What follows belongs to an exercise in optimizing a design on an open flow for small area and a short achievable clock period; a production flow would make more cautious choices. Not every run is shown, and edits may drop behaviour that the tests do not exercise. No run shown here included a check of the RTL's function; only the layout flow was run.

$ cat config.mk
export PLATFORM = sky130hd
export DESIGN_NAME = MAC
export DESIGN_NICKNAME = MAC
export VERILOG_FILES = /design/flow/design.v
export SDC_FILE = /design/flow/constraint.sdc
export NUM_CORES = 4
export LEC_CHECK = 0
export CAP_MARGIN = 20
export CORE_MARGIN = 2
export CORE_UTILIZATION = 65
export CTS_BUF_LIST = sky130_fd_sc_hd__clkbuf_2 sky130_fd_sc_hd__clkbuf_4 sky130_fd_sc_hd__clkbuf_8
export SLEW_MARGIN = 20
export SYNTH_HIERARCHICAL = 1
export SYNTH_MINIMUM_KEEP_SIZE = 0
$ cat constraint.sdc
create_clock -name core_clock -period 19.0 [get_ports {clk}]
set_input_delay 3.8000 -clock core_clock [delete_from_list [all_inputs] [get_ports {clk}]]
set_output_delay 3.8000 -clock core_clock [all_outputs]
set_load 0.01 [all_outputs]
$ cat design.v
module FX(A, B, C, S, CO);
	input A, B, C;
	output S, CO;
	wire t;
	X2 x1(A, B, t);
	X2 x2(t, C, S);
	MJ m(A, B, C, CO);
endmodule
module X2(a, b, y);
	input a, b;
	output y;
	assign y = a ^ b;
endmodule
module MJ(a, b, c, y);
	input a, b, c;
	output y;
	assign y = (a & b) | (a & c) | (b & c);
endmodule
module FA(A,B,C,sum, carry);
	input A,B,C;
	output sum,carry;
	assign sum = A^B^C;
	assign carry = (A&B) | (B&C) | (C&A);
endmodule
module HA(A,B,sum, carry);
	input A,B;
	output sum,carry;
	assign sum = A^B;
	assign carry = A&B;
endmodule
module MAC(A,B,out,clk,reset);
	input [15:0] A,B;
	input clk,reset;
	output [35:0] out;
	reg [35:0] acc;
	wire [35:0] nxt;
	always @(posedge clk or posedge reset)
	begin
		if(reset)
			acc <= 36'd0;
		else
			acc <= nxt;
	end
	assign out = acc;
	wire [255:0] pp;
	genvar gi;
	generate for (gi = 0; gi < 16; gi = gi + 1) begin : ppg
		assign pp[16*gi+15:16*gi] = A & {16{B[gi]}};
	end endgenerate
	wire hs1;
	wire hc2;
	wire fs3;
	wire fc4;
	wire hs5;
	wire hc6;
	wire fs7;
	wire fc8;
	wire fs9;
	wire fc10;
	wire hs11;
	wire hc12;
	wire fs13;
	wire fc14;
	wire fs15;
	wire fc16;
	wire fs17;
	wire fc18;
	wire hs19;
	wire hc20;
	wire fs21;
	wire fc22;
	wire fs23;
	wire fc24;
	wire fs25;
	wire fc26;
	wire fs27;
	wire fc28;
	wire hs29;
	wire hc30;
	wire fs31;
	wire fc32;
	wire fs33;
	wire fc34;
	wire fs35;
	wire fc36;
	wire fs37;
	wire fc38;
	wire fs39;
	wire fc40;
	wire hs41;
	wire hc42;
	wire fs43;
	wire fc44;
	wire fs45;
	wire fc46;
	wire fs47;
	wire fc48;
	wire fs49;
	wire fc50;
	wire fs51;
	wire fc52;
	wire fs53;
	wire fc54;
	wire hs55;
	wire hc56;
	wire fs57;
	wire fc58;
	wire fs59;
	wire fc60;
	wire fs61;
	wire fc62;
	wire fs63;
	wire fc64;
	wire fs65;
	wire fc66;
	wire fs67;
	wire fc68;
	wire fs69;
	wire fc70;
	wire hs71;
	wire hc72;
	wire fs73;
	wire fc74;
	wire fs75;
	wire fc76;
	wire fs77;
	wire fc78;
	wire fs79;
	wire fc80;
	wire fs81;
	wire fc82;
	wire fs83;
	wire fc84;
	wire fs85;
	wire fc86;
	wire fs87;
	wire fc88;
	wire hs89;
	wire hc90;
	wire fs91;
	wire fc92;
	wire fs93;
	wire fc94;
	wire fs95;
	wire fc96;
	wire fs97;
	wire fc98;
	wire fs99;
	wire fc100;
	wire fs101;
	wire fc102;
	wire fs103;
	wire fc104;
	wire fs105;
	wire fc106;
	wire fs107;
	wire fc108;
	wire hs109;
	wire hc110;
	wire fs111;
	wire fc112;
	wire fs113;
	wire fc114;
	wire fs115;
	wire fc116;
	wire fs117;
	wire fc118;
	wire fs119;
	wire fc120;
	wire fs121;
	wire fc122;
	wire fs123;
	wire fc124;
	wire fs125;
	wire fc126;
	wire fs127;
	wire fc128;
	wire fs129;
	wire fc130;
	wire hs131;
	wire hc132;
	wire fs133;
	wire fc134;
	wire fs135;
	wire fc136;
	wire fs137;
	wire fc138;
	wire fs139;
	wire fc140;
	wire fs141;
	wire fc142;
	wire fs143;
	wire fc144;
	wire fs145;
	wire fc146;
	wire fs147;
	wire fc148;
	wire fs149;
	wire fc150;
	wire fs151;
	wire fc152;
	wire fs153;
	wire fc154;
	wire hs155;
	wire hc156;
	wire fs157;
	wire fc158;
	wire fs159;
	wire fc160;
	wire fs161;
	wire fc162;
	wire fs163;
	wire fc164;
	wire fs165;
	wire fc166;
	wire fs167;
	wire fc168;
	wire fs169;
	wire fc170;
	wire fs171;
	wire fc172;
	wire fs173;
	wire fc174;
	wire fs175;
	wire fc176;
	wire fs177;
	wire fc178;
	wire fs179;
	wire fc180;
	wire hs181;
	wire hc182;
	wire fs183;
	wire fc184;
	wire fs185;
	wire fc186;
	wire fs187;
	wire fc188;
	wire fs189;
	wire fc190;
	wire fs191;
	wire fc192;
	wire fs193;
	wire fc194;
	wire fs195;
	wire fc196;
	wire fs197;
	wire fc198;
	wire fs199;
	wire fc200;
	wire fs201;
	wire fc202;
	wire fs203;
	wire fc204;
	wire fs205;
	wire fc206;
	wire fs207;
	wire fc208;
	wire hs209;
	wire hc210;
	wire fs211;
	wire fc212;
	wire fs213;
	wire fc214;
	wire fs215;
	wire fc216;
	wire fs217;
	wire fc218;
	wire fs219;
	wire fc220;
	wire fs221;
	wire fc222;
	wire fs223;
	wire fc224;
	wire fs225;
	wire fc226;
	wire fs227;
	wire fc228;
	wire fs229;
	wire fc230;
	wire fs231;
	wire fc232;
	wire fs233;
	wire fc234;
	wire fs235;
	wire fc236;
	wire fs237;
	wire fc238;
	wire hs239;
	wire hc240;
	wire fs241;
	wire fc242;
	wire fs243;
	wire fc244;
	wire fs245;
	wire fc246;
	wire fs247;
	wire fc248;
	wire fs249;
	wire fc250;
	wire fs251;
	wire fc252;
	wire fs253;
	wire fc254;
	wire fs255;
	wire fc256;
	wire fs257;
	wire fc258;
	wire fs259;
	wire fc260;
	wire fs261;
	wire fc262;
	wire fs263;
	wire fc264;
	wire fs265;
	wire fc266;
	wire fs267;
	wire fc268;
	wire hs269;
	wire hc270;
	wire fs271;
	wire fc272;
	wire fs273;
	wire fc274;
	wire fs275;
	wire fc276;
	wire fs277;
	wire fc278;
	wire fs279;
	wire fc280;
	wire fs281;
	wire fc282;
	wire fs283;
	wire fc284;
	wire fs285;
	wire fc286;
	wire fs287;
	wire fc288;
	wire fs289;
	wire fc290;
	wire fs291;
	wire fc292;
	wire fs293;
	wire fc294;
	wire fs295;
	wire fc296;
	wire fs297;
	wire fc298;
	wire fs299;
	wire fc300;
	wire fs301;
	wire fc302;
	wire fs303;
	wire fc304;
	wire fs305;
	wire fc306;
	wire fs307;
	wire fc308;
	wire fs309;
	wire fc310;
	wire fs311;
	wire fc312;
	wire fs313;
	wire fc314;
	wire fs315;
	wire fc316;
	wire fs317;
	wire fc318;
	wire fs319;
	wire fc320;
	wire fs321;
	wire fc322;
	wire fs323;
	wire fc324;
	wire fs325;
	wire fc326;
	wire fs327;
	wire fc328;
	wire fs329;
	wire fc330;
	wire fs331;
	wire fc332;
	wire fs333;
	wire fc334;
	wire fs335;
	wire fc336;
	wire fs337;
	wire fc338;
	wire fs339;
	wire fc340;
	wire fs341;
	wire fc342;
	wire fs343;
	wire fc344;
	wire fs345;
	wire fc346;
	wire fs347;
	wire fc348;
	wire fs349;
	wire fc350;
	wire fs351;
	wire fc352;
	wire fs353;
	wire fc354;
	wire fs355;
	wire fc356;
	wire fs357;
	wire fc358;
	wire fs359;
	wire fc360;
	wire fs361;
	wire fc362;
	wire fs363;
	wire fc364;
	wire fs365;
	wire fc366;
	wire fs367;
	wire fc368;
	wire fs369;
	wire fc370;
	wire fs371;
	wire fc372;
	wire fs373;
	wire fc374;
	wire fs375;
	wire fc376;
	wire fs377;
	wire fc378;
	wire fs379;
	wire fc380;
	wire fs381;
	wire fc382;
	wire fs383;
	wire fc384;
	wire fs385;
	wire fc386;
	wire fs387;
	wire fc388;
	wire fs389;
	wire fc390;
	wire fs391;
	wire fc392;
	wire fs393;
	wire fc394;
	wire fs395;
	wire fc396;
	wire fs397;
	wire fc398;
	wire fs399;
	wire fc400;
	wire fs401;
	wire fc402;
	wire fs403;
	wire fc404;
	wire fs405;
	wire fc406;
	wire fs407;
	wire fc408;
	wire fs409;
	wire fc410;
	wire fs411;
	wire fc412;
	wire fs413;
	wire fc414;
	wire fs415;
	wire fc416;
	wire fs417;
	wire fc418;
	wire fs419;
	wire fc420;
	wire fs421;
	wire fc422;
	wire fs423;
	wire fc424;
	wire fs425;
	wire fc426;
	wire fs427;
	wire fc428;
	wire fs429;
	wire fc430;
	wire fs431;
	wire fc432;
	wire fs433;
	wire fc434;
	wire fs435;
	wire fc436;
	wire fs437;
	wire fc438;
	wire fs439;
	wire fc440;
	wire fs441;
	wire fc442;
	wire fs443;
	wire fc444;
	wire fs445;
	wire fc446;
	wire fs447;
	wire fc448;
	wire fs449;
	wire fc450;
	wire fs451;
	wire fc452;
	wire fs453;
	wire fc454;
	wire fs455;
	wire fc456;
	wire fs457;
	wire fc458;
	wire fs459;
	wire fc460;
	wire fs461;
	wire fc462;
	wire fs463;
	wire fc464;
	wire fs465;
	wire fc466;
	wire fs467;
	wire fc468;
	wire fs469;
	wire fc470;
	wire fs471;
	wire fc472;
	wire fs473;
	wire fc474;
	wire fs475;
	wire fc476;
	wire fs477;
	wire fc478;
	wire fs479;
	wire fc480;
	wire g0_0;
	wire p0_0;
	wire g0_1;
	wire p0_1;
	wire g0_2;
	wire p0_2;
	wire g0_3;
	wire p0_3;
	wire g0_4;
	wire p0_4;
	wire g0_5;
	wire p0_5;
	wire g0_6;
	wire p0_6;
	wire g0_7;
	wire p0_7;
	wire g0_8;
	wire p0_8;
	wire g0_9;
	wire p0_9;
	wire g0_10;
	wire p0_10;
	wire g0_11;
	wire p0_11;
	wire g0_12;
	wire p0_12;
	wire g0_13;
	wire p0_13;
	wire g0_14;
	wire p0_14;
	wire g0_15;
	wire p0_15;
	wire g0_16;
	wire p0_16;
	wire g0_17;
	wire p0_17;
	wire g0_18;
	wire p0_18;
	wire g0_19;
	wire p0_19;
	wire g0_20;
	wire p0_20;
	wire g0_21;
	wire p0_21;
	wire g0_22;
	wire p0_22;
	wire g0_23;
	wire p0_23;
	wire g0_24;
	wire p0_24;
	wire g0_25;
	wire p0_25;
	wire g0_26;
	wire p0_26;
	wire g0_27;
	wire p0_27;
	wire g0_28;
	wire p0_28;
	wire g0_29;
	wire p0_29;
	wire g0_30;
	wire p0_30;
	wire g0_31;
	wire p0_31;
	wire g0_32;
	wire p0_32;
	wire g0_33;
	wire p0_33;
	wire g0_34;
	wire p0_34;
	wire g0_35;
	wire p0_35;
	wire G481;
	wire P481;
	wire G482;
	wire P482;
	wire G483;
	wire P483;
	wire G484;
	wire P484;
	wire G485;
	wire P485;
	wire G486;
	wire P486;
	wire G487;
	wire P487;
	wire G488;
	wire P488;
	wire G489;
	wire P489;
	wire G490;
	wire P490;
	wire G491;
	wire P491;
	wire G492;
	wire P492;
	wire G493;
	wire P493;
	wire G494;
	wire P494;
	wire G495;
	wire P495;
	wire G496;
	wire P496;
	wire G497;
	wire P497;
	wire G498;
	wire P498;
	wire G499;
	wire P499;
	wire G500;
	wire P500;
	wire G501;
	wire P501;
	wire G502;
	wire P502;
	wire G503;
	wire P503;
	wire G504;
	wire P504;
	wire G505;
	wire P505;
	wire G506;
	wire P506;
	wire G507;
	wire P507;
	wire G508;
	wire P508;
	wire G509;
	wire P509;
	wire G510;
	wire P510;
	wire G511;
	wire P511;
	wire G512;
	wire P512;
	wire G513;
	wire P513;
	wire G514;
	wire P514;
	wire G515;
	wire P515;
	wire G516;
	wire P516;
	wire G517;
	wire P517;
	wire G518;
	wire P518;
	wire G519;
	wire P519;
	wire G520;
	wire P520;
	wire G521;
	wire P521;
	wire G522;
	wire P522;
	wire G523;
	wire P523;
	wire G524;
	wire P524;
	wire G525;
	wire P525;
	wire G526;
	wire P526;
	wire G527;
	wire P527;
	wire G528;
	wire P528;
	wire G529;
	wire P529;
	wire G530;
	wire P530;
	wire G531;
	wire P531;
	wire G532;
	wire P532;
	wire G533;
	wire P533;
	wire G534;
	wire P534;
	wire G535;
	wire P535;
	wire G536;
	wire P536;
	wire G537;
	wire P537;
	wire G538;
	wire P538;
	wire G539;
	wire P539;
	wire G540;
	wire P540;
	wire G541;
	wire P541;
	wire G542;
	wire P542;
	wire G543;
	wire P543;
	wire G544;
	wire P544;
	wire G545;
	wire P545;
	wire G546;
	wire P546;
	wire G547;
	wire P547;
	wire G548;
	wire P548;
	wire G549;
	wire P549;
	wire G550;
	wire P550;
	wire G551;
	wire P551;
	wire G552;
	wire P552;
	wire G553;
	wire P553;
	wire G554;
	wire P554;
	HA h2(acc[1], pp[1], hs1, hc2);
	FA f4(acc[2], pp[2], pp[17], fs3, fc4);
	HA h6(pp[32], hc2, hs5, hc6);
	FA f8(acc[3], pp[3], pp[18], fs7, fc8);
	FA f10(pp[33], pp[48], fc4, fs9, fc10);
	HA h12(hc6, fs7, hs11, hc12);
	FA f14(acc[4], pp[4], pp[19], fs13, fc14);
	FA f16(pp[34], pp[49], pp[64], fs15, fc16);
	FA f18(fc8, fs13, fs15, fs17, fc18);
	HA h20(hc12, fc10, hs19, hc20);
	FA f22(acc[5], pp[5], pp[20], fs21, fc22);
	FA f24(pp[35], pp[50], pp[65], fs23, fc24);
	FA f26(pp[80], fc14, fc16, fs25, fc26);
	FA f28(fs21, fs23, fc18, fs27, fc28);
	HA h30(fs25, hc20, hs29, hc30);
	FA f32(acc[6], pp[6], pp[21], fs31, fc32);
	FA f34(pp[36], pp[51], pp[66], fs33, fc34);
	FA f36(pp[81], pp[96], fc22, fs35, fc36);
	FA f38(fc24, fs31, fs33, fs37, fc38);
	FA f40(fc26, fs35, fs37, fs39, fc40);
	HA h42(hc30, fc28, hs41, hc42);
	FA f44(acc[7], pp[7], pp[22], fs43, fc44);
	FA f46(pp[37], pp[52], pp[67], fs45, fc46);
	FA f48(pp[82], pp[97], pp[112], fs47, fc48);
	FA f50(fc32, fc34, fs43, fs49, fc50);
	FA f52(fs45, fs47, fc36, fs51, fc52);
	FA f54(fc38, fs49, fs51, fs53, fc54);
	HA h56(fc40, hc42, hs55, hc56);
	FA f58(acc[8], pp[8], pp[23], fs57, fc58);
	FA f60(pp[38], pp[53], pp[68], fs59, fc60);
	FA f62(pp[83], pp[98], pp[113], fs61, fc62);
	FA f64(pp[128], fc44, fc46, fs63, fc64);
	FA f66(fc48, fs57, fs59, fs65, fc66);
	FA f68(fs61, fc50, fs63, fs67, fc68);
	FA f70(fs65, fc52, fs67, fs69, fc70);
	HA h72(fc54, hc56, hs71, hc72);
	FA f74(acc[9], pp[9], pp[24], fs73, fc74);
	FA f76(pp[39], pp[54], pp[69], fs75, fc76);
	FA f78(pp[84], pp[99], pp[114], fs77, fc78);
	FA f80(pp[129], pp[144], fc58, fs79, fc80);
	FA f82(fc60, fc62, fs73, fs81, fc82);
	FA f84(fs75, fs77, fc64, fs83, fc84);
	FA f86(fc66, fs79, fs81, fs85, fc86);
	FA f88(fc68, fs83, fs85, fs87, fc88);
	HA h90(fc70, hc72, hs89, hc90);
	FA f92(acc[10], pp[10], pp[25], fs91, fc92);
	FA f94(pp[40], pp[55], pp[70], fs93, fc94);
	FA f96(pp[85], pp[100], pp[115], fs95, fc96);
	FA f98(pp[130], pp[145], pp[160], fs97, fc98);
	FA f100(fc74, fc76, fc78, fs99, fc100);
	FA f102(fs91, fs93, fs95, fs101, fc102);
	FA f104(fs97, fc80, fc82, fs103, fc104);
	FA f106(fs99, fs101, fc84, fs105, fc106);
	FA f108(fc86, fs103, fs105, fs107, fc108);
	HA h110(fc88, hc90, hs109, hc110);
	FA f112(acc[11], pp[11], pp[26], fs111, fc112);
	FA f114(pp[41], pp[56], pp[71], fs113, fc114);
	FA f116(pp[86], pp[101], pp[116], fs115, fc116);
	FA f118(pp[131], pp[146], pp[161], fs117, fc118);
	FA f120(pp[176], fc92, fc94, fs119, fc120);
	FA f122(fc96, fc98, fs111, fs121, fc122);
	FA f124(fs113, fs115, fs117, fs123, fc124);
	FA f126(fc100, fc102, fs119, fs125, fc126);
	FA f128(fs121, fs123, fc104, fs127, fc128);
	FA f130(fs125, fc106, fs127, fs129, fc130);
	HA h132(fc108, fs129, hs131, hc132);
	FX x134(acc[12], pp[12], pp[27], fs133, fc134);
	FX x136(pp[42], pp[57], pp[72], fs135, fc136);
	FX x138(pp[87], pp[102], pp[117], fs137, fc138);
	FX x140(pp[132], pp[147], pp[162], fs139, fc140);
	FA f142(pp[177], pp[192], fc112, fs141, fc142);
	FA f144(fc114, fc116, fc118, fs143, fc144);
	FX x146(fs133, fs135, fs137, fs145, fc146);
	FA f148(fs139, fc120, fc122, fs147, fc148);
	FA f150(fc124, fs141, fs143, fs149, fc150);
	FA f152(fs145, fc126, fs147, fs151, fc152);
	FA f154(fs149, fc128, fs151, fs153, fc154);
	HA h156(fc130, fs153, hs155, hc156);
	FX x158(acc[13], pp[13], pp[28], fs157, fc158);
	FX x160(pp[43], pp[58], pp[73], fs159, fc160);
	FX x162(pp[88], pp[103], pp[118], fs161, fc162);
	FX x164(pp[133], pp[148], pp[163], fs163, fc164);
	FX x166(pp[178], pp[193], pp[208], fs165, fc166);
	FX x168(fc134, fc136, fc138, fs167, fc168);
	FX x170(fc140, fs157, fs159, fs169, fc170);
	FX x172(fs161, fs163, fs165, fs171, fc172);
	FX x174(fc142, fc144, fc146, fs173, fc174);
	FA f176(fs167, fs169, fs171, fs175, fc176);
	FA f178(fc148, fc150, fs173, fs177, fc178);
	FA f180(fs175, fc152, fs177, fs179, fc180);
	HA h182(fc154, fs179, hs181, hc182);
	FA f184(acc[14], pp[14], pp[29], fs183, fc184);
	FA f186(pp[44], pp[59], pp[74], fs185, fc186);
	FA f188(pp[89], pp[104], pp[119], fs187, fc188);
	FA f190(pp[134], pp[149], pp[164], fs189, fc190);
	FA f192(pp[179], pp[194], pp[209], fs191, fc192);
	FX x194(pp[224], fc158, fc160, fs193, fc194);
	FA f196(fc162, fc164, fc166, fs195, fc196);
	FA f198(fs183, fs185, fs187, fs197, fc198);
	FX x200(fs189, fs191, fc168, fs199, fc200);
	FX x202(fc170, fc172, fs193, fs201, fc202);
	FX x204(fs195, fs197, fc174, fs203, fc204);
	FA f206(fs199, fc176, fs201, fs205, fc206);
	FA f208(fc178, fs203, fs205, fs207, fc208);
	HA h210(fc180, fs207, hs209, hc210);
	FA f212(acc[15], pp[15], pp[30], fs211, fc212);
	FA f214(pp[45], pp[60], pp[75], fs213, fc214);
	FA f216(pp[90], pp[105], pp[120], fs215, fc216);
	FA f218(pp[135], pp[150], pp[165], fs217, fc218);
	FA f220(pp[180], pp[195], pp[210], fs219, fc220);
	FA f222(pp[225], pp[240], fc184, fs221, fc222);
	FA f224(fc186, fc188, fc190, fs223, fc224);
	FA f226(fc192, fs211, fs213, fs225, fc226);
	FA f228(fs215, fs217, fs219, fs227, fc228);
	FA f230(fc194, fc196, fc198, fs229, fc230);
	FA f232(fs221, fs223, fs225, fs231, fc232);
	FX x234(fs227, fc200, fc202, fs233, fc234);
	FX x236(fs229, fs231, fc204, fs235, fc236);
	FA f238(fc206, fs233, fs235, fs237, fc238);
	HA h240(fc208, hc210, hs239, hc240);
	FA f242(acc[16], pp[31], pp[46], fs241, fc242);
	FA f244(pp[61], pp[76], pp[91], fs243, fc244);
	FA f246(pp[106], pp[121], pp[136], fs245, fc246);
	FA f248(pp[151], pp[166], pp[181], fs247, fc248);
	FA f250(pp[196], pp[211], pp[226], fs249, fc250);
	FA f252(pp[241], fc212, fc214, fs251, fc252);
	FA f254(fc216, fc218, fc220, fs253, fc254);
	FA f256(fs241, fs243, fs245, fs255, fc256);
	FA f258(fs247, fs249, fc222, fs257, fc258);
	FA f260(fc224, fc226, fc228, fs259, fc260);
	FA f262(fs251, fs253, fs255, fs261, fc262);
	FA f264(fc230, fs257, fc232, fs263, fc264);
	FX x266(fs259, fs261, fc234, fs265, fc266);
	FX x268(fs263, fc236, fs265, fs267, fc268);
	HA h270(fc238, fs267, hs269, hc270);
	FX x272(acc[17], pp[47], pp[62], fs271, fc272);
	FX x274(pp[77], pp[92], pp[107], fs273, fc274);
	FX x276(pp[122], pp[137], pp[152], fs275, fc276);
	FA f278(pp[167], pp[182], pp[197], fs277, fc278);
	FA f280(pp[212], pp[227], pp[242], fs279, fc280);
	FA f282(fc242, fc244, fc246, fs281, fc282);
	FX x284(fc248, fc250, fs271, fs283, fc284);
	FA f286(fs273, fs275, fs277, fs285, fc286);
	FA f288(fs279, fc252, fc254, fs287, fc288);
	FX x290(fc256, fs281, fs283, fs289, fc290);
	FA f292(fs285, fc258, fc260, fs291, fc292);
	FX x294(fs287, fc262, fs289, fs293, fc294);
	FX x296(fc264, fs291, fs293, fs295, fc296);
	FX x298(fc266, fs295, fc268, fs297, fc298);
	FA f300(acc[18], pp[63], pp[78], fs299, fc300);
	FA f302(pp[93], pp[108], pp[123], fs301, fc302);
	FA f304(pp[138], pp[153], pp[168], fs303, fc304);
	FA f306(pp[183], pp[198], pp[213], fs305, fc306);
	FA f308(pp[228], pp[243], fc272, fs307, fc308);
	FA f310(fc274, fc276, fc278, fs309, fc310);
	FA f312(fc280, fs299, fs301, fs311, fc312);
	FA f314(fs303, fs305, fc282, fs313, fc314);
	FA f316(fc284, fc286, fs307, fs315, fc316);
	FA f318(fs309, fs311, fc288, fs317, fc318);
	FA f320(fs313, fc290, fs315, fs319, fc320);
	FA f322(fc292, fs317, fc294, fs321, fc322);
	FA f324(fs319, fc296, fs321, fs323, fc324);
	FA f326(acc[19], pp[79], pp[94], fs325, fc326);
	FA f328(pp[109], pp[124], pp[139], fs327, fc328);
	FA f330(pp[154], pp[169], pp[184], fs329, fc330);
	FA f332(pp[199], pp[214], pp[229], fs331, fc332);
	FA f334(pp[244], fc300, fc302, fs333, fc334);
	FA f336(fc304, fc306, fs325, fs335, fc336);
	FA f338(fs327, fs329, fs331, fs337, fc338);
	FA f340(fc308, fc310, fc312, fs339, fc340);
	FA f342(fs333, fs335, fs337, fs341, fc342);
	FA f344(fc314, fc316, fs339, fs343, fc344);
	FA f346(fs341, fc318, fc320, fs345, fc346);
	FA f348(fs343, fc322, fs345, fs347, fc348);
	FA f350(acc[20], pp[95], pp[110], fs349, fc350);
	FA f352(pp[125], pp[140], pp[155], fs351, fc352);
	FA f354(pp[170], pp[185], pp[200], fs353, fc354);
	FA f356(pp[215], pp[230], pp[245], fs355, fc356);
	FA f358(fc326, fc328, fc330, fs357, fc358);
	FA f360(fc332, fs349, fs351, fs359, fc360);
	FA f362(fs353, fs355, fc334, fs361, fc362);
	FA f364(fc336, fc338, fs357, fs363, fc364);
	FA f366(fs359, fc340, fs361, fs365, fc366);
	FA f368(fc342, fs363, fc344, fs367, fc368);
	FA f370(fs365, fc346, fs367, fs369, fc370);
	FA f372(acc[21], pp[111], pp[126], fs371, fc372);
	FA f374(pp[141], pp[156], pp[171], fs373, fc374);
	FA f376(pp[186], pp[201], pp[216], fs375, fc376);
	FA f378(pp[231], pp[246], fc350, fs377, fc378);
	FA f380(fc352, fc354, fc356, fs379, fc380);
	FA f382(fs371, fs373, fs375, fs381, fc382);
	FA f384(fc358, fc360, fs377, fs383, fc384);
	FA f386(fs379, fs381, fc362, fs385, fc386);
	FA f388(fc364, fs383, fc366, fs387, fc388);
	FA f390(fs385, fc368, fs387, fs389, fc390);
	FA f392(acc[22], pp[127], pp[142], fs391, fc392);
	FA f394(pp[157], pp[172], pp[187], fs393, fc394);
	FA f396(pp[202], pp[217], pp[232], fs395, fc396);
	FA f398(pp[247], fc372, fc374, fs397, fc398);
	FA f400(fc376, fs391, fs393, fs399, fc400);
	FA f402(fs395, fc378, fc380, fs401, fc402);
	FA f404(fc382, fs397, fs399, fs403, fc404);
	FA f406(fc384, fs401, fs403, fs405, fc406);
	FA f408(fc386, fs405, fc388, fs407, fc408);
	FA f410(acc[23], pp[143], pp[158], fs409, fc410);
	FA f412(pp[173], pp[188], pp[203], fs411, fc412);
	FA f414(pp[218], pp[233], pp[248], fs413, fc414);
	FA f416(fc392, fc394, fc396, fs415, fc416);
	FA f418(fs409, fs411, fs413, fs417, fc418);
	FA f420(fc398, fc400, fs415, fs419, fc420);
	FA f422(fs417, fc402, fc404, fs421, fc422);
	FA f424(fs419, fc406, fs421, fs423, fc424);
	FA f426(acc[24], pp[159], pp[174], fs425, fc426);
	FA f428(pp[189], pp[204], pp[219], fs427, fc428);
	FA f430(pp[234], pp[249], fc410, fs429, fc430);
	FA f432(fc412, fc414, fs425, fs431, fc432);
	FA f434(fs427, fc416, fc418, fs433, fc434);
	FA f436(fs429, fs431, fc420, fs435, fc436);
	FA f438(fs433, fc422, fs435, fs437, fc438);
	FA f440(acc[25], pp[175], pp[190], fs439, fc440);
	FA f442(pp[205], pp[220], pp[235], fs441, fc442);
	FA f444(pp[250], fc426, fc428, fs443, fc444);
	FA f446(fs439, fs441, fc430, fs445, fc446);
	FA f448(fc432, fs443, fc434, fs447, fc448);
	FA f450(fs445, fc436, fs447, fs449, fc450);
	FA f452(acc[26], pp[191], pp[206], fs451, fc452);
	FA f454(pp[221], pp[236], pp[251], fs453, fc454);
	FA f456(fc440, fc442, fs451, fs455, fc456);
	FA f458(fs453, fc444, fs455, fs457, fc458);
	FA f460(fc446, fs457, fc448, fs459, fc460);
	FA f462(acc[27], pp[207], pp[222], fs461, fc462);
	FA f464(pp[237], pp[252], fc452, fs463, fc464);
	FA f466(fc454, fs461, fc456, fs465, fc466);
	FA f468(fs463, fc458, fs465, fs467, fc468);
	FA f470(acc[28], pp[223], pp[238], fs469, fc470);
	FA f472(pp[253], fc462, fs469, fs471, fc472);
	FA f474(fc464, fs471, fc466, fs473, fc474);
	FA f476(acc[29], pp[239], pp[254], fs475, fc476);
	FA f478(fc470, fs475, fc472, fs477, fc478);
	FA f480(acc[30], pp[255], fc476, fs479, fc480);
	wire [35:0] r0, r1;
	assign r0[0] = acc[0];
	assign r1[0] = pp[0];
	assign r0[1] = pp[16];
	assign r1[1] = hs1;
	assign r0[2] = fs3;
	assign r1[2] = hs5;
	assign r0[3] = hs11;
	assign r1[3] = fs9;
	assign r0[4] = fs17;
	assign r1[4] = hs19;
	assign r0[5] = hs29;
	assign r1[5] = fs27;
	assign r0[6] = fs39;
	assign r1[6] = hs41;
	assign r0[7] = fs53;
	assign r1[7] = hs55;
	assign r0[8] = fs69;
	assign r1[8] = hs71;
	assign r0[9] = fs87;
	assign r1[9] = hs89;
	assign r0[10] = fs107;
	assign r1[10] = hs109;
	assign r0[11] = hc110;
	assign r1[11] = hs131;
	assign r0[12] = hc132;
	assign r1[12] = hs155;
	assign r0[13] = hs181;
	assign r1[13] = hc156;
	assign r0[14] = hs209;
	assign r1[14] = hc182;
	assign r0[15] = fs237;
	assign r1[15] = hs239;
	assign r0[16] = hc240;
	assign r1[16] = hs269;
	assign r0[17] = fs297;
	assign r1[17] = hc270;
	assign r0[18] = fc298;
	assign r1[18] = fs323;
	assign r0[19] = fc324;
	assign r1[19] = fs347;
	assign r0[20] = fc348;
	assign r1[20] = fs369;
	assign r0[21] = fc370;
	assign r1[21] = fs389;
	assign r0[22] = fc390;
	assign r1[22] = fs407;
	assign r0[23] = fs423;
	assign r1[23] = fc408;
	assign r0[24] = fc424;
	assign r1[24] = fs437;
	assign r0[25] = fc438;
	assign r1[25] = fs449;
	assign r0[26] = fc450;
	assign r1[26] = fs459;
	assign r0[27] = fs467;
	assign r1[27] = fc460;
	assign r0[28] = fc468;
	assign r1[28] = fs473;
	assign r0[29] = fs477;
	assign r1[29] = fc474;
	assign r0[30] = fs479;
	assign r1[30] = fc478;
	assign r0[31] = acc[31];
	assign r1[31] = fc480;
	assign r0[32] = acc[32];
	assign r1[32] = 1'b0;
	assign r0[33] = acc[33];
	assign r1[33] = 1'b0;
	assign r0[34] = acc[34];
	assign r1[34] = 1'b0;
	assign r0[35] = acc[35];
	assign r1[35] = 1'b0;
	assign g0_0 = r0[0] & r1[0];
	assign p0_0 = r0[0] ^ r1[0];
	assign g0_1 = r0[1] & r1[1];
	assign p0_1 = r0[1] ^ r1[1];
	assign g0_2 = r0[2] & r1[2];
	assign p0_2 = r0[2] ^ r1[2];
	assign g0_3 = r0[3] & r1[3];
	assign p0_3 = r0[3] ^ r1[3];
	assign g0_4 = r0[4] & r1[4];
	assign p0_4 = r0[4] ^ r1[4];
	assign g0_5 = r0[5] & r1[5];
	assign p0_5 = r0[5] ^ r1[5];
	assign g0_6 = r0[6] & r1[6];
	assign p0_6 = r0[6] ^ r1[6];
	assign g0_7 = r0[7] & r1[7];
	assign p0_7 = r0[7] ^ r1[7];
	assign g0_8 = r0[8] & r1[8];
	assign p0_8 = r0[8] ^ r1[8];
	assign g0_9 = r0[9] & r1[9];
	assign p0_9 = r0[9] ^ r1[9];
	assign g0_10 = r0[10] & r1[10];
	assign p0_10 = r0[10] ^ r1[10];
	assign g0_11 = r0[11] & r1[11];
	assign p0_11 = r0[11] ^ r1[11];
	assign g0_12 = r0[12] & r1[12];
	assign p0_12 = r0[12] ^ r1[12];
	assign g0_13 = r0[13] & r1[13];
	assign p0_13 = r0[13] ^ r1[13];
	assign g0_14 = r0[14] & r1[14];
	assign p0_14 = r0[14] ^ r1[14];
	assign g0_15 = r0[15] & r1[15];
	assign p0_15 = r0[15] ^ r1[15];
	assign g0_16 = r0[16] & r1[16];
	assign p0_16 = r0[16] ^ r1[16];
	assign g0_17 = r0[17] & r1[17];
	assign p0_17 = r0[17] ^ r1[17];
	assign g0_18 = r0[18] & r1[18];
	assign p0_18 = r0[18] ^ r1[18];
	assign g0_19 = r0[19] & r1[19];
	assign p0_19 = r0[19] ^ r1[19];
	assign g0_20 = r0[20] & r1[20];
	assign p0_20 = r0[20] ^ r1[20];
	assign g0_21 = r0[21] & r1[21];
	assign p0_21 = r0[21] ^ r1[21];
	assign g0_22 = r0[22] & r1[22];
	assign p0_22 = r0[22] ^ r1[22];
	assign g0_23 = r0[23] & r1[23];
	assign p0_23 = r0[23] ^ r1[23];
	assign g0_24 = r0[24] & r1[24];
	assign p0_24 = r0[24] ^ r1[24];
	assign g0_25 = r0[25] & r1[25];
	assign p0_25 = r0[25] ^ r1[25];
	assign g0_26 = r0[26] & r1[26];
	assign p0_26 = r0[26] ^ r1[26];
	assign g0_27 = r0[27] & r1[27];
	assign p0_27 = r0[27] ^ r1[27];
	assign g0_28 = r0[28] & r1[28];
	assign p0_28 = r0[28] ^ r1[28];
	assign g0_29 = r0[29] & r1[29];
	assign p0_29 = r0[29] ^ r1[29];
	assign g0_30 = r0[30] & r1[30];
	assign p0_30 = r0[30] ^ r1[30];
	assign g0_31 = r0[31] & r1[31];
	assign p0_31 = r0[31] ^ r1[31];
	assign g0_32 = r0[32] & r1[32];
	assign p0_32 = r0[32] ^ r1[32];
	assign g0_33 = r0[33] & r1[33];
	assign p0_33 = r0[33] ^ r1[33];
	assign g0_34 = r0[34] & r1[34];
	assign p0_34 = r0[34] ^ r1[34];
	assign g0_35 = r0[35] & r1[35];
	assign p0_35 = r0[35] ^ r1[35];
	assign G481 = g0_1 | (p0_1 & g0_0);
	assign P481 = p0_1 & p0_0;
	assign G482 = g0_2 | (p0_2 & G481);
	assign P482 = p0_2 & P481;
	assign G483 = g0_3 | (p0_3 & G482);
	assign P483 = p0_3 & P482;
	assign G484 = g0_4 | (p0_4 & G483);
	assign P484 = p0_4 & P483;
	assign G485 = g0_5 | (p0_5 & G484);
	assign P485 = p0_5 & P484;
	assign G486 = g0_6 | (p0_6 & G485);
	assign P486 = p0_6 & P485;
	assign G487 = g0_7 | (p0_7 & G486);
	assign P487 = p0_7 & P486;
	assign G488 = g0_8 | (p0_8 & G487);
	assign P488 = p0_8 & P487;
	assign G489 = g0_10 | (p0_10 & g0_9);
	assign P489 = p0_10 & p0_9;
	assign G490 = g0_12 | (p0_12 & g0_11);
	assign P490 = p0_12 & p0_11;
	assign G491 = g0_14 | (p0_14 & g0_13);
	assign P491 = p0_14 & p0_13;
	assign G492 = g0_16 | (p0_16 & g0_15);
	assign P492 = p0_16 & p0_15;
	assign G493 = g0_18 | (p0_18 & g0_17);
	assign P493 = p0_18 & p0_17;
	assign G494 = g0_20 | (p0_20 & g0_19);
	assign P494 = p0_20 & p0_19;
	assign G495 = g0_22 | (p0_22 & g0_21);
	assign P495 = p0_22 & p0_21;
	assign G496 = g0_24 | (p0_24 & g0_23);
	assign P496 = p0_24 & p0_23;
	assign G497 = g0_26 | (p0_26 & g0_25);
	assign P497 = p0_26 & p0_25;
	assign G498 = g0_28 | (p0_28 & g0_27);
	assign P498 = p0_28 & p0_27;
	assign G499 = g0_30 | (p0_30 & g0_29);
	assign P499 = p0_30 & p0_29;
	assign G500 = g0_32 | (p0_32 & g0_31);
	assign P500 = p0_32 & p0_31;
	assign G501 = g0_34 | (p0_34 & g0_33);
	assign P501 = p0_34 & p0_33;
	assign G502 = g0_9 | (p0_9 & G488);
	assign P502 = p0_9 & P488;
	assign G503 = G489 | (P489 & G488);
	assign P503 = P489 & P488;
	assign G504 = g0_13 | (p0_13 & G490);
	assign P504 = p0_13 & P490;
	assign G505 = G491 | (P491 & G490);
	assign P505 = P491 & P490;
	assign G506 = g0_17 | (p0_17 & G492);
	assign P506 = p0_17 & P492;
	assign G507 = G493 | (P493 & G492);
	assign P507 = P493 & P492;
	assign G508 = g0_21 | (p0_21 & G494);
	assign P508 = p0_21 & P494;
	assign G509 = G495 | (P495 & G494);
	assign P509 = P495 & P494;
	assign G510 = g0_25 | (p0_25 & G496);
	assign P510 = p0_25 & P496;
	assign G511 = G497 | (P497 & G496);
	assign P511 = P497 & P496;
	assign G512 = g0_29 | (p0_29 & G498);
	assign P512 = p0_29 & P498;
	assign G513 = G499 | (P499 & G498);
	assign P513 = P499 & P498;
	assign G514 = g0_33 | (p0_33 & G500);
	assign P514 = p0_33 & P500;
	assign G515 = G501 | (P501 & G500);
	assign P515 = P501 & P500;
	assign G516 = g0_11 | (p0_11 & G503);
	assign P516 = p0_11 & P503;
	assign G517 = G490 | (P490 & G503);
	assign P517 = P490 & P503;
	assign G518 = G504 | (P504 & G503);
	assign P518 = P504 & P503;
	assign G519 = G505 | (P505 & G503);
	assign P519 = P505 & P503;
	assign G520 = g0_19 | (p0_19 & G507);
	assign P520 = p0_19 & P507;
	assign G521 = G494 | (P494 & G507);
	assign P521 = P494 & P507;
	assign G522 = G508 | (P508 & G507);
	assign P522 = P508 & P507;
	assign G523 = G509 | (P509 & G507);
	assign P523 = P509 & P507;
	assign G524 = g0_27 | (p0_27 & G511);
	assign P524 = p0_27 & P511;
	assign G525 = G498 | (P498 & G511);
	assign P525 = P498 & P511;
	assign G526 = G512 | (P512 & G511);
	assign P526 = P512 & P511;
	assign G527 = G513 | (P513 & G511);
	assign P527 = P513 & P511;
	assign G528 = g0_35 | (p0_35 & G515);
	assign P528 = p0_35 & P515;
	assign G529 = g0_15 | (p0_15 & G519);
	assign P529 = p0_15 & P519;
	assign G530 = G492 | (P492 & G519);
	assign P530 = P492 & P519;
	assign G531 = G506 | (P506 & G519);
	assign P531 = P506 & P519;
	assign G532 = G507 | (P507 & G519);
	assign P532 = P507 & P519;
	assign G533 = G520 | (P520 & G519);
	assign P533 = P520 & P519;
	assign G534 = G521 | (P521 & G519);
	assign P534 = P521 & P519;
	assign G535 = G522 | (P522 & G519);
	assign P535 = P522 & P519;
	assign G536 = G523 | (P523 & G519);
	assign P536 = P523 & P519;
	assign G537 = g0_31 | (p0_31 & G527);
	assign P537 = p0_31 & P527;
	assign G538 = G500 | (P500 & G527);
	assign P538 = P500 & P527;
	assign G539 = G514 | (P514 & G527);
	assign P539 = P514 & P527;
	assign G540 = G515 | (P515 & G527);
	assign P540 = P515 & P527;
	assign G541 = G528 | (P528 & G527);
	assign P541 = P528 & P527;
	assign G542 = g0_23 | (p0_23 & G536);
	assign P542 = p0_23 & P536;
	assign G543 = G496 | (P496 & G536);
	assign P543 = P496 & P536;
	assign G544 = G510 | (P510 & G536);
	assign P544 = P510 & P536;
	assign G545 = G511 | (P511 & G536);
	assign P545 = P511 & P536;
	assign G546 = G524 | (P524 & G536);
	assign P546 = P524 & P536;
	assign G547 = G525 | (P525 & G536);
	assign P547 = P525 & P536;
	assign G548 = G526 | (P526 & G536);
	assign P548 = P526 & P536;
	assign G549 = G527 | (P527 & G536);
	assign P549 = P527 & P536;
	assign G550 = G537 | (P537 & G536);
	assign P550 = P537 & P536;
	assign G551 = G538 | (P538 & G536);
	assign P551 = P538 & P536;
	assign G552 = G539 | (P539 & G536);
	assign P552 = P539 & P536;
	assign G553 = G540 | (P540 & G536);
	assign P553 = P540 & P536;
	assign G554 = G541 | (P541 & G536);
	assign P554 = P541 & P536;
	assign nxt[0] = p0_0;
	assign nxt[1] = p0_1 ^ g0_0;
	assign nxt[2] = p0_2 ^ G481;
	assign nxt[3] = p0_3 ^ G482;
	assign nxt[4] = p0_4 ^ G483;
	assign nxt[5] = p0_5 ^ G484;
	assign nxt[6] = p0_6 ^ G485;
	assign nxt[7] = p0_7 ^ G486;
	assign nxt[8] = p0_8 ^ G487;
	assign nxt[9] = p0_9 ^ G488;
	assign nxt[10] = p0_10 ^ G502;
	assign nxt[11] = p0_11 ^ G503;
	assign nxt[12] = p0_12 ^ G516;
	assign nxt[13] = p0_13 ^ G517;
	assign nxt[14] = p0_14 ^ G518;
	assign nxt[15] = p0_15 ^ G519;
	assign nxt[16] = p0_16 ^ G529;
	assign nxt[17] = p0_17 ^ G530;
	assign nxt[18] = p0_18 ^ G531;
	assign nxt[19] = p0_19 ^ G532;
	assign nxt[20] = p0_20 ^ G533;
	assign nxt[21] = p0_21 ^ G534;
	assign nxt[22] = p0_22 ^ G535;
	assign nxt[23] = p0_23 ^ G536;
	assign nxt[24] = p0_24 ^ G542;
	assign nxt[25] = p0_25 ^ G543;
	assign nxt[26] = p0_26 ^ G544;
	assign nxt[27] = p0_27 ^ G545;
	assign nxt[28] = p0_28 ^ G546;
	assign nxt[29] = p0_29 ^ G547;
	assign nxt[30] = p0_30 ^ G548;
	assign nxt[31] = p0_31 ^ G549;
	assign nxt[32] = p0_32 ^ G550;
	assign nxt[33] = p0_33 ^ G551;
	assign nxt[34] = p0_34 ^ G552;
	assign nxt[35] = p0_35 ^ G553;
endmodule
$ cat flow/run.sh
#!/bin/bash
# The standard layout (standard synthesis, floorplan, place, CTS, route) with two changes:
# repair_timing is asked for a larger setup slack than 0 (flow/setup_margin.txt) so that it
# keeps shortening the critical path, and the port buffers that every input and output gets
# are sky130_fd_sc_hd__buf_1 (flow/port_buffer.txt) instead of the delay cell buffer_ports
# picks by default; repair_timing then sizes the ones on critical paths.
# Make's full output goes to make_finish.log; each tool's own log is under orfs/logs/.
set -euo pipefail
MARGIN=$(cat flow/setup_margin.txt)
PBUF=$(cat flow/port_buffer.txt)
bash standard.sh SETUP_SLACK_MARGIN=$MARGIN "BUFFER_PORTS_ARGS=-buffer_cell $PBUF" finish > make_finish.log 2>&1
$ cat flow/port_buffer.txt
sky130_fd_sc_hd__buf_1
$ cat flow/setup_margin.txt
10.4
$ cat standard.sh
#!/bin/bash
# synth_recipe.tcl (not shown) runs the flow's synth.tcl, then flattens the netlist and writes it again
# the make line also repeats each setting of config.mk as NAME=value (left out here)
make -C /OpenROAD-flow-scripts/flow DESIGN_CONFIG=/design/flow/config.mk WORK_HOME=/design/flow/orfs CLKGATE_MAP_FILE= SYNTH_SCRIPT=/design/flow/synth_recipe.tcl "${@:-finish}"
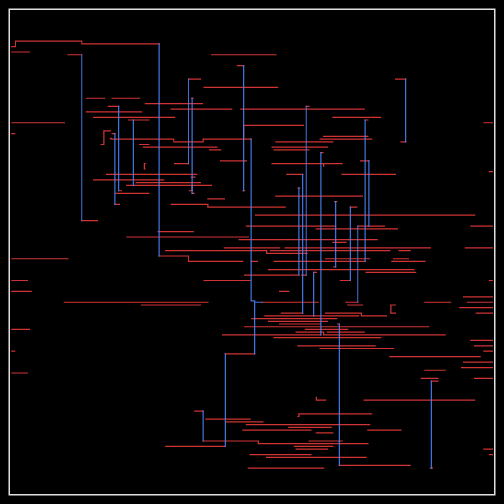
**Above:** run 1 (wiring by layer).
(4 px per µm) Only two layers are drawn.
red -> metal 3  # wire length 1840 µm
blue -> metal 4  # wire length 646 µm
drt total wl: 23300 µm
drt wl/cell: 23.1 µm
via count: 5996

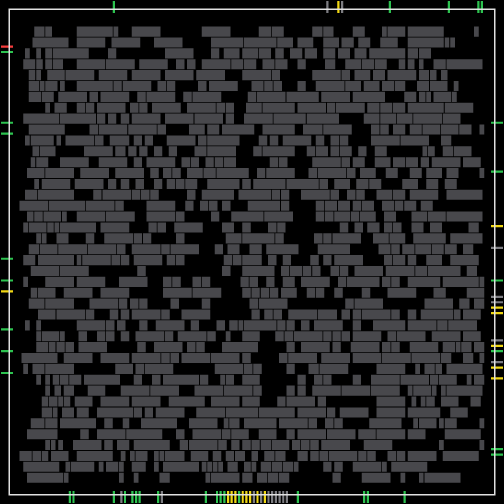
**Above:** run 1 (I/O pins on the die edge).
(4 px per µm) Pins as bars across the die edge, other pins in grey.
yellow -> `A`  # pins 16, direction input, edge 8 bottom, 6 right, 1 top, 1 left
red -> `clk`  # pins 1, direction input, edge left
green -> `out`  # pins 36, direction output, edge 17 bottom, 8 left, 6 right, 5 top
all pins by edge = 35 bottom, 17 right, 10 left, 8 top
IO buf count: 69
Die Width: 121 µm
chip height: 121 µm

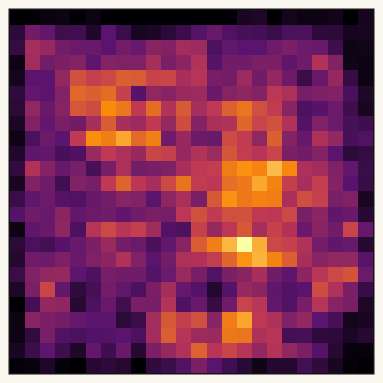
**Above:** run 1 (routed metal per tile).
(3 px per µm) 24 x 24 tiles, from black (low) to pale yellow (high), scaled to the fullest tile. Values are wire area over tile area, all layers added.
mean over tiles = 0.26
densest ninth of the die = centre
nearly empty tiles = 4.0%
Tot GR Track Use: 35.4%

==> metrics.yaml, run 1 <==
sta:
  period_share_pct: 44.5
  worstMarginPinSlew_ps: 533
  slew_headroom_pct: 64.5
  tns_ps: 0
  rsz0062_at_grt: "no"
final_layout:
  n_sequential_cell: 36
  multi_input_area_mm2: 0.00792
  clkbuf_count: 5
  multi_input_comb_cells: 691
  fin_nets: 1112
  final-clk-cell-share_pct: 0.961
  area_share_nonclk_buffers_pct: 4.21
  multi_input_area_share_pct: 82.2
  largest_register_ffs: 36
  drive_gt1_share_pct: 15.6
  diodes: 0
  area_growth_pct: 8.30
clock_network:
  insertion_delay_ps: 340
  path_clk_slew_ps: 90
  cts_setup_buffers: 1
  cts_buffers: 5
  cts-htree-levels: 2
  numClockSinks: 36
floorplan:
  tapCellCount: 176
  die_area_mm2: 0.0146
  rows: 42
  ios: 70
  design.core.area_mm2: 0.0133
min_path:
  worstHoldPathCells: 1
  hold_end: "acc[35]"
run_status:
  status: "finished clean"
synthesis:
  synth_compound_area_share_pct: 3.22
  syn_area_mm2: 0.00890
  netlist_instances: 788
  synth-simple-area-share_pct: 20.1
  synth_top_family_by_area: "adder cells"
  ys_ff_latch: 36
  synth.distinct_cells: 37
setup_path:
  path_buf_inv: 1
  cp-startpoint: "A[5]"
  path_common_cell: "fa_1"
  critPathTopFamily: "adder cells"
  critPathArrivalTime_ps: 8680
  reg2reg_depth: 14
detailed_routing:
  dr.pass1.iters: 5
  drc_errors: 0
global_route:
  antenna_found_initial: 0
  grt_pass1_wl_um: 38100
==> run 1: worst reg2reg max path: cells and delay by family (launching register included) <==
family	cells	cell delay, ps
DFF	1	460
AOI/OAI and AO/OA	3	680
and+or+nand+nor	3	620
xor gates and xnor gates	1	130
adders and majority gates	7	3100
==> run 1: synth_stat cells, drive strengths merged, types with 2 or more instances <==
library cell / count / area (µm²)
a21o: 4 / 30.0
a21oi: 16 / 80.1
and2: 255 / 1600
buf: 4 / 30.0
clkbuf: 32 / 120
dfrtp: 36 / 901
fa: 206 / 4120
ha: 40 / 500
inv: 25 / 93.8
maj3: 30 / 338
nand2: 13 / 48.8
nand2b: 4 / 25.0
nand3: 4 / 25.0
nand4: 2 / 18.8
nor2: 8 / 30.0
o211ai: 2 / 15.0
o21a: 3 / 22.5
o21ai: 6 / 30.0
o31a: 2 / 17.5
or3: 2 / 17.5
xnor2: 15 / 131
xor2: 67 / 587
==> run 1: through the flow <==
step | worst slack (ps) | instance area (µm²) | hold slack, ps
2_1_floorplan | 10480 | 8900 | 446
3_3_place_gp | 9590 | 9240 | 459
3_5_place_dp | 9570 | 9240 | 465
4_1_cts | 10410 | 9400 | 480
5_1_grt | 10400 | 9640 | 495
6_report | 10550 | 9640 | 476
==> run 1: Yosys stat by module (local to each module, per instance), excerpt <==
module	flops+latches	area (µm²)	cells	copies in the design
HA	0	12.5	1	16
X2	0	8.76	1	60
MJ	0	11.3	1	30
FA	0	20.0	1	194
MAC	36	3950	488	1
==> run 1: placed cells by master, fill, tap and decap left out, types with 15 or more instances in the layout <==
cell / count
and2_1: 253
fa_1: 171
xor2_1: 67
buf_1: 37
ha_1: 36
dfrtp_1: 36
fa_2: 35
maj3_2: 30
buf_4: 26
inv_1: 25
xnor2_1: 15
==> run 1: per-layer routing <==
| layer | global-route usage [%] | wire [µm] | up-vias | share of wire [%] |
|---|---|---|---|---|
| met2 | 58.7 | 11700 | 267 | 50 |
| met3 | 8.74 | 1840 | 51 | 7.9 |
| met1 | 44.9 | 9050 | 3140 | 39 |
| met4 | 14.0 | 646 | 0 | 2.8 |
| met5 | 0 | 0 | - | 0 |
| li1 | - | - | 2538 | - |
**Run 1: clock wires, drivers and flops**

(4 px per µm)
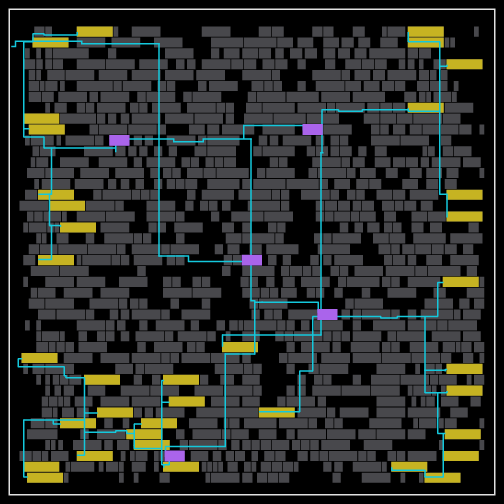

==> run 2: changes to the inputs <==
--- a/design.v
+++ b/design.v
@@ -1,18 +1,5 @@
-module FX(A, B, C, S, CO);
-	input A, B, C;
-	output S, CO;
-	wire t;
-	X2 x1(A, B, t);
-	X2 x2(t, C, S);
-	MJ m(A, B, C, CO);
-endmodule
-module X2(a, b, y);
-	input a, b;
-	output y;
-	assign y = a ^ b;
-endmodule
-module MJ(a, b, c, y);
-	input a, b, c;
-	output y;
-	assign y = (a & b) | (a & c) | (b & c);
+module NOT16(a, y);
+	input [15:0] a;
+	output [15:0] y;
+	assign y = ~a;
 endmodule
@@ -46,4 +33,16 @@
 	genvar gi;
+	wire [15:0] An0, Bn0;
+	NOT16 ina0(A, An0);
+	NOT16 inb0(B, Bn0);
+	wire [15:0] An1, Bn1;
+	NOT16 ina1(A, An1);
+	NOT16 inb1(B, Bn1);
+	genvar gj;
 	generate for (gi = 0; gi < 16; gi = gi + 1) begin : ppg
-		assign pp[16*gi+15:16*gi] = A & {16{B[gi]}};
+		for (gj = 0; gj < 16; gj = gj + 1) begin : ppc
+			wire an, bn;
+			assign an = (gi * 2 / 16 == 0) ? An0[gj] : An1[gj];
+			assign bn = (gj * 2 / 16 == 0) ? Bn0[gi] : Bn1[gi];
+			assign pp[16*gi+gj] = ~(an | bn);
+		end
 	end endgenerate
@@ -749,2 +748,14 @@
 	wire P554;
+	wire G555;
+	wire P555;
+	wire G556;
+	wire P556;
+	wire G557;
+	wire P557;
+	wire G558;
+	wire P558;
+	wire G559;
+	wire P559;
+	wire G560;
+	wire P560;
 	HA h2(acc[1], pp[1], hs1, hc2);
@@ -815,9 +826,9 @@
 	HA h132(fc108, fs129, hs131, hc132);
-	FX x134(acc[12], pp[12], pp[27], fs133, fc134);
-	FX x136(pp[42], pp[57], pp[72], fs135, fc136);
-	FX x138(pp[87], pp[102], pp[117], fs137, fc138);
-	FX x140(pp[132], pp[147], pp[162], fs139, fc140);
+	FA f134(acc[12], pp[12], pp[27], fs133, fc134);
+	FA f136(pp[42], pp[57], pp[72], fs135, fc136);
+	FA f138(pp[87], pp[102], pp[117], fs137, fc138);
+	FA f140(pp[132], pp[147], pp[162], fs139, fc140);
 	FA f142(pp[177], pp[192], fc112, fs141, fc142);
 	FA f144(fc114, fc116, fc118, fs143, fc144);
-	FX x146(fs133, fs135, fs137, fs145, fc146);
+	FA f146(fs133, fs135, fs137, fs145, fc146);
 	FA f148(fs139, fc120, fc122, fs147, fc148);
@@ -827,11 +838,11 @@
 	HA h156(fc130, fs153, hs155, hc156);
-	FX x158(acc[13], pp[13], pp[28], fs157, fc158);
-	FX x160(pp[43], pp[58], pp[73], fs159, fc160);
-	FX x162(pp[88], pp[103], pp[118], fs161, fc162);
-	FX x164(pp[133], pp[148], pp[163], fs163, fc164);
-	FX x166(pp[178], pp[193], pp[208], fs165, fc166);
-	FX x168(fc134, fc136, fc138, fs167, fc168);
-	FX x170(fc140, fs157, fs159, fs169, fc170);
-	FX x172(fs161, fs163, fs165, fs171, fc172);
-	FX x174(fc142, fc144, fc146, fs173, fc174);
+	FA f158(acc[13], pp[13], pp[28], fs157, fc158);
+	FA f160(pp[43], pp[58], pp[73], fs159, fc160);
+	FA f162(pp[88], pp[103], pp[118], fs161, fc162);
+	FA f164(pp[133], pp[148], pp[163], fs163, fc164);
+	FA f166(pp[178], pp[193], pp[208], fs165, fc166);
+	FA f168(fc134, fc136, fc138, fs167, fc168);
+	FA f170(fc140, fs157, fs159, fs169, fc170);
+	FA f172(fs161, fs163, fs165, fs171, fc172);
+	FA f174(fc142, fc144, fc146, fs173, fc174);
 	FA f176(fs167, fs169, fs171, fs175, fc176);
@@ -845,8 +856,8 @@
 	FA f192(pp[179], pp[194], pp[209], fs191, fc192);
-	FX x194(pp[224], fc158, fc160, fs193, fc194);
+	FA f194(pp[224], fc158, fc160, fs193, fc194);
 	FA f196(fc162, fc164, fc166, fs195, fc196);
 	FA f198(fs183, fs185, fs187, fs197, fc198);
-	FX x200(fs189, fs191, fc168, fs199, fc200);
-	FX x202(fc170, fc172, fs193, fs201, fc202);
-	FX x204(fs195, fs197, fc174, fs203, fc204);
+	FA f200(fs189, fs191, fc168, fs199, fc200);
+	FA f202(fc170, fc172, fs193, fs201, fc202);
+	FA f204(fs195, fs197, fc174, fs203, fc204);
 	FA f206(fs199, fc176, fs201, fs205, fc206);
@@ -865,4 +876,4 @@
 	FA f232(fs221, fs223, fs225, fs231, fc232);
-	FX x234(fs227, fc200, fc202, fs233, fc234);
-	FX x236(fs229, fs231, fc204, fs235, fc236);
+	FA f234(fs227, fc200, fc202, fs233, fc234);
+	FA f236(fs229, fs231, fc204, fs235, fc236);
 	FA f238(fc206, fs233, fs235, fs237, fc238);
@@ -881,8 +892,8 @@
 	FA f264(fc230, fs257, fc232, fs263, fc264);
-	FX x266(fs259, fs261, fc234, fs265, fc266);
-	FX x268(fs263, fc236, fs265, fs267, fc268);
+	FA f266(fs259, fs261, fc234, fs265, fc266);
+	FA f268(fs263, fc236, fs265, fs267, fc268);
 	HA h270(fc238, fs267, hs269, hc270);
-	FX x272(acc[17], pp[47], pp[62], fs271, fc272);
-	FX x274(pp[77], pp[92], pp[107], fs273, fc274);
-	FX x276(pp[122], pp[137], pp[152], fs275, fc276);
+	FA f272(acc[17], pp[47], pp[62], fs271, fc272);
+	FA f274(pp[77], pp[92], pp[107], fs273, fc274);
+	FA f276(pp[122], pp[137], pp[152], fs275, fc276);
 	FA f278(pp[167], pp[182], pp[197], fs277, fc278);
@@ -890,10 +901,10 @@
 	FA f282(fc242, fc244, fc246, fs281, fc282);
-	FX x284(fc248, fc250, fs271, fs283, fc284);
+	FA f284(fc248, fc250, fs271, fs283, fc284);
 	FA f286(fs273, fs275, fs277, fs285, fc286);
 	FA f288(fs279, fc252, fc254, fs287, fc288);
-	FX x290(fc256, fs281, fs283, fs289, fc290);
+	FA f290(fc256, fs281, fs283, fs289, fc290);
 	FA f292(fs285, fc258, fc260, fs291, fc292);
-	FX x294(fs287, fc262, fs289, fs293, fc294);
-	FX x296(fc264, fs291, fs293, fs295, fc296);
-	FX x298(fc266, fs295, fc268, fs297, fc298);
+	FA f294(fs287, fc262, fs289, fs293, fc294);
+	FA f296(fc264, fs291, fs293, fs295, fc296);
+	FA f298(fc266, fs295, fc268, fs297, fc298);
 	FA f300(acc[18], pp[63], pp[78], fs299, fc300);
@@ -1016,6 +1027,6 @@
 	assign r1[12] = hs155;
-	assign r0[13] = hs181;
-	assign r1[13] = hc156;
-	assign r0[14] = hs209;
-	assign r1[14] = hc182;
+	assign r0[13] = hc156;
+	assign r1[13] = hs181;
+	assign r0[14] = hc182;
+	assign r1[14] = hs209;
 	assign r0[15] = fs237;
@@ -1024,6 +1035,6 @@
 	assign r1[16] = hs269;
-	assign r0[17] = fs297;
-	assign r1[17] = hc270;
-	assign r0[18] = fc298;
-	assign r1[18] = fs323;
+	assign r0[17] = hc270;
+	assign r1[17] = fs297;
+	assign r0[18] = fs323;
+	assign r1[18] = fc298;
 	assign r0[19] = fc324;
@@ -1146,138 +1157,150 @@
 	assign P486 = p0_6 & P485;
-	assign G487 = g0_7 | (p0_7 & G486);
-	assign P487 = p0_7 & P486;
-	assign G488 = g0_8 | (p0_8 & G487);
-	assign P488 = p0_8 & P487;
-	assign G489 = g0_10 | (p0_10 & g0_9);
-	assign P489 = p0_10 & p0_9;
-	assign G490 = g0_12 | (p0_12 & g0_11);
-	assign P490 = p0_12 & p0_11;
-	assign G491 = g0_14 | (p0_14 & g0_13);
-	assign P491 = p0_14 & p0_13;
-	assign G492 = g0_16 | (p0_16 & g0_15);
-	assign P492 = p0_16 & p0_15;
-	assign G493 = g0_18 | (p0_18 & g0_17);
-	assign P493 = p0_18 & p0_17;
-	assign G494 = g0_20 | (p0_20 & g0_19);
-	assign P494 = p0_20 & p0_19;
-	assign G495 = g0_22 | (p0_22 & g0_21);
-	assign P495 = p0_22 & p0_21;
-	assign G496 = g0_24 | (p0_24 & g0_23);
-	assign P496 = p0_24 & p0_23;
-	assign G497 = g0_26 | (p0_26 & g0_25);
-	assign P497 = p0_26 & p0_25;
-	assign G498 = g0_28 | (p0_28 & g0_27);
-	assign P498 = p0_28 & p0_27;
-	assign G499 = g0_30 | (p0_30 & g0_29);
-	assign P499 = p0_30 & p0_29;
-	assign G500 = g0_32 | (p0_32 & g0_31);
-	assign P500 = p0_32 & p0_31;
-	assign G501 = g0_34 | (p0_34 & g0_33);
-	assign P501 = p0_34 & p0_33;
-	assign G502 = g0_9 | (p0_9 & G488);
-	assign P502 = p0_9 & P488;
-	assign G503 = G489 | (P489 & G488);
-	assign P503 = P489 & P488;
-	assign G504 = g0_13 | (p0_13 & G490);
-	assign P504 = p0_13 & P490;
-	assign G505 = G491 | (P491 & G490);
-	assign P505 = P491 & P490;
-	assign G506 = g0_17 | (p0_17 & G492);
-	assign P506 = p0_17 & P492;
-	assign G507 = G493 | (P493 & G492);
-	assign P507 = P493 & P492;
-	assign G508 = g0_21 | (p0_21 & G494);
-	assign P508 = p0_21 & P494;
-	assign G509 = G495 | (P495 & G494);
-	assign P509 = P495 & P494;
-	assign G510 = g0_25 | (p0_25 & G496);
-	assign P510 = p0_25 & P496;
-	assign G511 = G497 | (P497 & G496);
-	assign P511 = P497 & P496;
-	assign G512 = g0_29 | (p0_29 & G498);
-	assign P512 = p0_29 & P498;
-	assign G513 = G499 | (P499 & G498);
-	assign P513 = P499 & P498;
-	assign G514 = g0_33 | (p0_33 & G500);
-	assign P514 = p0_33 & P500;
-	assign G515 = G501 | (P501 & G500);
-	assign P515 = P501 & P500;
-	assign G516 = g0_11 | (p0_11 & G503);
-	assign P516 = p0_11 & P503;
-	assign G517 = G490 | (P490 & G503);
-	assign P517 = P490 & P503;
-	assign G518 = G504 | (P504 & G503);
-	assign P518 = P504 & P503;
-	assign G519 = G505 | (P505 & G503);
-	assign P519 = P505 & P503;
-	assign G520 = g0_19 | (p0_19 & G507);
-	assign P520 = p0_19 & P507;
-	assign G521 = G494 | (P494 & G507);
-	assign P521 = P494 & P507;
-	assign G522 = G508 | (P508 & G507);
-	assign P522 = P508 & P507;
-	assign G523 = G509 | (P509 & G507);
-	assign P523 = P509 & P507;
-	assign G524 = g0_27 | (p0_27 & G511);
-	assign P524 = p0_27 & P511;
-	assign G525 = G498 | (P498 & G511);
-	assign P525 = P498 & P511;
-	assign G526 = G512 | (P512 & G511);
-	assign P526 = P512 & P511;
-	assign G527 = G513 | (P513 & G511);
-	assign P527 = P513 & P511;
-	assign G528 = g0_35 | (p0_35 & G515);
-	assign P528 = p0_35 & P515;
-	assign G529 = g0_15 | (p0_15 & G519);
-	assign P529 = p0_15 & P519;
-	assign G530 = G492 | (P492 & G519);
-	assign P530 = P492 & P519;
-	assign G531 = G506 | (P506 & G519);
-	assign P531 = P506 & P519;
-	assign G532 = G507 | (P507 & G519);
-	assign P532 = P507 & P519;
-	assign G533 = G520 | (P520 & G519);
-	assign P533 = P520 & P519;
-	assign G534 = G521 | (P521 & G519);
-	assign P534 = P521 & P519;
-	assign G535 = G522 | (P522 & G519);
-	assign P535 = P522 & P519;
-	assign G536 = G523 | (P523 & G519);
-	assign P536 = P523 & P519;
-	assign G537 = g0_31 | (p0_31 & G527);
-	assign P537 = p0_31 & P527;
-	assign G538 = G500 | (P500 & G527);
-	assign P538 = P500 & P527;
-	assign G539 = G514 | (P514 & G527);
-	assign P539 = P514 & P527;
-	assign G540 = G515 | (P515 & G527);
-	assign P540 = P515 & P527;
-	assign G541 = G528 | (P528 & G527);
-	assign P541 = P528 & P527;
-	assign G542 = g0_23 | (p0_23 & G536);
-	assign P542 = p0_23 & P536;
-	assign G543 = G496 | (P496 & G536);
-	assign P543 = P496 & P536;
-	assign G544 = G510 | (P510 & G536);
-	assign P544 = P510 & P536;
-	assign G545 = G511 | (P511 & G536);
-	assign P545 = P511 & P536;
-	assign G546 = G524 | (P524 & G536);
-	assign P546 = P524 & P536;
-	assign G547 = G525 | (P525 & G536);
-	assign P547 = P525 & P536;
-	assign G548 = G526 | (P526 & G536);
-	assign P548 = P526 & P536;
-	assign G549 = G527 | (P527 & G536);
-	assign P549 = P527 & P536;
-	assign G550 = G537 | (P537 & G536);
-	assign P550 = P537 & P536;
-	assign G551 = G538 | (P538 & G536);
-	assign P551 = P538 & P536;
-	assign G552 = G539 | (P539 & G536);
-	assign P552 = P539 & P536;
-	assign G553 = G540 | (P540 & G536);
-	assign P553 = P540 & P536;
-	assign G554 = G541 | (P541 & G536);
-	assign P554 = P541 & P536;
+	assign G487 = g0_8 | (p0_8 & g0_7);
+	assign P487 = p0_8 & p0_7;
+	assign G488 = g0_10 | (p0_10 & g0_9);
+	assign P488 = p0_10 & p0_9;
+	assign G489 = g0_12 | (p0_12 & g0_11);
+	assign P489 = p0_12 & p0_11;
+	assign G490 = g0_14 | (p0_14 & g0_13);
+	assign P490 = p0_14 & p0_13;
+	assign G491 = g0_16 | (p0_16 & g0_15);
+	assign P491 = p0_16 & p0_15;
+	assign G492 = g0_18 | (p0_18 & g0_17);
+	assign P492 = p0_18 & p0_17;
+	assign G493 = g0_20 | (p0_20 & g0_19);
+	assign P493 = p0_20 & p0_19;
+	assign G494 = g0_22 | (p0_22 & g0_21);
+	assign P494 = p0_22 & p0_21;
+	assign G495 = g0_24 | (p0_24 & g0_23);
+	assign P495 = p0_24 & p0_23;
+	assign G496 = g0_26 | (p0_26 & g0_25);
+	assign P496 = p0_26 & p0_25;
+	assign G497 = g0_28 | (p0_28 & g0_27);
+	assign P497 = p0_28 & p0_27;
+	assign G498 = g0_30 | (p0_30 & g0_29);
+	assign P498 = p0_30 & p0_29;
+	assign G499 = g0_32 | (p0_32 & g0_31);
+	assign P499 = p0_32 & p0_31;
+	assign G500 = g0_34 | (p0_34 & g0_33);
+	assign P500 = p0_34 & p0_33;
+	assign G501 = g0_7 | (p0_7 & G486);
+	assign P501 = p0_7 & P486;
+	assign G502 = G487 | (P487 & G486);
+	assign P502 = P487 & P486;
+	assign G503 = g0_11 | (p0_11 & G488);
+	assign P503 = p0_11 & P488;
+	assign G504 = G489 | (P489 & G488);
+	assign P504 = P489 & P488;
+	assign G505 = g0_15 | (p0_15 & G490);
+	assign P505 = p0_15 & P490;
+	assign G506 = G491 | (P491 & G490);
+	assign P506 = P491 & P490;
+	assign G507 = g0_19 | (p0_19 & G492);
+	assign P507 = p0_19 & P492;
+	assign G508 = G493 | (P493 & G492);
+	assign P508 = P493 & P492;
+	assign G509 = g0_23 | (p0_23 & G494);
+	assign P509 = p0_23 & P494;
+	assign G510 = G495 | (P495 & G494);
+	assign P510 = P495 & P494;
+	assign G511 = g0_27 | (p0_27 & G496);
+	assign P511 = p0_27 & P496;
+	assign G512 = G497 | (P497 & G496);
+	assign P512 = P497 & P496;
+	assign G513 = g0_31 | (p0_31 & G498);
+	assign P513 = p0_31 & P498;
+	assign G514 = G499 | (P499 & G498);
+	assign P514 = P499 & P498;
+	assign G515 = g0_35 | (p0_35 & G500);
+	assign P515 = p0_35 & P500;
+	assign G516 = g0_9 | (p0_9 & G502);
+	assign P516 = p0_9 & P502;
+	assign G517 = G488 | (P488 & G502);
+	assign P517 = P488 & P502;
+	assign G518 = G503 | (P503 & G502);
+	assign P518 = P503 & P502;
+	assign G519 = G504 | (P504 & G502);
+	assign P519 = P504 & P502;
+	assign G520 = g0_17 | (p0_17 & G506);
+	assign P520 = p0_17 & P506;
+	assign G521 = G492 | (P492 & G506);
+	assign P521 = P492 & P506;
+	assign G522 = G507 | (P507 & G506);
+	assign P522 = P507 & P506;
+	assign G523 = G508 | (P508 & G506);
+	assign P523 = P508 & P506;
+	assign G524 = g0_25 | (p0_25 & G510);
+	assign P524 = p0_25 & P510;
+	assign G525 = G496 | (P496 & G510);
+	assign P525 = P496 & P510;
+	assign G526 = G511 | (P511 & G510);
+	assign P526 = P511 & P510;
+	assign G527 = G512 | (P512 & G510);
+	assign P527 = P512 & P510;
+	assign G528 = g0_33 | (p0_33 & G514);
+	assign P528 = p0_33 & P514;
+	assign G529 = G500 | (P500 & G514);
+	assign P529 = P500 & P514;
+	assign G530 = G515 | (P515 & G514);
+	assign P530 = P515 & P514;
+	assign G531 = g0_13 | (p0_13 & G519);
+	assign P531 = p0_13 & P519;
+	assign G532 = G490 | (P490 & G519);
+	assign P532 = P490 & P519;
+	assign G533 = G505 | (P505 & G519);
+	assign P533 = P505 & P519;
+	assign G534 = G506 | (P506 & G519);
+	assign P534 = P506 & P519;
+	assign G535 = G520 | (P520 & G519);
+	assign P535 = P520 & P519;
+	assign G536 = G521 | (P521 & G519);
+	assign P536 = P521 & P519;
+	assign G537 = G522 | (P522 & G519);
+	assign P537 = P522 & P519;
+	assign G538 = G523 | (P523 & G519);
+	assign P538 = P523 & P519;
+	assign G539 = g0_29 | (p0_29 & G527);
+	assign P539 = p0_29 & P527;
+	assign G540 = G498 | (P498 & G527);
+	assign P540 = P498 & P527;
+	assign G541 = G513 | (P513 & G527);
+	assign P541 = P513 & P527;
+	assign G542 = G514 | (P514 & G527);
+	assign P542 = P514 & P527;
+	assign G543 = G528 | (P528 & G527);
+	assign P543 = P528 & P527;
+	assign G544 = G529 | (P529 & G527);
+	assign P544 = P529 & P527;
+	assign G545 = G530 | (P530 & G527);
+	assign P545 = P530 & P527;
+	assign G546 = g0_21 | (p0_21 & G538);
+	assign P546 = p0_21 & P538;
+	assign G547 = G494 | (P494 & G538);
+	assign P547 = P494 & P538;
+	assign G548 = G509 | (P509 & G538);
+	assign P548 = P509 & P538;
+	assign G549 = G510 | (P510 & G538);
+	assign P549 = P510 & P538;
+	assign G550 = G524 | (P524 & G538);
+	assign P550 = P524 & P538;
+	assign G551 = G525 | (P525 & G538);
+	assign P551 = P525 & P538;
+	assign G552 = G526 | (P526 & G538);
+	assign P552 = P526 & P538;
+	assign G553 = G527 | (P527 & G538);
+	assign P553 = P527 & P538;
+	assign G554 = G539 | (P539 & G538);
+	assign P554 = P539 & P538;
+	assign G555 = G540 | (P540 & G538);
+	assign P555 = P540 & P538;
+	assign G556 = G541 | (P541 & G538);
+	assign P556 = P541 & P538;
+	assign G557 = G542 | (P542 & G538);
+	assign P557 = P542 & P538;
+	assign G558 = G543 | (P543 & G538);
+	assign P558 = P543 & P538;
+	assign G559 = G544 | (P544 & G538);
+	assign P559 = P544 & P538;
+	assign G560 = G545 | (P545 & G538);
+	assign P560 = P545 & P538;
 	assign nxt[0] = p0_0;
@@ -1290,30 +1313,30 @@
 	assign nxt[7] = p0_7 ^ G486;
-	assign nxt[8] = p0_8 ^ G487;
-	assign nxt[9] = p0_9 ^ G488;
-	assign nxt[10] = p0_10 ^ G502;
-	assign nxt[11] = p0_11 ^ G503;
-	assign nxt[12] = p0_12 ^ G516;
-	assign nxt[13] = p0_13 ^ G517;
-	assign nxt[14] = p0_14 ^ G518;
-	assign nxt[15] = p0_15 ^ G519;
-	assign nxt[16] = p0_16 ^ G529;
-	assign nxt[17] = p0_17 ^ G530;
-	assign nxt[18] = p0_18 ^ G531;
-	assign nxt[19] = p0_19 ^ G532;
-	assign nxt[20] = p0_20 ^ G533;
-	assign nxt[21] = p0_21 ^ G534;
-	assign nxt[22] = p0_22 ^ G535;
-	assign nxt[23] = p0_23 ^ G536;
-	assign nxt[24] = p0_24 ^ G542;
-	assign nxt[25] = p0_25 ^ G543;
-	assign nxt[26] = p0_26 ^ G544;
-	assign nxt[27] = p0_27 ^ G545;
-	assign nxt[28] = p0_28 ^ G546;
-	assign nxt[29] = p0_29 ^ G547;
-	assign nxt[30] = p0_30 ^ G548;
-	assign nxt[31] = p0_31 ^ G549;
-	assign nxt[32] = p0_32 ^ G550;
-	assign nxt[33] = p0_33 ^ G551;
-	assign nxt[34] = p0_34 ^ G552;
-	assign nxt[35] = p0_35 ^ G553;
+	assign nxt[8] = p0_8 ^ G501;
+	assign nxt[9] = p0_9 ^ G502;
+	assign nxt[10] = p0_10 ^ G516;
+	assign nxt[11] = p0_11 ^ G517;
+	assign nxt[12] = p0_12 ^ G518;
+	assign nxt[13] = p0_13 ^ G519;
+	assign nxt[14] = p0_14 ^ G531;
+	assign nxt[15] = p0_15 ^ G532;
+	assign nxt[16] = p0_16 ^ G533;
+	assign nxt[17] = p0_17 ^ G534;
+	assign nxt[18] = p0_18 ^ G535;
+	assign nxt[19] = p0_19 ^ G536;
+	assign nxt[20] = p0_20 ^ G537;
+	assign nxt[21] = p0_21 ^ G538;
+	assign nxt[22] = p0_22 ^ G546;
+	assign nxt[23] = p0_23 ^ G547;
+	assign nxt[24] = p0_24 ^ G548;
+	assign nxt[25] = p0_25 ^ G549;
+	assign nxt[26] = p0_26 ^ G550;
+	assign nxt[27] = p0_27 ^ G551;
+	assign nxt[28] = p0_28 ^ G552;
+	assign nxt[29] = p0_29 ^ G553;
+	assign nxt[30] = p0_30 ^ G554;
+	assign nxt[31] = p0_31 ^ G555;
+	assign nxt[32] = p0_32 ^ G556;
+	assign nxt[33] = p0_33 ^ G557;
+	assign nxt[34] = p0_34 ^ G558;
+	assign nxt[35] = p0_35 ^ G559;
 endmodule
==> flow/setup_margin.txt (replaced) <==
10.2
--- a/config.mk
+++ b/config.mk
@@ -9,3 +9,3 @@
 export CORE_MARGIN = 2
-export CORE_UTILIZATION = 65
+export CORE_UTILIZATION = 40
 export CTS_BUF_LIST = sky130_fd_sc_hd__clkbuf_2 sky130_fd_sc_hd__clkbuf_4 sky130_fd_sc_hd__clkbuf_8
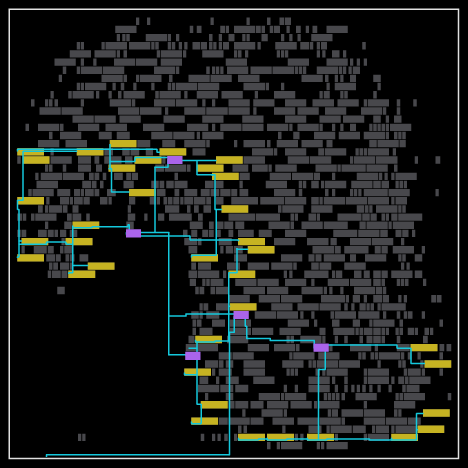
**Above:** run 2 (clock wires, drivers and flops).
(3 px per µm)
cyan -> clock wires  # length 816 µm
purple -> clock drivers  # count 5
yellow -> flip-flops  # count 36
flops lie = all over the die
clk latency of the worst-skew pair: 320 ps
Worst Clk Skew: 17.3 ps

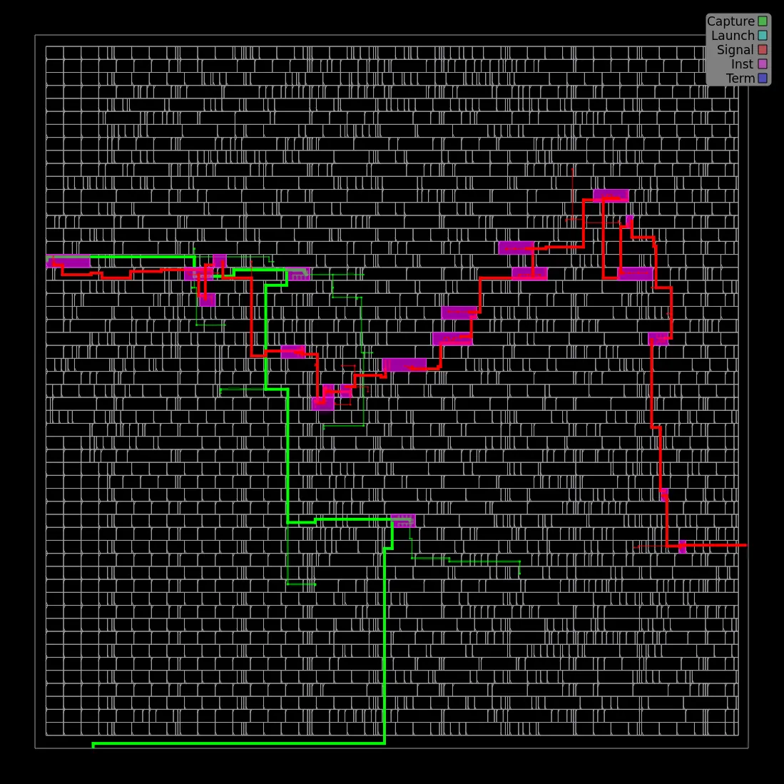
**Above:** run 2 (path with the least slack).
Sum Neg Setup Slack: 0 ps
utilization after layout: 44.8%

==> run 2 against run 1 <==
  * Still clean on timing, DRC and antenna
  * Sequential share of layout area increased by 0.27 points
  * Clock skew increased by 1.4 ps
  * Synthesized area decreased by 5.1%
  * Flip-flop and latch count unchanged
  * Critical path depth increased by 2
  * Synthesized cell count rose by 6.6%
  * Cell count up 14%
  * Final area shrank 2.8%
==> metrics.yaml, run 2 <==
clock_network:
  path_clk_slew_ps: 90  # about the same
  cts_setup_buffers: 4  # +3
  numClockSinks: 36  # unchanged
  cts_buffers: 5  # unchanged
  cts-htree-levels: 2  # unchanged
synthesis:
  synth_common_cells: "nor2_1 (264), fa_1 (234), inv_1 (91)"
  ys_ff_latch: 36  # unchanged
  synth.distinct_cells: 43  # +16%
  syn_area_mm2: 0.00844  # -5.1%
  yosys.area.top_type: "fa_1"
  synthTopCellsByArea: "fa_1 (55%), nor2_1 (12%), dfrtp_1 (11%)"
  yosysSeqAreaShare_pct: 10.7
  netlist_instances: 840  # +6.6%
  yosys.cell_count.top_type: "nor2_1"
floorplan:
  ios: 70  # unchanged
  rows: 53  # +26%
  design.core.area_mm2: 0.0209  # +57%
  fp.dieW_um: 149  # +23%
  die_h_um: 149  # +23%
  die_area_mm2: 0.0223  # +52%
placement:
  place_ws_ps: 9470  # -103 ps
  portBuffers: 69  # unchanged
  dpl-instance-area_mm2: 0.00879  # -4.9%
final_layout:
  final_cell_mix: "nor2_1 (238), fa_1 (222), buf_1 (52), inv_1 (46), ha_1 (37)"
  diodes: 0  # unchanged
  area_growth_pct: 10.9
  final_common_cell: "nor2_1"
  seq_area_um2: 901
  design_area_mm2: 0.00937  # -2.8%
  fin_nets: 1188  # +6.8%
  drive_gt1_share_pct: 17.6  # +2.0 points
detailed_routing:
  dr.pass1.iters: 5  # unchanged
  wl_um: 21700  # -6.7%
  num_vias: 5944  # -0.87%
sta:
  slew_headroom_pct: 42.7  # -22 points
  fin_ws_ps: 10310  # -240 ps
  rsz0062_at_grt: "no"
  worstMarginPinSlew_ps: 858  # +325 ps
  period_share_pct: 45.8  # +1.3 points
setup_path:
  cp-startpoint: "A[4]"
  critPathArrivalTime_ps: 8930  # +250 ps
  reg2reg_depth: 14  # unchanged
run_status:
  status: "finished clean"
global_route:
  grt_pass1_wl_um: 35800  # -5.8%
  gr-usage-all-layers_pct: 21.1  # -14 points
-- run 2: cell count changes after synthesis, sizes merged, moves of 30 or more --
cell,change
nor2,+256
xor2,-61
clkbuf,+32
inv,+66
maj3,-30
and2,-255
-- run 2: cell families (layout without fill, tap and decap cells) --
group	Yosys count	after routing	share of synthesized area, %
buffers and inverters	159	198	7.25
AND/OR/NAND/NOR	297	297	14.1
flip-flops	36	36	10.7
adder cells (fa/ha/maj)	276	276	61.7
multiplexers	1	1	0.119
AO/OA/AOI/OAI	50	50	3.99
XOR/XNOR	21	21	2.18
-- run 2: modules after synthesis, one instance, submodules excluded --
module,cells inside,flops+latches
MAC,536,36
NOT16,16,0
FA,1,0
HA,1,0
-- run 2: how the worst min path moves through the flow --
| stage | endpoint | start | slack (ps) | depth (start not counted) |
|---|---|---|---|---|
| 2_1_floorplan | acc[35] | acc[35] | 450 | 1 |
| 3_3_place_gp | acc[35] | acc[35] | 460 | 1 |
| 3_5_place_dp | acc[35] | acc[35] | 470 | 1 |
| 4_1_cts | acc[35] | acc[35] | 490 | 1 |
| 5_1_grt | acc[35] | acc[35] | 500 | 1 |
| 6_report | acc[35] | acc[35] | 480 | 1 |
-- run 2: final cells by class --
type | instances | area share (%)
timing repair buffer | 99 | 5.44
clock buffer | 6 | 0.815
multi-input combinational | 645 | 75.8
clock inverter | 2 | 0.374
tap | 275 | 3.67
sequential | 36 | 9.62
inverter | 91 | 4.29
-- run 2: through the flow --
stage / std cells / hold WS [ps]
global placement: 1116 / 464
global route: 1154 / 499
finish: 1154 / 484
floorplan: 840 / 448
detailed placement: 1116 / 472
CTS: 1128 / 492
-- run 2: critical path: stages --
cell      delay (ps)
buf_1            110
inv_2            100
buf_6            130
nor2_1            70
fa_1             460
fa_1             560
fa_1             460
fa_1             570
fa_1             450
fa_2             570
ha_4             220
and3_1           180
nand4_1          110
a211oi_2          70
or4b_4           580
a21o_1           200
a21oi_2          170
xnor2_2          140
-- run 2: layer usage --
metal | part of all wire (%) | vias to the layer above | global-route usage [%]
met5 | 0 | - | 0
met4 | 1.4 | 0 | 5.52
met3 | 6.6 | 26 | 5.02
met2 | 48 | 212 | 33.6
met1 | 44 | 3107 | 29.2
li1 | - | 2599 | -
**Run 2: routed metal per tile**

(2 px per µm) 30 x 30 tiles, from black (low) to pale yellow (high), scaled to the fullest tile. Values are wire area over tile area, all layers added.
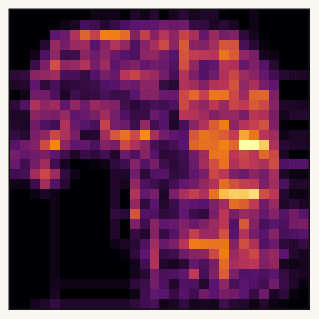

==> run 3: a larger rewrite; changed files in full <==
==> design.v <==
module FA(A,B,C,sum, carry);
	input A,B,C;
	output sum,carry;
	assign sum = A^B^C;
	assign carry = (A&B) | (B&C) | (C&A);
endmodule
module HA(A,B,sum, carry);
	input A,B;
	output sum,carry;
	assign sum = A^B;
	assign carry = A&B;
endmodule
module MAC(A,B,out,clk,reset);
	input [15:0] A,B;
	input clk,reset;
	output [35:0] out;
	reg [35:0] acc;
	wire [35:0] nxt;
	always @(posedge clk or posedge reset)
	begin
		if(reset)
			acc <= 36'd0;
		else
			acc <= nxt;
	end
	assign out = acc;
	wire [255:0] pp;
	genvar gi;
	generate for (gi = 0; gi < 16; gi = gi + 1) begin : ppg
		assign pp[16*gi+15:16*gi] = A & {16{B[gi]}};
	end endgenerate
	wire hs1;
	wire hc2;
	wire fs3;
	wire fc4;
	wire hs5;
	wire hc6;
	wire fs7;
	wire fc8;
	wire fs9;
	wire fc10;
	wire hs11;
	wire hc12;
	wire fs13;
	wire fc14;
	wire fs15;
	wire fc16;
	wire fs17;
	wire fc18;
	wire hs19;
	wire hc20;
	wire fs21;
	wire fc22;
	wire fs23;
	wire fc24;
	wire fs25;
	wire fc26;
	wire fs27;
	wire fc28;
	wire hs29;
	wire hc30;
	wire fs31;
	wire fc32;
	wire fs33;
	wire fc34;
	wire fs35;
	wire fc36;
	wire fs37;
	wire fc38;
	wire fs39;
	wire fc40;
	wire hs41;
	wire hc42;
	wire fs43;
	wire fc44;
	wire fs45;
	wire fc46;
	wire fs47;
	wire fc48;
	wire fs49;
	wire fc50;
	wire fs51;
	wire fc52;
	wire fs53;
	wire fc54;
	wire hs55;
	wire hc56;
	wire fs57;
	wire fc58;
	wire fs59;
	wire fc60;
	wire fs61;
	wire fc62;
	wire fs63;
	wire fc64;
	wire fs65;
	wire fc66;
	wire fs67;
	wire fc68;
	wire fs69;
	wire fc70;
	wire hs71;
	wire hc72;
	wire fs73;
	wire fc74;
	wire fs75;
	wire fc76;
	wire fs77;
	wire fc78;
	wire fs79;
	wire fc80;
	wire fs81;
	wire fc82;
	wire fs83;
	wire fc84;
	wire fs85;
	wire fc86;
	wire fs87;
	wire fc88;
	wire hs89;
	wire hc90;
	wire fs91;
	wire fc92;
	wire fs93;
	wire fc94;
	wire fs95;
	wire fc96;
	wire fs97;
	wire fc98;
	wire fs99;
	wire fc100;
	wire fs101;
	wire fc102;
	wire fs103;
	wire fc104;
	wire fs105;
	wire fc106;
	wire fs107;
	wire fc108;
	wire hs109;
	wire hc110;
	wire fs111;
	wire fc112;
	wire fs113;
	wire fc114;
	wire fs115;
	wire fc116;
	wire fs117;
	wire fc118;
	wire fs119;
	wire fc120;
	wire fs121;
	wire fc122;
	wire fs123;
	wire fc124;
	wire fs125;
	wire fc126;
	wire fs127;
	wire fc128;
	wire fs129;
	wire fc130;
	wire hs131;
	wire hc132;
	wire fs133;
	wire fc134;
	wire fs135;
	wire fc136;
	wire fs137;
	wire fc138;
	wire fs139;
	wire fc140;
	wire fs141;
	wire fc142;
	wire fs143;
	wire fc144;
	wire fs145;
	wire fc146;
	wire fs147;
	wire fc148;
	wire fs149;
	wire fc150;
	wire fs151;
	wire fc152;
	wire fs153;
	wire fc154;
	wire hs155;
	wire hc156;
	wire fs157;
	wire fc158;
	wire fs159;
	wire fc160;
	wire fs161;
	wire fc162;
	wire fs163;
	wire fc164;
	wire fs165;
	wire fc166;
	wire fs167;
	wire fc168;
	wire fs169;
	wire fc170;
	wire fs171;
	wire fc172;
	wire fs173;
	wire fc174;
	wire fs175;
	wire fc176;
	wire fs177;
	wire fc178;
	wire fs179;
	wire fc180;
	wire hs181;
	wire hc182;
	wire fs183;
	wire fc184;
	wire fs185;
	wire fc186;
	wire fs187;
	wire fc188;
	wire fs189;
	wire fc190;
	wire fs191;
	wire fc192;
	wire fs193;
	wire fc194;
	wire fs195;
	wire fc196;
	wire fs197;
	wire fc198;
	wire fs199;
	wire fc200;
	wire fs201;
	wire fc202;
	wire fs203;
	wire fc204;
	wire fs205;
	wire fc206;
	wire fs207;
	wire fc208;
	wire hs209;
	wire hc210;
	wire fs211;
	wire fc212;
	wire fs213;
	wire fc214;
	wire fs215;
	wire fc216;
	wire fs217;
	wire fc218;
	wire fs219;
	wire fc220;
	wire fs221;
	wire fc222;
	wire fs223;
	wire fc224;
	wire fs225;
	wire fc226;
	wire fs227;
	wire fc228;
	wire fs229;
	wire fc230;
	wire fs231;
	wire fc232;
	wire fs233;
	wire fc234;
	wire fs235;
	wire fc236;
	wire fs237;
	wire fc238;
	wire hs239;
	wire hc240;
	wire fs241;
	wire fc242;
	wire fs243;
	wire fc244;
	wire fs245;
	wire fc246;
	wire fs247;
	wire fc248;
	wire fs249;
	wire fc250;
	wire fs251;
	wire fc252;
	wire fs253;
	wire fc254;
	wire fs255;
	wire fc256;
	wire fs257;
	wire fc258;
	wire fs259;
	wire fc260;
	wire fs261;
	wire fc262;
	wire fs263;
	wire fc264;
	wire fs265;
	wire fc266;
	wire fs267;
	wire fc268;
	wire hs269;
	wire hc270;
	wire fs271;
	wire fc272;
	wire fs273;
	wire fc274;
	wire fs275;
	wire fc276;
	wire fs277;
	wire fc278;
	wire fs279;
	wire fc280;
	wire fs281;
	wire fc282;
	wire fs283;
	wire fc284;
	wire fs285;
	wire fc286;
	wire fs287;
	wire fc288;
	wire fs289;
	wire fc290;
	wire fs291;
	wire fc292;
	wire fs293;
	wire fc294;
	wire fs295;
	wire fc296;
	wire fs297;
	wire fc298;
	wire fs299;
	wire fc300;
	wire fs301;
	wire fc302;
	wire fs303;
	wire fc304;
	wire fs305;
	wire fc306;
	wire fs307;
	wire fc308;
	wire fs309;
	wire fc310;
	wire fs311;
	wire fc312;
	wire fs313;
	wire fc314;
	wire fs315;
	wire fc316;
	wire fs317;
	wire fc318;
	wire fs319;
	wire fc320;
	wire fs321;
	wire fc322;
	wire fs323;
	wire fc324;
	wire fs325;
	wire fc326;
	wire fs327;
	wire fc328;
	wire fs329;
	wire fc330;
	wire fs331;
	wire fc332;
	wire fs333;
	wire fc334;
	wire fs335;
	wire fc336;
	wire fs337;
	wire fc338;
	wire fs339;
	wire fc340;
	wire fs341;
	wire fc342;
	wire fs343;
	wire fc344;
	wire fs345;
	wire fc346;
	wire fs347;
	wire fc348;
	wire fs349;
	wire fc350;
	wire fs351;
	wire fc352;
	wire fs353;
	wire fc354;
	wire fs355;
	wire fc356;
	wire fs357;
	wire fc358;
	wire fs359;
	wire fc360;
	wire fs361;
	wire fc362;
	wire fs363;
	wire fc364;
	wire fs365;
	wire fc366;
	wire fs367;
	wire fc368;
	wire fs369;
	wire fc370;
	wire fs371;
	wire fc372;
	wire fs373;
	wire fc374;
	wire fs375;
	wire fc376;
	wire fs377;
	wire fc378;
	wire fs379;
	wire fc380;
	wire fs381;
	wire fc382;
	wire fs383;
	wire fc384;
	wire fs385;
	wire fc386;
	wire fs387;
	wire fc388;
	wire fs389;
	wire fc390;
	wire fs391;
	wire fc392;
	wire fs393;
	wire fc394;
	wire fs395;
	wire fc396;
	wire fs397;
	wire fc398;
	wire fs399;
	wire fc400;
	wire fs401;
	wire fc402;
	wire fs403;
	wire fc404;
	wire fs405;
	wire fc406;
	wire fs407;
	wire fc408;
	wire fs409;
	wire fc410;
	wire fs411;
	wire fc412;
	wire fs413;
	wire fc414;
	wire fs415;
	wire fc416;
	wire fs417;
	wire fc418;
	wire fs419;
	wire fc420;
	wire fs421;
	wire fc422;
	wire fs423;
	wire fc424;
	wire fs425;
	wire fc426;
	wire fs427;
	wire fc428;
	wire fs429;
	wire fc430;
	wire fs431;
	wire fc432;
	wire fs433;
	wire fc434;
	wire fs435;
	wire fc436;
	wire fs437;
	wire fc438;
	wire fs439;
	wire fc440;
	wire fs441;
	wire fc442;
	wire fs443;
	wire fc444;
	wire fs445;
	wire fc446;
	wire fs447;
	wire fc448;
	wire fs449;
	wire fc450;
	wire fs451;
	wire fc452;
	wire fs453;
	wire fc454;
	wire fs455;
	wire fc456;
	wire fs457;
	wire fc458;
	wire fs459;
	wire fc460;
	wire fs461;
	wire fc462;
	wire fs463;
	wire fc464;
	wire fs465;
	wire fc466;
	wire fs467;
	wire fc468;
	wire fs469;
	wire fc470;
	wire fs471;
	wire fc472;
	wire fs473;
	wire fc474;
	wire fs475;
	wire fc476;
	wire fs477;
	wire fc478;
	wire fs479;
	wire fc480;
	wire rs0;
	wire rc1;
	wire rs1;
	wire rc2;
	wire rs2;
	wire rc3;
	wire rs3;
	wire rc4;
	wire rs4;
	wire rc5;
	wire rs5;
	wire rc6;
	wire rs6;
	wire rc7;
	wire rs7;
	wire rc8;
	wire g0_8;
	wire p0_8;
	wire g0_9;
	wire p0_9;
	wire g0_10;
	wire p0_10;
	wire g0_11;
	wire p0_11;
	wire g0_12;
	wire p0_12;
	wire g0_13;
	wire p0_13;
	wire g0_14;
	wire p0_14;
	wire g0_15;
	wire p0_15;
	wire g0_16;
	wire p0_16;
	wire g0_17;
	wire p0_17;
	wire g0_18;
	wire p0_18;
	wire g0_19;
	wire p0_19;
	wire g0_20;
	wire p0_20;
	wire g0_21;
	wire p0_21;
	wire g0_22;
	wire p0_22;
	wire g0_23;
	wire p0_23;
	wire g0_24;
	wire p0_24;
	wire g0_25;
	wire p0_25;
	wire g0_26;
	wire p0_26;
	wire g0_27;
	wire p0_27;
	wire g0_28;
	wire p0_28;
	wire g0_29;
	wire p0_29;
	wire g0_30;
	wire p0_30;
	wire g0_31;
	wire p0_31;
	wire g0_32;
	wire p0_32;
	wire g0_33;
	wire p0_33;
	wire g0_34;
	wire p0_34;
	wire g0_35;
	wire p0_35;
	wire G481;
	wire G482;
	wire P482;
	wire G483;
	wire P483;
	wire G484;
	wire P484;
	wire G485;
	wire P485;
	wire G486;
	wire P486;
	wire G487;
	wire P487;
	wire G488;
	wire P488;
	wire G489;
	wire P489;
	wire G490;
	wire P490;
	wire G491;
	wire P491;
	wire G492;
	wire P492;
	wire G493;
	wire P493;
	wire G494;
	wire P494;
	wire G495;
	wire P495;
	wire G496;
	wire P496;
	wire G497;
	wire P497;
	wire G498;
	wire P498;
	wire G499;
	wire P499;
	wire G500;
	wire P500;
	wire G501;
	wire P501;
	wire G502;
	wire P502;
	wire G503;
	wire P503;
	wire G504;
	wire P504;
	wire G505;
	wire P505;
	wire G506;
	wire P506;
	wire G507;
	wire P507;
	wire G508;
	wire P508;
	wire G509;
	wire P509;
	wire G510;
	wire P510;
	wire G511;
	wire P511;
	wire G512;
	wire P512;
	wire G513;
	wire P513;
	wire G514;
	wire P514;
	wire G515;
	wire P515;
	wire G516;
	wire P516;
	wire G517;
	wire P517;
	wire G518;
	wire P518;
	wire G519;
	wire P519;
	wire G520;
	wire P520;
	wire G521;
	wire P521;
	wire G522;
	wire P522;
	wire G523;
	wire P523;
	wire G524;
	wire P524;
	wire G525;
	wire P525;
	wire G526;
	wire P526;
	wire G527;
	wire P527;
	wire G528;
	wire P528;
	wire G529;
	wire P529;
	wire G530;
	wire P530;
	wire G531;
	wire P531;
	wire G532;
	wire P532;
	wire G533;
	wire P533;
	wire G534;
	wire P534;
	wire G535;
	wire P535;
	wire G536;
	wire P536;
	wire G537;
	wire P537;
	wire G538;
	wire P538;
	wire G539;
	wire P539;
	wire G540;
	wire P540;
	wire G541;
	wire P541;
	wire G542;
	wire P542;
	wire G543;
	wire P543;
	wire G544;
	wire P544;
	wire G545;
	wire P545;
	wire G546;
	wire P546;
	wire G547;
	wire P547;
	HA h2(acc[1], pp[1], hs1, hc2);
	FA f4(acc[2], pp[2], pp[17], fs3, fc4);
	HA h6(pp[32], hc2, hs5, hc6);
	FA f8(acc[3], pp[3], pp[18], fs7, fc8);
	FA f10(pp[33], pp[48], fc4, fs9, fc10);
	HA h12(hc6, fs7, hs11, hc12);
	FA f14(acc[4], pp[4], pp[19], fs13, fc14);
	FA f16(pp[34], pp[49], pp[64], fs15, fc16);
	FA f18(fc8, fs13, fs15, fs17, fc18);
	HA h20(hc12, fc10, hs19, hc20);
	FA f22(acc[5], pp[5], pp[20], fs21, fc22);
	FA f24(pp[35], pp[50], pp[65], fs23, fc24);
	FA f26(pp[80], fc14, fc16, fs25, fc26);
	FA f28(fs21, fs23, fc18, fs27, fc28);
	HA h30(fs25, hc20, hs29, hc30);
	FA f32(acc[6], pp[6], pp[21], fs31, fc32);
	FA f34(pp[36], pp[51], pp[66], fs33, fc34);
	FA f36(pp[81], pp[96], fc22, fs35, fc36);
	FA f38(fc24, fs31, fs33, fs37, fc38);
	FA f40(fc26, fs35, fs37, fs39, fc40);
	HA h42(hc30, fc28, hs41, hc42);
	FA f44(acc[7], pp[7], pp[22], fs43, fc44);
	FA f46(pp[37], pp[52], pp[67], fs45, fc46);
	FA f48(pp[82], pp[97], pp[112], fs47, fc48);
	FA f50(fc32, fc34, fs43, fs49, fc50);
	FA f52(fs45, fs47, fc36, fs51, fc52);
	FA f54(fc38, fs49, fs51, fs53, fc54);
	HA h56(fc40, hc42, hs55, hc56);
	FA f58(acc[8], pp[8], pp[23], fs57, fc58);
	FA f60(pp[38], pp[53], pp[68], fs59, fc60);
	FA f62(pp[83], pp[98], pp[113], fs61, fc62);
	FA f64(pp[128], fc44, fc46, fs63, fc64);
	FA f66(fc48, fs57, fs59, fs65, fc66);
	FA f68(fs61, fc50, fs63, fs67, fc68);
	FA f70(fs65, fc52, fs67, fs69, fc70);
	HA h72(fc54, hc56, hs71, hc72);
	FA f74(acc[9], pp[9], pp[24], fs73, fc74);
	FA f76(pp[39], pp[54], pp[69], fs75, fc76);
	FA f78(pp[84], pp[99], pp[114], fs77, fc78);
	FA f80(pp[129], pp[144], fc58, fs79, fc80);
	FA f82(fc60, fc62, fs73, fs81, fc82);
	FA f84(fs75, fs77, fc64, fs83, fc84);
	FA f86(fc66, fs79, fs81, fs85, fc86);
	FA f88(fc68, fs83, fs85, fs87, fc88);
	HA h90(fc70, hc72, hs89, hc90);
	FA f92(acc[10], pp[10], pp[25], fs91, fc92);
	FA f94(pp[40], pp[55], pp[70], fs93, fc94);
	FA f96(pp[85], pp[100], pp[115], fs95, fc96);
	FA f98(pp[130], pp[145], pp[160], fs97, fc98);
	FA f100(fc74, fc76, fc78, fs99, fc100);
	FA f102(fs91, fs93, fs95, fs101, fc102);
	FA f104(fs97, fc80, fc82, fs103, fc104);
	FA f106(fs99, fs101, fc84, fs105, fc106);
	FA f108(fc86, fs103, fs105, fs107, fc108);
	HA h110(fc88, hc90, hs109, hc110);
	FA f112(acc[11], pp[11], pp[26], fs111, fc112);
	FA f114(pp[41], pp[56], pp[71], fs113, fc114);
	FA f116(pp[86], pp[101], pp[116], fs115, fc116);
	FA f118(pp[131], pp[146], pp[161], fs117, fc118);
	FA f120(pp[176], fc92, fc94, fs119, fc120);
	FA f122(fc96, fc98, fs111, fs121, fc122);
	FA f124(fs113, fs115, fs117, fs123, fc124);
	FA f126(fc100, fc102, fs119, fs125, fc126);
	FA f128(fs121, fs123, fc104, fs127, fc128);
	FA f130(fs125, fc106, fs127, fs129, fc130);
	HA h132(fc108, fs129, hs131, hc132);
	FA f134(acc[12], pp[12], pp[27], fs133, fc134);
	FA f136(pp[42], pp[57], pp[72], fs135, fc136);
	FA f138(pp[87], pp[102], pp[117], fs137, fc138);
	FA f140(pp[132], pp[147], pp[162], fs139, fc140);
	FA f142(pp[177], pp[192], fc112, fs141, fc142);
	FA f144(fc114, fc116, fc118, fs143, fc144);
	FA f146(fs133, fs135, fs137, fs145, fc146);
	FA f148(fs139, fc120, fc122, fs147, fc148);
	FA f150(fc124, fs141, fs143, fs149, fc150);
	FA f152(fs145, fc126, fs147, fs151, fc152);
	FA f154(fs149, fc128, fs151, fs153, fc154);
	HA h156(fc130, fs153, hs155, hc156);
	FA f158(acc[13], pp[13], pp[28], fs157, fc158);
	FA f160(pp[43], pp[58], pp[73], fs159, fc160);
	FA f162(pp[88], pp[103], pp[118], fs161, fc162);
	FA f164(pp[133], pp[148], pp[163], fs163, fc164);
	FA f166(pp[178], pp[193], pp[208], fs165, fc166);
	FA f168(fc134, fc136, fc138, fs167, fc168);
	FA f170(fc140, fs157, fs159, fs169, fc170);
	FA f172(fs161, fs163, fs165, fs171, fc172);
	FA f174(fc142, fc144, fc146, fs173, fc174);
	FA f176(fs167, fs169, fs171, fs175, fc176);
	FA f178(fc148, fc150, fs173, fs177, fc178);
	FA f180(fs175, fc152, fs177, fs179, fc180);
	HA h182(fc154, fs179, hs181, hc182);
	FA f184(acc[14], pp[14], pp[29], fs183, fc184);
	FA f186(pp[44], pp[59], pp[74], fs185, fc186);
	FA f188(pp[89], pp[104], pp[119], fs187, fc188);
	FA f190(pp[134], pp[149], pp[164], fs189, fc190);
	FA f192(pp[179], pp[194], pp[209], fs191, fc192);
	FA f194(pp[224], fc158, fc160, fs193, fc194);
	FA f196(fc162, fc164, fc166, fs195, fc196);
	FA f198(fs183, fs185, fs187, fs197, fc198);
	FA f200(fs189, fs191, fc168, fs199, fc200);
	FA f202(fc170, fc172, fs193, fs201, fc202);
	FA f204(fs195, fs197, fc174, fs203, fc204);
	FA f206(fs199, fc176, fs201, fs205, fc206);
	FA f208(fc178, fs203, fs205, fs207, fc208);
	HA h210(fc180, fs207, hs209, hc210);
	FA f212(acc[15], pp[15], pp[30], fs211, fc212);
	FA f214(pp[45], pp[60], pp[75], fs213, fc214);
	FA f216(pp[90], pp[105], pp[120], fs215, fc216);
	FA f218(pp[135], pp[150], pp[165], fs217, fc218);
	FA f220(pp[180], pp[195], pp[210], fs219, fc220);
	FA f222(pp[225], pp[240], fc184, fs221, fc222);
	FA f224(fc186, fc188, fc190, fs223, fc224);
	FA f226(fc192, fs211, fs213, fs225, fc226);
	FA f228(fs215, fs217, fs219, fs227, fc228);
	FA f230(fc194, fc196, fc198, fs229, fc230);
	FA f232(fs221, fs223, fs225, fs231, fc232);
	FA f234(fs227, fc200, fc202, fs233, fc234);
	FA f236(fs229, fs231, fc204, fs235, fc236);
	FA f238(fc206, fs233, fs235, fs237, fc238);
	HA h240(fc208, hc210, hs239, hc240);
	FA f242(acc[16], pp[31], pp[46], fs241, fc242);
	FA f244(pp[61], pp[76], pp[91], fs243, fc244);
	FA f246(pp[106], pp[121], pp[136], fs245, fc246);
	FA f248(pp[151], pp[166], pp[181], fs247, fc248);
	FA f250(pp[196], pp[211], pp[226], fs249, fc250);
	FA f252(pp[241], fc212, fc214, fs251, fc252);
	FA f254(fc216, fc218, fc220, fs253, fc254);
	FA f256(fs241, fs243, fs245, fs255, fc256);
	FA f258(fs247, fs249, fc222, fs257, fc258);
	FA f260(fc224, fc226, fc228, fs259, fc260);
	FA f262(fs251, fs253, fs255, fs261, fc262);
	FA f264(fc230, fs257, fc232, fs263, fc264);
	FA f266(fs259, fs261, fc234, fs265, fc266);
	FA f268(fs263, fc236, fs265, fs267, fc268);
	HA h270(fc238, fs267, hs269, hc270);
	FA f272(acc[17], pp[47], pp[62], fs271, fc272);
	FA f274(pp[77], pp[92], pp[107], fs273, fc274);
	FA f276(pp[122], pp[137], pp[152], fs275, fc276);
	FA f278(pp[167], pp[182], pp[197], fs277, fc278);
	FA f280(pp[212], pp[227], pp[242], fs279, fc280);
	FA f282(fc242, fc244, fc246, fs281, fc282);
	FA f284(fc248, fc250, fs271, fs283, fc284);
	FA f286(fs273, fs275, fs277, fs285, fc286);
	FA f288(fs279, fc252, fc254, fs287, fc288);
	FA f290(fc256, fs281, fs283, fs289, fc290);
	FA f292(fs285, fc258, fc260, fs291, fc292);
	FA f294(fs287, fc262, fs289, fs293, fc294);
	FA f296(fc264, fs291, fs293, fs295, fc296);
	FA f298(fc266, fs295, fc268, fs297, fc298);
	FA f300(acc[18], pp[63], pp[78], fs299, fc300);
	FA f302(pp[93], pp[108], pp[123], fs301, fc302);
	FA f304(pp[138], pp[153], pp[168], fs303, fc304);
	FA f306(pp[183], pp[198], pp[213], fs305, fc306);
	FA f308(pp[228], pp[243], fc272, fs307, fc308);
	FA f310(fc274, fc276, fc278, fs309, fc310);
	FA f312(fc280, fs299, fs301, fs311, fc312);
	FA f314(fs303, fs305, fc282, fs313, fc314);
	FA f316(fc284, fc286, fs307, fs315, fc316);
	FA f318(fs309, fs311, fc288, fs317, fc318);
	FA f320(fs313, fc290, fs315, fs319, fc320);
	FA f322(fc292, fs317, fc294, fs321, fc322);
	FA f324(fs319, fc296, fs321, fs323, fc324);
	FA f326(acc[19], pp[79], pp[94], fs325, fc326);
	FA f328(pp[109], pp[124], pp[139], fs327, fc328);
	FA f330(pp[154], pp[169], pp[184], fs329, fc330);
	FA f332(pp[199], pp[214], pp[229], fs331, fc332);
	FA f334(pp[244], fc300, fc302, fs333, fc334);
	FA f336(fc304, fc306, fs325, fs335, fc336);
	FA f338(fs327, fs329, fs331, fs337, fc338);
	FA f340(fc308, fc310, fc312, fs339, fc340);
	FA f342(fs333, fs335, fs337, fs341, fc342);
	FA f344(fc314, fc316, fs339, fs343, fc344);
	FA f346(fs341, fc318, fc320, fs345, fc346);
	FA f348(fs343, fc322, fs345, fs347, fc348);
	FA f350(acc[20], pp[95], pp[110], fs349, fc350);
	FA f352(pp[125], pp[140], pp[155], fs351, fc352);
	FA f354(pp[170], pp[185], pp[200], fs353, fc354);
	FA f356(pp[215], pp[230], pp[245], fs355, fc356);
	FA f358(fc326, fc328, fc330, fs357, fc358);
	FA f360(fc332, fs349, fs351, fs359, fc360);
	FA f362(fs353, fs355, fc334, fs361, fc362);
	FA f364(fc336, fc338, fs357, fs363, fc364);
	FA f366(fs359, fc340, fs361, fs365, fc366);
	FA f368(fc342, fs363, fc344, fs367, fc368);
	FA f370(fs365, fc346, fs367, fs369, fc370);
	FA f372(acc[21], pp[111], pp[126], fs371, fc372);
	FA f374(pp[141], pp[156], pp[171], fs373, fc374);
	FA f376(pp[186], pp[201], pp[216], fs375, fc376);
	FA f378(pp[231], pp[246], fc350, fs377, fc378);
	FA f380(fc352, fc354, fc356, fs379, fc380);
	FA f382(fs371, fs373, fs375, fs381, fc382);
	FA f384(fc358, fc360, fs377, fs383, fc384);
	FA f386(fs379, fs381, fc362, fs385, fc386);
	FA f388(fc364, fs383, fc366, fs387, fc388);
	FA f390(fs385, fc368, fs387, fs389, fc390);
	FA f392(acc[22], pp[127], pp[142], fs391, fc392);
	FA f394(pp[157], pp[172], pp[187], fs393, fc394);
	FA f396(pp[202], pp[217], pp[232], fs395, fc396);
	FA f398(pp[247], fc372, fc374, fs397, fc398);
	FA f400(fc376, fs391, fs393, fs399, fc400);
	FA f402(fs395, fc378, fc380, fs401, fc402);
	FA f404(fc382, fs397, fs399, fs403, fc404);
	FA f406(fc384, fs401, fs403, fs405, fc406);
	FA f408(fc386, fs405, fc388, fs407, fc408);
	FA f410(acc[23], pp[143], pp[158], fs409, fc410);
	FA f412(pp[173], pp[188], pp[203], fs411, fc412);
	FA f414(pp[218], pp[233], pp[248], fs413, fc414);
	FA f416(fc392, fc394, fc396, fs415, fc416);
	FA f418(fs409, fs411, fs413, fs417, fc418);
	FA f420(fc398, fc400, fs415, fs419, fc420);
	FA f422(fs417, fc402, fc404, fs421, fc422);
	FA f424(fs419, fc406, fs421, fs423, fc424);
	FA f426(acc[24], pp[159], pp[174], fs425, fc426);
	FA f428(pp[189], pp[204], pp[219], fs427, fc428);
	FA f430(pp[234], pp[249], fc410, fs429, fc430);
	FA f432(fc412, fc414, fs425, fs431, fc432);
	FA f434(fs427, fc416, fc418, fs433, fc434);
	FA f436(fs429, fs431, fc420, fs435, fc436);
	FA f438(fs433, fc422, fs435, fs437, fc438);
	FA f440(acc[25], pp[175], pp[190], fs439, fc440);
	FA f442(pp[205], pp[220], pp[235], fs441, fc442);
	FA f444(pp[250], fc426, fc428, fs443, fc444);
	FA f446(fs439, fs441, fc430, fs445, fc446);
	FA f448(fc432, fs443, fc434, fs447, fc448);
	FA f450(fs445, fc436, fs447, fs449, fc450);
	FA f452(acc[26], pp[191], pp[206], fs451, fc452);
	FA f454(pp[221], pp[236], pp[251], fs453, fc454);
	FA f456(fc440, fc442, fs451, fs455, fc456);
	FA f458(fs453, fc444, fs455, fs457, fc458);
	FA f460(fc446, fs457, fc448, fs459, fc460);
	FA f462(acc[27], pp[207], pp[222], fs461, fc462);
	FA f464(pp[237], pp[252], fc452, fs463, fc464);
	FA f466(fc454, fs461, fc456, fs465, fc466);
	FA f468(fs463, fc458, fs465, fs467, fc468);
	FA f470(acc[28], pp[223], pp[238], fs469, fc470);
	FA f472(pp[253], fc462, fs469, fs471, fc472);
	FA f474(fc464, fs471, fc466, fs473, fc474);
	FA f476(acc[29], pp[239], pp[254], fs475, fc476);
	FA f478(fc470, fs475, fc472, fs477, fc478);
	FA f480(acc[30], pp[255], fc476, fs479, fc480);
	wire [35:0] r0, r1;
	assign r0[0] = acc[0];
	assign r1[0] = pp[0];
	assign r0[1] = pp[16];
	assign r1[1] = hs1;
	assign r0[2] = fs3;
	assign r1[2] = hs5;
	assign r0[3] = hs11;
	assign r1[3] = fs9;
	assign r0[4] = fs17;
	assign r1[4] = hs19;
	assign r0[5] = hs29;
	assign r1[5] = fs27;
	assign r0[6] = fs39;
	assign r1[6] = hs41;
	assign r0[7] = fs53;
	assign r1[7] = hs55;
	assign r0[8] = fs69;
	assign r1[8] = hs71;
	assign r0[9] = fs87;
	assign r1[9] = hs89;
	assign r0[10] = fs107;
	assign r1[10] = hs109;
	assign r0[11] = hc110;
	assign r1[11] = hs131;
	assign r0[12] = hc132;
	assign r1[12] = hs155;
	assign r0[13] = hc156;
	assign r1[13] = hs181;
	assign r0[14] = hc182;
	assign r1[14] = hs209;
	assign r0[15] = fs237;
	assign r1[15] = hs239;
	assign r0[16] = hc240;
	assign r1[16] = hs269;
	assign r0[17] = hc270;
	assign r1[17] = fs297;
	assign r0[18] = fs323;
	assign r1[18] = fc298;
	assign r0[19] = fc324;
	assign r1[19] = fs347;
	assign r0[20] = fc348;
	assign r1[20] = fs369;
	assign r0[21] = fc370;
	assign r1[21] = fs389;
	assign r0[22] = fc390;
	assign r1[22] = fs407;
	assign r0[23] = fs423;
	assign r1[23] = fc408;
	assign r0[24] = fc424;
	assign r1[24] = fs437;
	assign r0[25] = fc438;
	assign r1[25] = fs449;
	assign r0[26] = fc450;
	assign r1[26] = fs459;
	assign r0[27] = fs467;
	assign r1[27] = fc460;
	assign r0[28] = fc468;
	assign r1[28] = fs473;
	assign r0[29] = fs477;
	assign r1[29] = fc474;
	assign r0[30] = fs479;
	assign r1[30] = fc478;
	assign r0[31] = acc[31];
	assign r1[31] = fc480;
	assign r0[32] = acc[32];
	assign r1[32] = 1'b0;
	assign r0[33] = acc[33];
	assign r1[33] = 1'b0;
	assign r0[34] = acc[34];
	assign r1[34] = 1'b0;
	assign r0[35] = acc[35];
	assign r1[35] = 1'b0;
	FA fr0(r0[0], r1[0], 1'b0, rs0, rc1);
	assign nxt[0] = rs0;
	FA fr1(r0[1], r1[1], rc1, rs1, rc2);
	assign nxt[1] = rs1;
	FA fr2(r0[2], r1[2], rc2, rs2, rc3);
	assign nxt[2] = rs2;
	FA fr3(r0[3], r1[3], rc3, rs3, rc4);
	assign nxt[3] = rs3;
	FA fr4(r0[4], r1[4], rc4, rs4, rc5);
	assign nxt[4] = rs4;
	FA fr5(r0[5], r1[5], rc5, rs5, rc6);
	assign nxt[5] = rs5;
	FA fr6(r0[6], r1[6], rc6, rs6, rc7);
	assign nxt[6] = rs6;
	FA fr7(r0[7], r1[7], rc7, rs7, rc8);
	assign nxt[7] = rs7;
	HA hp8(r0[8], r1[8], p0_8, g0_8);
	HA hp9(r0[9], r1[9], p0_9, g0_9);
	HA hp10(r0[10], r1[10], p0_10, g0_10);
	HA hp11(r0[11], r1[11], p0_11, g0_11);
	HA hp12(r0[12], r1[12], p0_12, g0_12);
	HA hp13(r0[13], r1[13], p0_13, g0_13);
	HA hp14(r0[14], r1[14], p0_14, g0_14);
	HA hp15(r0[15], r1[15], p0_15, g0_15);
	HA hp16(r0[16], r1[16], p0_16, g0_16);
	HA hp17(r0[17], r1[17], p0_17, g0_17);
	HA hp18(r0[18], r1[18], p0_18, g0_18);
	HA hp19(r0[19], r1[19], p0_19, g0_19);
	HA hp20(r0[20], r1[20], p0_20, g0_20);
	HA hp21(r0[21], r1[21], p0_21, g0_21);
	HA hp22(r0[22], r1[22], p0_22, g0_22);
	HA hp23(r0[23], r1[23], p0_23, g0_23);
	HA hp24(r0[24], r1[24], p0_24, g0_24);
	HA hp25(r0[25], r1[25], p0_25, g0_25);
	HA hp26(r0[26], r1[26], p0_26, g0_26);
	HA hp27(r0[27], r1[27], p0_27, g0_27);
	HA hp28(r0[28], r1[28], p0_28, g0_28);
	HA hp29(r0[29], r1[29], p0_29, g0_29);
	HA hp30(r0[30], r1[30], p0_30, g0_30);
	HA hp31(r0[31], r1[31], p0_31, g0_31);
	HA hp32(r0[32], r1[32], p0_32, g0_32);
	HA hp33(r0[33], r1[33], p0_33, g0_33);
	HA hp34(r0[34], r1[34], p0_34, g0_34);
	HA hp35(r0[35], r1[35], p0_35, g0_35);
	assign G481 = g0_8 | (p0_8 & rc8);
	assign G482 = g0_10 | (p0_10 & g0_9);
	assign P482 = p0_10 & p0_9;
	assign G483 = g0_12 | (p0_12 & g0_11);
	assign P483 = p0_12 & p0_11;
	assign G484 = g0_14 | (p0_14 & g0_13);
	assign P484 = p0_14 & p0_13;
	assign G485 = g0_16 | (p0_16 & g0_15);
	assign P485 = p0_16 & p0_15;
	assign G486 = g0_18 | (p0_18 & g0_17);
	assign P486 = p0_18 & p0_17;
	assign G487 = g0_20 | (p0_20 & g0_19);
	assign P487 = p0_20 & p0_19;
	assign G488 = g0_22 | (p0_22 & g0_21);
	assign P488 = p0_22 & p0_21;
	assign G489 = g0_24 | (p0_24 & g0_23);
	assign P489 = p0_24 & p0_23;
	assign G490 = g0_26 | (p0_26 & g0_25);
	assign P490 = p0_26 & p0_25;
	assign G491 = g0_28 | (p0_28 & g0_27);
	assign P491 = p0_28 & p0_27;
	assign G492 = g0_30 | (p0_30 & g0_29);
	assign P492 = p0_30 & p0_29;
	assign G493 = g0_32 | (p0_32 & g0_31);
	assign P493 = p0_32 & p0_31;
	assign G494 = g0_34 | (p0_34 & g0_33);
	assign P494 = p0_34 & p0_33;
	assign G495 = g0_9 | (p0_9 & G481);
	assign P495 = p0_9 & p0_8;
	assign G496 = G482 | (P482 & G481);
	assign P496 = P482 & p0_8;
	assign G497 = g0_13 | (p0_13 & G483);
	assign P497 = p0_13 & P483;
	assign G498 = G484 | (P484 & G483);
	assign P498 = P484 & P483;
	assign G499 = g0_17 | (p0_17 & G485);
	assign P499 = p0_17 & P485;
	assign G500 = G486 | (P486 & G485);
	assign P500 = P486 & P485;
	assign G501 = g0_21 | (p0_21 & G487);
	assign P501 = p0_21 & P487;
	assign G502 = G488 | (P488 & G487);
	assign P502 = P488 & P487;
	assign G503 = g0_25 | (p0_25 & G489);
	assign P503 = p0_25 & P489;
	assign G504 = G490 | (P490 & G489);
	assign P504 = P490 & P489;
	assign G505 = g0_29 | (p0_29 & G491);
	assign P505 = p0_29 & P491;
	assign G506 = G492 | (P492 & G491);
	assign P506 = P492 & P491;
	assign G507 = g0_33 | (p0_33 & G493);
	assign P507 = p0_33 & P493;
	assign G508 = G494 | (P494 & G493);
	assign P508 = P494 & P493;
	assign G509 = g0_11 | (p0_11 & G496);
	assign P509 = p0_11 & P496;
	assign G510 = G483 | (P483 & G496);
	assign P510 = P483 & P496;
	assign G511 = G497 | (P497 & G496);
	assign P511 = P497 & P496;
	assign G512 = G498 | (P498 & G496);
	assign P512 = P498 & P496;
	assign G513 = g0_19 | (p0_19 & G500);
	assign P513 = p0_19 & P500;
	assign G514 = G487 | (P487 & G500);
	assign P514 = P487 & P500;
	assign G515 = G501 | (P501 & G500);
	assign P515 = P501 & P500;
	assign G516 = G502 | (P502 & G500);
	assign P516 = P502 & P500;
	assign G517 = g0_27 | (p0_27 & G504);
	assign P517 = p0_27 & P504;
	assign G518 = G491 | (P491 & G504);
	assign P518 = P491 & P504;
	assign G519 = G505 | (P505 & G504);
	assign P519 = P505 & P504;
	assign G520 = G506 | (P506 & G504);
	assign P520 = P506 & P504;
	assign G521 = g0_35 | (p0_35 & G508);
	assign P521 = p0_35 & P508;
	assign G522 = g0_15 | (p0_15 & G512);
	assign P522 = p0_15 & P512;
	assign G523 = G485 | (P485 & G512);
	assign P523 = P485 & P512;
	assign G524 = G499 | (P499 & G512);
	assign P524 = P499 & P512;
	assign G525 = G500 | (P500 & G512);
	assign P525 = P500 & P512;
	assign G526 = G513 | (P513 & G512);
	assign P526 = P513 & P512;
	assign G527 = G514 | (P514 & G512);
	assign P527 = P514 & P512;
	assign G528 = G515 | (P515 & G512);
	assign P528 = P515 & P512;
	assign G529 = G516 | (P516 & G512);
	assign P529 = P516 & P512;
	assign G530 = g0_31 | (p0_31 & G520);
	assign P530 = p0_31 & P520;
	assign G531 = G493 | (P493 & G520);
	assign P531 = P493 & P520;
	assign G532 = G507 | (P507 & G520);
	assign P532 = P507 & P520;
	assign G533 = G508 | (P508 & G520);
	assign P533 = P508 & P520;
	assign G534 = G521 | (P521 & G520);
	assign P534 = P521 & P520;
	assign G535 = g0_23 | (p0_23 & G529);
	assign P535 = p0_23 & P529;
	assign G536 = G489 | (P489 & G529);
	assign P536 = P489 & P529;
	assign G537 = G503 | (P503 & G529);
	assign P537 = P503 & P529;
	assign G538 = G504 | (P504 & G529);
	assign P538 = P504 & P529;
	assign G539 = G517 | (P517 & G529);
	assign P539 = P517 & P529;
	assign G540 = G518 | (P518 & G529);
	assign P540 = P518 & P529;
	assign G541 = G519 | (P519 & G529);
	assign P541 = P519 & P529;
	assign G542 = G520 | (P520 & G529);
	assign P542 = P520 & P529;
	assign G543 = G530 | (P530 & G529);
	assign P543 = P530 & P529;
	assign G544 = G531 | (P531 & G529);
	assign P544 = P531 & P529;
	assign G545 = G532 | (P532 & G529);
	assign P545 = P532 & P529;
	assign G546 = G533 | (P533 & G529);
	assign P546 = P533 & P529;
	assign G547 = G534 | (P534 & G529);
	assign P547 = P534 & P529;
	assign nxt[8] = (p0_8 ^ rc8);
	assign nxt[9] = (p0_9 ^ G481);
	assign nxt[10] = (p0_10 ^ G495);
	assign nxt[11] = (p0_11 ^ G496);
	assign nxt[12] = (p0_12 ^ G509);
	assign nxt[13] = (p0_13 ^ G510);
	assign nxt[14] = (p0_14 ^ G511);
	assign nxt[15] = (p0_15 ^ G512);
	assign nxt[16] = (p0_16 ^ G522);
	assign nxt[17] = (p0_17 ^ G523);
	assign nxt[18] = (p0_18 ^ G524);
	assign nxt[19] = (p0_19 ^ G525);
	assign nxt[20] = (p0_20 ^ G526);
	assign nxt[21] = (p0_21 ^ G527);
	assign nxt[22] = (p0_22 ^ G528);
	assign nxt[23] = (p0_23 ^ G529);
	assign nxt[24] = (p0_24 ^ G535);
	assign nxt[25] = (p0_25 ^ G536);
	assign nxt[26] = (p0_26 ^ G537);
	assign nxt[27] = (p0_27 ^ G538);
	assign nxt[28] = (p0_28 ^ G539);
	assign nxt[29] = (p0_29 ^ G540);
	assign nxt[30] = (p0_30 ^ G541);
	assign nxt[31] = (p0_31 ^ G542);
	assign nxt[32] = (p0_32 ^ G543);
	assign nxt[33] = (p0_33 ^ G544);
	assign nxt[34] = (p0_34 ^ G545);
	assign nxt[35] = (p0_35 ^ G546);
endmodule
==> flow/setup_margin.txt <==
10
==> config.mk <==
export PLATFORM = sky130hd
export DESIGN_NAME = MAC
export DESIGN_NICKNAME = MAC
export VERILOG_FILES = /design/flow/design.v
export SDC_FILE = /design/flow/constraint.sdc
export NUM_CORES = 4
export LEC_CHECK = 0
export CAP_MARGIN = 20
export CORE_MARGIN = 2
export CORE_UTILIZATION = 65
export SLEW_MARGIN = 20
export SYNTH_HIERARCHICAL = 1
export SYNTH_MINIMUM_KEEP_SIZE = 0
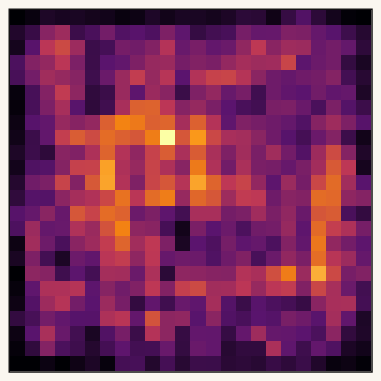
**Above:** run 3 (routed metal per tile).
(3 px per µm) 24 x 24 tiles, from black (low) to pale yellow (high), scaled to the fullest tile. Values are wire area over tile area, all layers added.
densest ninth of the die = centre
fullest tile = 0.77
tiles over half the peak = 15%
mean over tiles = 0.25
nearly empty tiles = 1.9%
drt wl/cell: 23.2 µm
via count: 5871

==> run 3 against run 2 <==
  * Register-to-register slack got worse by 50 ps
  * Non-clock buffer count down 24
  * Maximum frequency is 2.0% lower
  * Final area increased by 0.99%
  * Via count decreased by 1.2%
  * Critical path type unchanged
  * Critical endpoint is now acc[32]
==> metrics.yaml, run 3 <==
run_status:
  status: "finished clean"
global_route:
  gr-usage-all-layers_pct: 34.5  # +13 points
  grtUsageMet1_pct: 45.6  # +16 points
  antenna_found_initial: 0
  grt_pass1_vias: 6869
  grt_pass1_wl_um: 37200  # +3.9%
  top_usage_layer: "met2"
  grtUsageMet2_pct: 59.1  # +25 points
  globalRouteMet3Util_pct: 4.76  # -0.25 points
synthesis:
  synth_common_cells: "and2_1 (258), fa_1 (232), ha_1 (49)"
  async_reset_ff_share_pct: 100
  synthTopCellsByArea: "fa_1 (53%), and2_1 (18%), dfrtp_1 (10%)"
  synth_ff_type: "dfrtp_1"
  yosysSeqAreaShare_pct: 10.2  # -0.44 points
  yosys.area.top_type: "fa_1"
  synth.distinct_cells: 51  # +19%
  netlist_instances: 746  # -11%
  syn_area_mm2: 0.00881  # +4.3%
  yosys.cell_count.top_type: "and2_1"
  ys_ff_latch: 36  # unchanged
floorplan:
  fp.dieW_um: 120  # -19%
  initial_utilization_pct: 66.5
  die_h_um: 120  # -19%
  die_area_mm2: 0.0145  # -35%
  rows: 42  # -21%
  ios: 70  # unchanged
  design.core.area_mm2: 0.0132  # -37%
clock_network:
  path_clk_slew_ps: 70  # -20 ps
  numClockSinks: 36  # unchanged
  cts_tree: "built"
  cts_buffers: 5  # unchanged
final_layout:
  fin_nets: 1114  # -6.2%
  largest_register: "acc"
  final_common_cell: "and2_1"
  diodes: 0  # unchanged
  design_area_mm2: 0.00946  # +0.99%
  area_growth_pct: 7.39
  final_cell_mix: "and2_1 (258), fa_1 (226), ha_1 (48), buf_1 (39), dfrtp_1 (36)"
  drive_gt1_share_pct: 7.75  # -9.9 points
detailed_routing:
  met3_length_um: 1210  # -15%
  dr.pass1.iters: 5  # unchanged
  met2WireLength_um: 11900  # +14%
  routed.top_layer: "met4"
  met1Wirelength_um: 8740  # -8.6%
sta:
  period_share_pct: 46.7  # +0.93 points
  tns_ps: 0  # unchanged
  rsz0062_at_grt: "no"
  worstMarginPinSlew_ps: 755  # -103 ps
  finalHoldViolations: 0
  slew_headroom_pct: 49.7  # +7.0 points
min_path:
  hold_end: "acc[0]"
  worstHoldPathCells: 1  # unchanged
placement:
  dpl-instance-area_mm2: 0.00919  # +4.5%
  dp.cells: 964  # -14%
  portBuffers: 69  # unchanged
setup_path:
  path_common_cell: "fa_1"
  critical_path.max_stage_delay_ps: 580  # about the same
  critPathTopFamily: "adder cells"
  path_buf_inv: 2  # -1
  critPathArrivalTime_ps: 9070  # +140 ps
  crit_slowest_cell: "fa_1"
  path_cells: "buf_2, and2_1, fa_1, fa_1, fa_1, fa_1, fa_1, fa_1, ha_1, nand4_1, nor2_1, a2111oi_4, buf_4, a21oi_2, or4_1, o311ai_1"
  reg2reg_depth: 14  # unchanged
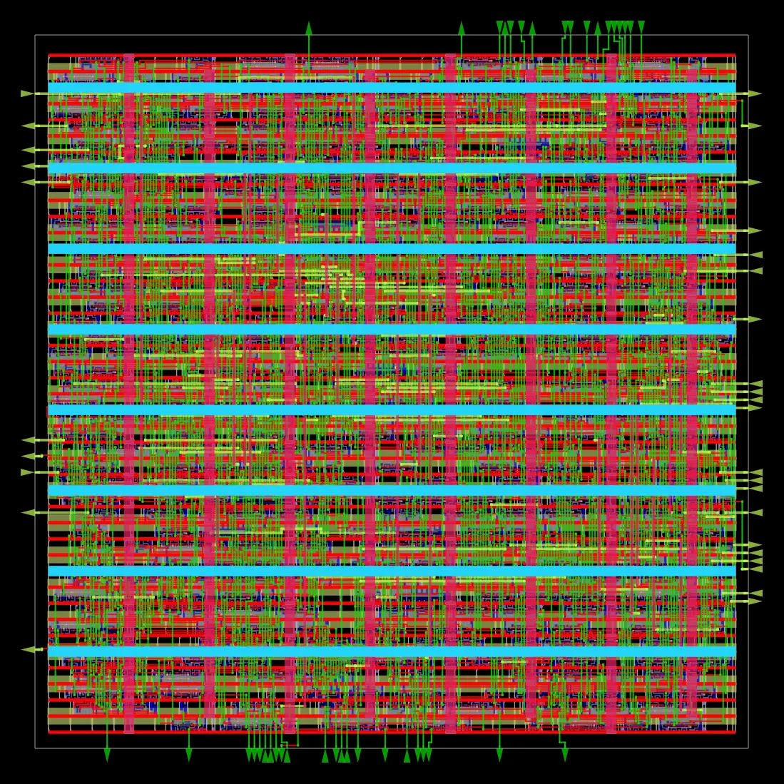
**Above:** run 3 (finished layout with every layer on).
utilization after layout: 71.4%
drt total wl: 22700 µm
fin cells: 976

## run 3: cell types whose count changed after synthesis, sizes merged, moves of 3 or more
cell,change
xor2,-5
a21boi,+3
ha,+7
nor2b,+3
nand3,+7
or4,+4
clkbuf,-32
inv,-83
and2,+258
buf,-3
nor2,-246
and3,-5
## run 3: what timing repair did
action | 4_1_cts | 5_1_grt
endpoints found under the setup margin | 18 | 13
pin swaps | 5 | 4
setup buffers | 4 | 0
gates resized for setup | 39 | 14
## run 3: cell type report
| type | instances | area [µm²] |
|---|---|---|
| well taps | 176 | 220 |
| multi-input cells | 673 | 7790 |
| clock inverters | 1 | 7.51 |
| clock buffers | 7 | 143 |
| inverters | 8 | 30.0 |
| repair buffers | 75 | 362 |
| flip-flops and latches | 36 | 901 |
| fillers | 992 | 3780 |
## run 3: per-module statistics from Yosys, one instance, submodules excluded
module / cell area, µm² / copies in the design / cells
FA: 20.0 / 232 / 1
HA: 12.5 / 44 / 1
MAC: 3610 / 1 / 470
## run 3: logic make-up (layout without fill, tap and decap cells)
family	count (synthesis)	in the layout	synth area share [%]
multiplexers	2	2	0.227
other	1	5	0.0426
flip-flops	36	36	10.2
buffers and inverters	41	91	1.83
AND/OR/NAND/NOR	316	316	21.6
XOR/XNOR	15	15	1.49
AO/OA/AOI/OAI	54	54	4.87
adder cells (fa/ha/maj)	281	281	59.7
## run 3: per-stage QoR
step / hold slack (ps) / utilization [%] / setup WS [ps]
6_report: 603 / 71.4 / 10130
5_1_grt: 623 / 71.4 / 10010
4_1_cts: 610 / 71.1 / 10040
3_5_place_dp: 572 / 69.4 / 9230
3_3_place_gp: 563 / 69.4 / 9260
2_1_floorplan: 604 / - / 10220
## run 3: worst max-delay path by stage
stage,start,depth (start not counted),to
2_1_floorplan,B[5],16,acc[34]
4_1_cts,B[0],17,acc[22]
5_1_grt,B[0],17,acc[22]
6_report,A[15],16,acc[32]
3_5_place_dp,B[0],17,acc[34]
3_3_place_gp,B[0],17,acc[34]
**Run 3: clock wires, drivers and flops**

(4 px per µm)
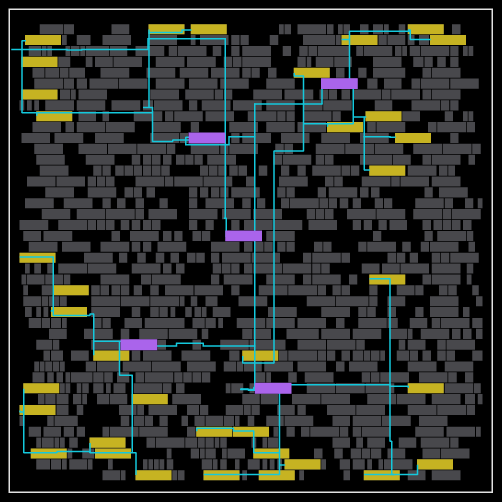

--- run 4 (changed files replaced; the others as in run 3) ---
removed: flow/run.sh
removed: flow/port_buffer.txt
removed: flow/setup_margin.txt
removed: standard.sh
==> design.v <==
module FullAdder(A,B,C,sum, carry);
	input A,B,C;
	output sum,carry;
	assign sum = A^B^C;
	assign carry = (A&B) | (B&C) | (C&A);
endmodule
module	FA4(A,B,Cin, sum,carry);
	input [3:0] A,B;
	input Cin;
	output [3:0] sum;
	output carry;
	wire C1,C2,C3;
	FullAdder FA_0(A[0],B[0],Cin,sum[0],C1);
	FullAdder FA_1(A[1],B[1],C1, sum[1], C2);
	FullAdder FA_2(A[2],B[2],C2, sum[2], C3);
	FullAdder FA_3(A[3],B[3], C3, sum[3], carry);
endmodule
module FA8(A,B,Cin,Sum,Carry);
	input [7:0] A,B;
	input Cin;
	output [7:0] Sum;
	output Carry;
	wire C1;
	FA4 f1(A[3:0],B[3:0], Cin, Sum[3:0], C1);
	FA4 f2(A[7:4],B[7:4], C1, Sum[7:4], Carry);
endmodule
module FA16(A,B,Cin,Sum,Cout);
	input [15:0] A,B;
	input Cin;
	output [15:0] Sum;
	output Cout;
	wire C1;
	FA8 f1(A[7:0],B[7:0], Cin, Sum[7:0], C1);
	FA8 f2(A[15:8],B[15:8], C1, Sum[15:8], Cout);
endmodule
module FA36(A,B,Sum,Carry);
	input [35:0] A,B;
	output [35:0] Sum;
	output Carry;
	wire C0,C1;
	FA16 f1(A[15:0],B[15:0],1'b0,Sum[15:0],C0);
	FA16 f2(A[31:16],B[31:16],C0,Sum[31:16],C1);
	FA4 f3(A[35:32],B[35:32],C1,Sum[35:32],Carry);
endmodule
module FA(A,B,C,sum, carry);
	input A,B,C;
	output sum,carry;
	assign sum = A^B^C;
	assign carry = (A&B) | (B&C) | (C&A);
endmodule
module HA(A,B,sum, carry);
	input A,B;
	output sum,carry;
	assign sum = A^B;
	assign carry = A&B;
endmodule
module step1(A,B,P1,P2,P3,P4,P5,P6,P7,P8);
	input [7:0] A,B;
	output [7:0] P1,P2,P3,P4,P5,P6,P7,P8;
	assign P1[0] = A[0] & B[0];
	assign P1[1] = A[1] & B[0];
	assign P1[2] = A[2] & B[0];
	assign P1[3] = A[3] & B[0];
	assign P1[4] = A[4] & B[0];
	assign P1[5] = A[5] & B[0];
	assign P1[6] = A[6] & B[0];
	assign P1[7] = A[7] & B[0];
	assign P2[0] = A[0] & B[1];
	assign P2[1] = A[1] & B[1];
	assign P2[2] = A[2] & B[1];
	assign P2[3] = A[3] & B[1];
	assign P2[4] = A[4] & B[1];
	assign P2[5] = A[5] & B[1];
	assign P2[6] = A[6] & B[1];
	assign P2[7] = A[7] & B[1];
	assign P3[0] = A[0] & B[2];
	assign P3[1] = A[1] & B[2];
	assign P3[2] = A[2] & B[2];
	assign P3[3] = A[3] & B[2];
	assign P3[4] = A[4] & B[2];
	assign P3[5] = A[5] & B[2];
	assign P3[6] = A[6] & B[2];
	assign P3[7] = A[7] & B[2];
	assign P4[0] = A[0] & B[3];
	assign P4[1] = A[1] & B[3];
	assign P4[2] = A[2] & B[3];
	assign P4[3] = A[3] & B[3];
	assign P4[4] = A[4] & B[3];
	assign P4[5] = A[5] & B[3];
	assign P4[6] = A[6] & B[3];
	assign P4[7] = A[7] & B[3];
	assign P5[0] = A[0] & B[4];
	assign P5[1] = A[1] & B[4];
	assign P5[2] = A[2] & B[4];
	assign P5[3] = A[3] & B[4];
	assign P5[4] = A[4] & B[4];
	assign P5[5] = A[5] & B[4];
	assign P5[6] = A[6] & B[4];
	assign P5[7] = A[7] & B[4];
	assign P6[0] = A[0] & B[5];
	assign P6[1] = A[1] & B[5];
	assign P6[2] = A[2] & B[5];
	assign P6[3] = A[3] & B[5];
	assign P6[4] = A[4] & B[5];
	assign P6[5] = A[5] & B[5];
	assign P6[6] = A[6] & B[5];
	assign P6[7] = A[7] & B[5];
	assign P7[0] = A[0] & B[6];
	assign P7[1] = A[1] & B[6];
	assign P7[2] = A[2] & B[6];
	assign P7[3] = A[3] & B[6];
	assign P7[4] = A[4] & B[6];
	assign P7[5] = A[5] & B[6];
	assign P7[6] = A[6] & B[6];
	assign P7[7] = A[7] & B[6];
	assign P8[0] = A[0] & B[7];
	assign P8[1] = A[1] & B[7];
	assign P8[2] = A[2] & B[7];
	assign P8[3] = A[3] & B[7];
	assign P8[4] = A[4] & B[7];
	assign P8[5] = A[5] & B[7];
	assign P8[6] = A[6] & B[7];
	assign P8[7] = A[7] & B[7];
endmodule
module it(P1,P2,P3,P4,P5,P6,P7,P8,S,C);
	input [7:0] P1,P2,P3,P4,P5,P6,P7,P8;
	output [14:0] S;
	output [10:0] C;	 
	wire [9:0] S1,S2;	
	wire [7:0] C1,C2;	 
	assign S1[0] = P1[0];  
	HA h1(P1[1],P2[0],S1[1],C1[0]);
	FA f1(P1[2],P2[1],P3[0],S1[2],C1[1]);
	FA f2(P1[3],P2[2],P3[1],S1[3],C1[2]);
	FA f3(P1[4],P2[3],P3[2],S1[4],C1[3]);
	FA f4(P1[5],P2[4],P3[3],S1[5],C1[4]);
	FA f5(P1[6],P2[5],P3[4],S1[6],C1[5]);
	FA f6(P1[7],P2[6],P3[5],S1[7],C1[6]);
	HA h2(P2[7],P3[6],S1[8],C1[7]);
	assign S1[9] = P3[7];
	assign S2[0] = P4[0];  
	HA i1h1(P4[1],P5[0],S2[1],C2[0]);
	FA i1f1(P4[2],P5[1],P6[0],S2[2],C2[1]);
	FA i1f2(P4[3],P5[2],P6[1],S2[3],C2[2]);
	FA i1f3(P4[4],P5[3],P6[2],S2[4],C2[3]);
	FA i1f4(P4[5],P5[4],P6[3],S2[5],C2[4]);
	FA i1f5(P4[6],P5[5],P6[4],S2[6],C2[5]);
	FA i1f6(P4[7],P5[6],P6[5],S2[7],C2[6]);
	HA i1h2(P5[7],P6[6],S2[8],C2[7]);
	assign S2[9] = P6[7];
	wire [10:0] S3;
	wire [9:0] C3;
	assign S3[0] = S1[0];
	assign S3[1] = S1[1];
	HA i2h1(S1[2],C1[0],S3[2],C3[0]);
	FA i2f1(S1[3],C1[1],S2[0],S3[3],C3[1]);
	FA i2f2(S1[4],C1[2],S2[1],S3[4],C3[2]);
	FA i2f3(S1[5],C1[3],S2[2],S3[5],C3[3]);
	FA i2f4(S1[6],C1[4],S2[3],S3[6],C3[4]);
	FA i2f5(S1[7],C1[5],S2[4],S3[7],C3[5]);
	FA i2f6(S1[8],C1[6],S2[5],S3[8],C3[6]);
	FA i2f7(S1[9],C1[7],S2[6],S3[9],C3[7]);
	assign S3[10] = S2[7];
	assign C3[8] = S2[8];
	assign C3[9] = S2[9];
	wire [9:0] S4;
	wire [7:0] C4;
	assign S4[0] = C2[0];  
	HA it2h1(C2[1],P7[0],S4[1],C4[0]);
	FA it2f1(C2[2],P7[1],P8[0],S4[2],C4[1]);
	FA it2f2(C2[3],P7[2],P8[1],S4[3],C4[2]);
	FA it2f3(C2[4],P7[3],P8[2],S4[4],C4[3]);
	FA it2f4(C2[5],P7[4],P8[3],S4[5],C4[4]);
	FA it2f5(C2[6],P7[5],P8[4],S4[6],C4[5]);
	FA it2f6(C2[7],P7[6],P8[5],S4[7],C4[6]);
	HA it2h2(P7[7],P8[6],S4[8],C4[7]);
	assign S4[9] = P8[7];
	wire [13:0] S5;
	wire [10:0] C5;
	assign S5[0] = S3[0];
	assign S5[1] = S3[1];
	assign S5[2] = S3[2];
	HA i3h1(S3[3],C3[0],S5[3],C5[0]);
	HA i3h2(S3[4],C3[1],S5[4],C5[1]);
	FA i3f1(S3[5],C3[2],S4[0],S5[5],C5[2]);
	FA i3f2(S3[6],C3[3],S4[1],S5[6],C5[3]);
	FA i3f3(S3[7],C3[4],S4[2],S5[7],C5[4]);
	FA i3f4(S3[8],C3[5],S4[3],S5[8],C5[5]);
	FA i3f5(S3[9],C3[6],S4[4],S5[9],C5[6]);
	FA i3f6(S3[10],C3[7],S4[5],S5[10],C5[7]);
	HA i3h3(C3[8],S4[6],S5[11],C5[8]);
	HA i3h4(C3[9],S4[7],S5[12],C5[9]);
	assign S5[13] = S4[8];
	assign C5[10] = S4[9];
	assign S[0] = S5[0];
	assign S[1] = S5[1];
	assign S[2] = S5[2];
	assign S[3] = S5[3];
	HA i4h1(S5[4],C5[0],S[4],C[0]);
	HA i4h2(S5[5],C5[1],S[5],C[1]);
	HA i4h3(S5[6],C5[2],S[6],C[2]);
	FA i4f1(S5[7],C5[3],C4[0],S[7],C[3]);
	FA i4f2(S5[8],C5[4],C4[1],S[8],C[4]);
	FA i4f3(S5[9],C5[5],C4[2],S[9],C[5]);
	FA i4f4(S5[10],C5[6],C4[3],S[10],C[6]);
	FA i4f5(S5[11],C5[7],C4[4],S[11],C[7]);
	FA i4f6(S5[12],C5[8],C4[5],S[12],C[8]);
	FA i4f7(S5[13],C5[9],C4[6],S[13],C[9]);
	HA i4h4(C5[10],C4[7],S[14],C[10]);
endmodule
module wm(A,B,Sum,Cout);
input [7:0] A,B;	 
output [15:0] Sum;		 
output Cout;
wire [7:0] P1,P2,P3,P4,P5,P6,P7,P8;
step1 s(A,B,P1,P2,P3,P4,P5,P6,P7,P8);
wire [14:0] S;
wire [10:0] C;
it i(P1,P2,P3,P4,P5,P6,P7,P8,S,C);
wire [15:0] a,b;	 
assign a[14:0] = S[14:0];
assign a[15] = 1'b0;
assign b[4:0] = 5'b00000;
assign b[15:5] = C[10:0];
FA16 add(a,b,1'b0,Sum,Cout);
endmodule
module Wallace16bit(A,B,out);
	input [15:0] A,B;
	output [35:0] out;
	wire cout1,cout2,cout3,cout4;
	wire [15:0] pp1,pp2,pp3,pp4;
	wm w1(A[7:0],B[7:0],pp1,cout1); 
	wm w2(A[15:8],B[7:0],pp2,cout2);
	wm w3(A[7:0],B[15:8],pp3,cout3);
	wm w4(A[15:8],B[15:8],pp4,cout4);
	assign out[7:0] = pp1[7:0];
	wire c1,c2,c3,c4,c5;
	wire [7:0] t1,t2;
	FA8 a(pp1[15:8],pp2[7:0],1'b0,t1,c1);
	FA8 b(t1,pp3[7:0],1'b0,out[15:8],c2);
	FA8 c(pp2[15:8],pp3[15:8],c1,t2,c3);
	FA8 d(t2,pp4[7:0],c2,out[23:16],c4);
	wire [7:0] ca1;
	assign ca1[0] = c3;
	assign ca1[7:1] = 7'd0;
	FA8 e(pp4[15:8],ca1,c4,out[31:24],c5);
	assign out[35:32] = 4'd0;
endmodule
module dff(d,clk,reset,q);
	input [35:0] d;
	input clk, reset;
	output reg [35:0] q;
	always @(posedge clk or posedge reset)
	begin
		if(reset)
 			q <= 36'd0;
		else
			q <= d;
	end
endmodule
module MAC(A,B,out,clk,reset);
	input [15:0] A,B;
	input clk,reset;
	output [35:0] out;
	wire [35:0] out1,temp;
	Wallace16bit w(A,B,out1);
	dff d1 (out1,clk,reset,temp);
	wire [35:0] sumt,outff;
	wire c;
	FA36 fa (temp,outff,out,c);
	dff d2 (out,clk,reset,outff);
endmodule
==> run.sh <==
#!/bin/bash
# synth_recipe.tcl (not shown) runs the flow's synth.tcl, then flattens the netlist and writes it again
# the make line also repeats each setting of config.mk as NAME=value (left out here)
make -C /OpenROAD-flow-scripts/flow DESIGN_CONFIG=/design/flow/config.mk WORK_HOME=/design/flow/orfs CLKGATE_MAP_FILE= SYNTH_SCRIPT=/design/flow/synth_recipe.tcl finish
==> config.mk <==
export PLATFORM = sky130hd
export DESIGN_NAME = MAC
export DESIGN_NICKNAME = MAC
export VERILOG_FILES = /design/flow/design.v
export SDC_FILE = /design/flow/constraint.sdc
export NUM_CORES = 4
export LEC_CHECK = 0
export CAP_MARGIN = 20
export CORE_MARGIN = 2
export CORE_UTILIZATION = 40
export SLEW_MARGIN = 20
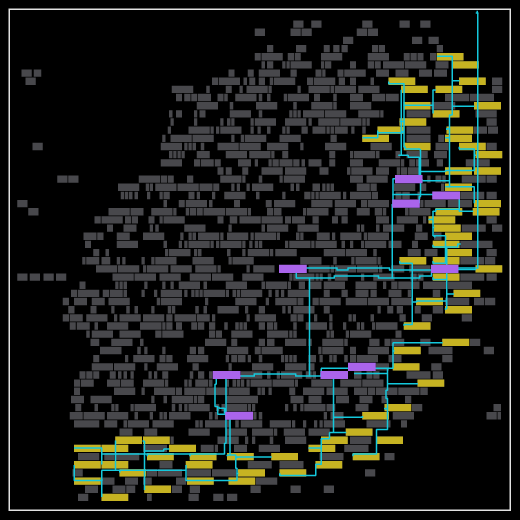
**Above:** run 4 (clock wires, drivers and flops).
(3 px per µm)
yellow -> flip-flops  # count 68
purple -> clock drivers  # count 9
cyan -> clock wires  # length 1150 µm
flops lie = all over the die
routed clock nets = 10
clk latency of the worst-skew pair: 340 ps
Worst Clk Skew: 11.1 ps

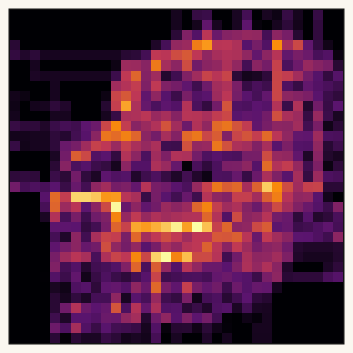
**Above:** run 4 (routed metal per tile).
(2 px per µm) 33 x 33 tiles, from black (low) to pale yellow (high), scaled to the fullest tile. Values are wire area over tile area, all layers added.
tiles over half the peak = 12%
emptiest ninth of the die = upper left
nearly empty tiles = 22%
drt wl/cell: 14.7 µm
Tot GR Track Use: 15.2%
via count: 5929
drt total wl: 19300 µm

==> run 4 against run 3 <==
  * Maximum frequency down 52%
  * Hold slack got worse by 140 ps
  * Synthesized area is 20% higher
  * Critical path depth grew 20
  * Flip-flop and latch count increased by 32
  * Highest routed layer unchanged
  * Still clean
  * Cell count rose by 34%
  * Non-clock buffer count fell by 3
==> metrics.yaml, run 4 <==
final_layout:
  final_core_util_pct: 44.2  # -27 points
  largest_register: "d2.q"
  diodes: 0  # unchanged
  final_common_cell: "inv_1"
  drive_gt1_share_pct: 5.95  # -1.8 points
  final_cell_mix: "inv_1 (231), fa_1 (222), and2_1 (157), nand2_1 (89), ha_1 (76)"
  fin_nets: 1330  # +19%
  area_growth_pct: 8.77
floorplan:
  rows: 59  # +40%
  design.core.area_mm2: 0.0260  # +96%
  fp.dieW_um: 167  # +38%
  die_area_mm2: 0.0277  # +91%
  initial_utilization_pct: 40.7  # -26 points
  ios: 70  # unchanged
  die_h_um: 167  # +38%
synthesis:
  synth.distinct_cells: 11  # -78%
  ys_ff_latch: 68  # +89%
  synth_ff_type: "dfrtp_1"
  yosys.area.top_type_share_pct: 47.4
  yosys.area.top_type: "fa_1"
  async_reset_ff_share_pct: 100  # unchanged
  synth_common_cells: "fa_1 (250), inv_1 (232), and2_1 (157)"
  synthTopCellsByArea: "fa_1 (47%), dfrtp_1 (16%), and2_1 (9.3%)"
  syn_area_mm2: 0.0106  # +20%
  netlist_instances: 955  # +28%
  yosysSeqAreaShare_pct: 16.1  # +5.9 points
  yosys.cell_count.top_type: "fa_1"
setup_path:
  end_kind: "primary output"
  critPathArrivalTime_ps: 14640  # +5570 ps
  path_common_cell: "fa_2"
  critPathMaxFanout: 2
  reg2reg_depth: 36  # +22
  crit_slowest_cell: "fa_1"
  critical_path.max_stage_delay_ps: 460  # -120 ps
detailed_routing:
  viasPerCell: 4.53
  dr.pass1.iters: 4  # -1
run_status:
  status: "finished clean"
clock_network:
  cts-htree-levels: 3
  cts_buffers: 9  # +4
  numClockSinks: 68  # +89%
  path_clk_slew_ps: 60  # about the same
  cts_tree: "built"
placement:
  portBuffers: 69  # unchanged
global_route:
  antenna_found_initial: 0  # unchanged
  globalRouteMet3Util_pct: 2.19  # -2.6 points
  grt_pass1_vias: 6472  # -5.8%
  grt_pass1_wl_um: 33500  # -10%
  grtUsageMet2_pct: 24.0  # -35 points
  top_usage_layer: "met2"
  grtUsageMet1_pct: 22.4  # -23 points
sta:
  slew_headroom_pct: 43.4  # -6.3 points
  tns_ps: 0  # unchanged
  finalHoldViolations: 0  # unchanged
  rsz0062_at_grt: "no"
  worstMarginPinSlew_ps: 849  # +93.9 ps
  period_share_pct: 97.1  # +50 points
  final.min_clock_period_ps: 18440
  setup_viol: 0
min_path:
  worstHoldPathCells: 1  # unchanged
  hold_end: "d2.q[35]"
[run 4: how the worst max path moves through the flow]
stage | from | to | depth (start not counted)
after floorplan | d2.q[0] | out[35] | 37
after global placement | d2.q[0] | out[35] | 37
after detailed placement | d2.q[0] | out[35] | 37
after CTS | d2.q[0] | out[35] | 37
after global routing | d2.q[0] | out[34] | 36
final | d2.q[0] | out[34] | 36
[run 4: worst max-delay path: cells and delay by family (launching register included)]
kind / cells / cell delay, ps
adders and majority gates: 35 / 13650
buffers and inverters: 1 / 280
DFF: 1 / 360
[run 4: final cells by class]
type / instances / area, µm²
Timing Repair Buffer: 72 / 709
Clock buffer: 10 / 229
Tap cell: 335 / 419
Sequential cell: 68 / 1700
Inverter: 232 / 871
Multi-Input combinational cell: 587 / 7480
Clock inverter: 6 / 88.8
Fill cell: 2436 / 14500
[run 4: stage by stage]
| stage | std cells | worst slack (ps) | area (µm²) | hold WS, ps |
|---|---|---|---|---|
| 2_1_floorplan | 955 | 7.25 | 10600 | 432 |
| 3_3_place_gp | 1294 | -833 | 11100 | 454 |
| 3_5_place_dp | 1294 | -932 | 11100 | 449 |
| 4_1_cts | 1310 | 43.2 | 11500 | 459 |
| 5_1_grt | 1310 | 42.3 | 11500 | 485 |
| 6_report | 1310 | 557 | 11500 | 458 |
[run 4: per-layer routing]
layer / vias to the layer above / part of all wire [%]
met3: 12 / 3.3
li1: 2689 / -
met1: 3143 / 48
met5: - / 0
met4: 0 / 0.92
met2: 85 / 48
[run 4: logic make-up after synthesis]
logic type	synth area share, %
xor+xnor	0.556
fa+ha+maj	56.4
buf+inv	13.8
simple gates	13.2
flops	16.1
[run 4: what timing repair did]
item                                    CTS  global route
endpoints found under the setup margin    6             4
buffers inserted                          0             0
hold endpoints to repair                  0             0
gates resized for setup                  20             8
**Run 4: finished layout with every layer on**

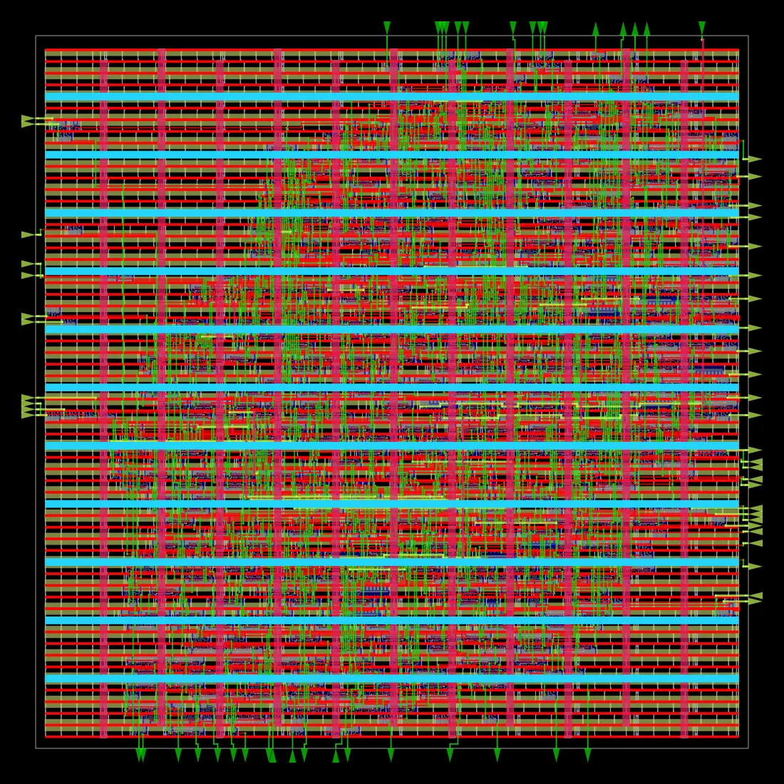

--- run 5 (changed files replaced; the others as in run 4) ---
==> design.v <==
module FA(A,B,C,sum, carry);
	input A,B,C;
	output sum,carry;
	assign sum = A^B^C;
	assign carry = (A&B) | (B&C) | (C&A);
endmodule
module HA(A,B,sum, carry);
	input A,B;
	output sum,carry;
	assign sum = A^B;
	assign carry = A&B;
endmodule
module MAC(A,B,out,clk,reset);
	input [15:0] A,B;
	input clk,reset;
	output [35:0] out;
	reg [35:0] acc;
	wire [35:0] nxt;
	always @(posedge clk or posedge reset)
	begin
		if(reset)
			acc <= 36'd0;
		else
			acc <= nxt;
	end
	assign out = acc;
	wire [255:0] pp;
	genvar gi;
	generate for (gi = 0; gi < 16; gi = gi + 1) begin : ppg
		assign pp[16*gi+15:16*gi] = A & {16{B[gi]}};
	end endgenerate
	wire hs1;
	wire hc2;
	wire fs3;
	wire fc4;
	wire hs5;
	wire hc6;
	wire fs7;
	wire fc8;
	wire fs9;
	wire fc10;
	wire hs11;
	wire hc12;
	wire fs13;
	wire fc14;
	wire fs15;
	wire fc16;
	wire fs17;
	wire fc18;
	wire hs19;
	wire hc20;
	wire fs21;
	wire fc22;
	wire fs23;
	wire fc24;
	wire fs25;
	wire fc26;
	wire fs27;
	wire fc28;
	wire hs29;
	wire hc30;
	wire fs31;
	wire fc32;
	wire fs33;
	wire fc34;
	wire fs35;
	wire fc36;
	wire fs37;
	wire fc38;
	wire fs39;
	wire fc40;
	wire hs41;
	wire hc42;
	wire fs43;
	wire fc44;
	wire fs45;
	wire fc46;
	wire fs47;
	wire fc48;
	wire fs49;
	wire fc50;
	wire fs51;
	wire fc52;
	wire fs53;
	wire fc54;
	wire hs55;
	wire hc56;
	wire fs57;
	wire fc58;
	wire fs59;
	wire fc60;
	wire fs61;
	wire fc62;
	wire fs63;
	wire fc64;
	wire fs65;
	wire fc66;
	wire fs67;
	wire fc68;
	wire fs69;
	wire fc70;
	wire hs71;
	wire hc72;
	wire fs73;
	wire fc74;
	wire fs75;
	wire fc76;
	wire fs77;
	wire fc78;
	wire fs79;
	wire fc80;
	wire fs81;
	wire fc82;
	wire fs83;
	wire fc84;
	wire fs85;
	wire fc86;
	wire fs87;
	wire fc88;
	wire hs89;
	wire hc90;
	wire fs91;
	wire fc92;
	wire fs93;
	wire fc94;
	wire fs95;
	wire fc96;
	wire fs97;
	wire fc98;
	wire fs99;
	wire fc100;
	wire fs101;
	wire fc102;
	wire fs103;
	wire fc104;
	wire fs105;
	wire fc106;
	wire fs107;
	wire fc108;
	wire hs109;
	wire hc110;
	wire fs111;
	wire fc112;
	wire fs113;
	wire fc114;
	wire fs115;
	wire fc116;
	wire fs117;
	wire fc118;
	wire fs119;
	wire fc120;
	wire fs121;
	wire fc122;
	wire fs123;
	wire fc124;
	wire fs125;
	wire fc126;
	wire fs127;
	wire fc128;
	wire fs129;
	wire fc130;
	wire hs131;
	wire hc132;
	wire fs133;
	wire fc134;
	wire fs135;
	wire fc136;
	wire fs137;
	wire fc138;
	wire fs139;
	wire fc140;
	wire fs141;
	wire fc142;
	wire fs143;
	wire fc144;
	wire fs145;
	wire fc146;
	wire fs147;
	wire fc148;
	wire fs149;
	wire fc150;
	wire fs151;
	wire fc152;
	wire fs153;
	wire fc154;
	wire hs155;
	wire hc156;
	wire fs157;
	wire fc158;
	wire fs159;
	wire fc160;
	wire fs161;
	wire fc162;
	wire fs163;
	wire fc164;
	wire fs165;
	wire fc166;
	wire fs167;
	wire fc168;
	wire fs169;
	wire fc170;
	wire fs171;
	wire fc172;
	wire fs173;
	wire fc174;
	wire fs175;
	wire fc176;
	wire fs177;
	wire fc178;
	wire fs179;
	wire fc180;
	wire hs181;
	wire hc182;
	wire fs183;
	wire fc184;
	wire fs185;
	wire fc186;
	wire fs187;
	wire fc188;
	wire fs189;
	wire fc190;
	wire fs191;
	wire fc192;
	wire fs193;
	wire fc194;
	wire fs195;
	wire fc196;
	wire fs197;
	wire fc198;
	wire fs199;
	wire fc200;
	wire fs201;
	wire fc202;
	wire fs203;
	wire fc204;
	wire fs205;
	wire fc206;
	wire fs207;
	wire fc208;
	wire hs209;
	wire hc210;
	wire fs211;
	wire fc212;
	wire fs213;
	wire fc214;
	wire fs215;
	wire fc216;
	wire fs217;
	wire fc218;
	wire fs219;
	wire fc220;
	wire fs221;
	wire fc222;
	wire fs223;
	wire fc224;
	wire fs225;
	wire fc226;
	wire fs227;
	wire fc228;
	wire fs229;
	wire fc230;
	wire fs231;
	wire fc232;
	wire fs233;
	wire fc234;
	wire fs235;
	wire fc236;
	wire fs237;
	wire fc238;
	wire hs239;
	wire hc240;
	wire fs241;
	wire fc242;
	wire fs243;
	wire fc244;
	wire fs245;
	wire fc246;
	wire fs247;
	wire fc248;
	wire fs249;
	wire fc250;
	wire fs251;
	wire fc252;
	wire fs253;
	wire fc254;
	wire fs255;
	wire fc256;
	wire fs257;
	wire fc258;
	wire fs259;
	wire fc260;
	wire fs261;
	wire fc262;
	wire fs263;
	wire fc264;
	wire fs265;
	wire fc266;
	wire fs267;
	wire fc268;
	wire hs269;
	wire hc270;
	wire fs271;
	wire fc272;
	wire fs273;
	wire fc274;
	wire fs275;
	wire fc276;
	wire fs277;
	wire fc278;
	wire fs279;
	wire fc280;
	wire fs281;
	wire fc282;
	wire fs283;
	wire fc284;
	wire fs285;
	wire fc286;
	wire fs287;
	wire fc288;
	wire fs289;
	wire fc290;
	wire fs291;
	wire fc292;
	wire fs293;
	wire fc294;
	wire fs295;
	wire fc296;
	wire fs297;
	wire fc298;
	wire fs299;
	wire fc300;
	wire fs301;
	wire fc302;
	wire fs303;
	wire fc304;
	wire fs305;
	wire fc306;
	wire fs307;
	wire fc308;
	wire fs309;
	wire fc310;
	wire fs311;
	wire fc312;
	wire fs313;
	wire fc314;
	wire fs315;
	wire fc316;
	wire fs317;
	wire fc318;
	wire fs319;
	wire fc320;
	wire fs321;
	wire fc322;
	wire fs323;
	wire fc324;
	wire fs325;
	wire fc326;
	wire fs327;
	wire fc328;
	wire fs329;
	wire fc330;
	wire fs331;
	wire fc332;
	wire fs333;
	wire fc334;
	wire fs335;
	wire fc336;
	wire fs337;
	wire fc338;
	wire fs339;
	wire fc340;
	wire fs341;
	wire fc342;
	wire fs343;
	wire fc344;
	wire fs345;
	wire fc346;
	wire fs347;
	wire fc348;
	wire fs349;
	wire fc350;
	wire fs351;
	wire fc352;
	wire fs353;
	wire fc354;
	wire fs355;
	wire fc356;
	wire fs357;
	wire fc358;
	wire fs359;
	wire fc360;
	wire fs361;
	wire fc362;
	wire fs363;
	wire fc364;
	wire fs365;
	wire fc366;
	wire fs367;
	wire fc368;
	wire fs369;
	wire fc370;
	wire fs371;
	wire fc372;
	wire fs373;
	wire fc374;
	wire fs375;
	wire fc376;
	wire fs377;
	wire fc378;
	wire fs379;
	wire fc380;
	wire fs381;
	wire fc382;
	wire fs383;
	wire fc384;
	wire fs385;
	wire fc386;
	wire fs387;
	wire fc388;
	wire fs389;
	wire fc390;
	wire fs391;
	wire fc392;
	wire fs393;
	wire fc394;
	wire fs395;
	wire fc396;
	wire fs397;
	wire fc398;
	wire fs399;
	wire fc400;
	wire fs401;
	wire fc402;
	wire fs403;
	wire fc404;
	wire fs405;
	wire fc406;
	wire fs407;
	wire fc408;
	wire fs409;
	wire fc410;
	wire fs411;
	wire fc412;
	wire fs413;
	wire fc414;
	wire fs415;
	wire fc416;
	wire fs417;
	wire fc418;
	wire fs419;
	wire fc420;
	wire fs421;
	wire fc422;
	wire fs423;
	wire fc424;
	wire fs425;
	wire fc426;
	wire fs427;
	wire fc428;
	wire fs429;
	wire fc430;
	wire fs431;
	wire fc432;
	wire fs433;
	wire fc434;
	wire fs435;
	wire fc436;
	wire fs437;
	wire fc438;
	wire fs439;
	wire fc440;
	wire fs441;
	wire fc442;
	wire fs443;
	wire fc444;
	wire fs445;
	wire fc446;
	wire fs447;
	wire fc448;
	wire fs449;
	wire fc450;
	wire fs451;
	wire fc452;
	wire fs453;
	wire fc454;
	wire fs455;
	wire fc456;
	wire fs457;
	wire fc458;
	wire fs459;
	wire fc460;
	wire fs461;
	wire fc462;
	wire fs463;
	wire fc464;
	wire fs465;
	wire fc466;
	wire fs467;
	wire fc468;
	wire fs469;
	wire fc470;
	wire fs471;
	wire fc472;
	wire fs473;
	wire fc474;
	wire fs475;
	wire fc476;
	wire fs477;
	wire fc478;
	wire fs479;
	wire fc480;
	wire g0_0;
	wire p0_0;
	wire g0_1;
	wire p0_1;
	wire g0_2;
	wire p0_2;
	wire g0_3;
	wire p0_3;
	wire g0_4;
	wire p0_4;
	wire g0_5;
	wire p0_5;
	wire g0_6;
	wire p0_6;
	wire g0_7;
	wire p0_7;
	wire g0_8;
	wire p0_8;
	wire g0_9;
	wire p0_9;
	wire g0_10;
	wire p0_10;
	wire g0_11;
	wire p0_11;
	wire g0_12;
	wire p0_12;
	wire g0_13;
	wire p0_13;
	wire g0_14;
	wire p0_14;
	wire g0_15;
	wire p0_15;
	wire g0_16;
	wire p0_16;
	wire g0_17;
	wire p0_17;
	wire g0_18;
	wire p0_18;
	wire g0_19;
	wire p0_19;
	wire g0_20;
	wire p0_20;
	wire g0_21;
	wire p0_21;
	wire g0_22;
	wire p0_22;
	wire g0_23;
	wire p0_23;
	wire g0_24;
	wire p0_24;
	wire g0_25;
	wire p0_25;
	wire g0_26;
	wire p0_26;
	wire g0_27;
	wire p0_27;
	wire g0_28;
	wire p0_28;
	wire g0_29;
	wire p0_29;
	wire g0_30;
	wire p0_30;
	wire g0_31;
	wire p0_31;
	wire g0_32;
	wire p0_32;
	wire g0_33;
	wire p0_33;
	wire g0_34;
	wire p0_34;
	wire g0_35;
	wire p0_35;
	wire pg481;
	wire pp_482;
	wire pg483;
	wire pp_484;
	wire pg485;
	wire pp_486;
	wire pg487;
	wire pp_488;
	wire pg489;
	wire pp_490;
	wire pg491;
	wire pp_492;
	wire pg493;
	wire pp_494;
	wire pg495;
	wire pp_496;
	wire pg497;
	wire pp_498;
	wire pg499;
	wire pp_500;
	wire pg501;
	wire pp_502;
	wire pg503;
	wire pp_504;
	wire pg505;
	wire pp_506;
	wire pg507;
	wire pp_508;
	wire pg509;
	wire pp_510;
	wire pg511;
	wire pp_512;
	wire pg513;
	wire pp_514;
	wire pg515;
	wire pp_516;
	wire pg517;
	wire pp_518;
	wire pg519;
	wire pp_520;
	wire pg521;
	wire pp_522;
	wire pg523;
	wire pp_524;
	wire pg525;
	wire pp_526;
	wire pg527;
	wire pp_528;
	wire pg529;
	wire pp_530;
	wire pg531;
	wire pp_532;
	wire pg533;
	wire pp_534;
	wire pg535;
	wire pp_536;
	wire pg537;
	wire pp_538;
	wire pg539;
	wire pp_540;
	wire pg541;
	wire pp_542;
	wire pg543;
	wire pp_544;
	wire pg545;
	wire pp_546;
	wire pg547;
	wire pp_548;
	wire pg549;
	wire pp_550;
	wire pg551;
	wire pp_552;
	wire pg553;
	wire pp_554;
	wire pg555;
	wire pp_556;
	wire pg557;
	wire pp_558;
	wire pg559;
	wire pp_560;
	wire pg561;
	wire pp_562;
	wire pg563;
	wire pp_564;
	wire pg565;
	wire pp_566;
	wire pg567;
	wire pp_568;
	wire pg569;
	wire pp_570;
	wire pg571;
	wire pp_572;
	wire pg573;
	wire pp_574;
	wire pg575;
	wire pp_576;
	wire pg577;
	wire pp_578;
	wire pg579;
	wire pp_580;
	wire pg581;
	wire pp_582;
	wire pg583;
	wire pp_584;
	wire pg585;
	wire pp_586;
	wire pg587;
	wire pp_588;
	wire pg589;
	wire pp_590;
	wire pg591;
	wire pp_592;
	wire pg593;
	wire pp_594;
	wire pg595;
	wire pp_596;
	wire pg597;
	wire pp_598;
	wire pg599;
	wire pp_600;
	wire pg601;
	wire pp_602;
	wire pg603;
	wire pp_604;
	wire pg605;
	wire pp_606;
	wire pg607;
	wire pp_608;
	wire pg609;
	wire pp_610;
	wire pg611;
	wire pp_612;
	wire pg613;
	wire pp_614;
	wire pg615;
	wire pp_616;
	wire pg617;
	wire pp_618;
	wire pg619;
	wire pp_620;
	wire pg621;
	wire pp_622;
	wire pg623;
	wire pp_624;
	wire pg625;
	wire pp_626;
	wire pg627;
	wire pp_628;
	wire pg629;
	wire pp_630;
	wire pg631;
	wire pp_632;
	wire pg633;
	wire pp_634;
	wire pg635;
	wire pp_636;
	wire pg637;
	wire pp_638;
	wire pg639;
	wire pp_640;
	wire pg641;
	wire pp_642;
	wire pg643;
	wire pp_644;
	wire pg645;
	wire pp_646;
	wire pg647;
	wire pp_648;
	wire pg649;
	wire pp_650;
	wire pg651;
	wire pp_652;
	wire pg653;
	wire pp_654;
	wire pg655;
	wire pp_656;
	wire [35:0] x, y;
	HA h2(acc[1], pp[1], hs1, hc2);
	FA f4(acc[2], pp[2], pp[17], fs3, fc4);
	HA h6(pp[32], hc2, hs5, hc6);
	FA f8(acc[3], pp[3], pp[18], fs7, fc8);
	FA f10(pp[33], pp[48], fc4, fs9, fc10);
	HA h12(fs7, hc6, hs11, hc12);
	FA f14(acc[4], pp[4], pp[19], fs13, fc14);
	FA f16(pp[34], pp[49], pp[64], fs15, fc16);
	FA f18(fc8, fs15, fs13, fs17, fc18);
	HA h20(fc10, hc12, hs19, hc20);
	FA f22(acc[5], pp[5], pp[20], fs21, fc22);
	FA f24(pp[35], pp[50], pp[65], fs23, fc24);
	FA f26(pp[80], fc14, fc16, fs25, fc26);
	FA f28(fs23, fs21, fs25, fs27, fc28);
	HA h30(fc18, hc20, hs29, hc30);
	FA f32(acc[6], pp[6], pp[21], fs31, fc32);
	FA f34(pp[36], pp[51], pp[66], fs33, fc34);
	FA f36(pp[81], pp[96], fc22, fs35, fc36);
	FA f38(fc24, fs33, fs31, fs37, fc38);
	FA f40(fc26, fs35, fs37, fs39, fc40);
	HA h42(fc28, fs39, hs41, hc42);
	FA f44(acc[7], pp[7], pp[22], fs43, fc44);
	FA f46(pp[37], pp[52], pp[67], fs45, fc46);
	FA f48(pp[82], pp[97], pp[112], fs47, fc48);
	FA f50(fc32, fc34, fs47, fs49, fc50);
	FA f52(fs45, fs43, fc36, fs51, fc52);
	FA f54(fc38, fs49, fs51, fs53, fc54);
	HA h56(fc40, hc42, hs55, hc56);
	FA f58(acc[8], pp[8], pp[23], fs57, fc58);
	FA f60(pp[38], pp[53], pp[68], fs59, fc60);
	FA f62(pp[83], pp[98], pp[113], fs61, fc62);
	FA f64(pp[128], fc44, fc46, fs63, fc64);
	FA f66(fc48, fs61, fs59, fs65, fc66);
	FA f68(fs57, fs63, fc50, fs67, fc68);
	FA f70(fs65, fc52, fs67, fs69, fc70);
	HA h72(fc54, fs69, hs71, hc72);
	FA f74(acc[9], pp[9], pp[24], fs73, fc74);
	FA f76(pp[39], pp[54], pp[69], fs75, fc76);
	FA f78(pp[84], pp[99], pp[114], fs77, fc78);
	FA f80(pp[129], pp[144], fc58, fs79, fc80);
	FA f82(fc60, fc62, fs77, fs81, fc82);
	FA f84(fs75, fs73, fc64, fs83, fc84);
	FA f86(fs79, fc66, fs81, fs85, fc86);
	FA f88(fs83, fc68, fs85, fs87, fc88);
	HA h90(fc70, fs87, hs89, hc90);
	FA f92(acc[10], pp[10], pp[25], fs91, fc92);
	FA f94(pp[40], pp[55], pp[70], fs93, fc94);
	FA f96(pp[85], pp[100], pp[115], fs95, fc96);
	FA f98(pp[130], pp[145], pp[160], fs97, fc98);
	FA f100(fc74, fc76, fc78, fs99, fc100);
	FA f102(fs97, fs95, fs93, fs101, fc102);
	FA f104(fs91, fc80, fs99, fs103, fc104);
	FA f106(fc82, fs101, fc84, fs105, fc106);
	FA f108(fs103, fc86, fs105, fs107, fc108);
	HA h110(fc88, hc90, hs109, hc110);
	FA f112(acc[11], pp[11], pp[26], fs111, fc112);
	FA f114(pp[41], pp[56], pp[71], fs113, fc114);
	FA f116(pp[86], pp[101], pp[116], fs115, fc116);
	FA f118(pp[131], pp[146], pp[161], fs117, fc118);
	FA f120(pp[176], fc92, fc94, fs119, fc120);
	FA f122(fc96, fc98, fs117, fs121, fc122);
	FA f124(fs115, fs113, fs111, fs123, fc124);
	FA f126(fc100, fs119, fc102, fs125, fc126);
	FA f128(fs123, fs121, fc104, fs127, fc128);
	FA f130(fs125, fc106, fs127, fs129, fc130);
	HA h132(fc108, fs129, hs131, hc132);
	FA f134(acc[12], pp[12], pp[27], fs133, fc134);
	FA f136(pp[42], pp[57], pp[72], fs135, fc136);
	FA f138(pp[87], pp[102], pp[117], fs137, fc138);
	FA f140(pp[132], pp[147], pp[162], fs139, fc140);
	FA f142(pp[177], pp[192], fc112, fs141, fc142);
	FA f144(fc114, fc116, fc118, fs143, fc144);
	FA f146(fs139, fs137, fs135, fs145, fc146);
	FA f148(fs133, fc120, fs143, fs147, fc148);
	FA f150(fs141, fc122, fc124, fs149, fc150);
	FA f152(fs145, fc126, fs149, fs151, fc152);
	FA f154(fs147, fc128, fs151, fs153, fc154);
	HA h156(fc130, fs153, hs155, hc156);
	FA f158(acc[13], pp[13], pp[28], fs157, fc158);
	FA f160(pp[43], pp[58], pp[73], fs159, fc160);
	FA f162(pp[88], pp[103], pp[118], fs161, fc162);
	FA f164(pp[133], pp[148], pp[163], fs163, fc164);
	FA f166(pp[178], pp[193], pp[208], fs165, fc166);
	FA f168(fc134, fc136, fc138, fs167, fc168);
	FA f170(fc140, fs165, fs163, fs169, fc170);
	FA f172(fs161, fs159, fs157, fs171, fc172);
	FA f174(fc142, fc144, fs167, fs173, fc174);
	FA f176(fc146, fs171, fs169, fs175, fc176);
	FA f178(fc148, fc150, fs173, fs177, fc178);
	FA f180(fs175, fc152, fs177, fs179, fc180);
	HA h182(fc154, fs179, hs181, hc182);
	FA f184(acc[14], pp[14], pp[29], fs183, fc184);
	FA f186(pp[44], pp[59], pp[74], fs185, fc186);
	FA f188(pp[89], pp[104], pp[119], fs187, fc188);
	FA f190(pp[134], pp[149], pp[164], fs189, fc190);
	FA f192(pp[179], pp[194], pp[209], fs191, fc192);
	FA f194(pp[224], fc158, fc160, fs193, fc194);
	FA f196(fc162, fc164, fc166, fs195, fc196);
	FA f198(fs191, fs189, fs187, fs197, fc198);
	FA f200(fs185, fs183, fc168, fs199, fc200);
	FA f202(fs195, fs193, fc170, fs201, fc202);
	FA f204(fc172, fs197, fs199, fs203, fc204);
	FA f206(fc174, fs201, fc176, fs205, fc206);
	FA f208(fs203, fc178, fs205, fs207, fc208);
	HA h210(fc180, fs207, hs209, hc210);
	FA f212(acc[15], pp[15], pp[30], fs211, fc212);
	FA f214(pp[45], pp[60], pp[75], fs213, fc214);
	FA f216(pp[90], pp[105], pp[120], fs215, fc216);
	FA f218(pp[135], pp[150], pp[165], fs217, fc218);
	FA f220(pp[180], pp[195], pp[210], fs219, fc220);
	FA f222(pp[225], pp[240], fc184, fs221, fc222);
	FA f224(fc186, fc188, fc190, fs223, fc224);
	FA f226(fc192, fs219, fs217, fs225, fc226);
	FA f228(fs215, fs213, fs211, fs227, fc228);
	FA f230(fc194, fc196, fs223, fs229, fc230);
	FA f232(fs221, fc198, fs227, fs231, fc232);
	FA f234(fs225, fc200, fc202, fs233, fc234);
	FA f236(fs229, fs231, fc204, fs235, fc236);
	FA f238(fs233, fc206, fs235, fs237, fc238);
	HA h240(fc208, hc210, hs239, hc240);
	FA f242(acc[16], pp[31], pp[46], fs241, fc242);
	FA f244(pp[61], pp[76], pp[91], fs243, fc244);
	FA f246(pp[106], pp[121], pp[136], fs245, fc246);
	FA f248(pp[151], pp[166], pp[181], fs247, fc248);
	FA f250(pp[196], pp[211], pp[226], fs249, fc250);
	FA f252(pp[241], fc212, fc214, fs251, fc252);
	FA f254(fc216, fc218, fc220, fs253, fc254);
	FA f256(fs249, fs247, fs245, fs255, fc256);
	FA f258(fs243, fs241, fc222, fs257, fc258);
	FA f260(fc224, fs253, fs251, fs259, fc260);
	FA f262(fc226, fc228, fs255, fs261, fc262);
	FA f264(fs257, fc230, fs259, fs263, fc264);
	FA f266(fc232, fs261, fc234, fs265, fc266);
	FA f268(fs263, fc236, fs265, fs267, fc268);
	HA h270(fc238, fs267, hs269, hc270);
	FA f272(acc[17], pp[47], pp[62], fs271, fc272);
	FA f274(pp[77], pp[92], pp[107], fs273, fc274);
	FA f276(pp[122], pp[137], pp[152], fs275, fc276);
	FA f278(pp[167], pp[182], pp[197], fs277, fc278);
	FA f280(pp[212], pp[227], pp[242], fs279, fc280);
	FA f282(fc242, fc244, fc246, fs281, fc282);
	FA f284(fc248, fc250, fs279, fs283, fc284);
	FA f286(fs277, fs275, fs273, fs285, fc286);
	FA f288(fs271, fc252, fc254, fs287, fc288);
	FA f290(fs281, fc256, fs285, fs289, fc290);
	FA f292(fs283, fc258, fs287, fs291, fc292);
	FA f294(fc260, fc262, fs289, fs293, fc294);
	FA f296(fs291, fc264, fs293, fs295, fc296);
	FA f298(fc266, fs295, fc268, fs297, fc298);
	FA f300(acc[18], pp[63], pp[78], fs299, fc300);
	FA f302(pp[93], pp[108], pp[123], fs301, fc302);
	FA f304(pp[138], pp[153], pp[168], fs303, fc304);
	FA f306(pp[183], pp[198], pp[213], fs305, fc306);
	FA f308(pp[228], pp[243], fc272, fs307, fc308);
	FA f310(fc274, fc276, fc278, fs309, fc310);
	FA f312(fc280, fs305, fs303, fs311, fc312);
	FA f314(fs301, fs299, fc282, fs313, fc314);
	FA f316(fs309, fs307, fc284, fs315, fc316);
	FA f318(fc286, fs311, fc288, fs317, fc318);
	FA f320(fs313, fs315, fc290, fs319, fc320);
	FA f322(fc292, fs317, fs319, fs321, fc322);
	FA f324(fc294, fs321, fc296, fs323, fc324);
	FA f326(acc[19], pp[79], pp[94], fs325, fc326);
	FA f328(pp[109], pp[124], pp[139], fs327, fc328);
	FA f330(pp[154], pp[169], pp[184], fs329, fc330);
	FA f332(pp[199], pp[214], pp[229], fs331, fc332);
	FA f334(pp[244], fc300, fc302, fs333, fc334);
	FA f336(fc304, fc306, fs331, fs335, fc336);
	FA f338(fs329, fs327, fs325, fs337, fc338);
	FA f340(fc308, fc310, fs333, fs339, fc340);
	FA f342(fc312, fs337, fs335, fs341, fc342);
	FA f344(fc314, fc316, fs339, fs343, fc344);
	FA f346(fs341, fc318, fc320, fs345, fc346);
	FA f348(fs343, fs345, fc322, fs347, fc348);
	FA f350(acc[20], pp[95], pp[110], fs349, fc350);
	FA f352(pp[125], pp[140], pp[155], fs351, fc352);
	FA f354(pp[170], pp[185], pp[200], fs353, fc354);
	FA f356(pp[215], pp[230], pp[245], fs355, fc356);
	FA f358(fc326, fc328, fc330, fs357, fc358);
	FA f360(fc332, fs355, fs353, fs359, fc360);
	FA f362(fs351, fs349, fc334, fs361, fc362);
	FA f364(fs357, fc336, fc338, fs363, fc364);
	FA f366(fs359, fs361, fc340, fs365, fc366);
	FA f368(fs363, fc342, fs365, fs367, fc368);
	FA f370(fc344, fc346, fs367, fs369, fc370);
	FA f372(acc[21], pp[111], pp[126], fs371, fc372);
	FA f374(pp[141], pp[156], pp[171], fs373, fc374);
	FA f376(pp[186], pp[201], pp[216], fs375, fc376);
	FA f378(pp[231], pp[246], fc350, fs377, fc378);
	FA f380(fc352, fc354, fc356, fs379, fc380);
	FA f382(fs375, fs373, fs371, fs381, fc382);
	FA f384(fc358, fs379, fs377, fs383, fc384);
	FA f386(fc360, fs381, fc362, fs385, fc386);
	FA f388(fc364, fs383, fc366, fs387, fc388);
	FA f390(fs385, fs387, fc368, fs389, fc390);
	FA f392(acc[22], pp[127], pp[142], fs391, fc392);
	FA f394(pp[157], pp[172], pp[187], fs393, fc394);
	FA f396(pp[202], pp[217], pp[232], fs395, fc396);
	FA f398(pp[247], fc372, fc374, fs397, fc398);
	FA f400(fc376, fs395, fs393, fs399, fc400);
	FA f402(fs391, fc378, fc380, fs401, fc402);
	FA f404(fs397, fc382, fs399, fs403, fc404);
	FA f406(fs401, fc384, fs403, fs405, fc406);
	FA f408(fc386, fs405, fc388, fs407, fc408);
	FA f410(acc[23], pp[143], pp[158], fs409, fc410);
	FA f412(pp[173], pp[188], pp[203], fs411, fc412);
	FA f414(pp[218], pp[233], pp[248], fs413, fc414);
	FA f416(fc392, fc394, fc396, fs415, fc416);
	FA f418(fs413, fs411, fs409, fs417, fc418);
	FA f420(fc398, fs415, fc400, fs419, fc420);
	FA f422(fs417, fc402, fs419, fs421, fc422);
	FA f424(fc404, fs421, fc406, fs423, fc424);
	FA f426(acc[24], pp[159], pp[174], fs425, fc426);
	FA f428(pp[189], pp[204], pp[219], fs427, fc428);
	FA f430(pp[234], pp[249], fc410, fs429, fc430);
	FA f432(fc412, fc414, fs427, fs431, fc432);
	FA f434(fs425, fc416, fs429, fs433, fc434);
	FA f436(fc418, fs431, fc420, fs435, fc436);
	FA f438(fs433, fs435, fc422, fs437, fc438);
	FA f440(acc[25], pp[175], pp[190], fs439, fc440);
	FA f442(pp[205], pp[220], pp[235], fs441, fc442);
	FA f444(pp[250], fc426, fc428, fs443, fc444);
	FA f446(fs441, fs439, fc430, fs445, fc446);
	FA f448(fs443, fc432, fs445, fs447, fc448);
	FA f450(fc434, fc436, fs447, fs449, fc450);
	FA f452(acc[26], pp[191], pp[206], fs451, fc452);
	FA f454(pp[221], pp[236], pp[251], fs453, fc454);
	FA f456(fc440, fc442, fs453, fs455, fc456);
	FA f458(fs451, fc444, fs455, fs457, fc458);
	FA f460(fc446, fs457, fc448, fs459, fc460);
	FA f462(acc[27], pp[207], pp[222], fs461, fc462);
	FA f464(pp[237], pp[252], fc452, fs463, fc464);
	FA f466(fc454, fs461, fs463, fs465, fc466);
	FA f468(fc456, fs465, fc458, fs467, fc468);
	FA f470(acc[28], pp[223], pp[238], fs469, fc470);
	FA f472(pp[253], fc462, fs469, fs471, fc472);
	FA f474(fc464, fs471, fc466, fs473, fc474);
	FA f476(acc[29], pp[239], pp[254], fs475, fc476);
	FA f478(fc470, fs475, fc472, fs477, fc478);
	FA f480(acc[30], pp[255], fc476, fs479, fc480);
	assign x[0] = acc[0];
	assign y[0] = pp[0];
	assign x[1] = pp[16];
	assign y[1] = hs1;
	assign x[2] = fs3;
	assign y[2] = hs5;
	assign x[3] = fs9;
	assign y[3] = hs11;
	assign x[4] = fs17;
	assign y[4] = hs19;
	assign x[5] = fs27;
	assign y[5] = hs29;
	assign x[6] = hc30;
	assign y[6] = hs41;
	assign x[7] = fs53;
	assign y[7] = hs55;
	assign x[8] = hc56;
	assign y[8] = hs71;
	assign x[9] = hc72;
	assign y[9] = hs89;
	assign x[10] = fs107;
	assign y[10] = hs109;
	assign x[11] = hc110;
	assign y[11] = hs131;
	assign x[12] = hc132;
	assign y[12] = hs155;
	assign x[13] = hc156;
	assign y[13] = hs181;
	assign x[14] = hc182;
	assign y[14] = hs209;
	assign x[15] = fs237;
	assign y[15] = hs239;
	assign x[16] = hc240;
	assign y[16] = hs269;
	assign x[17] = hc270;
	assign y[17] = fs297;
	assign x[18] = fs323;
	assign y[18] = fc298;
	assign x[19] = fs347;
	assign y[19] = fc324;
	assign x[20] = fc348;
	assign y[20] = fs369;
	assign x[21] = fs389;
	assign y[21] = fc370;
	assign x[22] = fs407;
	assign y[22] = fc390;
	assign x[23] = fs423;
	assign y[23] = fc408;
	assign x[24] = fs437;
	assign y[24] = fc424;
	assign x[25] = fc438;
	assign y[25] = fs449;
	assign x[26] = fs459;
	assign y[26] = fc450;
	assign x[27] = fs467;
	assign y[27] = fc460;
	assign x[28] = fs473;
	assign y[28] = fc468;
	assign x[29] = fs477;
	assign y[29] = fc474;
	assign x[30] = fs479;
	assign y[30] = fc478;
	assign x[31] = acc[31];
	assign y[31] = fc480;
	assign x[32] = acc[32];
	assign y[32] = 1'b0;
	assign x[33] = acc[33];
	assign y[33] = 1'b0;
	assign x[34] = acc[34];
	assign y[34] = 1'b0;
	assign x[35] = acc[35];
	assign y[35] = 1'b0;
	assign g0_0 = x[0] & y[0];
	assign p0_0 = x[0] ^ y[0];
	assign g0_1 = x[1] & y[1];
	assign p0_1 = x[1] ^ y[1];
	assign g0_2 = x[2] & y[2];
	assign p0_2 = x[2] ^ y[2];
	assign g0_3 = x[3] & y[3];
	assign p0_3 = x[3] ^ y[3];
	assign g0_4 = x[4] & y[4];
	assign p0_4 = x[4] ^ y[4];
	assign g0_5 = x[5] & y[5];
	assign p0_5 = x[5] ^ y[5];
	assign g0_6 = x[6] & y[6];
	assign p0_6 = x[6] ^ y[6];
	assign g0_7 = x[7] & y[7];
	assign p0_7 = x[7] ^ y[7];
	assign g0_8 = x[8] & y[8];
	assign p0_8 = x[8] ^ y[8];
	assign g0_9 = x[9] & y[9];
	assign p0_9 = x[9] ^ y[9];
	assign g0_10 = x[10] & y[10];
	assign p0_10 = x[10] ^ y[10];
	assign g0_11 = x[11] & y[11];
	assign p0_11 = x[11] ^ y[11];
	assign g0_12 = x[12] & y[12];
	assign p0_12 = x[12] ^ y[12];
	assign g0_13 = x[13] & y[13];
	assign p0_13 = x[13] ^ y[13];
	assign g0_14 = x[14] & y[14];
	assign p0_14 = x[14] ^ y[14];
	assign g0_15 = x[15] & y[15];
	assign p0_15 = x[15] ^ y[15];
	assign g0_16 = x[16] & y[16];
	assign p0_16 = x[16] ^ y[16];
	assign g0_17 = x[17] & y[17];
	assign p0_17 = x[17] ^ y[17];
	assign g0_18 = x[18] & y[18];
	assign p0_18 = x[18] ^ y[18];
	assign g0_19 = x[19] & y[19];
	assign p0_19 = x[19] ^ y[19];
	assign g0_20 = x[20] & y[20];
	assign p0_20 = x[20] ^ y[20];
	assign g0_21 = x[21] & y[21];
	assign p0_21 = x[21] ^ y[21];
	assign g0_22 = x[22] & y[22];
	assign p0_22 = x[22] ^ y[22];
	assign g0_23 = x[23] & y[23];
	assign p0_23 = x[23] ^ y[23];
	assign g0_24 = x[24] & y[24];
	assign p0_24 = x[24] ^ y[24];
	assign g0_25 = x[25] & y[25];
	assign p0_25 = x[25] ^ y[25];
	assign g0_26 = x[26] & y[26];
	assign p0_26 = x[26] ^ y[26];
	assign g0_27 = x[27] & y[27];
	assign p0_27 = x[27] ^ y[27];
	assign g0_28 = x[28] & y[28];
	assign p0_28 = x[28] ^ y[28];
	assign g0_29 = x[29] & y[29];
	assign p0_29 = x[29] ^ y[29];
	assign g0_30 = x[30] & y[30];
	assign p0_30 = x[30] ^ y[30];
	assign g0_31 = x[31] & y[31];
	assign p0_31 = x[31] ^ y[31];
	assign g0_32 = x[32] & y[32];
	assign p0_32 = x[32] ^ y[32];
	assign g0_33 = x[33] & y[33];
	assign p0_33 = x[33] ^ y[33];
	assign g0_34 = x[34] & y[34];
	assign p0_34 = x[34] ^ y[34];
	assign g0_35 = x[35] & y[35];
	assign p0_35 = x[35] ^ y[35];
	assign pg481 = g0_1 | (p0_1 & g0_0);
	assign pp_482 = p0_1 & p0_0;
	assign pg483 = g0_3 | (p0_3 & g0_2);
	assign pp_484 = p0_3 & p0_2;
	assign pg485 = g0_5 | (p0_5 & g0_4);
	assign pp_486 = p0_5 & p0_4;
	assign pg487 = g0_7 | (p0_7 & g0_6);
	assign pp_488 = p0_7 & p0_6;
	assign pg489 = g0_9 | (p0_9 & g0_8);
	assign pp_490 = p0_9 & p0_8;
	assign pg491 = g0_11 | (p0_11 & g0_10);
	assign pp_492 = p0_11 & p0_10;
	assign pg493 = g0_13 | (p0_13 & g0_12);
	assign pp_494 = p0_13 & p0_12;
	assign pg495 = g0_15 | (p0_15 & g0_14);
	assign pp_496 = p0_15 & p0_14;
	assign pg497 = g0_17 | (p0_17 & g0_16);
	assign pp_498 = p0_17 & p0_16;
	assign pg499 = g0_19 | (p0_19 & g0_18);
	assign pp_500 = p0_19 & p0_18;
	assign pg501 = g0_21 | (p0_21 & g0_20);
	assign pp_502 = p0_21 & p0_20;
	assign pg503 = g0_23 | (p0_23 & g0_22);
	assign pp_504 = p0_23 & p0_22;
	assign pg505 = g0_25 | (p0_25 & g0_24);
	assign pp_506 = p0_25 & p0_24;
	assign pg507 = g0_27 | (p0_27 & g0_26);
	assign pp_508 = p0_27 & p0_26;
	assign pg509 = g0_29 | (p0_29 & g0_28);
	assign pp_510 = p0_29 & p0_28;
	assign pg511 = g0_31 | (p0_31 & g0_30);
	assign pp_512 = p0_31 & p0_30;
	assign pg513 = g0_33 | (p0_33 & g0_32);
	assign pp_514 = p0_33 & p0_32;
	assign pg515 = g0_35 | (p0_35 & g0_34);
	assign pp_516 = p0_35 & p0_34;
	assign pg517 = g0_2 | (p0_2 & pg481);
	assign pp_518 = p0_2 & pp_482;
	assign pg519 = pg483 | (pp_484 & pg481);
	assign pp_520 = pp_484 & pp_482;
	assign pg521 = g0_6 | (p0_6 & pg485);
	assign pp_522 = p0_6 & pp_486;
	assign pg523 = pg487 | (pp_488 & pg485);
	assign pp_524 = pp_488 & pp_486;
	assign pg525 = g0_10 | (p0_10 & pg489);
	assign pp_526 = p0_10 & pp_490;
	assign pg527 = pg491 | (pp_492 & pg489);
	assign pp_528 = pp_492 & pp_490;
	assign pg529 = g0_14 | (p0_14 & pg493);
	assign pp_530 = p0_14 & pp_494;
	assign pg531 = pg495 | (pp_496 & pg493);
	assign pp_532 = pp_496 & pp_494;
	assign pg533 = g0_18 | (p0_18 & pg497);
	assign pp_534 = p0_18 & pp_498;
	assign pg535 = pg499 | (pp_500 & pg497);
	assign pp_536 = pp_500 & pp_498;
	assign pg537 = g0_22 | (p0_22 & pg501);
	assign pp_538 = p0_22 & pp_502;
	assign pg539 = pg503 | (pp_504 & pg501);
	assign pp_540 = pp_504 & pp_502;
	assign pg541 = g0_26 | (p0_26 & pg505);
	assign pp_542 = p0_26 & pp_506;
	assign pg543 = pg507 | (pp_508 & pg505);
	assign pp_544 = pp_508 & pp_506;
	assign pg545 = g0_30 | (p0_30 & pg509);
	assign pp_546 = p0_30 & pp_510;
	assign pg547 = pg511 | (pp_512 & pg509);
	assign pp_548 = pp_512 & pp_510;
	assign pg549 = g0_34 | (p0_34 & pg513);
	assign pp_550 = p0_34 & pp_514;
	assign pg551 = pg515 | (pp_516 & pg513);
	assign pp_552 = pp_516 & pp_514;
	assign pg553 = g0_4 | (p0_4 & pg519);
	assign pp_554 = p0_4 & pp_520;
	assign pg555 = pg485 | (pp_486 & pg519);
	assign pp_556 = pp_486 & pp_520;
	assign pg557 = pg521 | (pp_522 & pg519);
	assign pp_558 = pp_522 & pp_520;
	assign pg559 = pg523 | (pp_524 & pg519);
	assign pp_560 = pp_524 & pp_520;
	assign pg561 = g0_12 | (p0_12 & pg527);
	assign pp_562 = p0_12 & pp_528;
	assign pg563 = pg493 | (pp_494 & pg527);
	assign pp_564 = pp_494 & pp_528;
	assign pg565 = pg529 | (pp_530 & pg527);
	assign pp_566 = pp_530 & pp_528;
	assign pg567 = pg531 | (pp_532 & pg527);
	assign pp_568 = pp_532 & pp_528;
	assign pg569 = g0_20 | (p0_20 & pg535);
	assign pp_570 = p0_20 & pp_536;
	assign pg571 = pg501 | (pp_502 & pg535);
	assign pp_572 = pp_502 & pp_536;
	assign pg573 = pg537 | (pp_538 & pg535);
	assign pp_574 = pp_538 & pp_536;
	assign pg575 = pg539 | (pp_540 & pg535);
	assign pp_576 = pp_540 & pp_536;
	assign pg577 = g0_28 | (p0_28 & pg543);
	assign pp_578 = p0_28 & pp_544;
	assign pg579 = pg509 | (pp_510 & pg543);
	assign pp_580 = pp_510 & pp_544;
	assign pg581 = pg545 | (pp_546 & pg543);
	assign pp_582 = pp_546 & pp_544;
	assign pg583 = pg547 | (pp_548 & pg543);
	assign pp_584 = pp_548 & pp_544;
	assign pg585 = g0_8 | (p0_8 & pg559);
	assign pp_586 = p0_8 & pp_560;
	assign pg587 = pg489 | (pp_490 & pg559);
	assign pp_588 = pp_490 & pp_560;
	assign pg589 = pg525 | (pp_526 & pg559);
	assign pp_590 = pp_526 & pp_560;
	assign pg591 = pg527 | (pp_528 & pg559);
	assign pp_592 = pp_528 & pp_560;
	assign pg593 = pg561 | (pp_562 & pg559);
	assign pp_594 = pp_562 & pp_560;
	assign pg595 = pg563 | (pp_564 & pg559);
	assign pp_596 = pp_564 & pp_560;
	assign pg597 = pg565 | (pp_566 & pg559);
	assign pp_598 = pp_566 & pp_560;
	assign pg599 = pg567 | (pp_568 & pg559);
	assign pp_600 = pp_568 & pp_560;
	assign pg601 = g0_24 | (p0_24 & pg575);
	assign pp_602 = p0_24 & pp_576;
	assign pg603 = pg505 | (pp_506 & pg575);
	assign pp_604 = pp_506 & pp_576;
	assign pg605 = pg541 | (pp_542 & pg575);
	assign pp_606 = pp_542 & pp_576;
	assign pg607 = pg543 | (pp_544 & pg575);
	assign pp_608 = pp_544 & pp_576;
	assign pg609 = pg577 | (pp_578 & pg575);
	assign pp_610 = pp_578 & pp_576;
	assign pg611 = pg579 | (pp_580 & pg575);
	assign pp_612 = pp_580 & pp_576;
	assign pg613 = pg581 | (pp_582 & pg575);
	assign pp_614 = pp_582 & pp_576;
	assign pg615 = pg583 | (pp_584 & pg575);
	assign pp_616 = pp_584 & pp_576;
	assign pg617 = g0_16 | (p0_16 & pg599);
	assign pp_618 = p0_16 & pp_600;
	assign pg619 = pg497 | (pp_498 & pg599);
	assign pp_620 = pp_498 & pp_600;
	assign pg621 = pg533 | (pp_534 & pg599);
	assign pp_622 = pp_534 & pp_600;
	assign pg623 = pg535 | (pp_536 & pg599);
	assign pp_624 = pp_536 & pp_600;
	assign pg625 = pg569 | (pp_570 & pg599);
	assign pp_626 = pp_570 & pp_600;
	assign pg627 = pg571 | (pp_572 & pg599);
	assign pp_628 = pp_572 & pp_600;
	assign pg629 = pg573 | (pp_574 & pg599);
	assign pp_630 = pp_574 & pp_600;
	assign pg631 = pg575 | (pp_576 & pg599);
	assign pp_632 = pp_576 & pp_600;
	assign pg633 = pg601 | (pp_602 & pg599);
	assign pp_634 = pp_602 & pp_600;
	assign pg635 = pg603 | (pp_604 & pg599);
	assign pp_636 = pp_604 & pp_600;
	assign pg637 = pg605 | (pp_606 & pg599);
	assign pp_638 = pp_606 & pp_600;
	assign pg639 = pg607 | (pp_608 & pg599);
	assign pp_640 = pp_608 & pp_600;
	assign pg641 = pg609 | (pp_610 & pg599);
	assign pp_642 = pp_610 & pp_600;
	assign pg643 = pg611 | (pp_612 & pg599);
	assign pp_644 = pp_612 & pp_600;
	assign pg645 = pg613 | (pp_614 & pg599);
	assign pp_646 = pp_614 & pp_600;
	assign pg647 = pg615 | (pp_616 & pg599);
	assign pp_648 = pp_616 & pp_600;
	assign pg649 = g0_32 | (p0_32 & pg647);
	assign pp_650 = p0_32 & pp_648;
	assign pg651 = pg513 | (pp_514 & pg647);
	assign pp_652 = pp_514 & pp_648;
	assign pg653 = pg549 | (pp_550 & pg647);
	assign pp_654 = pp_550 & pp_648;
	assign pg655 = pg551 | (pp_552 & pg647);
	assign pp_656 = pp_552 & pp_648;
	assign nxt[0] = p0_0;
	assign nxt[1] = p0_1 ^ g0_0;
	assign nxt[2] = p0_2 ^ pg481;
	assign nxt[3] = p0_3 ^ pg517;
	assign nxt[4] = p0_4 ^ pg519;
	assign nxt[5] = p0_5 ^ pg553;
	assign nxt[6] = p0_6 ^ pg555;
	assign nxt[7] = p0_7 ^ pg557;
	assign nxt[8] = p0_8 ^ pg559;
	assign nxt[9] = p0_9 ^ pg585;
	assign nxt[10] = p0_10 ^ pg587;
	assign nxt[11] = p0_11 ^ pg589;
	assign nxt[12] = p0_12 ^ pg591;
	assign nxt[13] = p0_13 ^ pg593;
	assign nxt[14] = p0_14 ^ pg595;
	assign nxt[15] = p0_15 ^ pg597;
	assign nxt[16] = p0_16 ^ pg599;
	assign nxt[17] = p0_17 ^ pg617;
	assign nxt[18] = p0_18 ^ pg619;
	assign nxt[19] = p0_19 ^ pg621;
	assign nxt[20] = p0_20 ^ pg623;
	assign nxt[21] = p0_21 ^ pg625;
	assign nxt[22] = p0_22 ^ pg627;
	assign nxt[23] = p0_23 ^ pg629;
	assign nxt[24] = p0_24 ^ pg631;
	assign nxt[25] = p0_25 ^ pg633;
	assign nxt[26] = p0_26 ^ pg635;
	assign nxt[27] = p0_27 ^ pg637;
	assign nxt[28] = p0_28 ^ pg639;
	assign nxt[29] = p0_29 ^ pg641;
	assign nxt[30] = p0_30 ^ pg643;
	assign nxt[31] = p0_31 ^ pg645;
	assign nxt[32] = p0_32 ^ pg647;
	assign nxt[33] = p0_33 ^ pg649;
	assign nxt[34] = p0_34 ^ pg651;
	assign nxt[35] = p0_35 ^ pg653;
endmodule
==> config.mk <==
export PLATFORM = sky130hd
export DESIGN_NAME = MAC
export DESIGN_NICKNAME = MAC
export VERILOG_FILES = /design/flow/design.v
export SDC_FILE = /design/flow/constraint.sdc
export NUM_CORES = 4
export LEC_CHECK = 0
export CAP_MARGIN = 20
export CORE_MARGIN = 2
export CORE_UTILIZATION = 40
export SLEW_MARGIN = 20
export SYNTH_HIERARCHICAL = 1
export SYNTH_MINIMUM_KEEP_SIZE = 0
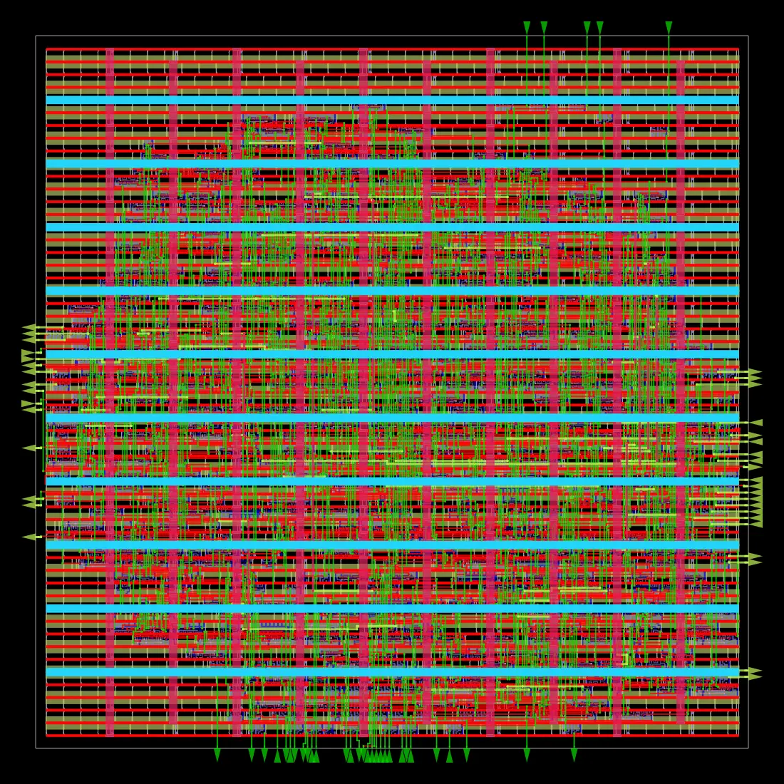
**Above:** run 5 (finished layout with every layer on).
Core Rows: 54
chip height: 153 µm
fin cells: 1092
Die Width: 153 µm
Final Instance Area: 0.00994 mm²

==> run 5 against run 4 <==
  * Still clean on timing, DRC and antenna
  * Synthesized area shrank 17%
  * Synthesized cell count is 20% lower
  * Critical path depth shrank 16
  * Hold slack better by 15 ps
  * Wire length grew 21%
  * Clock skew is 4.3 ps lower
  * Critical path type is now in -> reg
==> metrics.yaml, run 5 <==
global_route:
  grtUsageMet2_pct: 37.3  # +13 points
  antenna_found_initial: 0  # unchanged
  top_usage_layer: "met2"
synthesis:
  synth_ff_type: "dfrtp_1"
  ys_ff_latch: 36  # -47%
  yosys.area.top_type: "fa_1"
  netlist_instances: 762  # -20%
  yosys.cell_count.top_type: "and2_1"
  yosys.area.top_type_share_pct: 52.0  # +4.6 points
  synth_common_cells: "and2_1 (257), fa_1 (229), ha_1 (48)"
setup_path:
  critical_path.max_stage_delay_ps: 810  # +350 ps
  end_kind: "register"
  critPathArrivalTime_ps: 10160  # -4480 ps
detailed_routing:
  routed.top_layer: "met4"
  met3_length_um: 882  # +40%
  num_vias: 5692  # -4.0%
  met1Wirelength_um: 10200  # +10%
  dr.pass1.iters: 6  # +2
  viasPerCell: 5.21  # +15%
final_layout:
  drive_gt1_share_pct: 3.33  # -2.6 points
  fin_nets: 1121  # -16%
  area_growth_pct: 12.7
clock_network:
  cts_tree: "built"
  path_clk_slew_ps: 60  # about the same
  cts_buffers: 5  # -4
  insertion_delay_ps: 290  # -50 ps
  cts_resized: 0  # -100%
  numClockSinks: 36  # -47%
placement:
  dp.cells: 1083  # -16%
  place_ws_ps: 8700  # +9630 ps
sta:
  final.min_clock_period_ps: 9990  # -8450 ps
  period_share_pct: 52.6  # -44 points
  tns_ps: 0  # unchanged
  slew_headroom_pct: 47.8  # +4.4 points
  fin_ws_ps: 9010  # +8450 ps
  worstMarginPinSlew_ps: 781  # -68.4 ps
min_path:
  hold_end: "acc[35]"
  worstHoldPathCells: 1  # unchanged
run_status:
  status: "finished clean"
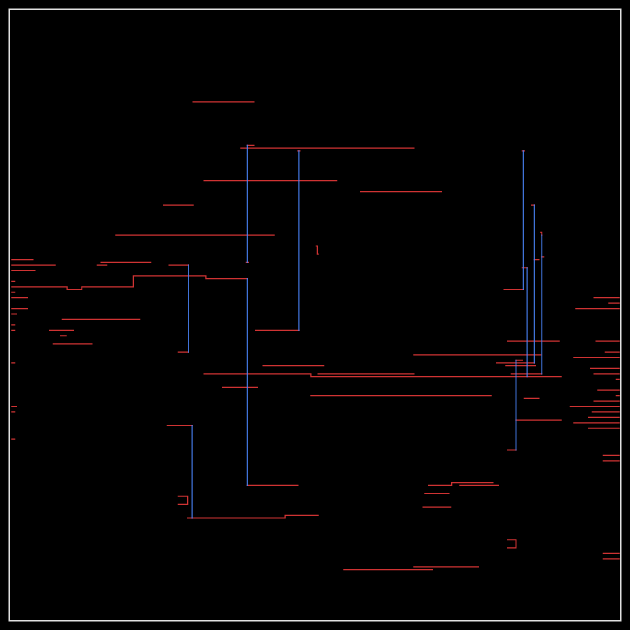
**Above:** run 5 (wiring by layer).
(4 px per µm) Only two layers are drawn.
blue -> metal 4  # wire length 329 µm
red -> metal 3  # wire length 882 µm
Tot GR Track Use: 21.5%
drt wl/cell: 21.3 µm
drt total wl: 23300 µm

[run 5: cell types whose count changed after synthesis, moves of 28 or more]
| cell | delta |
|---|---|
| dfrtp_1 | -32 |
| buf_4 | -43 |
| ha_1 | -28 |
| inv_1 | -212 |
| and2_1 | +100 |
| nand2_1 | -80 |
| clkbuf_1 | +32 |
[run 5: per-module statistics from Yosys (local to each module, per instance)]
module	times used	cells	flops+latches
HA	16	1	0
FA	224	1	0
MAC	1	522	36
[run 5: final cells by class]
class                      count  area [µm²]
tap                          280         350
timing repair buffer          77         751
antenna                        1        2.50
fill                        2014       11800
clock inverter                 2        35.0
clock buffer                   6         129
multi-input combinational    670        7690
inverter                      20        75.1
sequential                    36         901
[run 5: cells by family (layout without fill, tap and decap cells)]
group / after synthesis / in the layout / share of synthesized area (%)
compound gates: 57 / 57 / 4.85
xor+xnor: 22 / 22 / 2.18
fa+ha+maj: 277 / 277 / 58.8
buf+inv: 56 / 105 / 2.55
flops: 36 / 36 / 10.2
other cells: 0 / 1 / 0
simple gates: 314 / 314 / 21.4
[run 5: per-stage QoR]
stage | hold WS [ps] | instance area [µm²]
6_report | 473 | 9940
5_1_grt | 513 | 9940
4_1_cts | 479 | 9940
3_5_place_dp | 471 | 9770
3_3_place_gp | 463 | 9770
2_1_floorplan | 448 | 8820
[run 5: worst max-delay path, delay by kind of cell]
kind                       cells  cell delay, ps
AOI/OAI and AO/OA              6            1150
xor gates and xnor gates       1             150
adders and majority gates      9            3640
buffers and inverters          1             810
and+or+nand+nor                3             600
[run 5: how the worst max path moves through the flow]
stage                          to  startpoint  cells after the start  slack [ps]
after floorplan           acc[33]        B[5]                     20        9910
after global placement    acc[33]        B[5]                     20        8800
after detailed placement  acc[33]        A[2]                     20        8700
after CTS                 acc[33]        B[5]                     20        9000
after global routing      acc[33]        B[5]                     20        8700
final                     acc[33]        B[8]                     20        9010
**Run 5: path with the least slack**

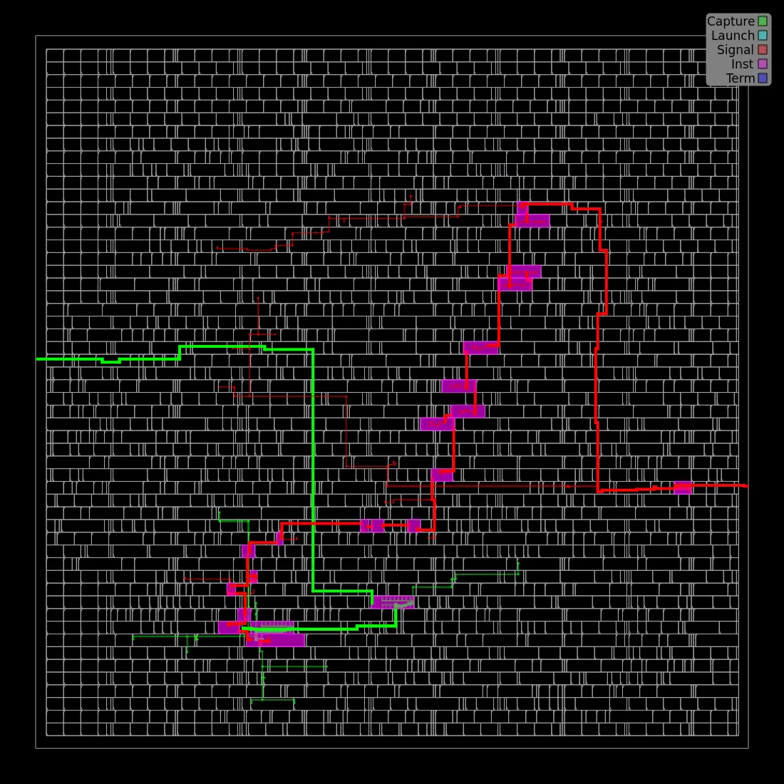

==> run 6: changes to the inputs <==
==> flow/run.sh (new file) <==
#!/bin/bash
# The standard layout (standard synthesis, floorplan, place, CTS, route), with repair_timing
# asked for a larger setup slack than 0 so that it keeps shortening the critical path.
# Each tool's full output is also kept by ORFS under orfs/logs/.
set -euo pipefail
MARGIN=$(cat flow/setup_margin.txt)
bash standard.sh SETUP_SLACK_MARGIN=$MARGIN finish > make_finish.log 2>&1
==> flow/setup_margin.txt (new file) <==
10
==> standard.sh (new file) <==
#!/bin/bash
# synth_recipe.tcl (not shown) runs the flow's synth.tcl, then flattens the netlist and writes it again
# the make line also repeats each setting of config.mk as NAME=value (left out here)
make -C /OpenROAD-flow-scripts/flow DESIGN_CONFIG=/design/flow/config.mk WORK_HOME=/design/flow/orfs CLKGATE_MAP_FILE= SYNTH_SCRIPT=/design/flow/synth_recipe.tcl "${@:-finish}"
removed: run.sh
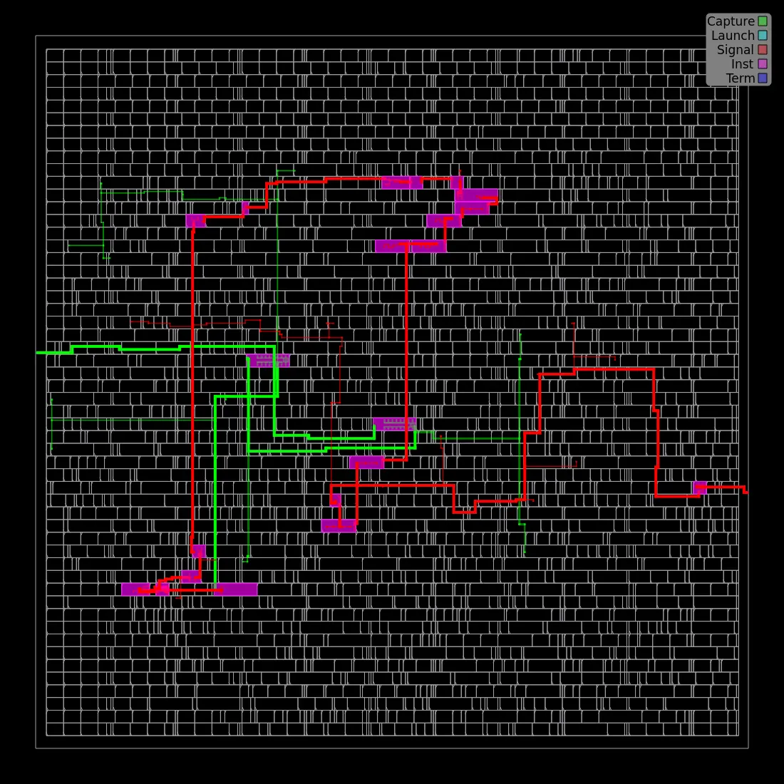
**Above:** run 6 (path with the least slack).
post-layout min period: 8890 ps
fin cells: 1100
setup ws final: 10110 ps

==> run 6 against run 5 <==
  * Sequential share of layout area is 0.093 points lower
  * Cell count up 0.73%
  * Setup slack better by 1100 ps
  * Maximum frequency increased by 12%
  * Clock-buffer cell count is 1 lower
  * Synthesized area unchanged
==> metrics.yaml, run 6 <==
synthesis:
  yosys.area.top_type: "fa_1"
  netlist_instances: 762  # unchanged
  syn_area_mm2: 0.00882
  synthTopCellsByArea: "fa_1 (52%), and2_1 (18%), dfrtp_1 (10%)"
  ys_ff_latch: 36  # unchanged
  async_reset_ff_share_pct: 100
  ys.warnings.count: 7
  synth_common_cells: "and2_1 (257), fa_1 (229), ha_1 (48)"
  yosysSeqAreaShare_pct: 10.2
  synth_area_per_cell_um2: 11.6
  yosys.cell_count.top_type: "and2_1"
  synth_ff_type: "dfrtp_1"
  yosys.area.top_type_share_pct: 52.0  # unchanged
floorplan:
  fp.dieW_um: 153  # unchanged
  initial_utilization_pct: 40.5
  die_h_um: 153  # unchanged
  die_area_mm2: 0.0233
  rows: 54  # unchanged
final_layout:
  largest_register_ffs: 36
  drive_gt1_share_pct: 11.5  # +8.1 points
  final_core_util_pct: 46.2
  reg_top3: "acc: 36 flops"
  fin_nets: 1130  # +0.80%
  area_growth_pct: 13.8
  diodes: 0  # -1
  design_area_mm2: 0.0100  # +1.0%
  largest_register: "acc"
  final_cell_mix: "and2_1 (255), fa_1 (213), ha_1 (46), clkdlybuf4s50_1 (37), dfrtp_1 (36)"
sta:
  max_freq_mhz: 112
  rsz0062_at_grt: "yes"
  tns_ps: 0  # unchanged
  whs_ps: 479  # +6.26 ps
  setup_viol: 0
  worstMarginPinSlew_ps: 537  # -244 ps
  finalHoldViolations: 0
  slew_headroom_pct: 64.2  # +16 points
  slew_violations: 0
  period_share_pct: 46.8  # -5.8 points
placement:
  place_hpwl_um: 17900
  dp.cells: 1079  # -0.37%
  dpl-instance-area_mm2: 0.00976  # -0.10%
  place_ws_ps: 8640  # -53.5 ps
  portBuffers: 69
setup_path:
  critPathMaxFanout: 16
  end_kind: "register"
  cp-start-kind: "primary input"
  critPathArrivalTime_ps: 9100  # -1060 ps
  critPathKind: "in -> reg"
  required_ps: 19210
global_route:
  antenna_found_initial: 0  # unchanged
  grt_pass1_vias: 6645
  grt_pass1_wl_um: 38200
  grt.overflow.total: 0
detailed_routing:
  dr.pass1.iters: 4  # -2
  drtIter0Drc: 204
  ant_nets: 0
  drc_errors: 0
  viasPerCell: 5.16  # -0.95%
clock_network:
  numClockSinks: 36  # unchanged
  insertion_delay_ps: 310  # +20 ps
  path_clk_slew_ps: 80  # +20 ps
  cts-root-buf: "clkbuf_16"
  clockBufferDepth: 2
  cts_buffers: 5  # unchanged
  cts_tree: "built"
  cts-htree-levels: 2
run_status:
  status: "finished clean"
min_path:
  hold_class: "reg -> reg"
flow_run:
  cap_violations: 0
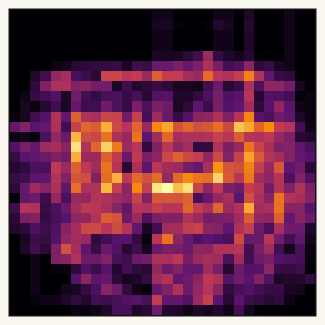
**Above:** run 6 (routed metal per tile).
(2 px per µm) 30 x 30 tiles, from black (low) to pale yellow (high), scaled to the fullest tile. Values are wire area over tile area, all layers added.
densest ninth of the die = centre
mean over tiles = 0.16
fullest tile = 0.60
drt total wl: 23100 µm
Tot GR Track Use: 21.4%
drt wl/cell: 21.0 µm
via count: 5679

run 6: worst paths after layout:
check                        start       to  slack, ps  cells past startpoint
min reg2reg                acc[35]  acc[35]        480                      1
max in group asynchronous    reset  acc[12]      14690                      3
min                        acc[35]  acc[35]        480                      1
max reg2reg                acc[12]  acc[29]      13620                     17
min in group asynchronous    reset  acc[29]       3930                      3
max                           B[7]  acc[29]      10110                     18
run 6: modules after synthesis, one instance, submodules excluded:
module  cells  copies in the design
FA          1                   224
HA          1                    16
MAC       522                     1
run 6: layout make-up:
class                      instances  area [µm²]
tap                              280         350
clock buffer                       5         125
timing repair buffer              86         733
multi-input combinational        670        7830
inverter                          20        75.1
clock inverter                     3        23.8
sequential                        36         901
fill                            2078       11700
run 6: cells by family after synthesis:
| family | count (synthesis) | synth area share (%) |
|---|---|---|
| AO/OA/AOI/OAI | 57 | 4.85 |
| XOR/XNOR | 22 | 2.18 |
| adder cells (fa/ha/maj) | 277 | 58.8 |
| buffers and inverters | 56 | 2.55 |
| flip-flops | 36 | 10.2 |
| AND/OR/NAND/NOR | 314 | 21.4 |
run 6: routing by layer:
metal,vias up,share of wire [%],GRT usage (%)
met5,-,0,0
met4,0,2.5,5.25
met3,30,5.0,3.36
met2,142,49,35.2
met1,3004,44,30.1
li1,2503,-,-
run 6: worst max-delay path, cell delays in order:
cell and delay [ps]:
clkbuf_4 210, and2_1 220, fa_1 510, fa_1 590
fa_1 440, fa_1 510, fa_1 430, fa_1 560
ha_4 210, a21o_1 150, a21o_1 200, a21oi_4 160
nor2_1 80, o21bai_2 250, buf_4 170, a21boi_2 60
or4_1 430, o311ai_2 100
run 6: timing repair:
item                                    in CTS  in global routing
gates resized for setup                    153                 44
endpoints found under the setup margin      21                 14
endpoints found under the hold margin        0                  0
setup buffers                                9                  3
pin swaps                                   13                  7
hold buffers                                 0                  0
cloned                                       1                  0
**Run 6: wiring by layer**

(4 px per µm) Only two layers are drawn.
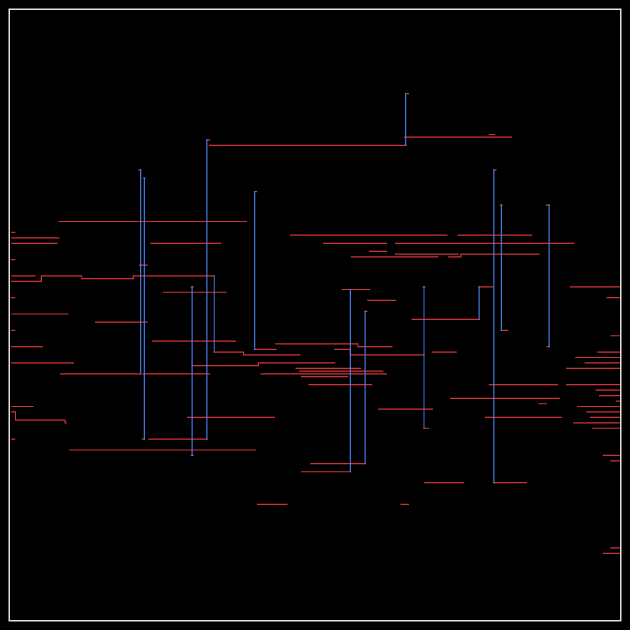

==> run 7: changes to the inputs <==
==> flow/setup_margin.txt (replaced) <==
12
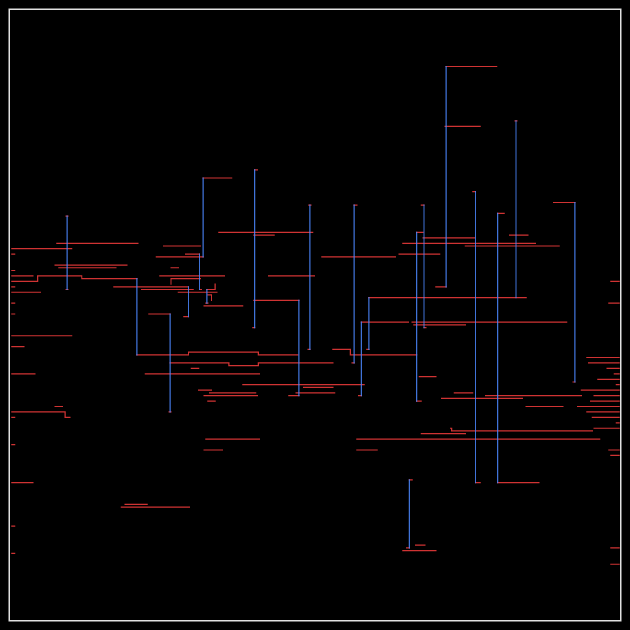
**Above:** run 7 (wiring by layer).
(4 px per µm) Only two layers are drawn.
red -> metal 3  # wire length 1130 µm
blue -> metal 4  # wire length 645 µm
drt wl/cell: 22.4 µm
via count: 6075

==> run 7 against run 6 <==
  * Synthesized area is the same
  * Wire length grew 9.3%
  * Non-clock buffer count grew 32
  * Synthesized cell count is the same
  * Hold slack lost 9.3 ps
==> metrics.yaml, run 7 <==
synthesis:
  yosys.cell_count.top_type: "and2_1"
  ys_ff_latch: 36  # unchanged
  synth_area_per_cell_um2: 11.6  # unchanged
  yosys.area.top_type_share_pct: 52.0  # unchanged
  synthXorXnorAreaFrac_pct: 2.18  # unchanged
  synthMuxAreaShare_pct: 0  # unchanged
  async_reset_ff_share_pct: 100  # unchanged
  ys.warnings.count: 7  # unchanged
  netlist_instances: 762  # unchanged
  synth_top_family_by_area: "adder cells"
  yosys.area.top_type: "fa_1"
  synth_ff_type: "dfrtp_1"
  synthTopCellsByArea: "fa_1 (52%), and2_1 (18%), dfrtp_1 (10%)"
min_path:
  hold_class: "reg -> reg"
global_route:
  grt_pass1_vias: 6979  # +5.0%
  antenna_found_initial: 0  # unchanged
setup_path:
  critical_path.max_stage_delay_ps: 550  # -40 ps
  critPathTopFamily: "adder cells"
  crit_slowest_cell: "fa_1"
  path_buf_inv: 3  # +1
  critPathArrivalTime_ps: 8980  # -120 ps
  critPathMaxFanout: 4  # -12
clock_network:
  clockBufferDepth: 2  # unchanged
  cts_tree: "built"
  insertion_delay_ps: 310  # about the same
  numClockSinks: 36  # unchanged
  cts-htree-levels: 2  # unchanged
run_status:
  status: "finished clean"
floorplan:
  fp.dieW_um: 153  # unchanged
  rows: 54  # unchanged
  initial_utilization_pct: 40.5  # unchanged
sta:
  rsz0062_at_grt: "yes"
  finalHoldViolations: 0  # unchanged
  period_share_pct: 46.2  # -0.59 points
  final.min_clock_period_ps: 8780  # -113 ps
detailed_routing:
  drtIter0Drc: 395  # +94%
  wl_um: 25300  # +9.3%
placement:
  place_hpwl_um: 19100  # +6.7%
  portBuffers: 69  # unchanged
final_layout:
  reg_top3: "acc: 36 flops"
  fin_nets: 1162  # +2.8%
  diodes: 0  # unchanged
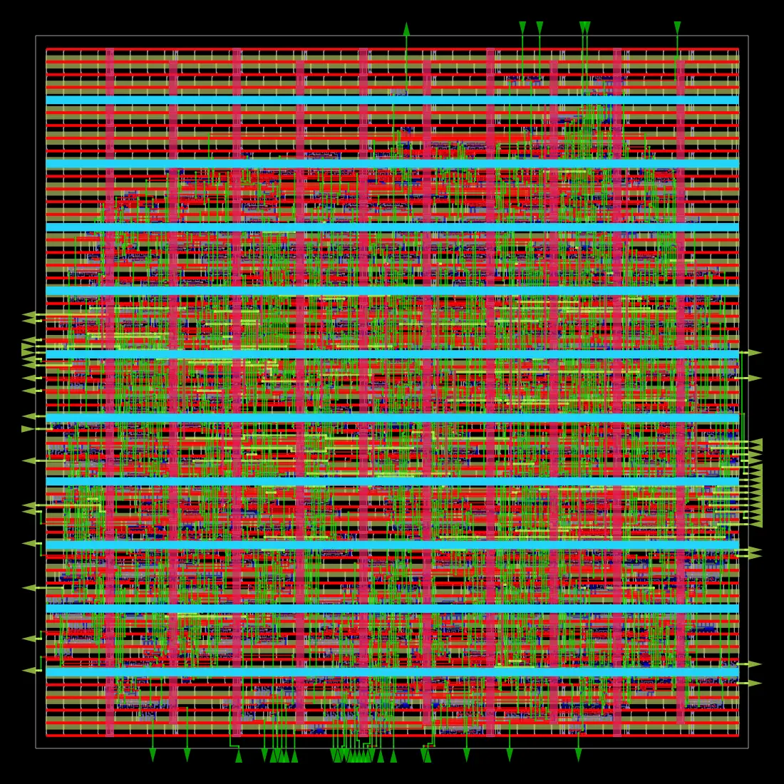
**Above:** run 7 (finished layout with every layer on).
Final Instance Area: 0.0112 mm²
fin cells: 1132
full die area: 0.0233 mm²
utilization after layout: 51.5%

==> run 7: cell counts after synthesis <==
No cell type changed its count.
==> run 7: worst paths after layout <==
check,startpoint,to,depth (start not counted),slack [ps]
worst max-delay path,A[0],acc[26],20,10220
worst min-delay path,acc[35],acc[35],1,470
worst max register to register,acc[13],acc[26],17,13610
worst min register to register,acc[35],acc[35],1,470
max in group asynchronous,reset,acc[13],3,14680
min in group asynchronous,reset,acc[0],3,3930
==> run 7: area by class of cell <==
cell class,instances,area [µm²]
clock buffer,5,125
clock inverter,3,23.8
fill,1885,10600
inverter,20,75.1
multi-input combinational,670,8460
sequential,36,901
tap,280,350
timing repair buffer,118,1260
==> run 7: per-module statistics from Yosys, one instance, submodules excluded <==
module  flops+latches  copies in the design  area, µm²
MAC                36                     1       4140
HA                  0                    16       12.5
FA                  0                   224       20.0
==> run 7: cell families (layout without fill, tap and decap cells) <==
family,after synthesis,after routing
AO/OA/AOI/OAI,57,57
flip-flops,36,36
XOR/XNOR,22,22
buffers and inverters,56,146
adder cells (fa/ha/maj),277,277
AND/OR/NAND/NOR,314,314
==> run 7: what timing repair did <==
action / 4_1_cts / 5_1_grt
setup endpoints to repair: 30 / 27
resized for setup: 305 / 46
gates cloned: 0 / 1
buffers inserted: 38 / 8
endpoints found under the hold margin: 0 / 0
pin swaps: 65 / 30
==> run 7: stage by stage <==
step | hold slack, ps | cell area, µm² | setup slack [ps] | std cells
after global placement | 465 | 10100 | 8790 | 1077
after CTS | 476 | 10900 | 10250 | 1123
after floorplan | 448 | 9270 | 10170 | 762
after global routing | 499 | 11200 | 10120 | 1132
after detailed placement | 470 | 10100 | 8720 | 1077
final | 470 | 11200 | 10220 | 1132
==> run 7: metal layers <==
metal / part of all wire (%) / routed length, µm / up-vias / GRT usage, %
met5: 0 / 0 / - / 0
met4: 2.5 / 645 / 0 / 6.00
met3: 4.5 / 1130 / 44 / 3.30
met2: 51 / 12900 / 194 / 38.2
met1: 42 / 10600 / 3267 / 31.0
li1: - / - / 2570 / -
**Run 7: routed metal per tile**

(2 px per µm) 30 x 30 tiles, from black (low) to pale yellow (high), scaled to the fullest tile. Values are wire area over tile area, all layers added.
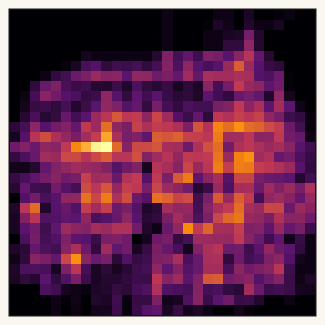

==> run 8: too many edits to list; what changed since run 7 <==
design.v: 1357 -> 1361 lines; modules unchanged: 2
  MAC: edited, 1345 -> 1349 lines
==> flow/setup_margin.txt (replaced) <==
10
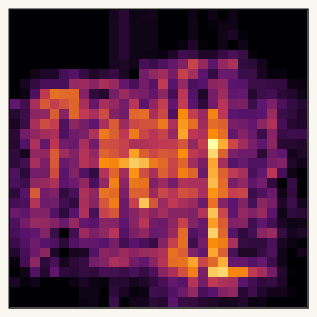
**Above:** run 8 (routed metal per tile).
(2 px per µm) 30 x 30 tiles, from black (low) to pale yellow (high), scaled to the fullest tile. Values are wire area over tile area, all layers added.
densest ninth of the die = centre
mean over tiles = 0.17
fullest tile = 0.64
tiles over half the peak = 16%
nearly empty tiles = 19%
drt total wl: 23100 µm
via count: 5889

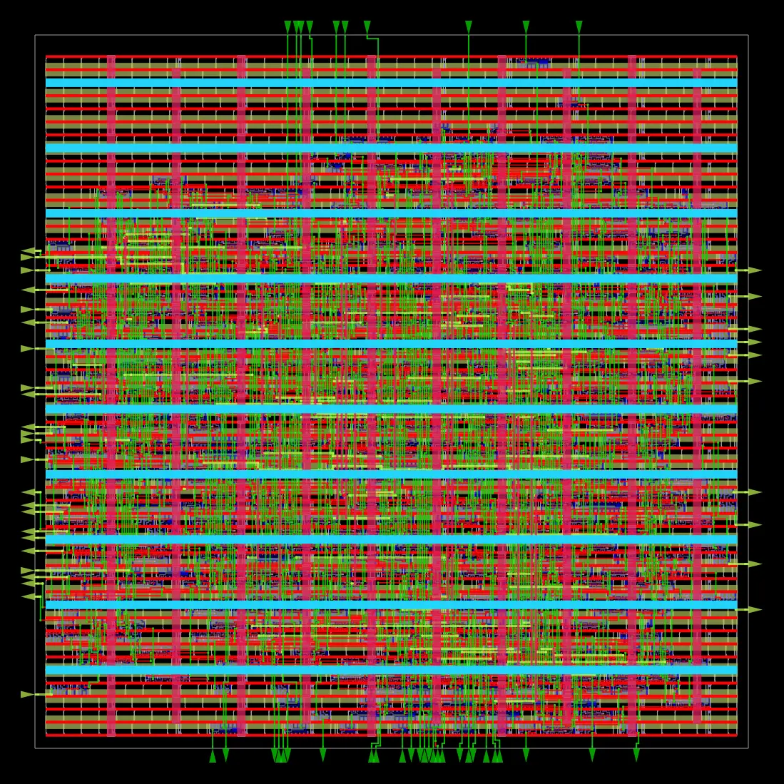
**Above:** run 8 (finished layout with every layer on).
chip height: 149 µm
Core Rows: 52
io pins: 70

==> run 8 against run 7 <==
  * Via count fell by 3.1%
  * Highest routed layer unchanged
  * Wire length fell by 8.6%
  * Utilization fell by 1.0 points
==> metrics.yaml, run 8 <==
clock_network:
  path_clk_slew_ps: 60
  cts-htree-levels: 2  # unchanged
  numClockSinks: 36  # unchanged
  insertion_delay_ps: 300  # about the same
  cts_tree: "built"
  cts_buffers: 5
  cts-root-buf: "clkbuf_16"
  clockBufferDepth: 2  # unchanged
  cts.hold.buffers_added: 0
detailed_routing:
  drc_errors: 0
  dr.pass1.iters: 7
  ant_nets: 0
  met1Wirelength_um: 8750  # -18%
  drtIter0Drc: 377  # -4.6%
  viasPerCell: 5.20
  met2WireLength_um: 12300  # -4.7%
  post_drt_wl_per_cell_um: 20.4  # -8.6%
  met3_length_um: 1170  # +3.0%
  routed.top_layer: "met4"
setup_path:
  cp-start-kind: "primary input"
  path_buf_inv: 3  # unchanged
  path_cells: "buf_6, buf_8, nand2_4, fa_2, fa_1, fa_2, fa_1, fa_1, fa_2, fa_2, ha_4, and3_4, a221oi_4, o211ai_1, a221o_2, buf_6, a31o_4, a31oi_4, xor2_1"
  end_kind: "register"
  critPathTopFamily: "adder cells"
  required_ps: 19210
  critPathMaxFanout: 4  # unchanged
  critPathArrivalTime_ps: 9510  # +530 ps
  critical_path.max_stage_delay_ps: 570  # +20 ps
  crit_slowest_cell: "fa_1"
  path_common_cell: "fa_2"
final_layout:
  final_cell_mix: "nand2_1 (250), fa_1 (198), fa_2 (47), inv_1 (43), clkdlybuf4s50_1 (37)"
  final_core_util_pct: 50.5  # -1.0 points
  fin_cells: 1132  # unchanged
  nFillCells: 1867  # -0.95%
  fin_nets: 1172  # +0.86%
  drive_gt1_share_pct: 19.7
  design_area_mm2: 0.0103  # -8.3%
  diodes: 0  # unchanged
  reg_top3: "acc: 36 flops"
  largest_register_ffs: 36
sta:
  tns_ps: 0
  slew_violations: 0
  final.min_clock_period_ps: 9300  # +520 ps
  period_share_pct: 48.9  # +2.7 points
  whs_ps: 508  # +38.2 ps
  fin_ws_ps: 9700  # -520 ps
  finalHoldViolations: 0  # unchanged
  rsz0062_at_grt: "yes"
  worstMarginPinSlew_ps: 520
  clock_skew_ps: 10.4
floorplan:
  initial_utilization_pct: 41.1  # +0.56 points
  die_area_mm2: 0.0221  # -5.0%
  fp.dieW_um: 149  # -2.5%
synthesis:
  yosys.area.top_type: "fa_1"
  ys_ff_latch: 36  # unchanged
  netlist_instances: 788  # +3.4%
  synth_area_per_cell_um2: 10.6  # -8.2%
  synth_common_cells: "nand2_1 (264), fa_1 (245), clkbuf_1 (61)"
  yosys.cell_count.top_type: "nand2_1"
  ys.warnings.count: 7  # unchanged
  synthTopCellsByArea: "fa_1 (59%), nand2_1 (12%), dfrtp_1 (11%)"
  yosys.area.top_type_share_pct: 58.6  # +6.6 points
  syn_area_mm2: 0.00837
  yosysSeqAreaShare_pct: 10.8
  async_reset_ff_share_pct: 100  # unchanged
  synth_ff_type: "dfrtp_1"
  synth.distinct_cells: 35
global_route:
  grt_pass1_wl_um: 36900
  grt_max_degree: 37
  antenna_found_initial: 0  # unchanged
  grt_pass1_vias: 6822  # -2.2%
placement:
  portBuffers: 69  # unchanged
  dp.cells: 1087  # +0.93%
  dpl-instance-area_mm2: 0.00942  # -6.6%
  place_hpwl_um: 17100  # -11%
  gp_congestion: 0.840
  place_ws_ps: 8190  # -538 ps
run_status:
  status: "finished clean"
flow_run:
  cap_violations: 0
min_path:
  hold_class: "reg -> reg"
[run 8: changes by cell type after synthesis, sizes merged, moves of 4 or more]
cell / before / now
o21ai: 12 / 7
fa: 229 / 245
and2: 258 / 5
nand3: 5 / 1
ha: 48 / 32
nor2: 20 / 7
inv: 20 / 43
xor2: 7 / 12
clkbuf: 32 / 61
a21oi: 18 / 14
nor3: 4 / 0
nand2: 9 / 264
[run 8: cell type report]
| cell class | instances | area [µm²] | share of cell area (%) |
|---|---|---|---|
| tap | 270 | 338 | 3.29 |
| multi-input combinational | 659 | 7430 | 72.3 |
| inverter | 43 | 161 | 1.57 |
| clock inverter | 3 | 42.5 | 0.414 |
| sequential | 36 | 901 | 8.77 |
| clock buffer | 5 | 125 | 1.22 |
| timing repair buffer | 116 | 1280 | 12.5 |
[run 8: cell families after synthesis]
| family | Yosys count | synth area share, % |
|---|---|---|
| other | 1 | 0.0448 |
| adders and majority gates | 277 | 63.4 |
| DFF | 36 | 10.8 |
| buffers and inverters | 108 | 5.02 |
| AOI/OAI and AO/OA | 45 | 4.02 |
| and+or+nand+nor | 293 | 13.9 |
| xor gates and xnor gates | 28 | 2.93 |
[run 8: Yosys stat by module (local to each module, per instance)]
module	times used	flip-flops and latches	cells	cell area (µm²)
MAC	1	36	548	3570
FA	240	0	1	20.0
[run 8: worst paths after layout]
kind                       startpoint      end  slack (ps)  cells past startpoint
min reg2reg                    acc[0]   acc[0]         510                      1
max reg2reg                   acc[13]  acc[30]       13050                     17
max in group asynchronous       reset  acc[13]       14700                      3
min in group asynchronous       reset  acc[32]        3930                      3
min                            acc[0]   acc[0]         510                      1
max                              A[1]  acc[30]        9700                     19
[run 8: worst register-to-register path: stages (launching register included)]
cell,delay (ps)
dfrtp_1,340
inv_1,90
fa_2,390
fa_1,480
fa_2,560
fa_1,450
fa_1,500
fa_2,360
fa_2,550
ha_4,200
and3_4,150
a221oi_4,340
o211ai_1,230
a221o_2,490
buf_6,130
a31o_4,240
a31oi_4,180
xor2_1,170
[run 8: what timing repair did]
action	CTS	global route
cloned	1	0
pin swaps	31	38
setup buffers	32	4
resized for setup	264	34
endpoints found under the setup margin	28	14
[run 8: routing by layer]
metal | track usage (%) | vias to the layer above
met2 | 40.4 | 199
met3 | 3.04 | 46
li1 | - | 2506
met5 | 0 | -
met1 | 27.4 | 3138
met4 | 7.86 | 0
**Run 8: clock wires, drivers and flops**

(3 px per µm)
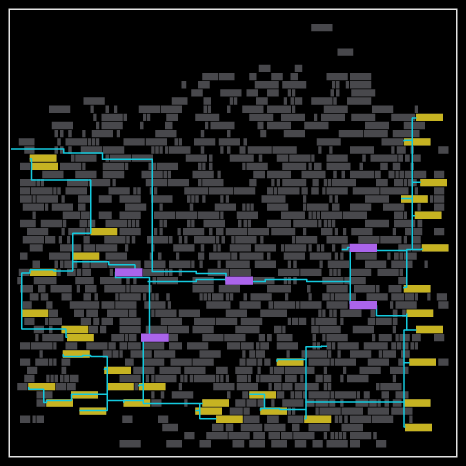

--- run 9: outline of the changes from run 8 ---
design.v: 1361 -> 1585 lines; modules unchanged: 0
  MAC: edited, 1349 -> 1585 lines
  removed: FA, HA
==> run.sh (new file) <==
#!/bin/bash
# synth_recipe.tcl (not shown) runs the flow's synth.tcl, then flattens the netlist and writes it again
# the make line also repeats each setting of config.mk as NAME=value (left out here)
make -C /OpenROAD-flow-scripts/flow DESIGN_CONFIG=/design/flow/config.mk WORK_HOME=/design/flow/orfs CLKGATE_MAP_FILE= SYNTH_SCRIPT=/design/flow/synth_recipe.tcl finish
--- a/config.mk
+++ b/config.mk
@@ -10,4 +10,2 @@
 export CORE_UTILIZATION = 40
 export SLEW_MARGIN = 20
-export SYNTH_HIERARCHICAL = 1
-export SYNTH_MINIMUM_KEEP_SIZE = 0
removed: flow/run.sh
removed: flow/setup_margin.txt
removed: standard.sh
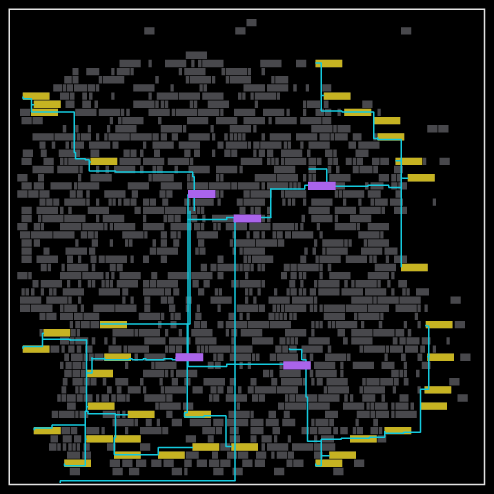
**Above:** run 9 (clock wires, drivers and flops).
(3 px per µm)
purple -> clock drivers  # count 5
cyan -> clock wires  # length 991 µm
yellow -> flip-flops  # count 36
routed clock nets = 6
flops lie = all over the die
clk latency of the worst-skew pair: 310 ps
Worst Clk Skew: 15.4 ps

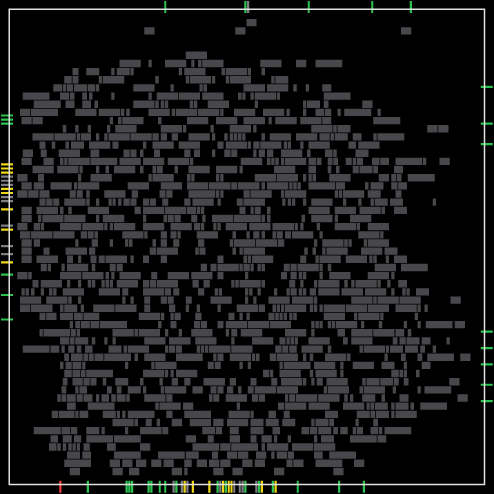
**Above:** run 9 (I/O pins on the die edge).
(3 px per µm) Pins as bars across the die edge, other pins in grey.
red -> `clk`  # pins 1, direction input, edge bottom
yellow -> `A`  # pins 16, direction input, edge 8 bottom, 8 left
green -> `out`  # pins 36, direction output, edge 17 bottom, 8 right, 6 left, 5 top
chip height: 158 µm
Die Width: 158 µm

==> run 9 against run 8 <==
  * Still clean on timing, DRC and antenna
  * Flip-flop and latch count did not move
  * First-iteration DRC count decreased by 5.0%
  * Clock-buffer cell count stayed put
  * Hold slack worse by 1.8 ps
  * Critical path type unchanged
  * Highest routed layer unchanged
==> metrics.yaml, run 9 <==
synthesis:
  netlist_instances: 1005  # +28%
  synth_common_cells: "inv_1 (253), fa_1 (229), and2_1 (151)"
  ys_ff_latch: 36  # unchanged
  yosys.area.top_type: "fa_1"
  syn_area_mm2: 0.00947  # +13%
  synth_ff_type: "dfrtp_1"
  ys.warnings.count: 1  # -6
  async_reset_ff_share_pct: 100  # unchanged
  synth.distinct_cells: 49  # +40%
  yosys.area.top_type_share_pct: 48.4  # -10 points
final_layout:
  diodes: 0  # unchanged
  drive_gt1_share_pct: 1.53  # -18 points
  largest_register_ffs: 36  # unchanged
  reg_top3: "acc: 36 flops"
placement:
  place_hpwl_um: 19300  # +12%
  portBuffers: 69  # unchanged
sta:
  period_share_pct: 55.3  # +6.4 points
  final.min_clock_period_ps: 10510  # +1210 ps
  finalHoldViolations: 0  # unchanged
  slew_violations: 0  # unchanged
  rsz0062_at_grt: "no"
  worstMarginPinSlew_ps: 762  # +242 ps
  tns_ps: 0  # unchanged
setup_path:
  critPathMaxFanout: 16  # +12
  cp-startpoint: "A[12]"
  r2r_start: "acc[13]"
  critPathArrivalTime_ps: 10710  # +1200 ps
min_path:
  hp-start: "acc[34]"
  hold_class: "reg -> reg"
clock_network:
  cts_resized: 0  # -100%
  clockBufferDepth: 2  # unchanged
  path_clk_slew_ps: 70  # about the same
  numClockSinks: 36  # unchanged
  cts_setup_buffers: 0  # -100%
detailed_routing:
  dr.pass1.iters: 5  # -2
  drc_errors: 0  # unchanged
  ant_nets: 0  # unchanged
  wl_um: 23000  # -0.70%
  post_drt_wl_per_cell_um: 16.8  # -18%
  viasPerCell: 4.83  # -7.2%
  num_vias: 6591  # +12%
global_route:
  grt_max_degree: 37  # unchanged
  grt_pass1_wl_um: 39100  # +5.9%
  grt_pass1_vias: 7314  # +7.2%
  antenna_found_initial: 1  # +1
floorplan:
  die_area_mm2: 0.0249  # +13%
  initial_utilization_pct: 40.6  # -0.50 points
  rows: 56  # +7.7%
  ios: 70  # unchanged
run_status:
  status: "finished clean"
flow_run:
  cap_violations: 0  # unchanged
run 9: cells by family (layout without fill, tap and decap cells):
kind of cell               Yosys count  count (layout)  synth area share [%]
and+or+nand+nor                    313             313                  17.2
buffers and inverters              290             331                  11.6
adders and majority gates          277             277                  54.7
AOI/OAI and AO/OA                   65              65                  4.69
DFF                                 36              36                  9.51
xor gates and xnor gates            23              23                  2.13
muxes                                1               1                 0.119
run 9: cell type report:
class                   count  area (µm²)
inverters                 253         950
clock buffers               5         125
well taps                 319         399
repair buffers             70         698
fillers                  2278       12800
flip-flops and latches     36         901
multi-input cells         679        7470
clock inverters             3        23.8
run 9: path summary, 6_finish.rpt:
kind                       endpoint  slack (ps)  cells past startpoint
max in group asynchronous   acc[18]       14700                      3
max                         acc[33]        8490                     19
min in group asynchronous    acc[2]        3920                      3
min                         acc[34]         510                      1
min reg2reg                 acc[34]         510                      1
max reg2reg                 acc[33]       12670                     18
run 9: metrics by stage:
step | setup slack, ps | cell area, µm² | std cells
finish | 8490 | 10600 | 1365
global route | 8200 | 10600 | 1365
CTS | 8490 | 10600 | 1365
detailed placement | 8160 | 10400 | 1357
global placement | 8200 | 10400 | 1357
floorplan | 9300 | 9470 | 1005
run 9: critical path: stages:
cell	delay, ps
clkdlybuf4s50_1	940
nand2_1	170
fa_1	470
fa_1	500
fa_1	460
fa_1	480
fa_1	520
fa_1	460
fa_1	550
inv_1	40
ha_1	350
a21o_1	200
a221o_1	400
a211o_2	430
a221oi_2	340
and2_1	200
nor2_1	50
ha_1	180
xor2_1	150
run 9: metal layers:
| layer | wire length (µm) | global-route usage, % | up-vias |
|---|---|---|---|
| li1 | - | - | 2998 |
| met1 | 10100 | 29.0 | 3411 |
| met2 | 11300 | 34.5 | 160 |
| met3 | 1140 | 2.44 | 22 |
| met4 | 414 | 4.81 | 0 |
| met5 | 0 | 0 | - |
**Run 9: finished layout with every layer on**

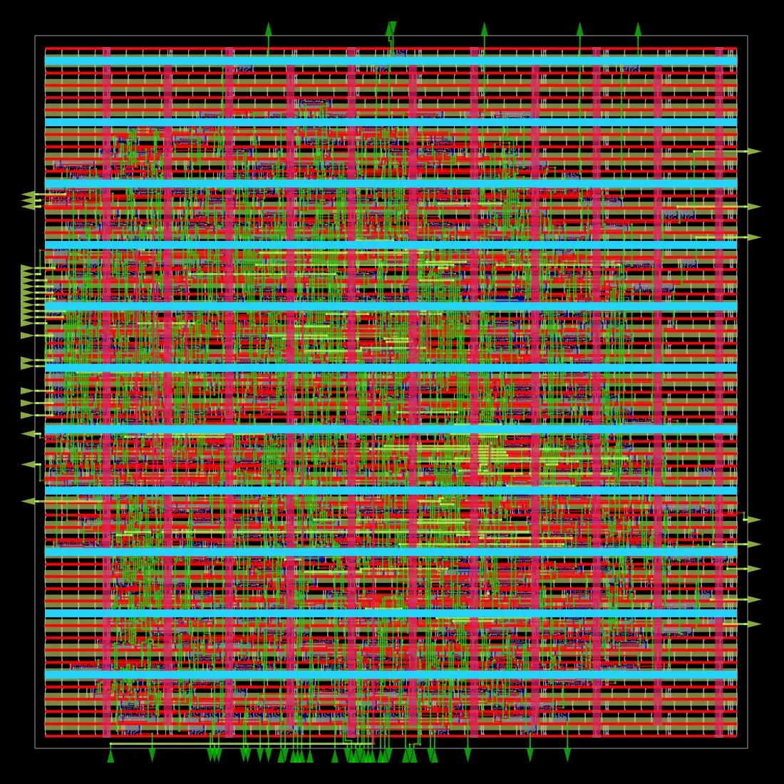

--- run 10: outline of the changes from run 9 ---
design.v: 1585 -> 1408 lines; modules unchanged: 0
  FA: new, 6 lines
  HA: new, 6 lines
  MAC: edited, 1585 -> 1396 lines
==> module HA as of run 10 <==
module HA(A,B,sum, carry);
	input A,B;
	output sum,carry;
	assign sum = A^B;
	assign carry = A&B;
endmodule
==> module FA as of run 10 <==
module FA(A,B,C,sum, carry);
	input A,B,C;
	output sum,carry;
	assign sum = A^B^C;
	assign carry = (A&B) | (B&C) | (C&A);
endmodule
==> flow/run.sh (new file) <==
#!/bin/bash
# The standard layout (standard synthesis, floorplan, place, CTS, route), with repair_timing
# asked for a larger setup slack than 0 so that it keeps shortening the critical path.
# Each tool's full output is also kept by ORFS under orfs/logs/.
set -euo pipefail
MARGIN=$(cat flow/setup_margin.txt)
bash standard.sh SETUP_SLACK_MARGIN=$MARGIN finish > make_finish.log 2>&1
==> flow/setup_margin.txt (new file) <==
10
==> standard.sh (new file) <==
#!/bin/bash
# synth_recipe.tcl (not shown) runs the flow's synth.tcl, then flattens the netlist and writes it again
# the make line also repeats each setting of config.mk as NAME=value (left out here)
make -C /OpenROAD-flow-scripts/flow DESIGN_CONFIG=/design/flow/config.mk WORK_HOME=/design/flow/orfs CLKGATE_MAP_FILE= SYNTH_SCRIPT=/design/flow/synth_recipe.tcl "${@:-finish}"
--- a/config.mk
+++ b/config.mk
@@ -10,2 +10,4 @@
 export CORE_UTILIZATION = 40
 export SLEW_MARGIN = 20
+export SYNTH_HIERARCHICAL = 1
+export SYNTH_MINIMUM_KEEP_SIZE = 0
removed: run.sh
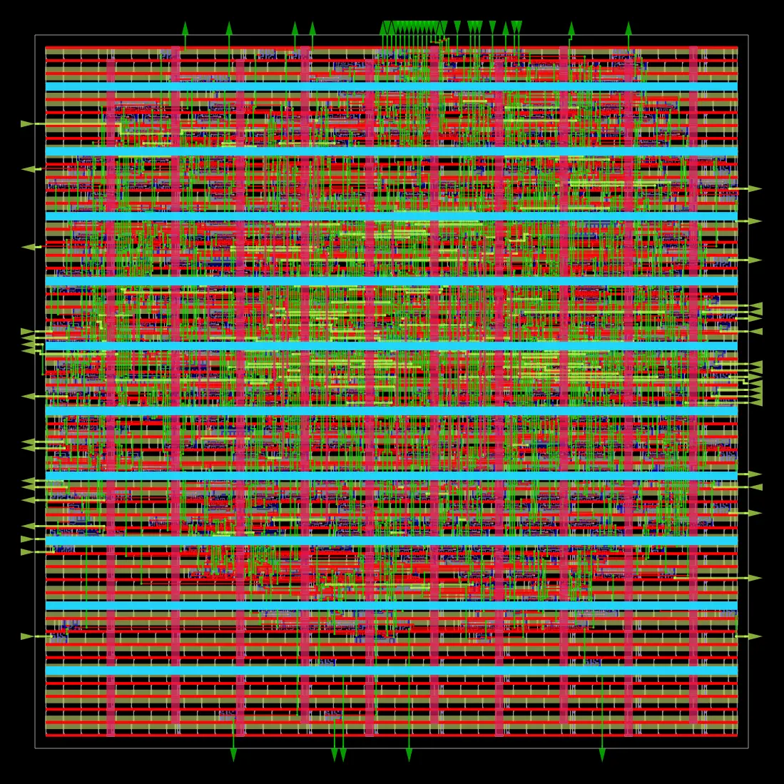
**Above:** run 10 (finished layout with every layer on).
Die Width: 150 µm
Final Instance Area: 0.00980 mm²
full die area: 0.0224 mm²
Core Rows: 53

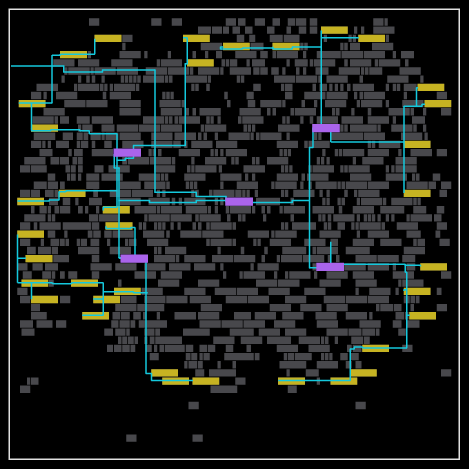
**Above:** run 10 (clock wires, drivers and flops).
(3 px per µm)
cyan -> clock wires  # length 941 µm
yellow -> flip-flops  # count 36
purple -> clock drivers  # count 5
flops lie = all over the die
Worst Clk Skew: 14.8 ps

==> run 10 against run 9 <==
  * Highest routed layer unchanged
  * Wire length decreased by 0.94%
  * Still clean
  * Die area fell by 10%
  * Flip-flop and latch count unchanged
  * Critical path depth decreased by 3
  * Clock-buffer cell count is the same
==> metrics.yaml, run 10 <==
setup_path:
  path_buf_inv: 1  # -1
  critical_path.max_stage_delay_ps: 540  # -400 ps
  critPathTopFamily: "adder cells"
  end_kind: "register"
  cp-start-kind: "primary input"
  crit_slowest_cell: "fa_2"
  critPathArrivalTime_ps: 9060  # -1650 ps
  path_cells: "clkbuf_4, nand2_1, fa_1, fa_1, fa_1, fa_1, fa_1, fa_2, fa_1, ha_4, nand2_2, a2111oi_4, o21ai_4, and2_2, fa_1, xor2_1"
  required_ps: 19190
  critPathMaxFanout: 16  # unchanged
  path_common_cell: "fa_1"
  critPathKind: "in -> reg"
sta:
  rsz0062_at_grt: "no"
  fin_ws_ps: 10140  # +1650 ps
  slew_headroom_pct: 63.4
  whs_ps: 483
  finalHoldViolations: 0  # unchanged
  final.min_clock_period_ps: 8870  # -1650 ps
  period_share_pct: 46.7  # -8.7 points
  slew_violations: 0  # unchanged
  worstMarginPinSlew_ps: 549  # -213 ps
  tns_ps: 0  # unchanged
detailed_routing:
  drc_errors: 0  # unchanged
  viasPerCell: 5.25  # +8.8%
  num_vias: 5948  # -9.8%
  ant_nets: 0  # unchanged
  wl_um: 22800  # -0.94%
  post_drt_wl_per_cell_um: 20.1  # +19%
  dr.pass1.iters: 5  # unchanged
clock_network:
  path_clk_slew_ps: 80  # about the same
  insertion_delay_ps: 310  # about the same
  numClockSinks: 36  # unchanged
  cts-root-buf: "clkbuf_16"
  cts_tree: "built"
  clockBufferDepth: 2  # unchanged
synthesis:
  yosys.cell_count.top_type: "nand2_1"
  yosys.area.top_type: "fa_1"
  syn_area_mm2: 0.00847  # -11%
  ys.warnings.count: 7  # +6
  ys_ff_latch: 36  # unchanged
  yosys.area.top_type_share_pct: 57.7  # +9.3 points
  synth_ff_type: "dfrtp_1"
  synth.distinct_cells: 47  # -4.1%
  synth_area_per_cell_um2: 10.4
  yosysSeqAreaShare_pct: 10.6
  async_reset_ff_share_pct: 100  # unchanged
  netlist_instances: 815  # -19%
  synth_common_cells: "nand2_1 (262), fa_1 (244), inv_1 (67)"
global_route:
  grt.overflow.total: 0
  grt_max_degree: 37  # unchanged
  antenna_found_initial: 0  # -1
  gr-usage-all-layers_pct: 21.5
  grt_pass1_vias: 6588  # -9.9%
  grt_pass1_wl_um: 36000  # -8.0%
final_layout:
  final_common_cell: "nand2_1"
  largest_register: "acc"
  diodes: 0  # unchanged
  fin_cells: 1132  # -17%
  drive_gt1_share_pct: 11.3  # +9.8 points
  fin_nets: 1166
  largest_register_ffs: 36  # unchanged
  final_cell_mix: "nand2_1 (259), fa_1 (236), inv_1 (66), clkdlybuf4s50_1 (38), dfrtp_1 (36)"
  reg_top3: "acc: 36 flops"
placement:
  gp_congestion: 0.858
  dp.cells: 1107  # -18%
  place_ws_ps: 8860  # +704 ps
  dpl-instance-area_mm2: 0.00934  # -10%
  portBuffers: 69  # unchanged
  place_hpwl_um: 17600  # -8.7%
flow_run:
  cap_violations: 0  # unchanged
floorplan:
  ios: 70  # unchanged
  initial_utilization_pct: 40.6  # -0.048 points
min_path:
  hold_class: "reg -> reg"
run_status:
  status: "finished clean"
-- run 10: worst register-to-register path, cell delays in order, from the launching register on --
cell	delay (ps)
dfrtp_1	350
inv_1	90
fa_1	510
fa_1	440
fa_2	410
fa_1	380
fa_1	460
fa_2	540
fa_1	440
ha_4	320
nand2_2	80
a2111oi_4	370
o21ai_4	140
and2_2	240
fa_1	390
xor2_1	170
-- run 10: path summary, 6_finish.rpt --
| path | start | endpoint | slack, ps | cells after the start |
|---|---|---|---|---|
| min | acc[35] | acc[35] | 480 | 1 |
| max | A[10] | acc[24] | 10140 | 16 |
| max reg2reg | acc[13] | acc[24] | 13570 | 15 |
| min reg2reg | acc[35] | acc[35] | 480 | 1 |
| max in group asynchronous | reset | acc[5] | 14690 | 3 |
| min in group asynchronous | reset | acc[30] | 3930 | 3 |
-- run 10: area by class of cell --
type / count / area, µm²
timing repair buffer: 91 / 848
multi-input combinational: 655 / 7280
sequential: 36 / 901
clock buffer: 5 / 125
tap: 275 / 344
inverter: 67 / 251
clock inverter: 3 / 42.5
fill: 1989 / 11100
-- run 10: modules after synthesis (local to each module, per instance) --
| module | cells inside | flops+latches |
|---|---|---|
| FA | 1 | 0 |
| HA | 1 | 0 |
| MAC | 575 | 36 |
-- run 10: layer usage --
layer,track usage [%],wire length (µm),up-vias
met2,35.8,11600,224
met5,0,0,-
met4,7.14,719,0
met1,29.0,9010,3159
li1,-,-,2520
met3,3.38,1400,45
-- run 10: logic make-up (layout without fill, tap and decap cells) --
family	Yosys count	after routing	share of synthesized area, %
adders and majority gates	276	276	62.4
muxes	2	2	0.236
AOI/OAI and AO/OA	44	44	3.99
buffers and inverters	131	166	5.98
and+or+nand+nor	306	306	14.8
xor gates and xnor gates	19	19	1.96
other	1	8	0.0443
DFF	36	36	10.6
-- run 10: repair_timing --
| item | 4_1_cts | 5_1_grt |
|---|---|---|
| gates cloned | 0 | 1 |
| resized for setup | 126 | 85 |
| setup endpoints to repair | 22 | 20 |
| hold buffers | 0 | 0 |
| setup buffers | 14 | 2 |
| pin swaps | 7 | 10 |
**Run 10: routed metal per tile**

(2 px per µm) 30 x 30 tiles, from black (low) to pale yellow (high), scaled to the fullest tile. Values are wire area over tile area, all layers added.
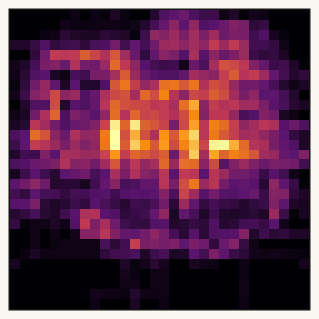

==> run 11: changes to the inputs <==
==> flow/run.sh (replaced) <==
#!/bin/bash
# The standard layout (standard synthesis, floorplan, place, CTS, route) with two changes:
# repair_timing is asked for a larger setup slack than 0 (flow/setup_margin.txt) so that it
# keeps shortening the critical path, and the port buffers that every input and output gets
# are sky130_fd_sc_hd__buf_1 (flow/port_buffer.txt) instead of the delay cell buffer_ports
# picks by default; repair_timing then sizes the ones on critical paths.
# Make's full output goes to make_finish.log; each tool's own log is under orfs/logs/.
set -euo pipefail
MARGIN=$(cat flow/setup_margin.txt)
PBUF=$(cat flow/port_buffer.txt)
bash standard.sh SETUP_SLACK_MARGIN=$MARGIN "BUFFER_PORTS_ARGS=-buffer_cell $PBUF" finish > make_finish.log 2>&1
==> flow/port_buffer.txt (new file) <==
sky130_fd_sc_hd__buf_1
--- a/config.mk
+++ b/config.mk
@@ -9,3 +9,3 @@
 export CORE_MARGIN = 2
-export CORE_UTILIZATION = 40
+export CORE_UTILIZATION = 65
 export SLEW_MARGIN = 20
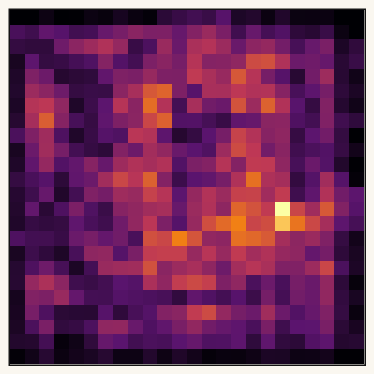
**Above:** run 11 (routed metal per tile).
(3 px per µm) 24 x 24 tiles, from black (low) to pale yellow (high), scaled to the fullest tile. Values are wire area over tile area, all layers added.
emptiest ninth of the die = lower left
fullest tile = 0.92
tiles over half the peak = 9.5%
densest ninth of the die = centre
mean over tiles = 0.26
via count: 6025
Tot GR Track Use: 35.1%
drt wl/cell: 21.7 µm

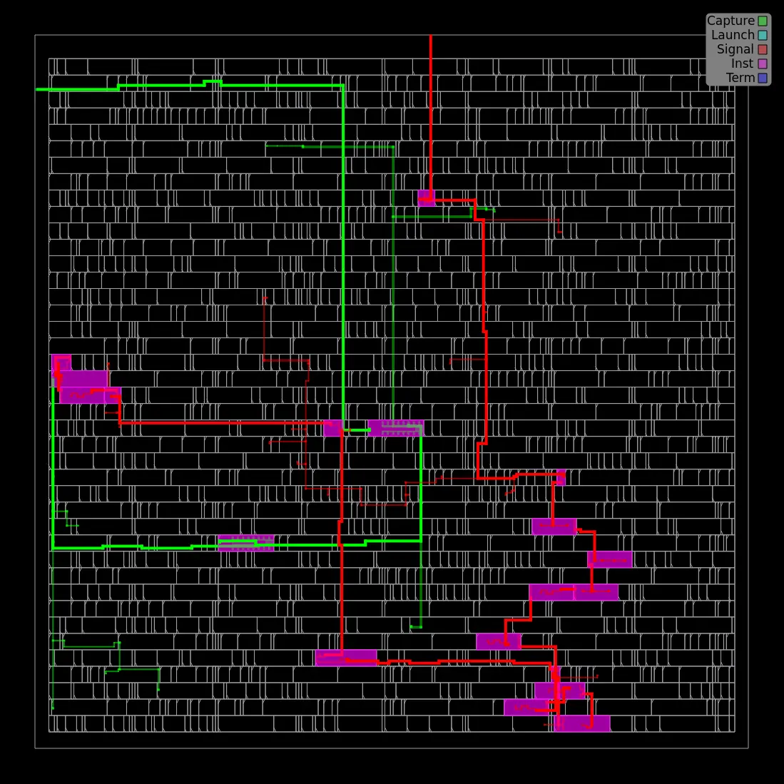
**Above:** run 11 (path with the least slack).
setup ws final: 10000 ps
post-layout min period: 9000 ps
fin cells: 1013
utilization after layout: 72.2%

==> run 11 against run 10 <==
  * Maximum frequency shrank 1.5%
  * Global-route usage increased by 14 points
  * Critical path depth did not move
  * Highest routed layer unchanged
  * Clock-buffer cell count up 2
  * Setup slack got worse by 130 ps
  * Largest cell class unchanged
==> metrics.yaml, run 11 <==
final_layout:
  diodes: 0  # unchanged
  final_common_cell: "nand2_1"
  reg_top3: "acc: 36 flops"
  largest_register: "acc"
  final_cell_mix: "nand2_1 (262), fa_1 (240), inv_1 (67), buf_1 (40), dfrtp_1 (36)"
  largest_register_ffs: 36  # unchanged
  drive_gt1_share_pct: 7.49  # -3.8 points
  fin_nets: 1151  # -1.3%
floorplan:
  ios: 70  # unchanged
  rows: 41  # -23%
  die_area_mm2: 0.0140  # -38%
  fp.dieW_um: 118  # -21%
  initial_utilization_pct: 66.9  # +26 points
  design.core.area_mm2: 0.0127
synthesis:
  synth_top_family_by_area: "adder cells"
  synth.distinct_cells: 47  # unchanged
  synth-edff-count: 0
  synthXorXnorAreaFrac_pct: 1.96  # unchanged
  synth-simple-area-share_pct: 14.8  # unchanged
  synth_ff_type: "dfrtp_1"
  yosys.cell_count.top_type: "nand2_1"
  ys_ff_latch: 36  # unchanged
  synthMuxAreaShare_pct: 0.236  # unchanged
  ys.warnings.count: 7  # unchanged
  synth_compound_area_share_pct: 3.99  # unchanged
  synthAdderAreaFrac_pct: 62.4  # unchanged
  yosys.area.top_type: "fa_1"
  synth_common_cells: "nand2_1 (262), fa_1 (244), inv_1 (67)"
  async_reset_ff_share_pct: 100  # unchanged
  netlist_instances: 815  # unchanged
  syn_area_mm2: 0.00847  # unchanged
  synth_area_per_cell_um2: 10.4  # unchanged
  yosysSeqAreaShare_pct: 10.6  # unchanged
  yosys.area.top_type_share_pct: 57.7  # unchanged
clock_network:
  cts-root-buf: "clkbuf_16"
  clockBufferDepth: 2  # unchanged
  path_clk_slew_ps: 60  # -20 ps
  cts_tree: "built"
  cts_buffers: 5
  cts-htree-levels: 2
  insertion_delay_ps: 300  # about the same
  numClockSinks: 36  # unchanged
run_status:
  status: "finished clean"
min_path:
  hold_class: "reg -> reg"
sta:
  setup_viol: 0
  slew_violations: 0  # unchanged
  whs_ps: 476  # -6.99 ps
  tns_ps: 0  # unchanged
  clock_skew_ps: 8.43  # -6.34 ps
  finalHoldViolations: 0  # unchanged
  worstMarginPinSlew_ps: 541  # -8.35 ps
  rsz0062_at_grt: "yes"
  slew_headroom_pct: 63.9  # +0.56 points
  period_share_pct: 47.3  # +0.69 points
setup_path:
  path_common_cell: "fa_1"
  path_buf_inv: 1  # unchanged
  r2r_slack_ps: 13410  # -160 ps
  critPathKind: "in -> reg"
  critPathArrivalTime_ps: 9170  # +110 ps
  critPathMaxFanout: 16  # unchanged
  crit_slowest_cell: "fa_1"
  path_cells: "buf_4, nand2_1, fa_1, fa_1, fa_1, fa_1, fa_1, fa_1, fa_2, ha_4, nand2_1, a2111oi_4, o21ai_2, and2_2, fa_1, xor2_1"
  critical_path.max_stage_delay_ps: 520  # -20 ps
  cp-start-kind: "primary input"
  required_ps: 19170  # -20 ps
  critPathTopFamily: "adder cells"
  end_kind: "register"
global_route:
  top_usage_layer: "met2"
  grt_max_degree: 37  # unchanged
  grt_pass1_wl_um: 37000  # +2.8%
  grt_pass1_vias: 6897  # +4.7%
  globalRouteMet3Util_pct: 7.96  # +4.6 points
  grtUsageMet1_pct: 46.7  # +18 points
  grt.overflow.total: 0  # unchanged
  grtUsageMet2_pct: 58.1  # +22 points
  antenna_found_initial: 0  # unchanged
detailed_routing:
  viasPerCell: 5.95  # +13%
  dr.pass1.iters: 6  # +1
  drc_errors: 0  # unchanged
  drtIter0Drc: 644
  wl_um: 22000  # -3.5%
  ant_nets: 0  # unchanged
placement:
  place_hpwl_um: 17700  # +0.42%
  portBuffers: 69  # unchanged
  gp_congestion: 0.936  # +9.0%
flow_run:
  cap_violations: 0  # unchanged
## run 11: cell counts after synthesis
No cell type changed its count.
## run 11: metal layers
layer,part of all wire (%),wire length [µm]
met5,0,0
met4,2.6,576
met3,9.2,2020
met2,51,11300
met1,37,8070
## run 11: path summary, 6_finish.rpt
| path | startpoint | endpoint | cells past startpoint |
|---|---|---|---|
| max in group asynchronous | reset | acc[10] | 3 |
| max reg2reg | acc[13] | acc[24] | 15 |
| min | acc[35] | acc[35] | 1 |
| min reg2reg | acc[35] | acc[35] | 1 |
| max | A[7] | acc[24] | 16 |
| min in group asynchronous | reset | acc[17] | 3 |
## run 11: layout make-up
| type | instances | area, µm² |
|---|---|---|
| Tap cell | 172 | 215 |
| Sequential cell | 36 | 901 |
| Clock buffer | 7 | 153 |
| Timing Repair Buffer | 76 | 475 |
| Multi-Input combinational cell | 655 | 7150 |
| Inverter | 67 | 251 |
| Fill cell | 980 | 3520 |
## run 11: cells by family after synthesis
group	after synthesis
mux	2
other cells	1
xor+xnor	19
flops	36
simple gates	306
buf+inv	131
fa+ha+maj	276
compound gates	44
## run 11: timing repair
action                     in CTS  in global routing
gates cloned                    0                  0
setup endpoints to repair      21                 16
gates resized for setup       109                 16
setup buffers                   2                  1
pin swaps                       1                  2
hold buffers                    0                  0
## run 11: per-module statistics from Yosys (local to each module, per instance)
module  cells  copies in the design  area (µm²)  flops+latches
MAC       575                     1        3730             36
HA          1                     8        12.5              0
FA          1                   232        20.0              0
## run 11: stage by stage
stage	cells	setup WS [ps]	cell area, µm²
floorplan	822	10040	8660
global placement	1003	9130	8780
detailed placement	1003	9030	8780
CTS	1012	10020	9100
global route	1013	9890	9150
finish	1013	10000	9150
**Run 11: clock wires, drivers and flops**

(4 px per µm)
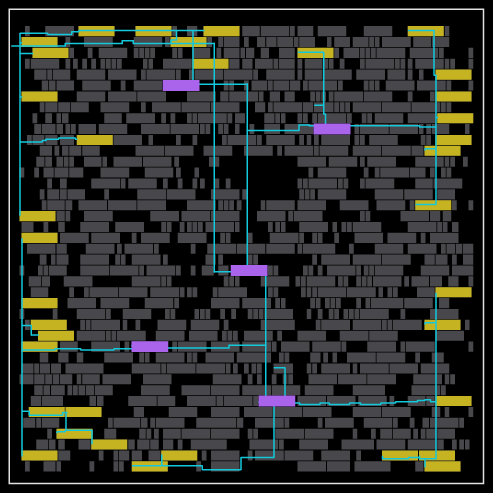

--- run 12: outline of the changes from run 11 ---
design.v: 1408 -> 1400 lines; modules unchanged: 2
  MAC: edited, 1396 -> 1388 lines
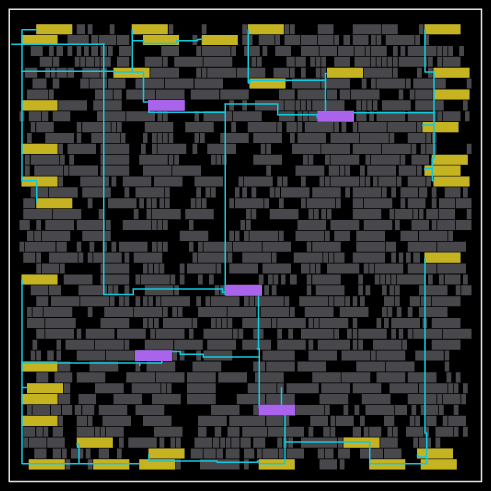
**Above:** run 12 (clock wires, drivers and flops).
(4 px per µm)
purple -> clock drivers  # count 5
yellow -> flip-flops  # count 36
cyan -> clock wires  # length 800 µm
routed clock nets = 6
flops lie = all over the die
clk latency of the worst-skew pair: 300 ps
Worst Clk Skew: 5.90 ps

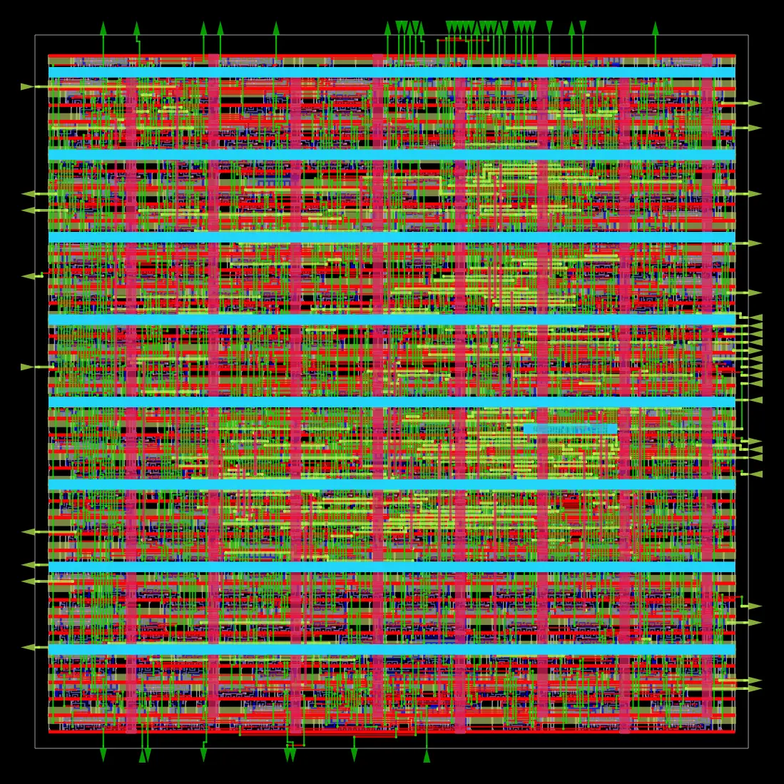
**Above:** run 12 (finished layout with every layer on).
Core Rows: 41
drt total wl: 21200 µm
Final Instance Area: 0.00925 mm²

==> run 12 against run 11 <==
  * Clock-buffer cell count is 1 lower
  * Global-route usage decreased by 1.6 points
  * Die area down 0.83%
  * Final area is 1.1% higher
  * Critical path depth increased by 4
  * Non-clock buffer count up 13
  * Flip-flop and latch count is the same
  * Sequential share of layout area fell by 0.11 points
==> metrics.yaml, run 12 <==
run_status:
  status: "finished clean"
detailed_routing:
  drc_errors: 0  # unchanged
  drtIter0Drc: 543  # -16%
  ant_nets: 0  # unchanged
  dr.pass1.iters: 6  # unchanged
  num_vias: 6058  # +0.55%
  viasPerCell: 5.83  # -2.1%
clock_network:
  cts_tree: "built"
  cts-htree-levels: 2  # unchanged
  clockBufferDepth: 2  # unchanged
  cts-root-buf: "clkbuf_16"
synthesis:
  yosys.area.top_type_share_pct: 55.3  # -2.4 points
  synth_area_per_cell_um2: 10.1  # -2.4%
  netlist_instances: 828  # +1.6%
  synth.distinct_cells: 39  # -17%
  syn_area_mm2: 0.00840  # -0.86%
  ys_ff_latch: 36  # unchanged
  synth_ff_type: "dfrtp_1"
final_layout:
  multi_input_area_mm2: 0.00704  # -1.5%
  seq_area_um2: 901  # unchanged
  nFillCells: 937  # -4.4%
  final_core_util_pct: 73.3  # +1.1 points
  fin_nets: 1183  # +2.8%
  largest_register_ffs: 36  # unchanged
  drive_gt1_share_pct: 9.68  # +2.2 points
  final_common_cell: "nand2_1"
  final_cell_mix: "nand2_1 (261), fa_1 (224), inv_1 (96), ha_1 (46), buf_1 (40)"
  reg_top3: "acc: 36 flops"
  fin_cells: 1040  # +2.7%
setup_path:
  critical_path.max_stage_delay_ps: 430  # -90 ps
  cp-start-kind: "primary input"
  required_ps: 19220  # +50 ps
  r2r_start: "acc[0]"
  path_cells: "buf_6, nand2_1, fa_1, fa_1, fa_2, fa_1, fa_2, fa_1, fa_1, fa_1, ha_1, o211ai_2, a21oi_2, o21ai_4, o41ai_4, a21oi_2, inv_1, a21o_1, a21oi_1, xor2_1"
  critPathMaxFanout: 16  # unchanged
  path_common_cell: "fa_1"
  crit_slowest_cell: "fa_1"
  critPathArrivalTime_ps: 9110  # -60 ps
min_path:
  hold_end: "acc[0]"
  hp-start: "acc[0]"
global_route:
  grt_max_degree: 37  # unchanged
  gr-usage-all-layers_pct: 33.5  # -1.6 points
  grt.overflow.total: 0  # unchanged
sta:
  rsz0062_at_grt: "yes"
  worstMarginPinSlew_ps: 538  # -2.69 ps
  tns_ps: 0  # unchanged
  setup_viol: 0  # unchanged
  final.min_clock_period_ps: 8890  # -103 ps
  fin_ws_ps: 10110  # +103 ps
  slew_headroom_pct: 64.1  # +0.18 points
flow_run:
  cap_violations: 0  # unchanged
floorplan:
  design.core.area_mm2: 0.0126  # -0.40%
  die_area_mm2: 0.0138  # -0.83%
  fp.dieW_um: 118  # -0.41%
placement:
  gp_congestion: 0.904  # -3.3%
  place_hpwl_um: 16600  # -6.2%
-- run 12: tightest hold or removal path, delay by kind of cell (launching register included) --
kind / cells / cell delay [ps]
fa+ha+maj: 1 / 190
buf+inv: 2 / 130
flops: 1 / 370
-- run 12: worst max-delay path by stage --
stage / startpoint / end / slack, ps / cells after the start
after floorplan: B[4] / acc[25] / 10000 / 22
after global placement: B[5] / acc[34] / 9160 / 18
after detailed placement: B[5] / acc[34] / 9010 / 18
after CTS: A[12] / acc[25] / 10000 / 21
after global routing: B[0] / acc[25] / 9950 / 20
final: B[0] / acc[25] / 10110 / 20
-- run 12: per-layer routing --
layer	global-route usage (%)	wire [µm]	vias up
met5	0	13	-
met4	12.1	784	2
met3	7.17	1990	75
met2	54.9	10700	354
met1	44.8	7700	3099
li1	-	-	2528
-- run 12: cell type report --
type / count / area share (%)
timing repair buffer: 89 / 6.48
clock buffer: 6 / 1.39
multi-input combinational: 640 / 76.1
sequential: 36 / 9.73
inverter: 96 / 3.89
clock inverter: 1 / 0.0541
tap: 172 / 2.33
-- run 12: what timing repair did --
item                       4_1_cts  5_1_grt
buffers inserted                 4       11
hold buffers                     0        0
pin swaps                        4       15
gates cloned                     0        0
setup endpoints to repair       20       13
gates resized for setup        100       58
-- run 12: modules after synthesis (local to each module, per instance) --
module  cells inside  times used  area, µm²
FA                 1         232       20.0
HA                 1          44       12.5
MAC              552           1       3200
-- run 12: cell families after synthesis --
kind of cell	count (synthesis)	share of synthesized area, %
xor+xnor	23	2.40
fa+ha+maj	281	62.6
other cells	1	0.0446
flops	36	10.7
simple gates	288	13.3
compound gates	43	3.95
buf+inv	156	6.97

[separate check: timing with driven ports]
Ports are ideal in the flow. The routed layouts listed here were re-timed in OpenROAD.
Step 1, drivers: a clkbuf_16 drives clk and a buf_2 each remaining input, both assumed.
Step 2 times the ports against the registers' clock, not the clock port: input delays grow and output delays shrink by t, the midpoint of the rising clock arrivals with the driver on.
Slacks: ideal ports / drivers / drivers and shift; pairs: ideal ports / drivers.
run	t (ns)	setup WS [ns]	worst register clock-pin slew, ns
run 1	0.375	10.547 / 10.555 / 10.180	0.10 / 0.10
run 2	0.340	10.306 / 10.311 / 9.972	0.09 / 0.09
run 3	0.340	10.130 / 10.151 / 9.811	0.07 / 0.07
run 4	0.381	0.557 / 0.510 / 0.890	0.06 / 0.06
run 5	0.330	9.005 / 9.020 / 8.691	0.06 / 0.06
run 6	0.344	10.110 / 10.126 / 9.782	0.08 / 0.08
run 7	0.342	10.223 / 10.216 / 9.874	0.07 / 0.07
run 8	0.336	9.703 / 9.701 / 9.365	0.07 / 0.07
run 9	0.352	8.490 / 8.505 / 8.153	0.08 / 0.08
run 10	0.347	10.135 / 10.147 / 9.800	0.08 / 0.08
run 11	0.341	10.004 / 10.003 / 9.662	0.06 / 0.06
run 12	0.342	10.107 / 10.111 / 9.769	0.06 / 0.06
After both steps every run listed still meets setup and hold. For run 1, which loses most, drivers alone change the setup slack by +0.008 ns; drivers and shift together by -0.367 ns.
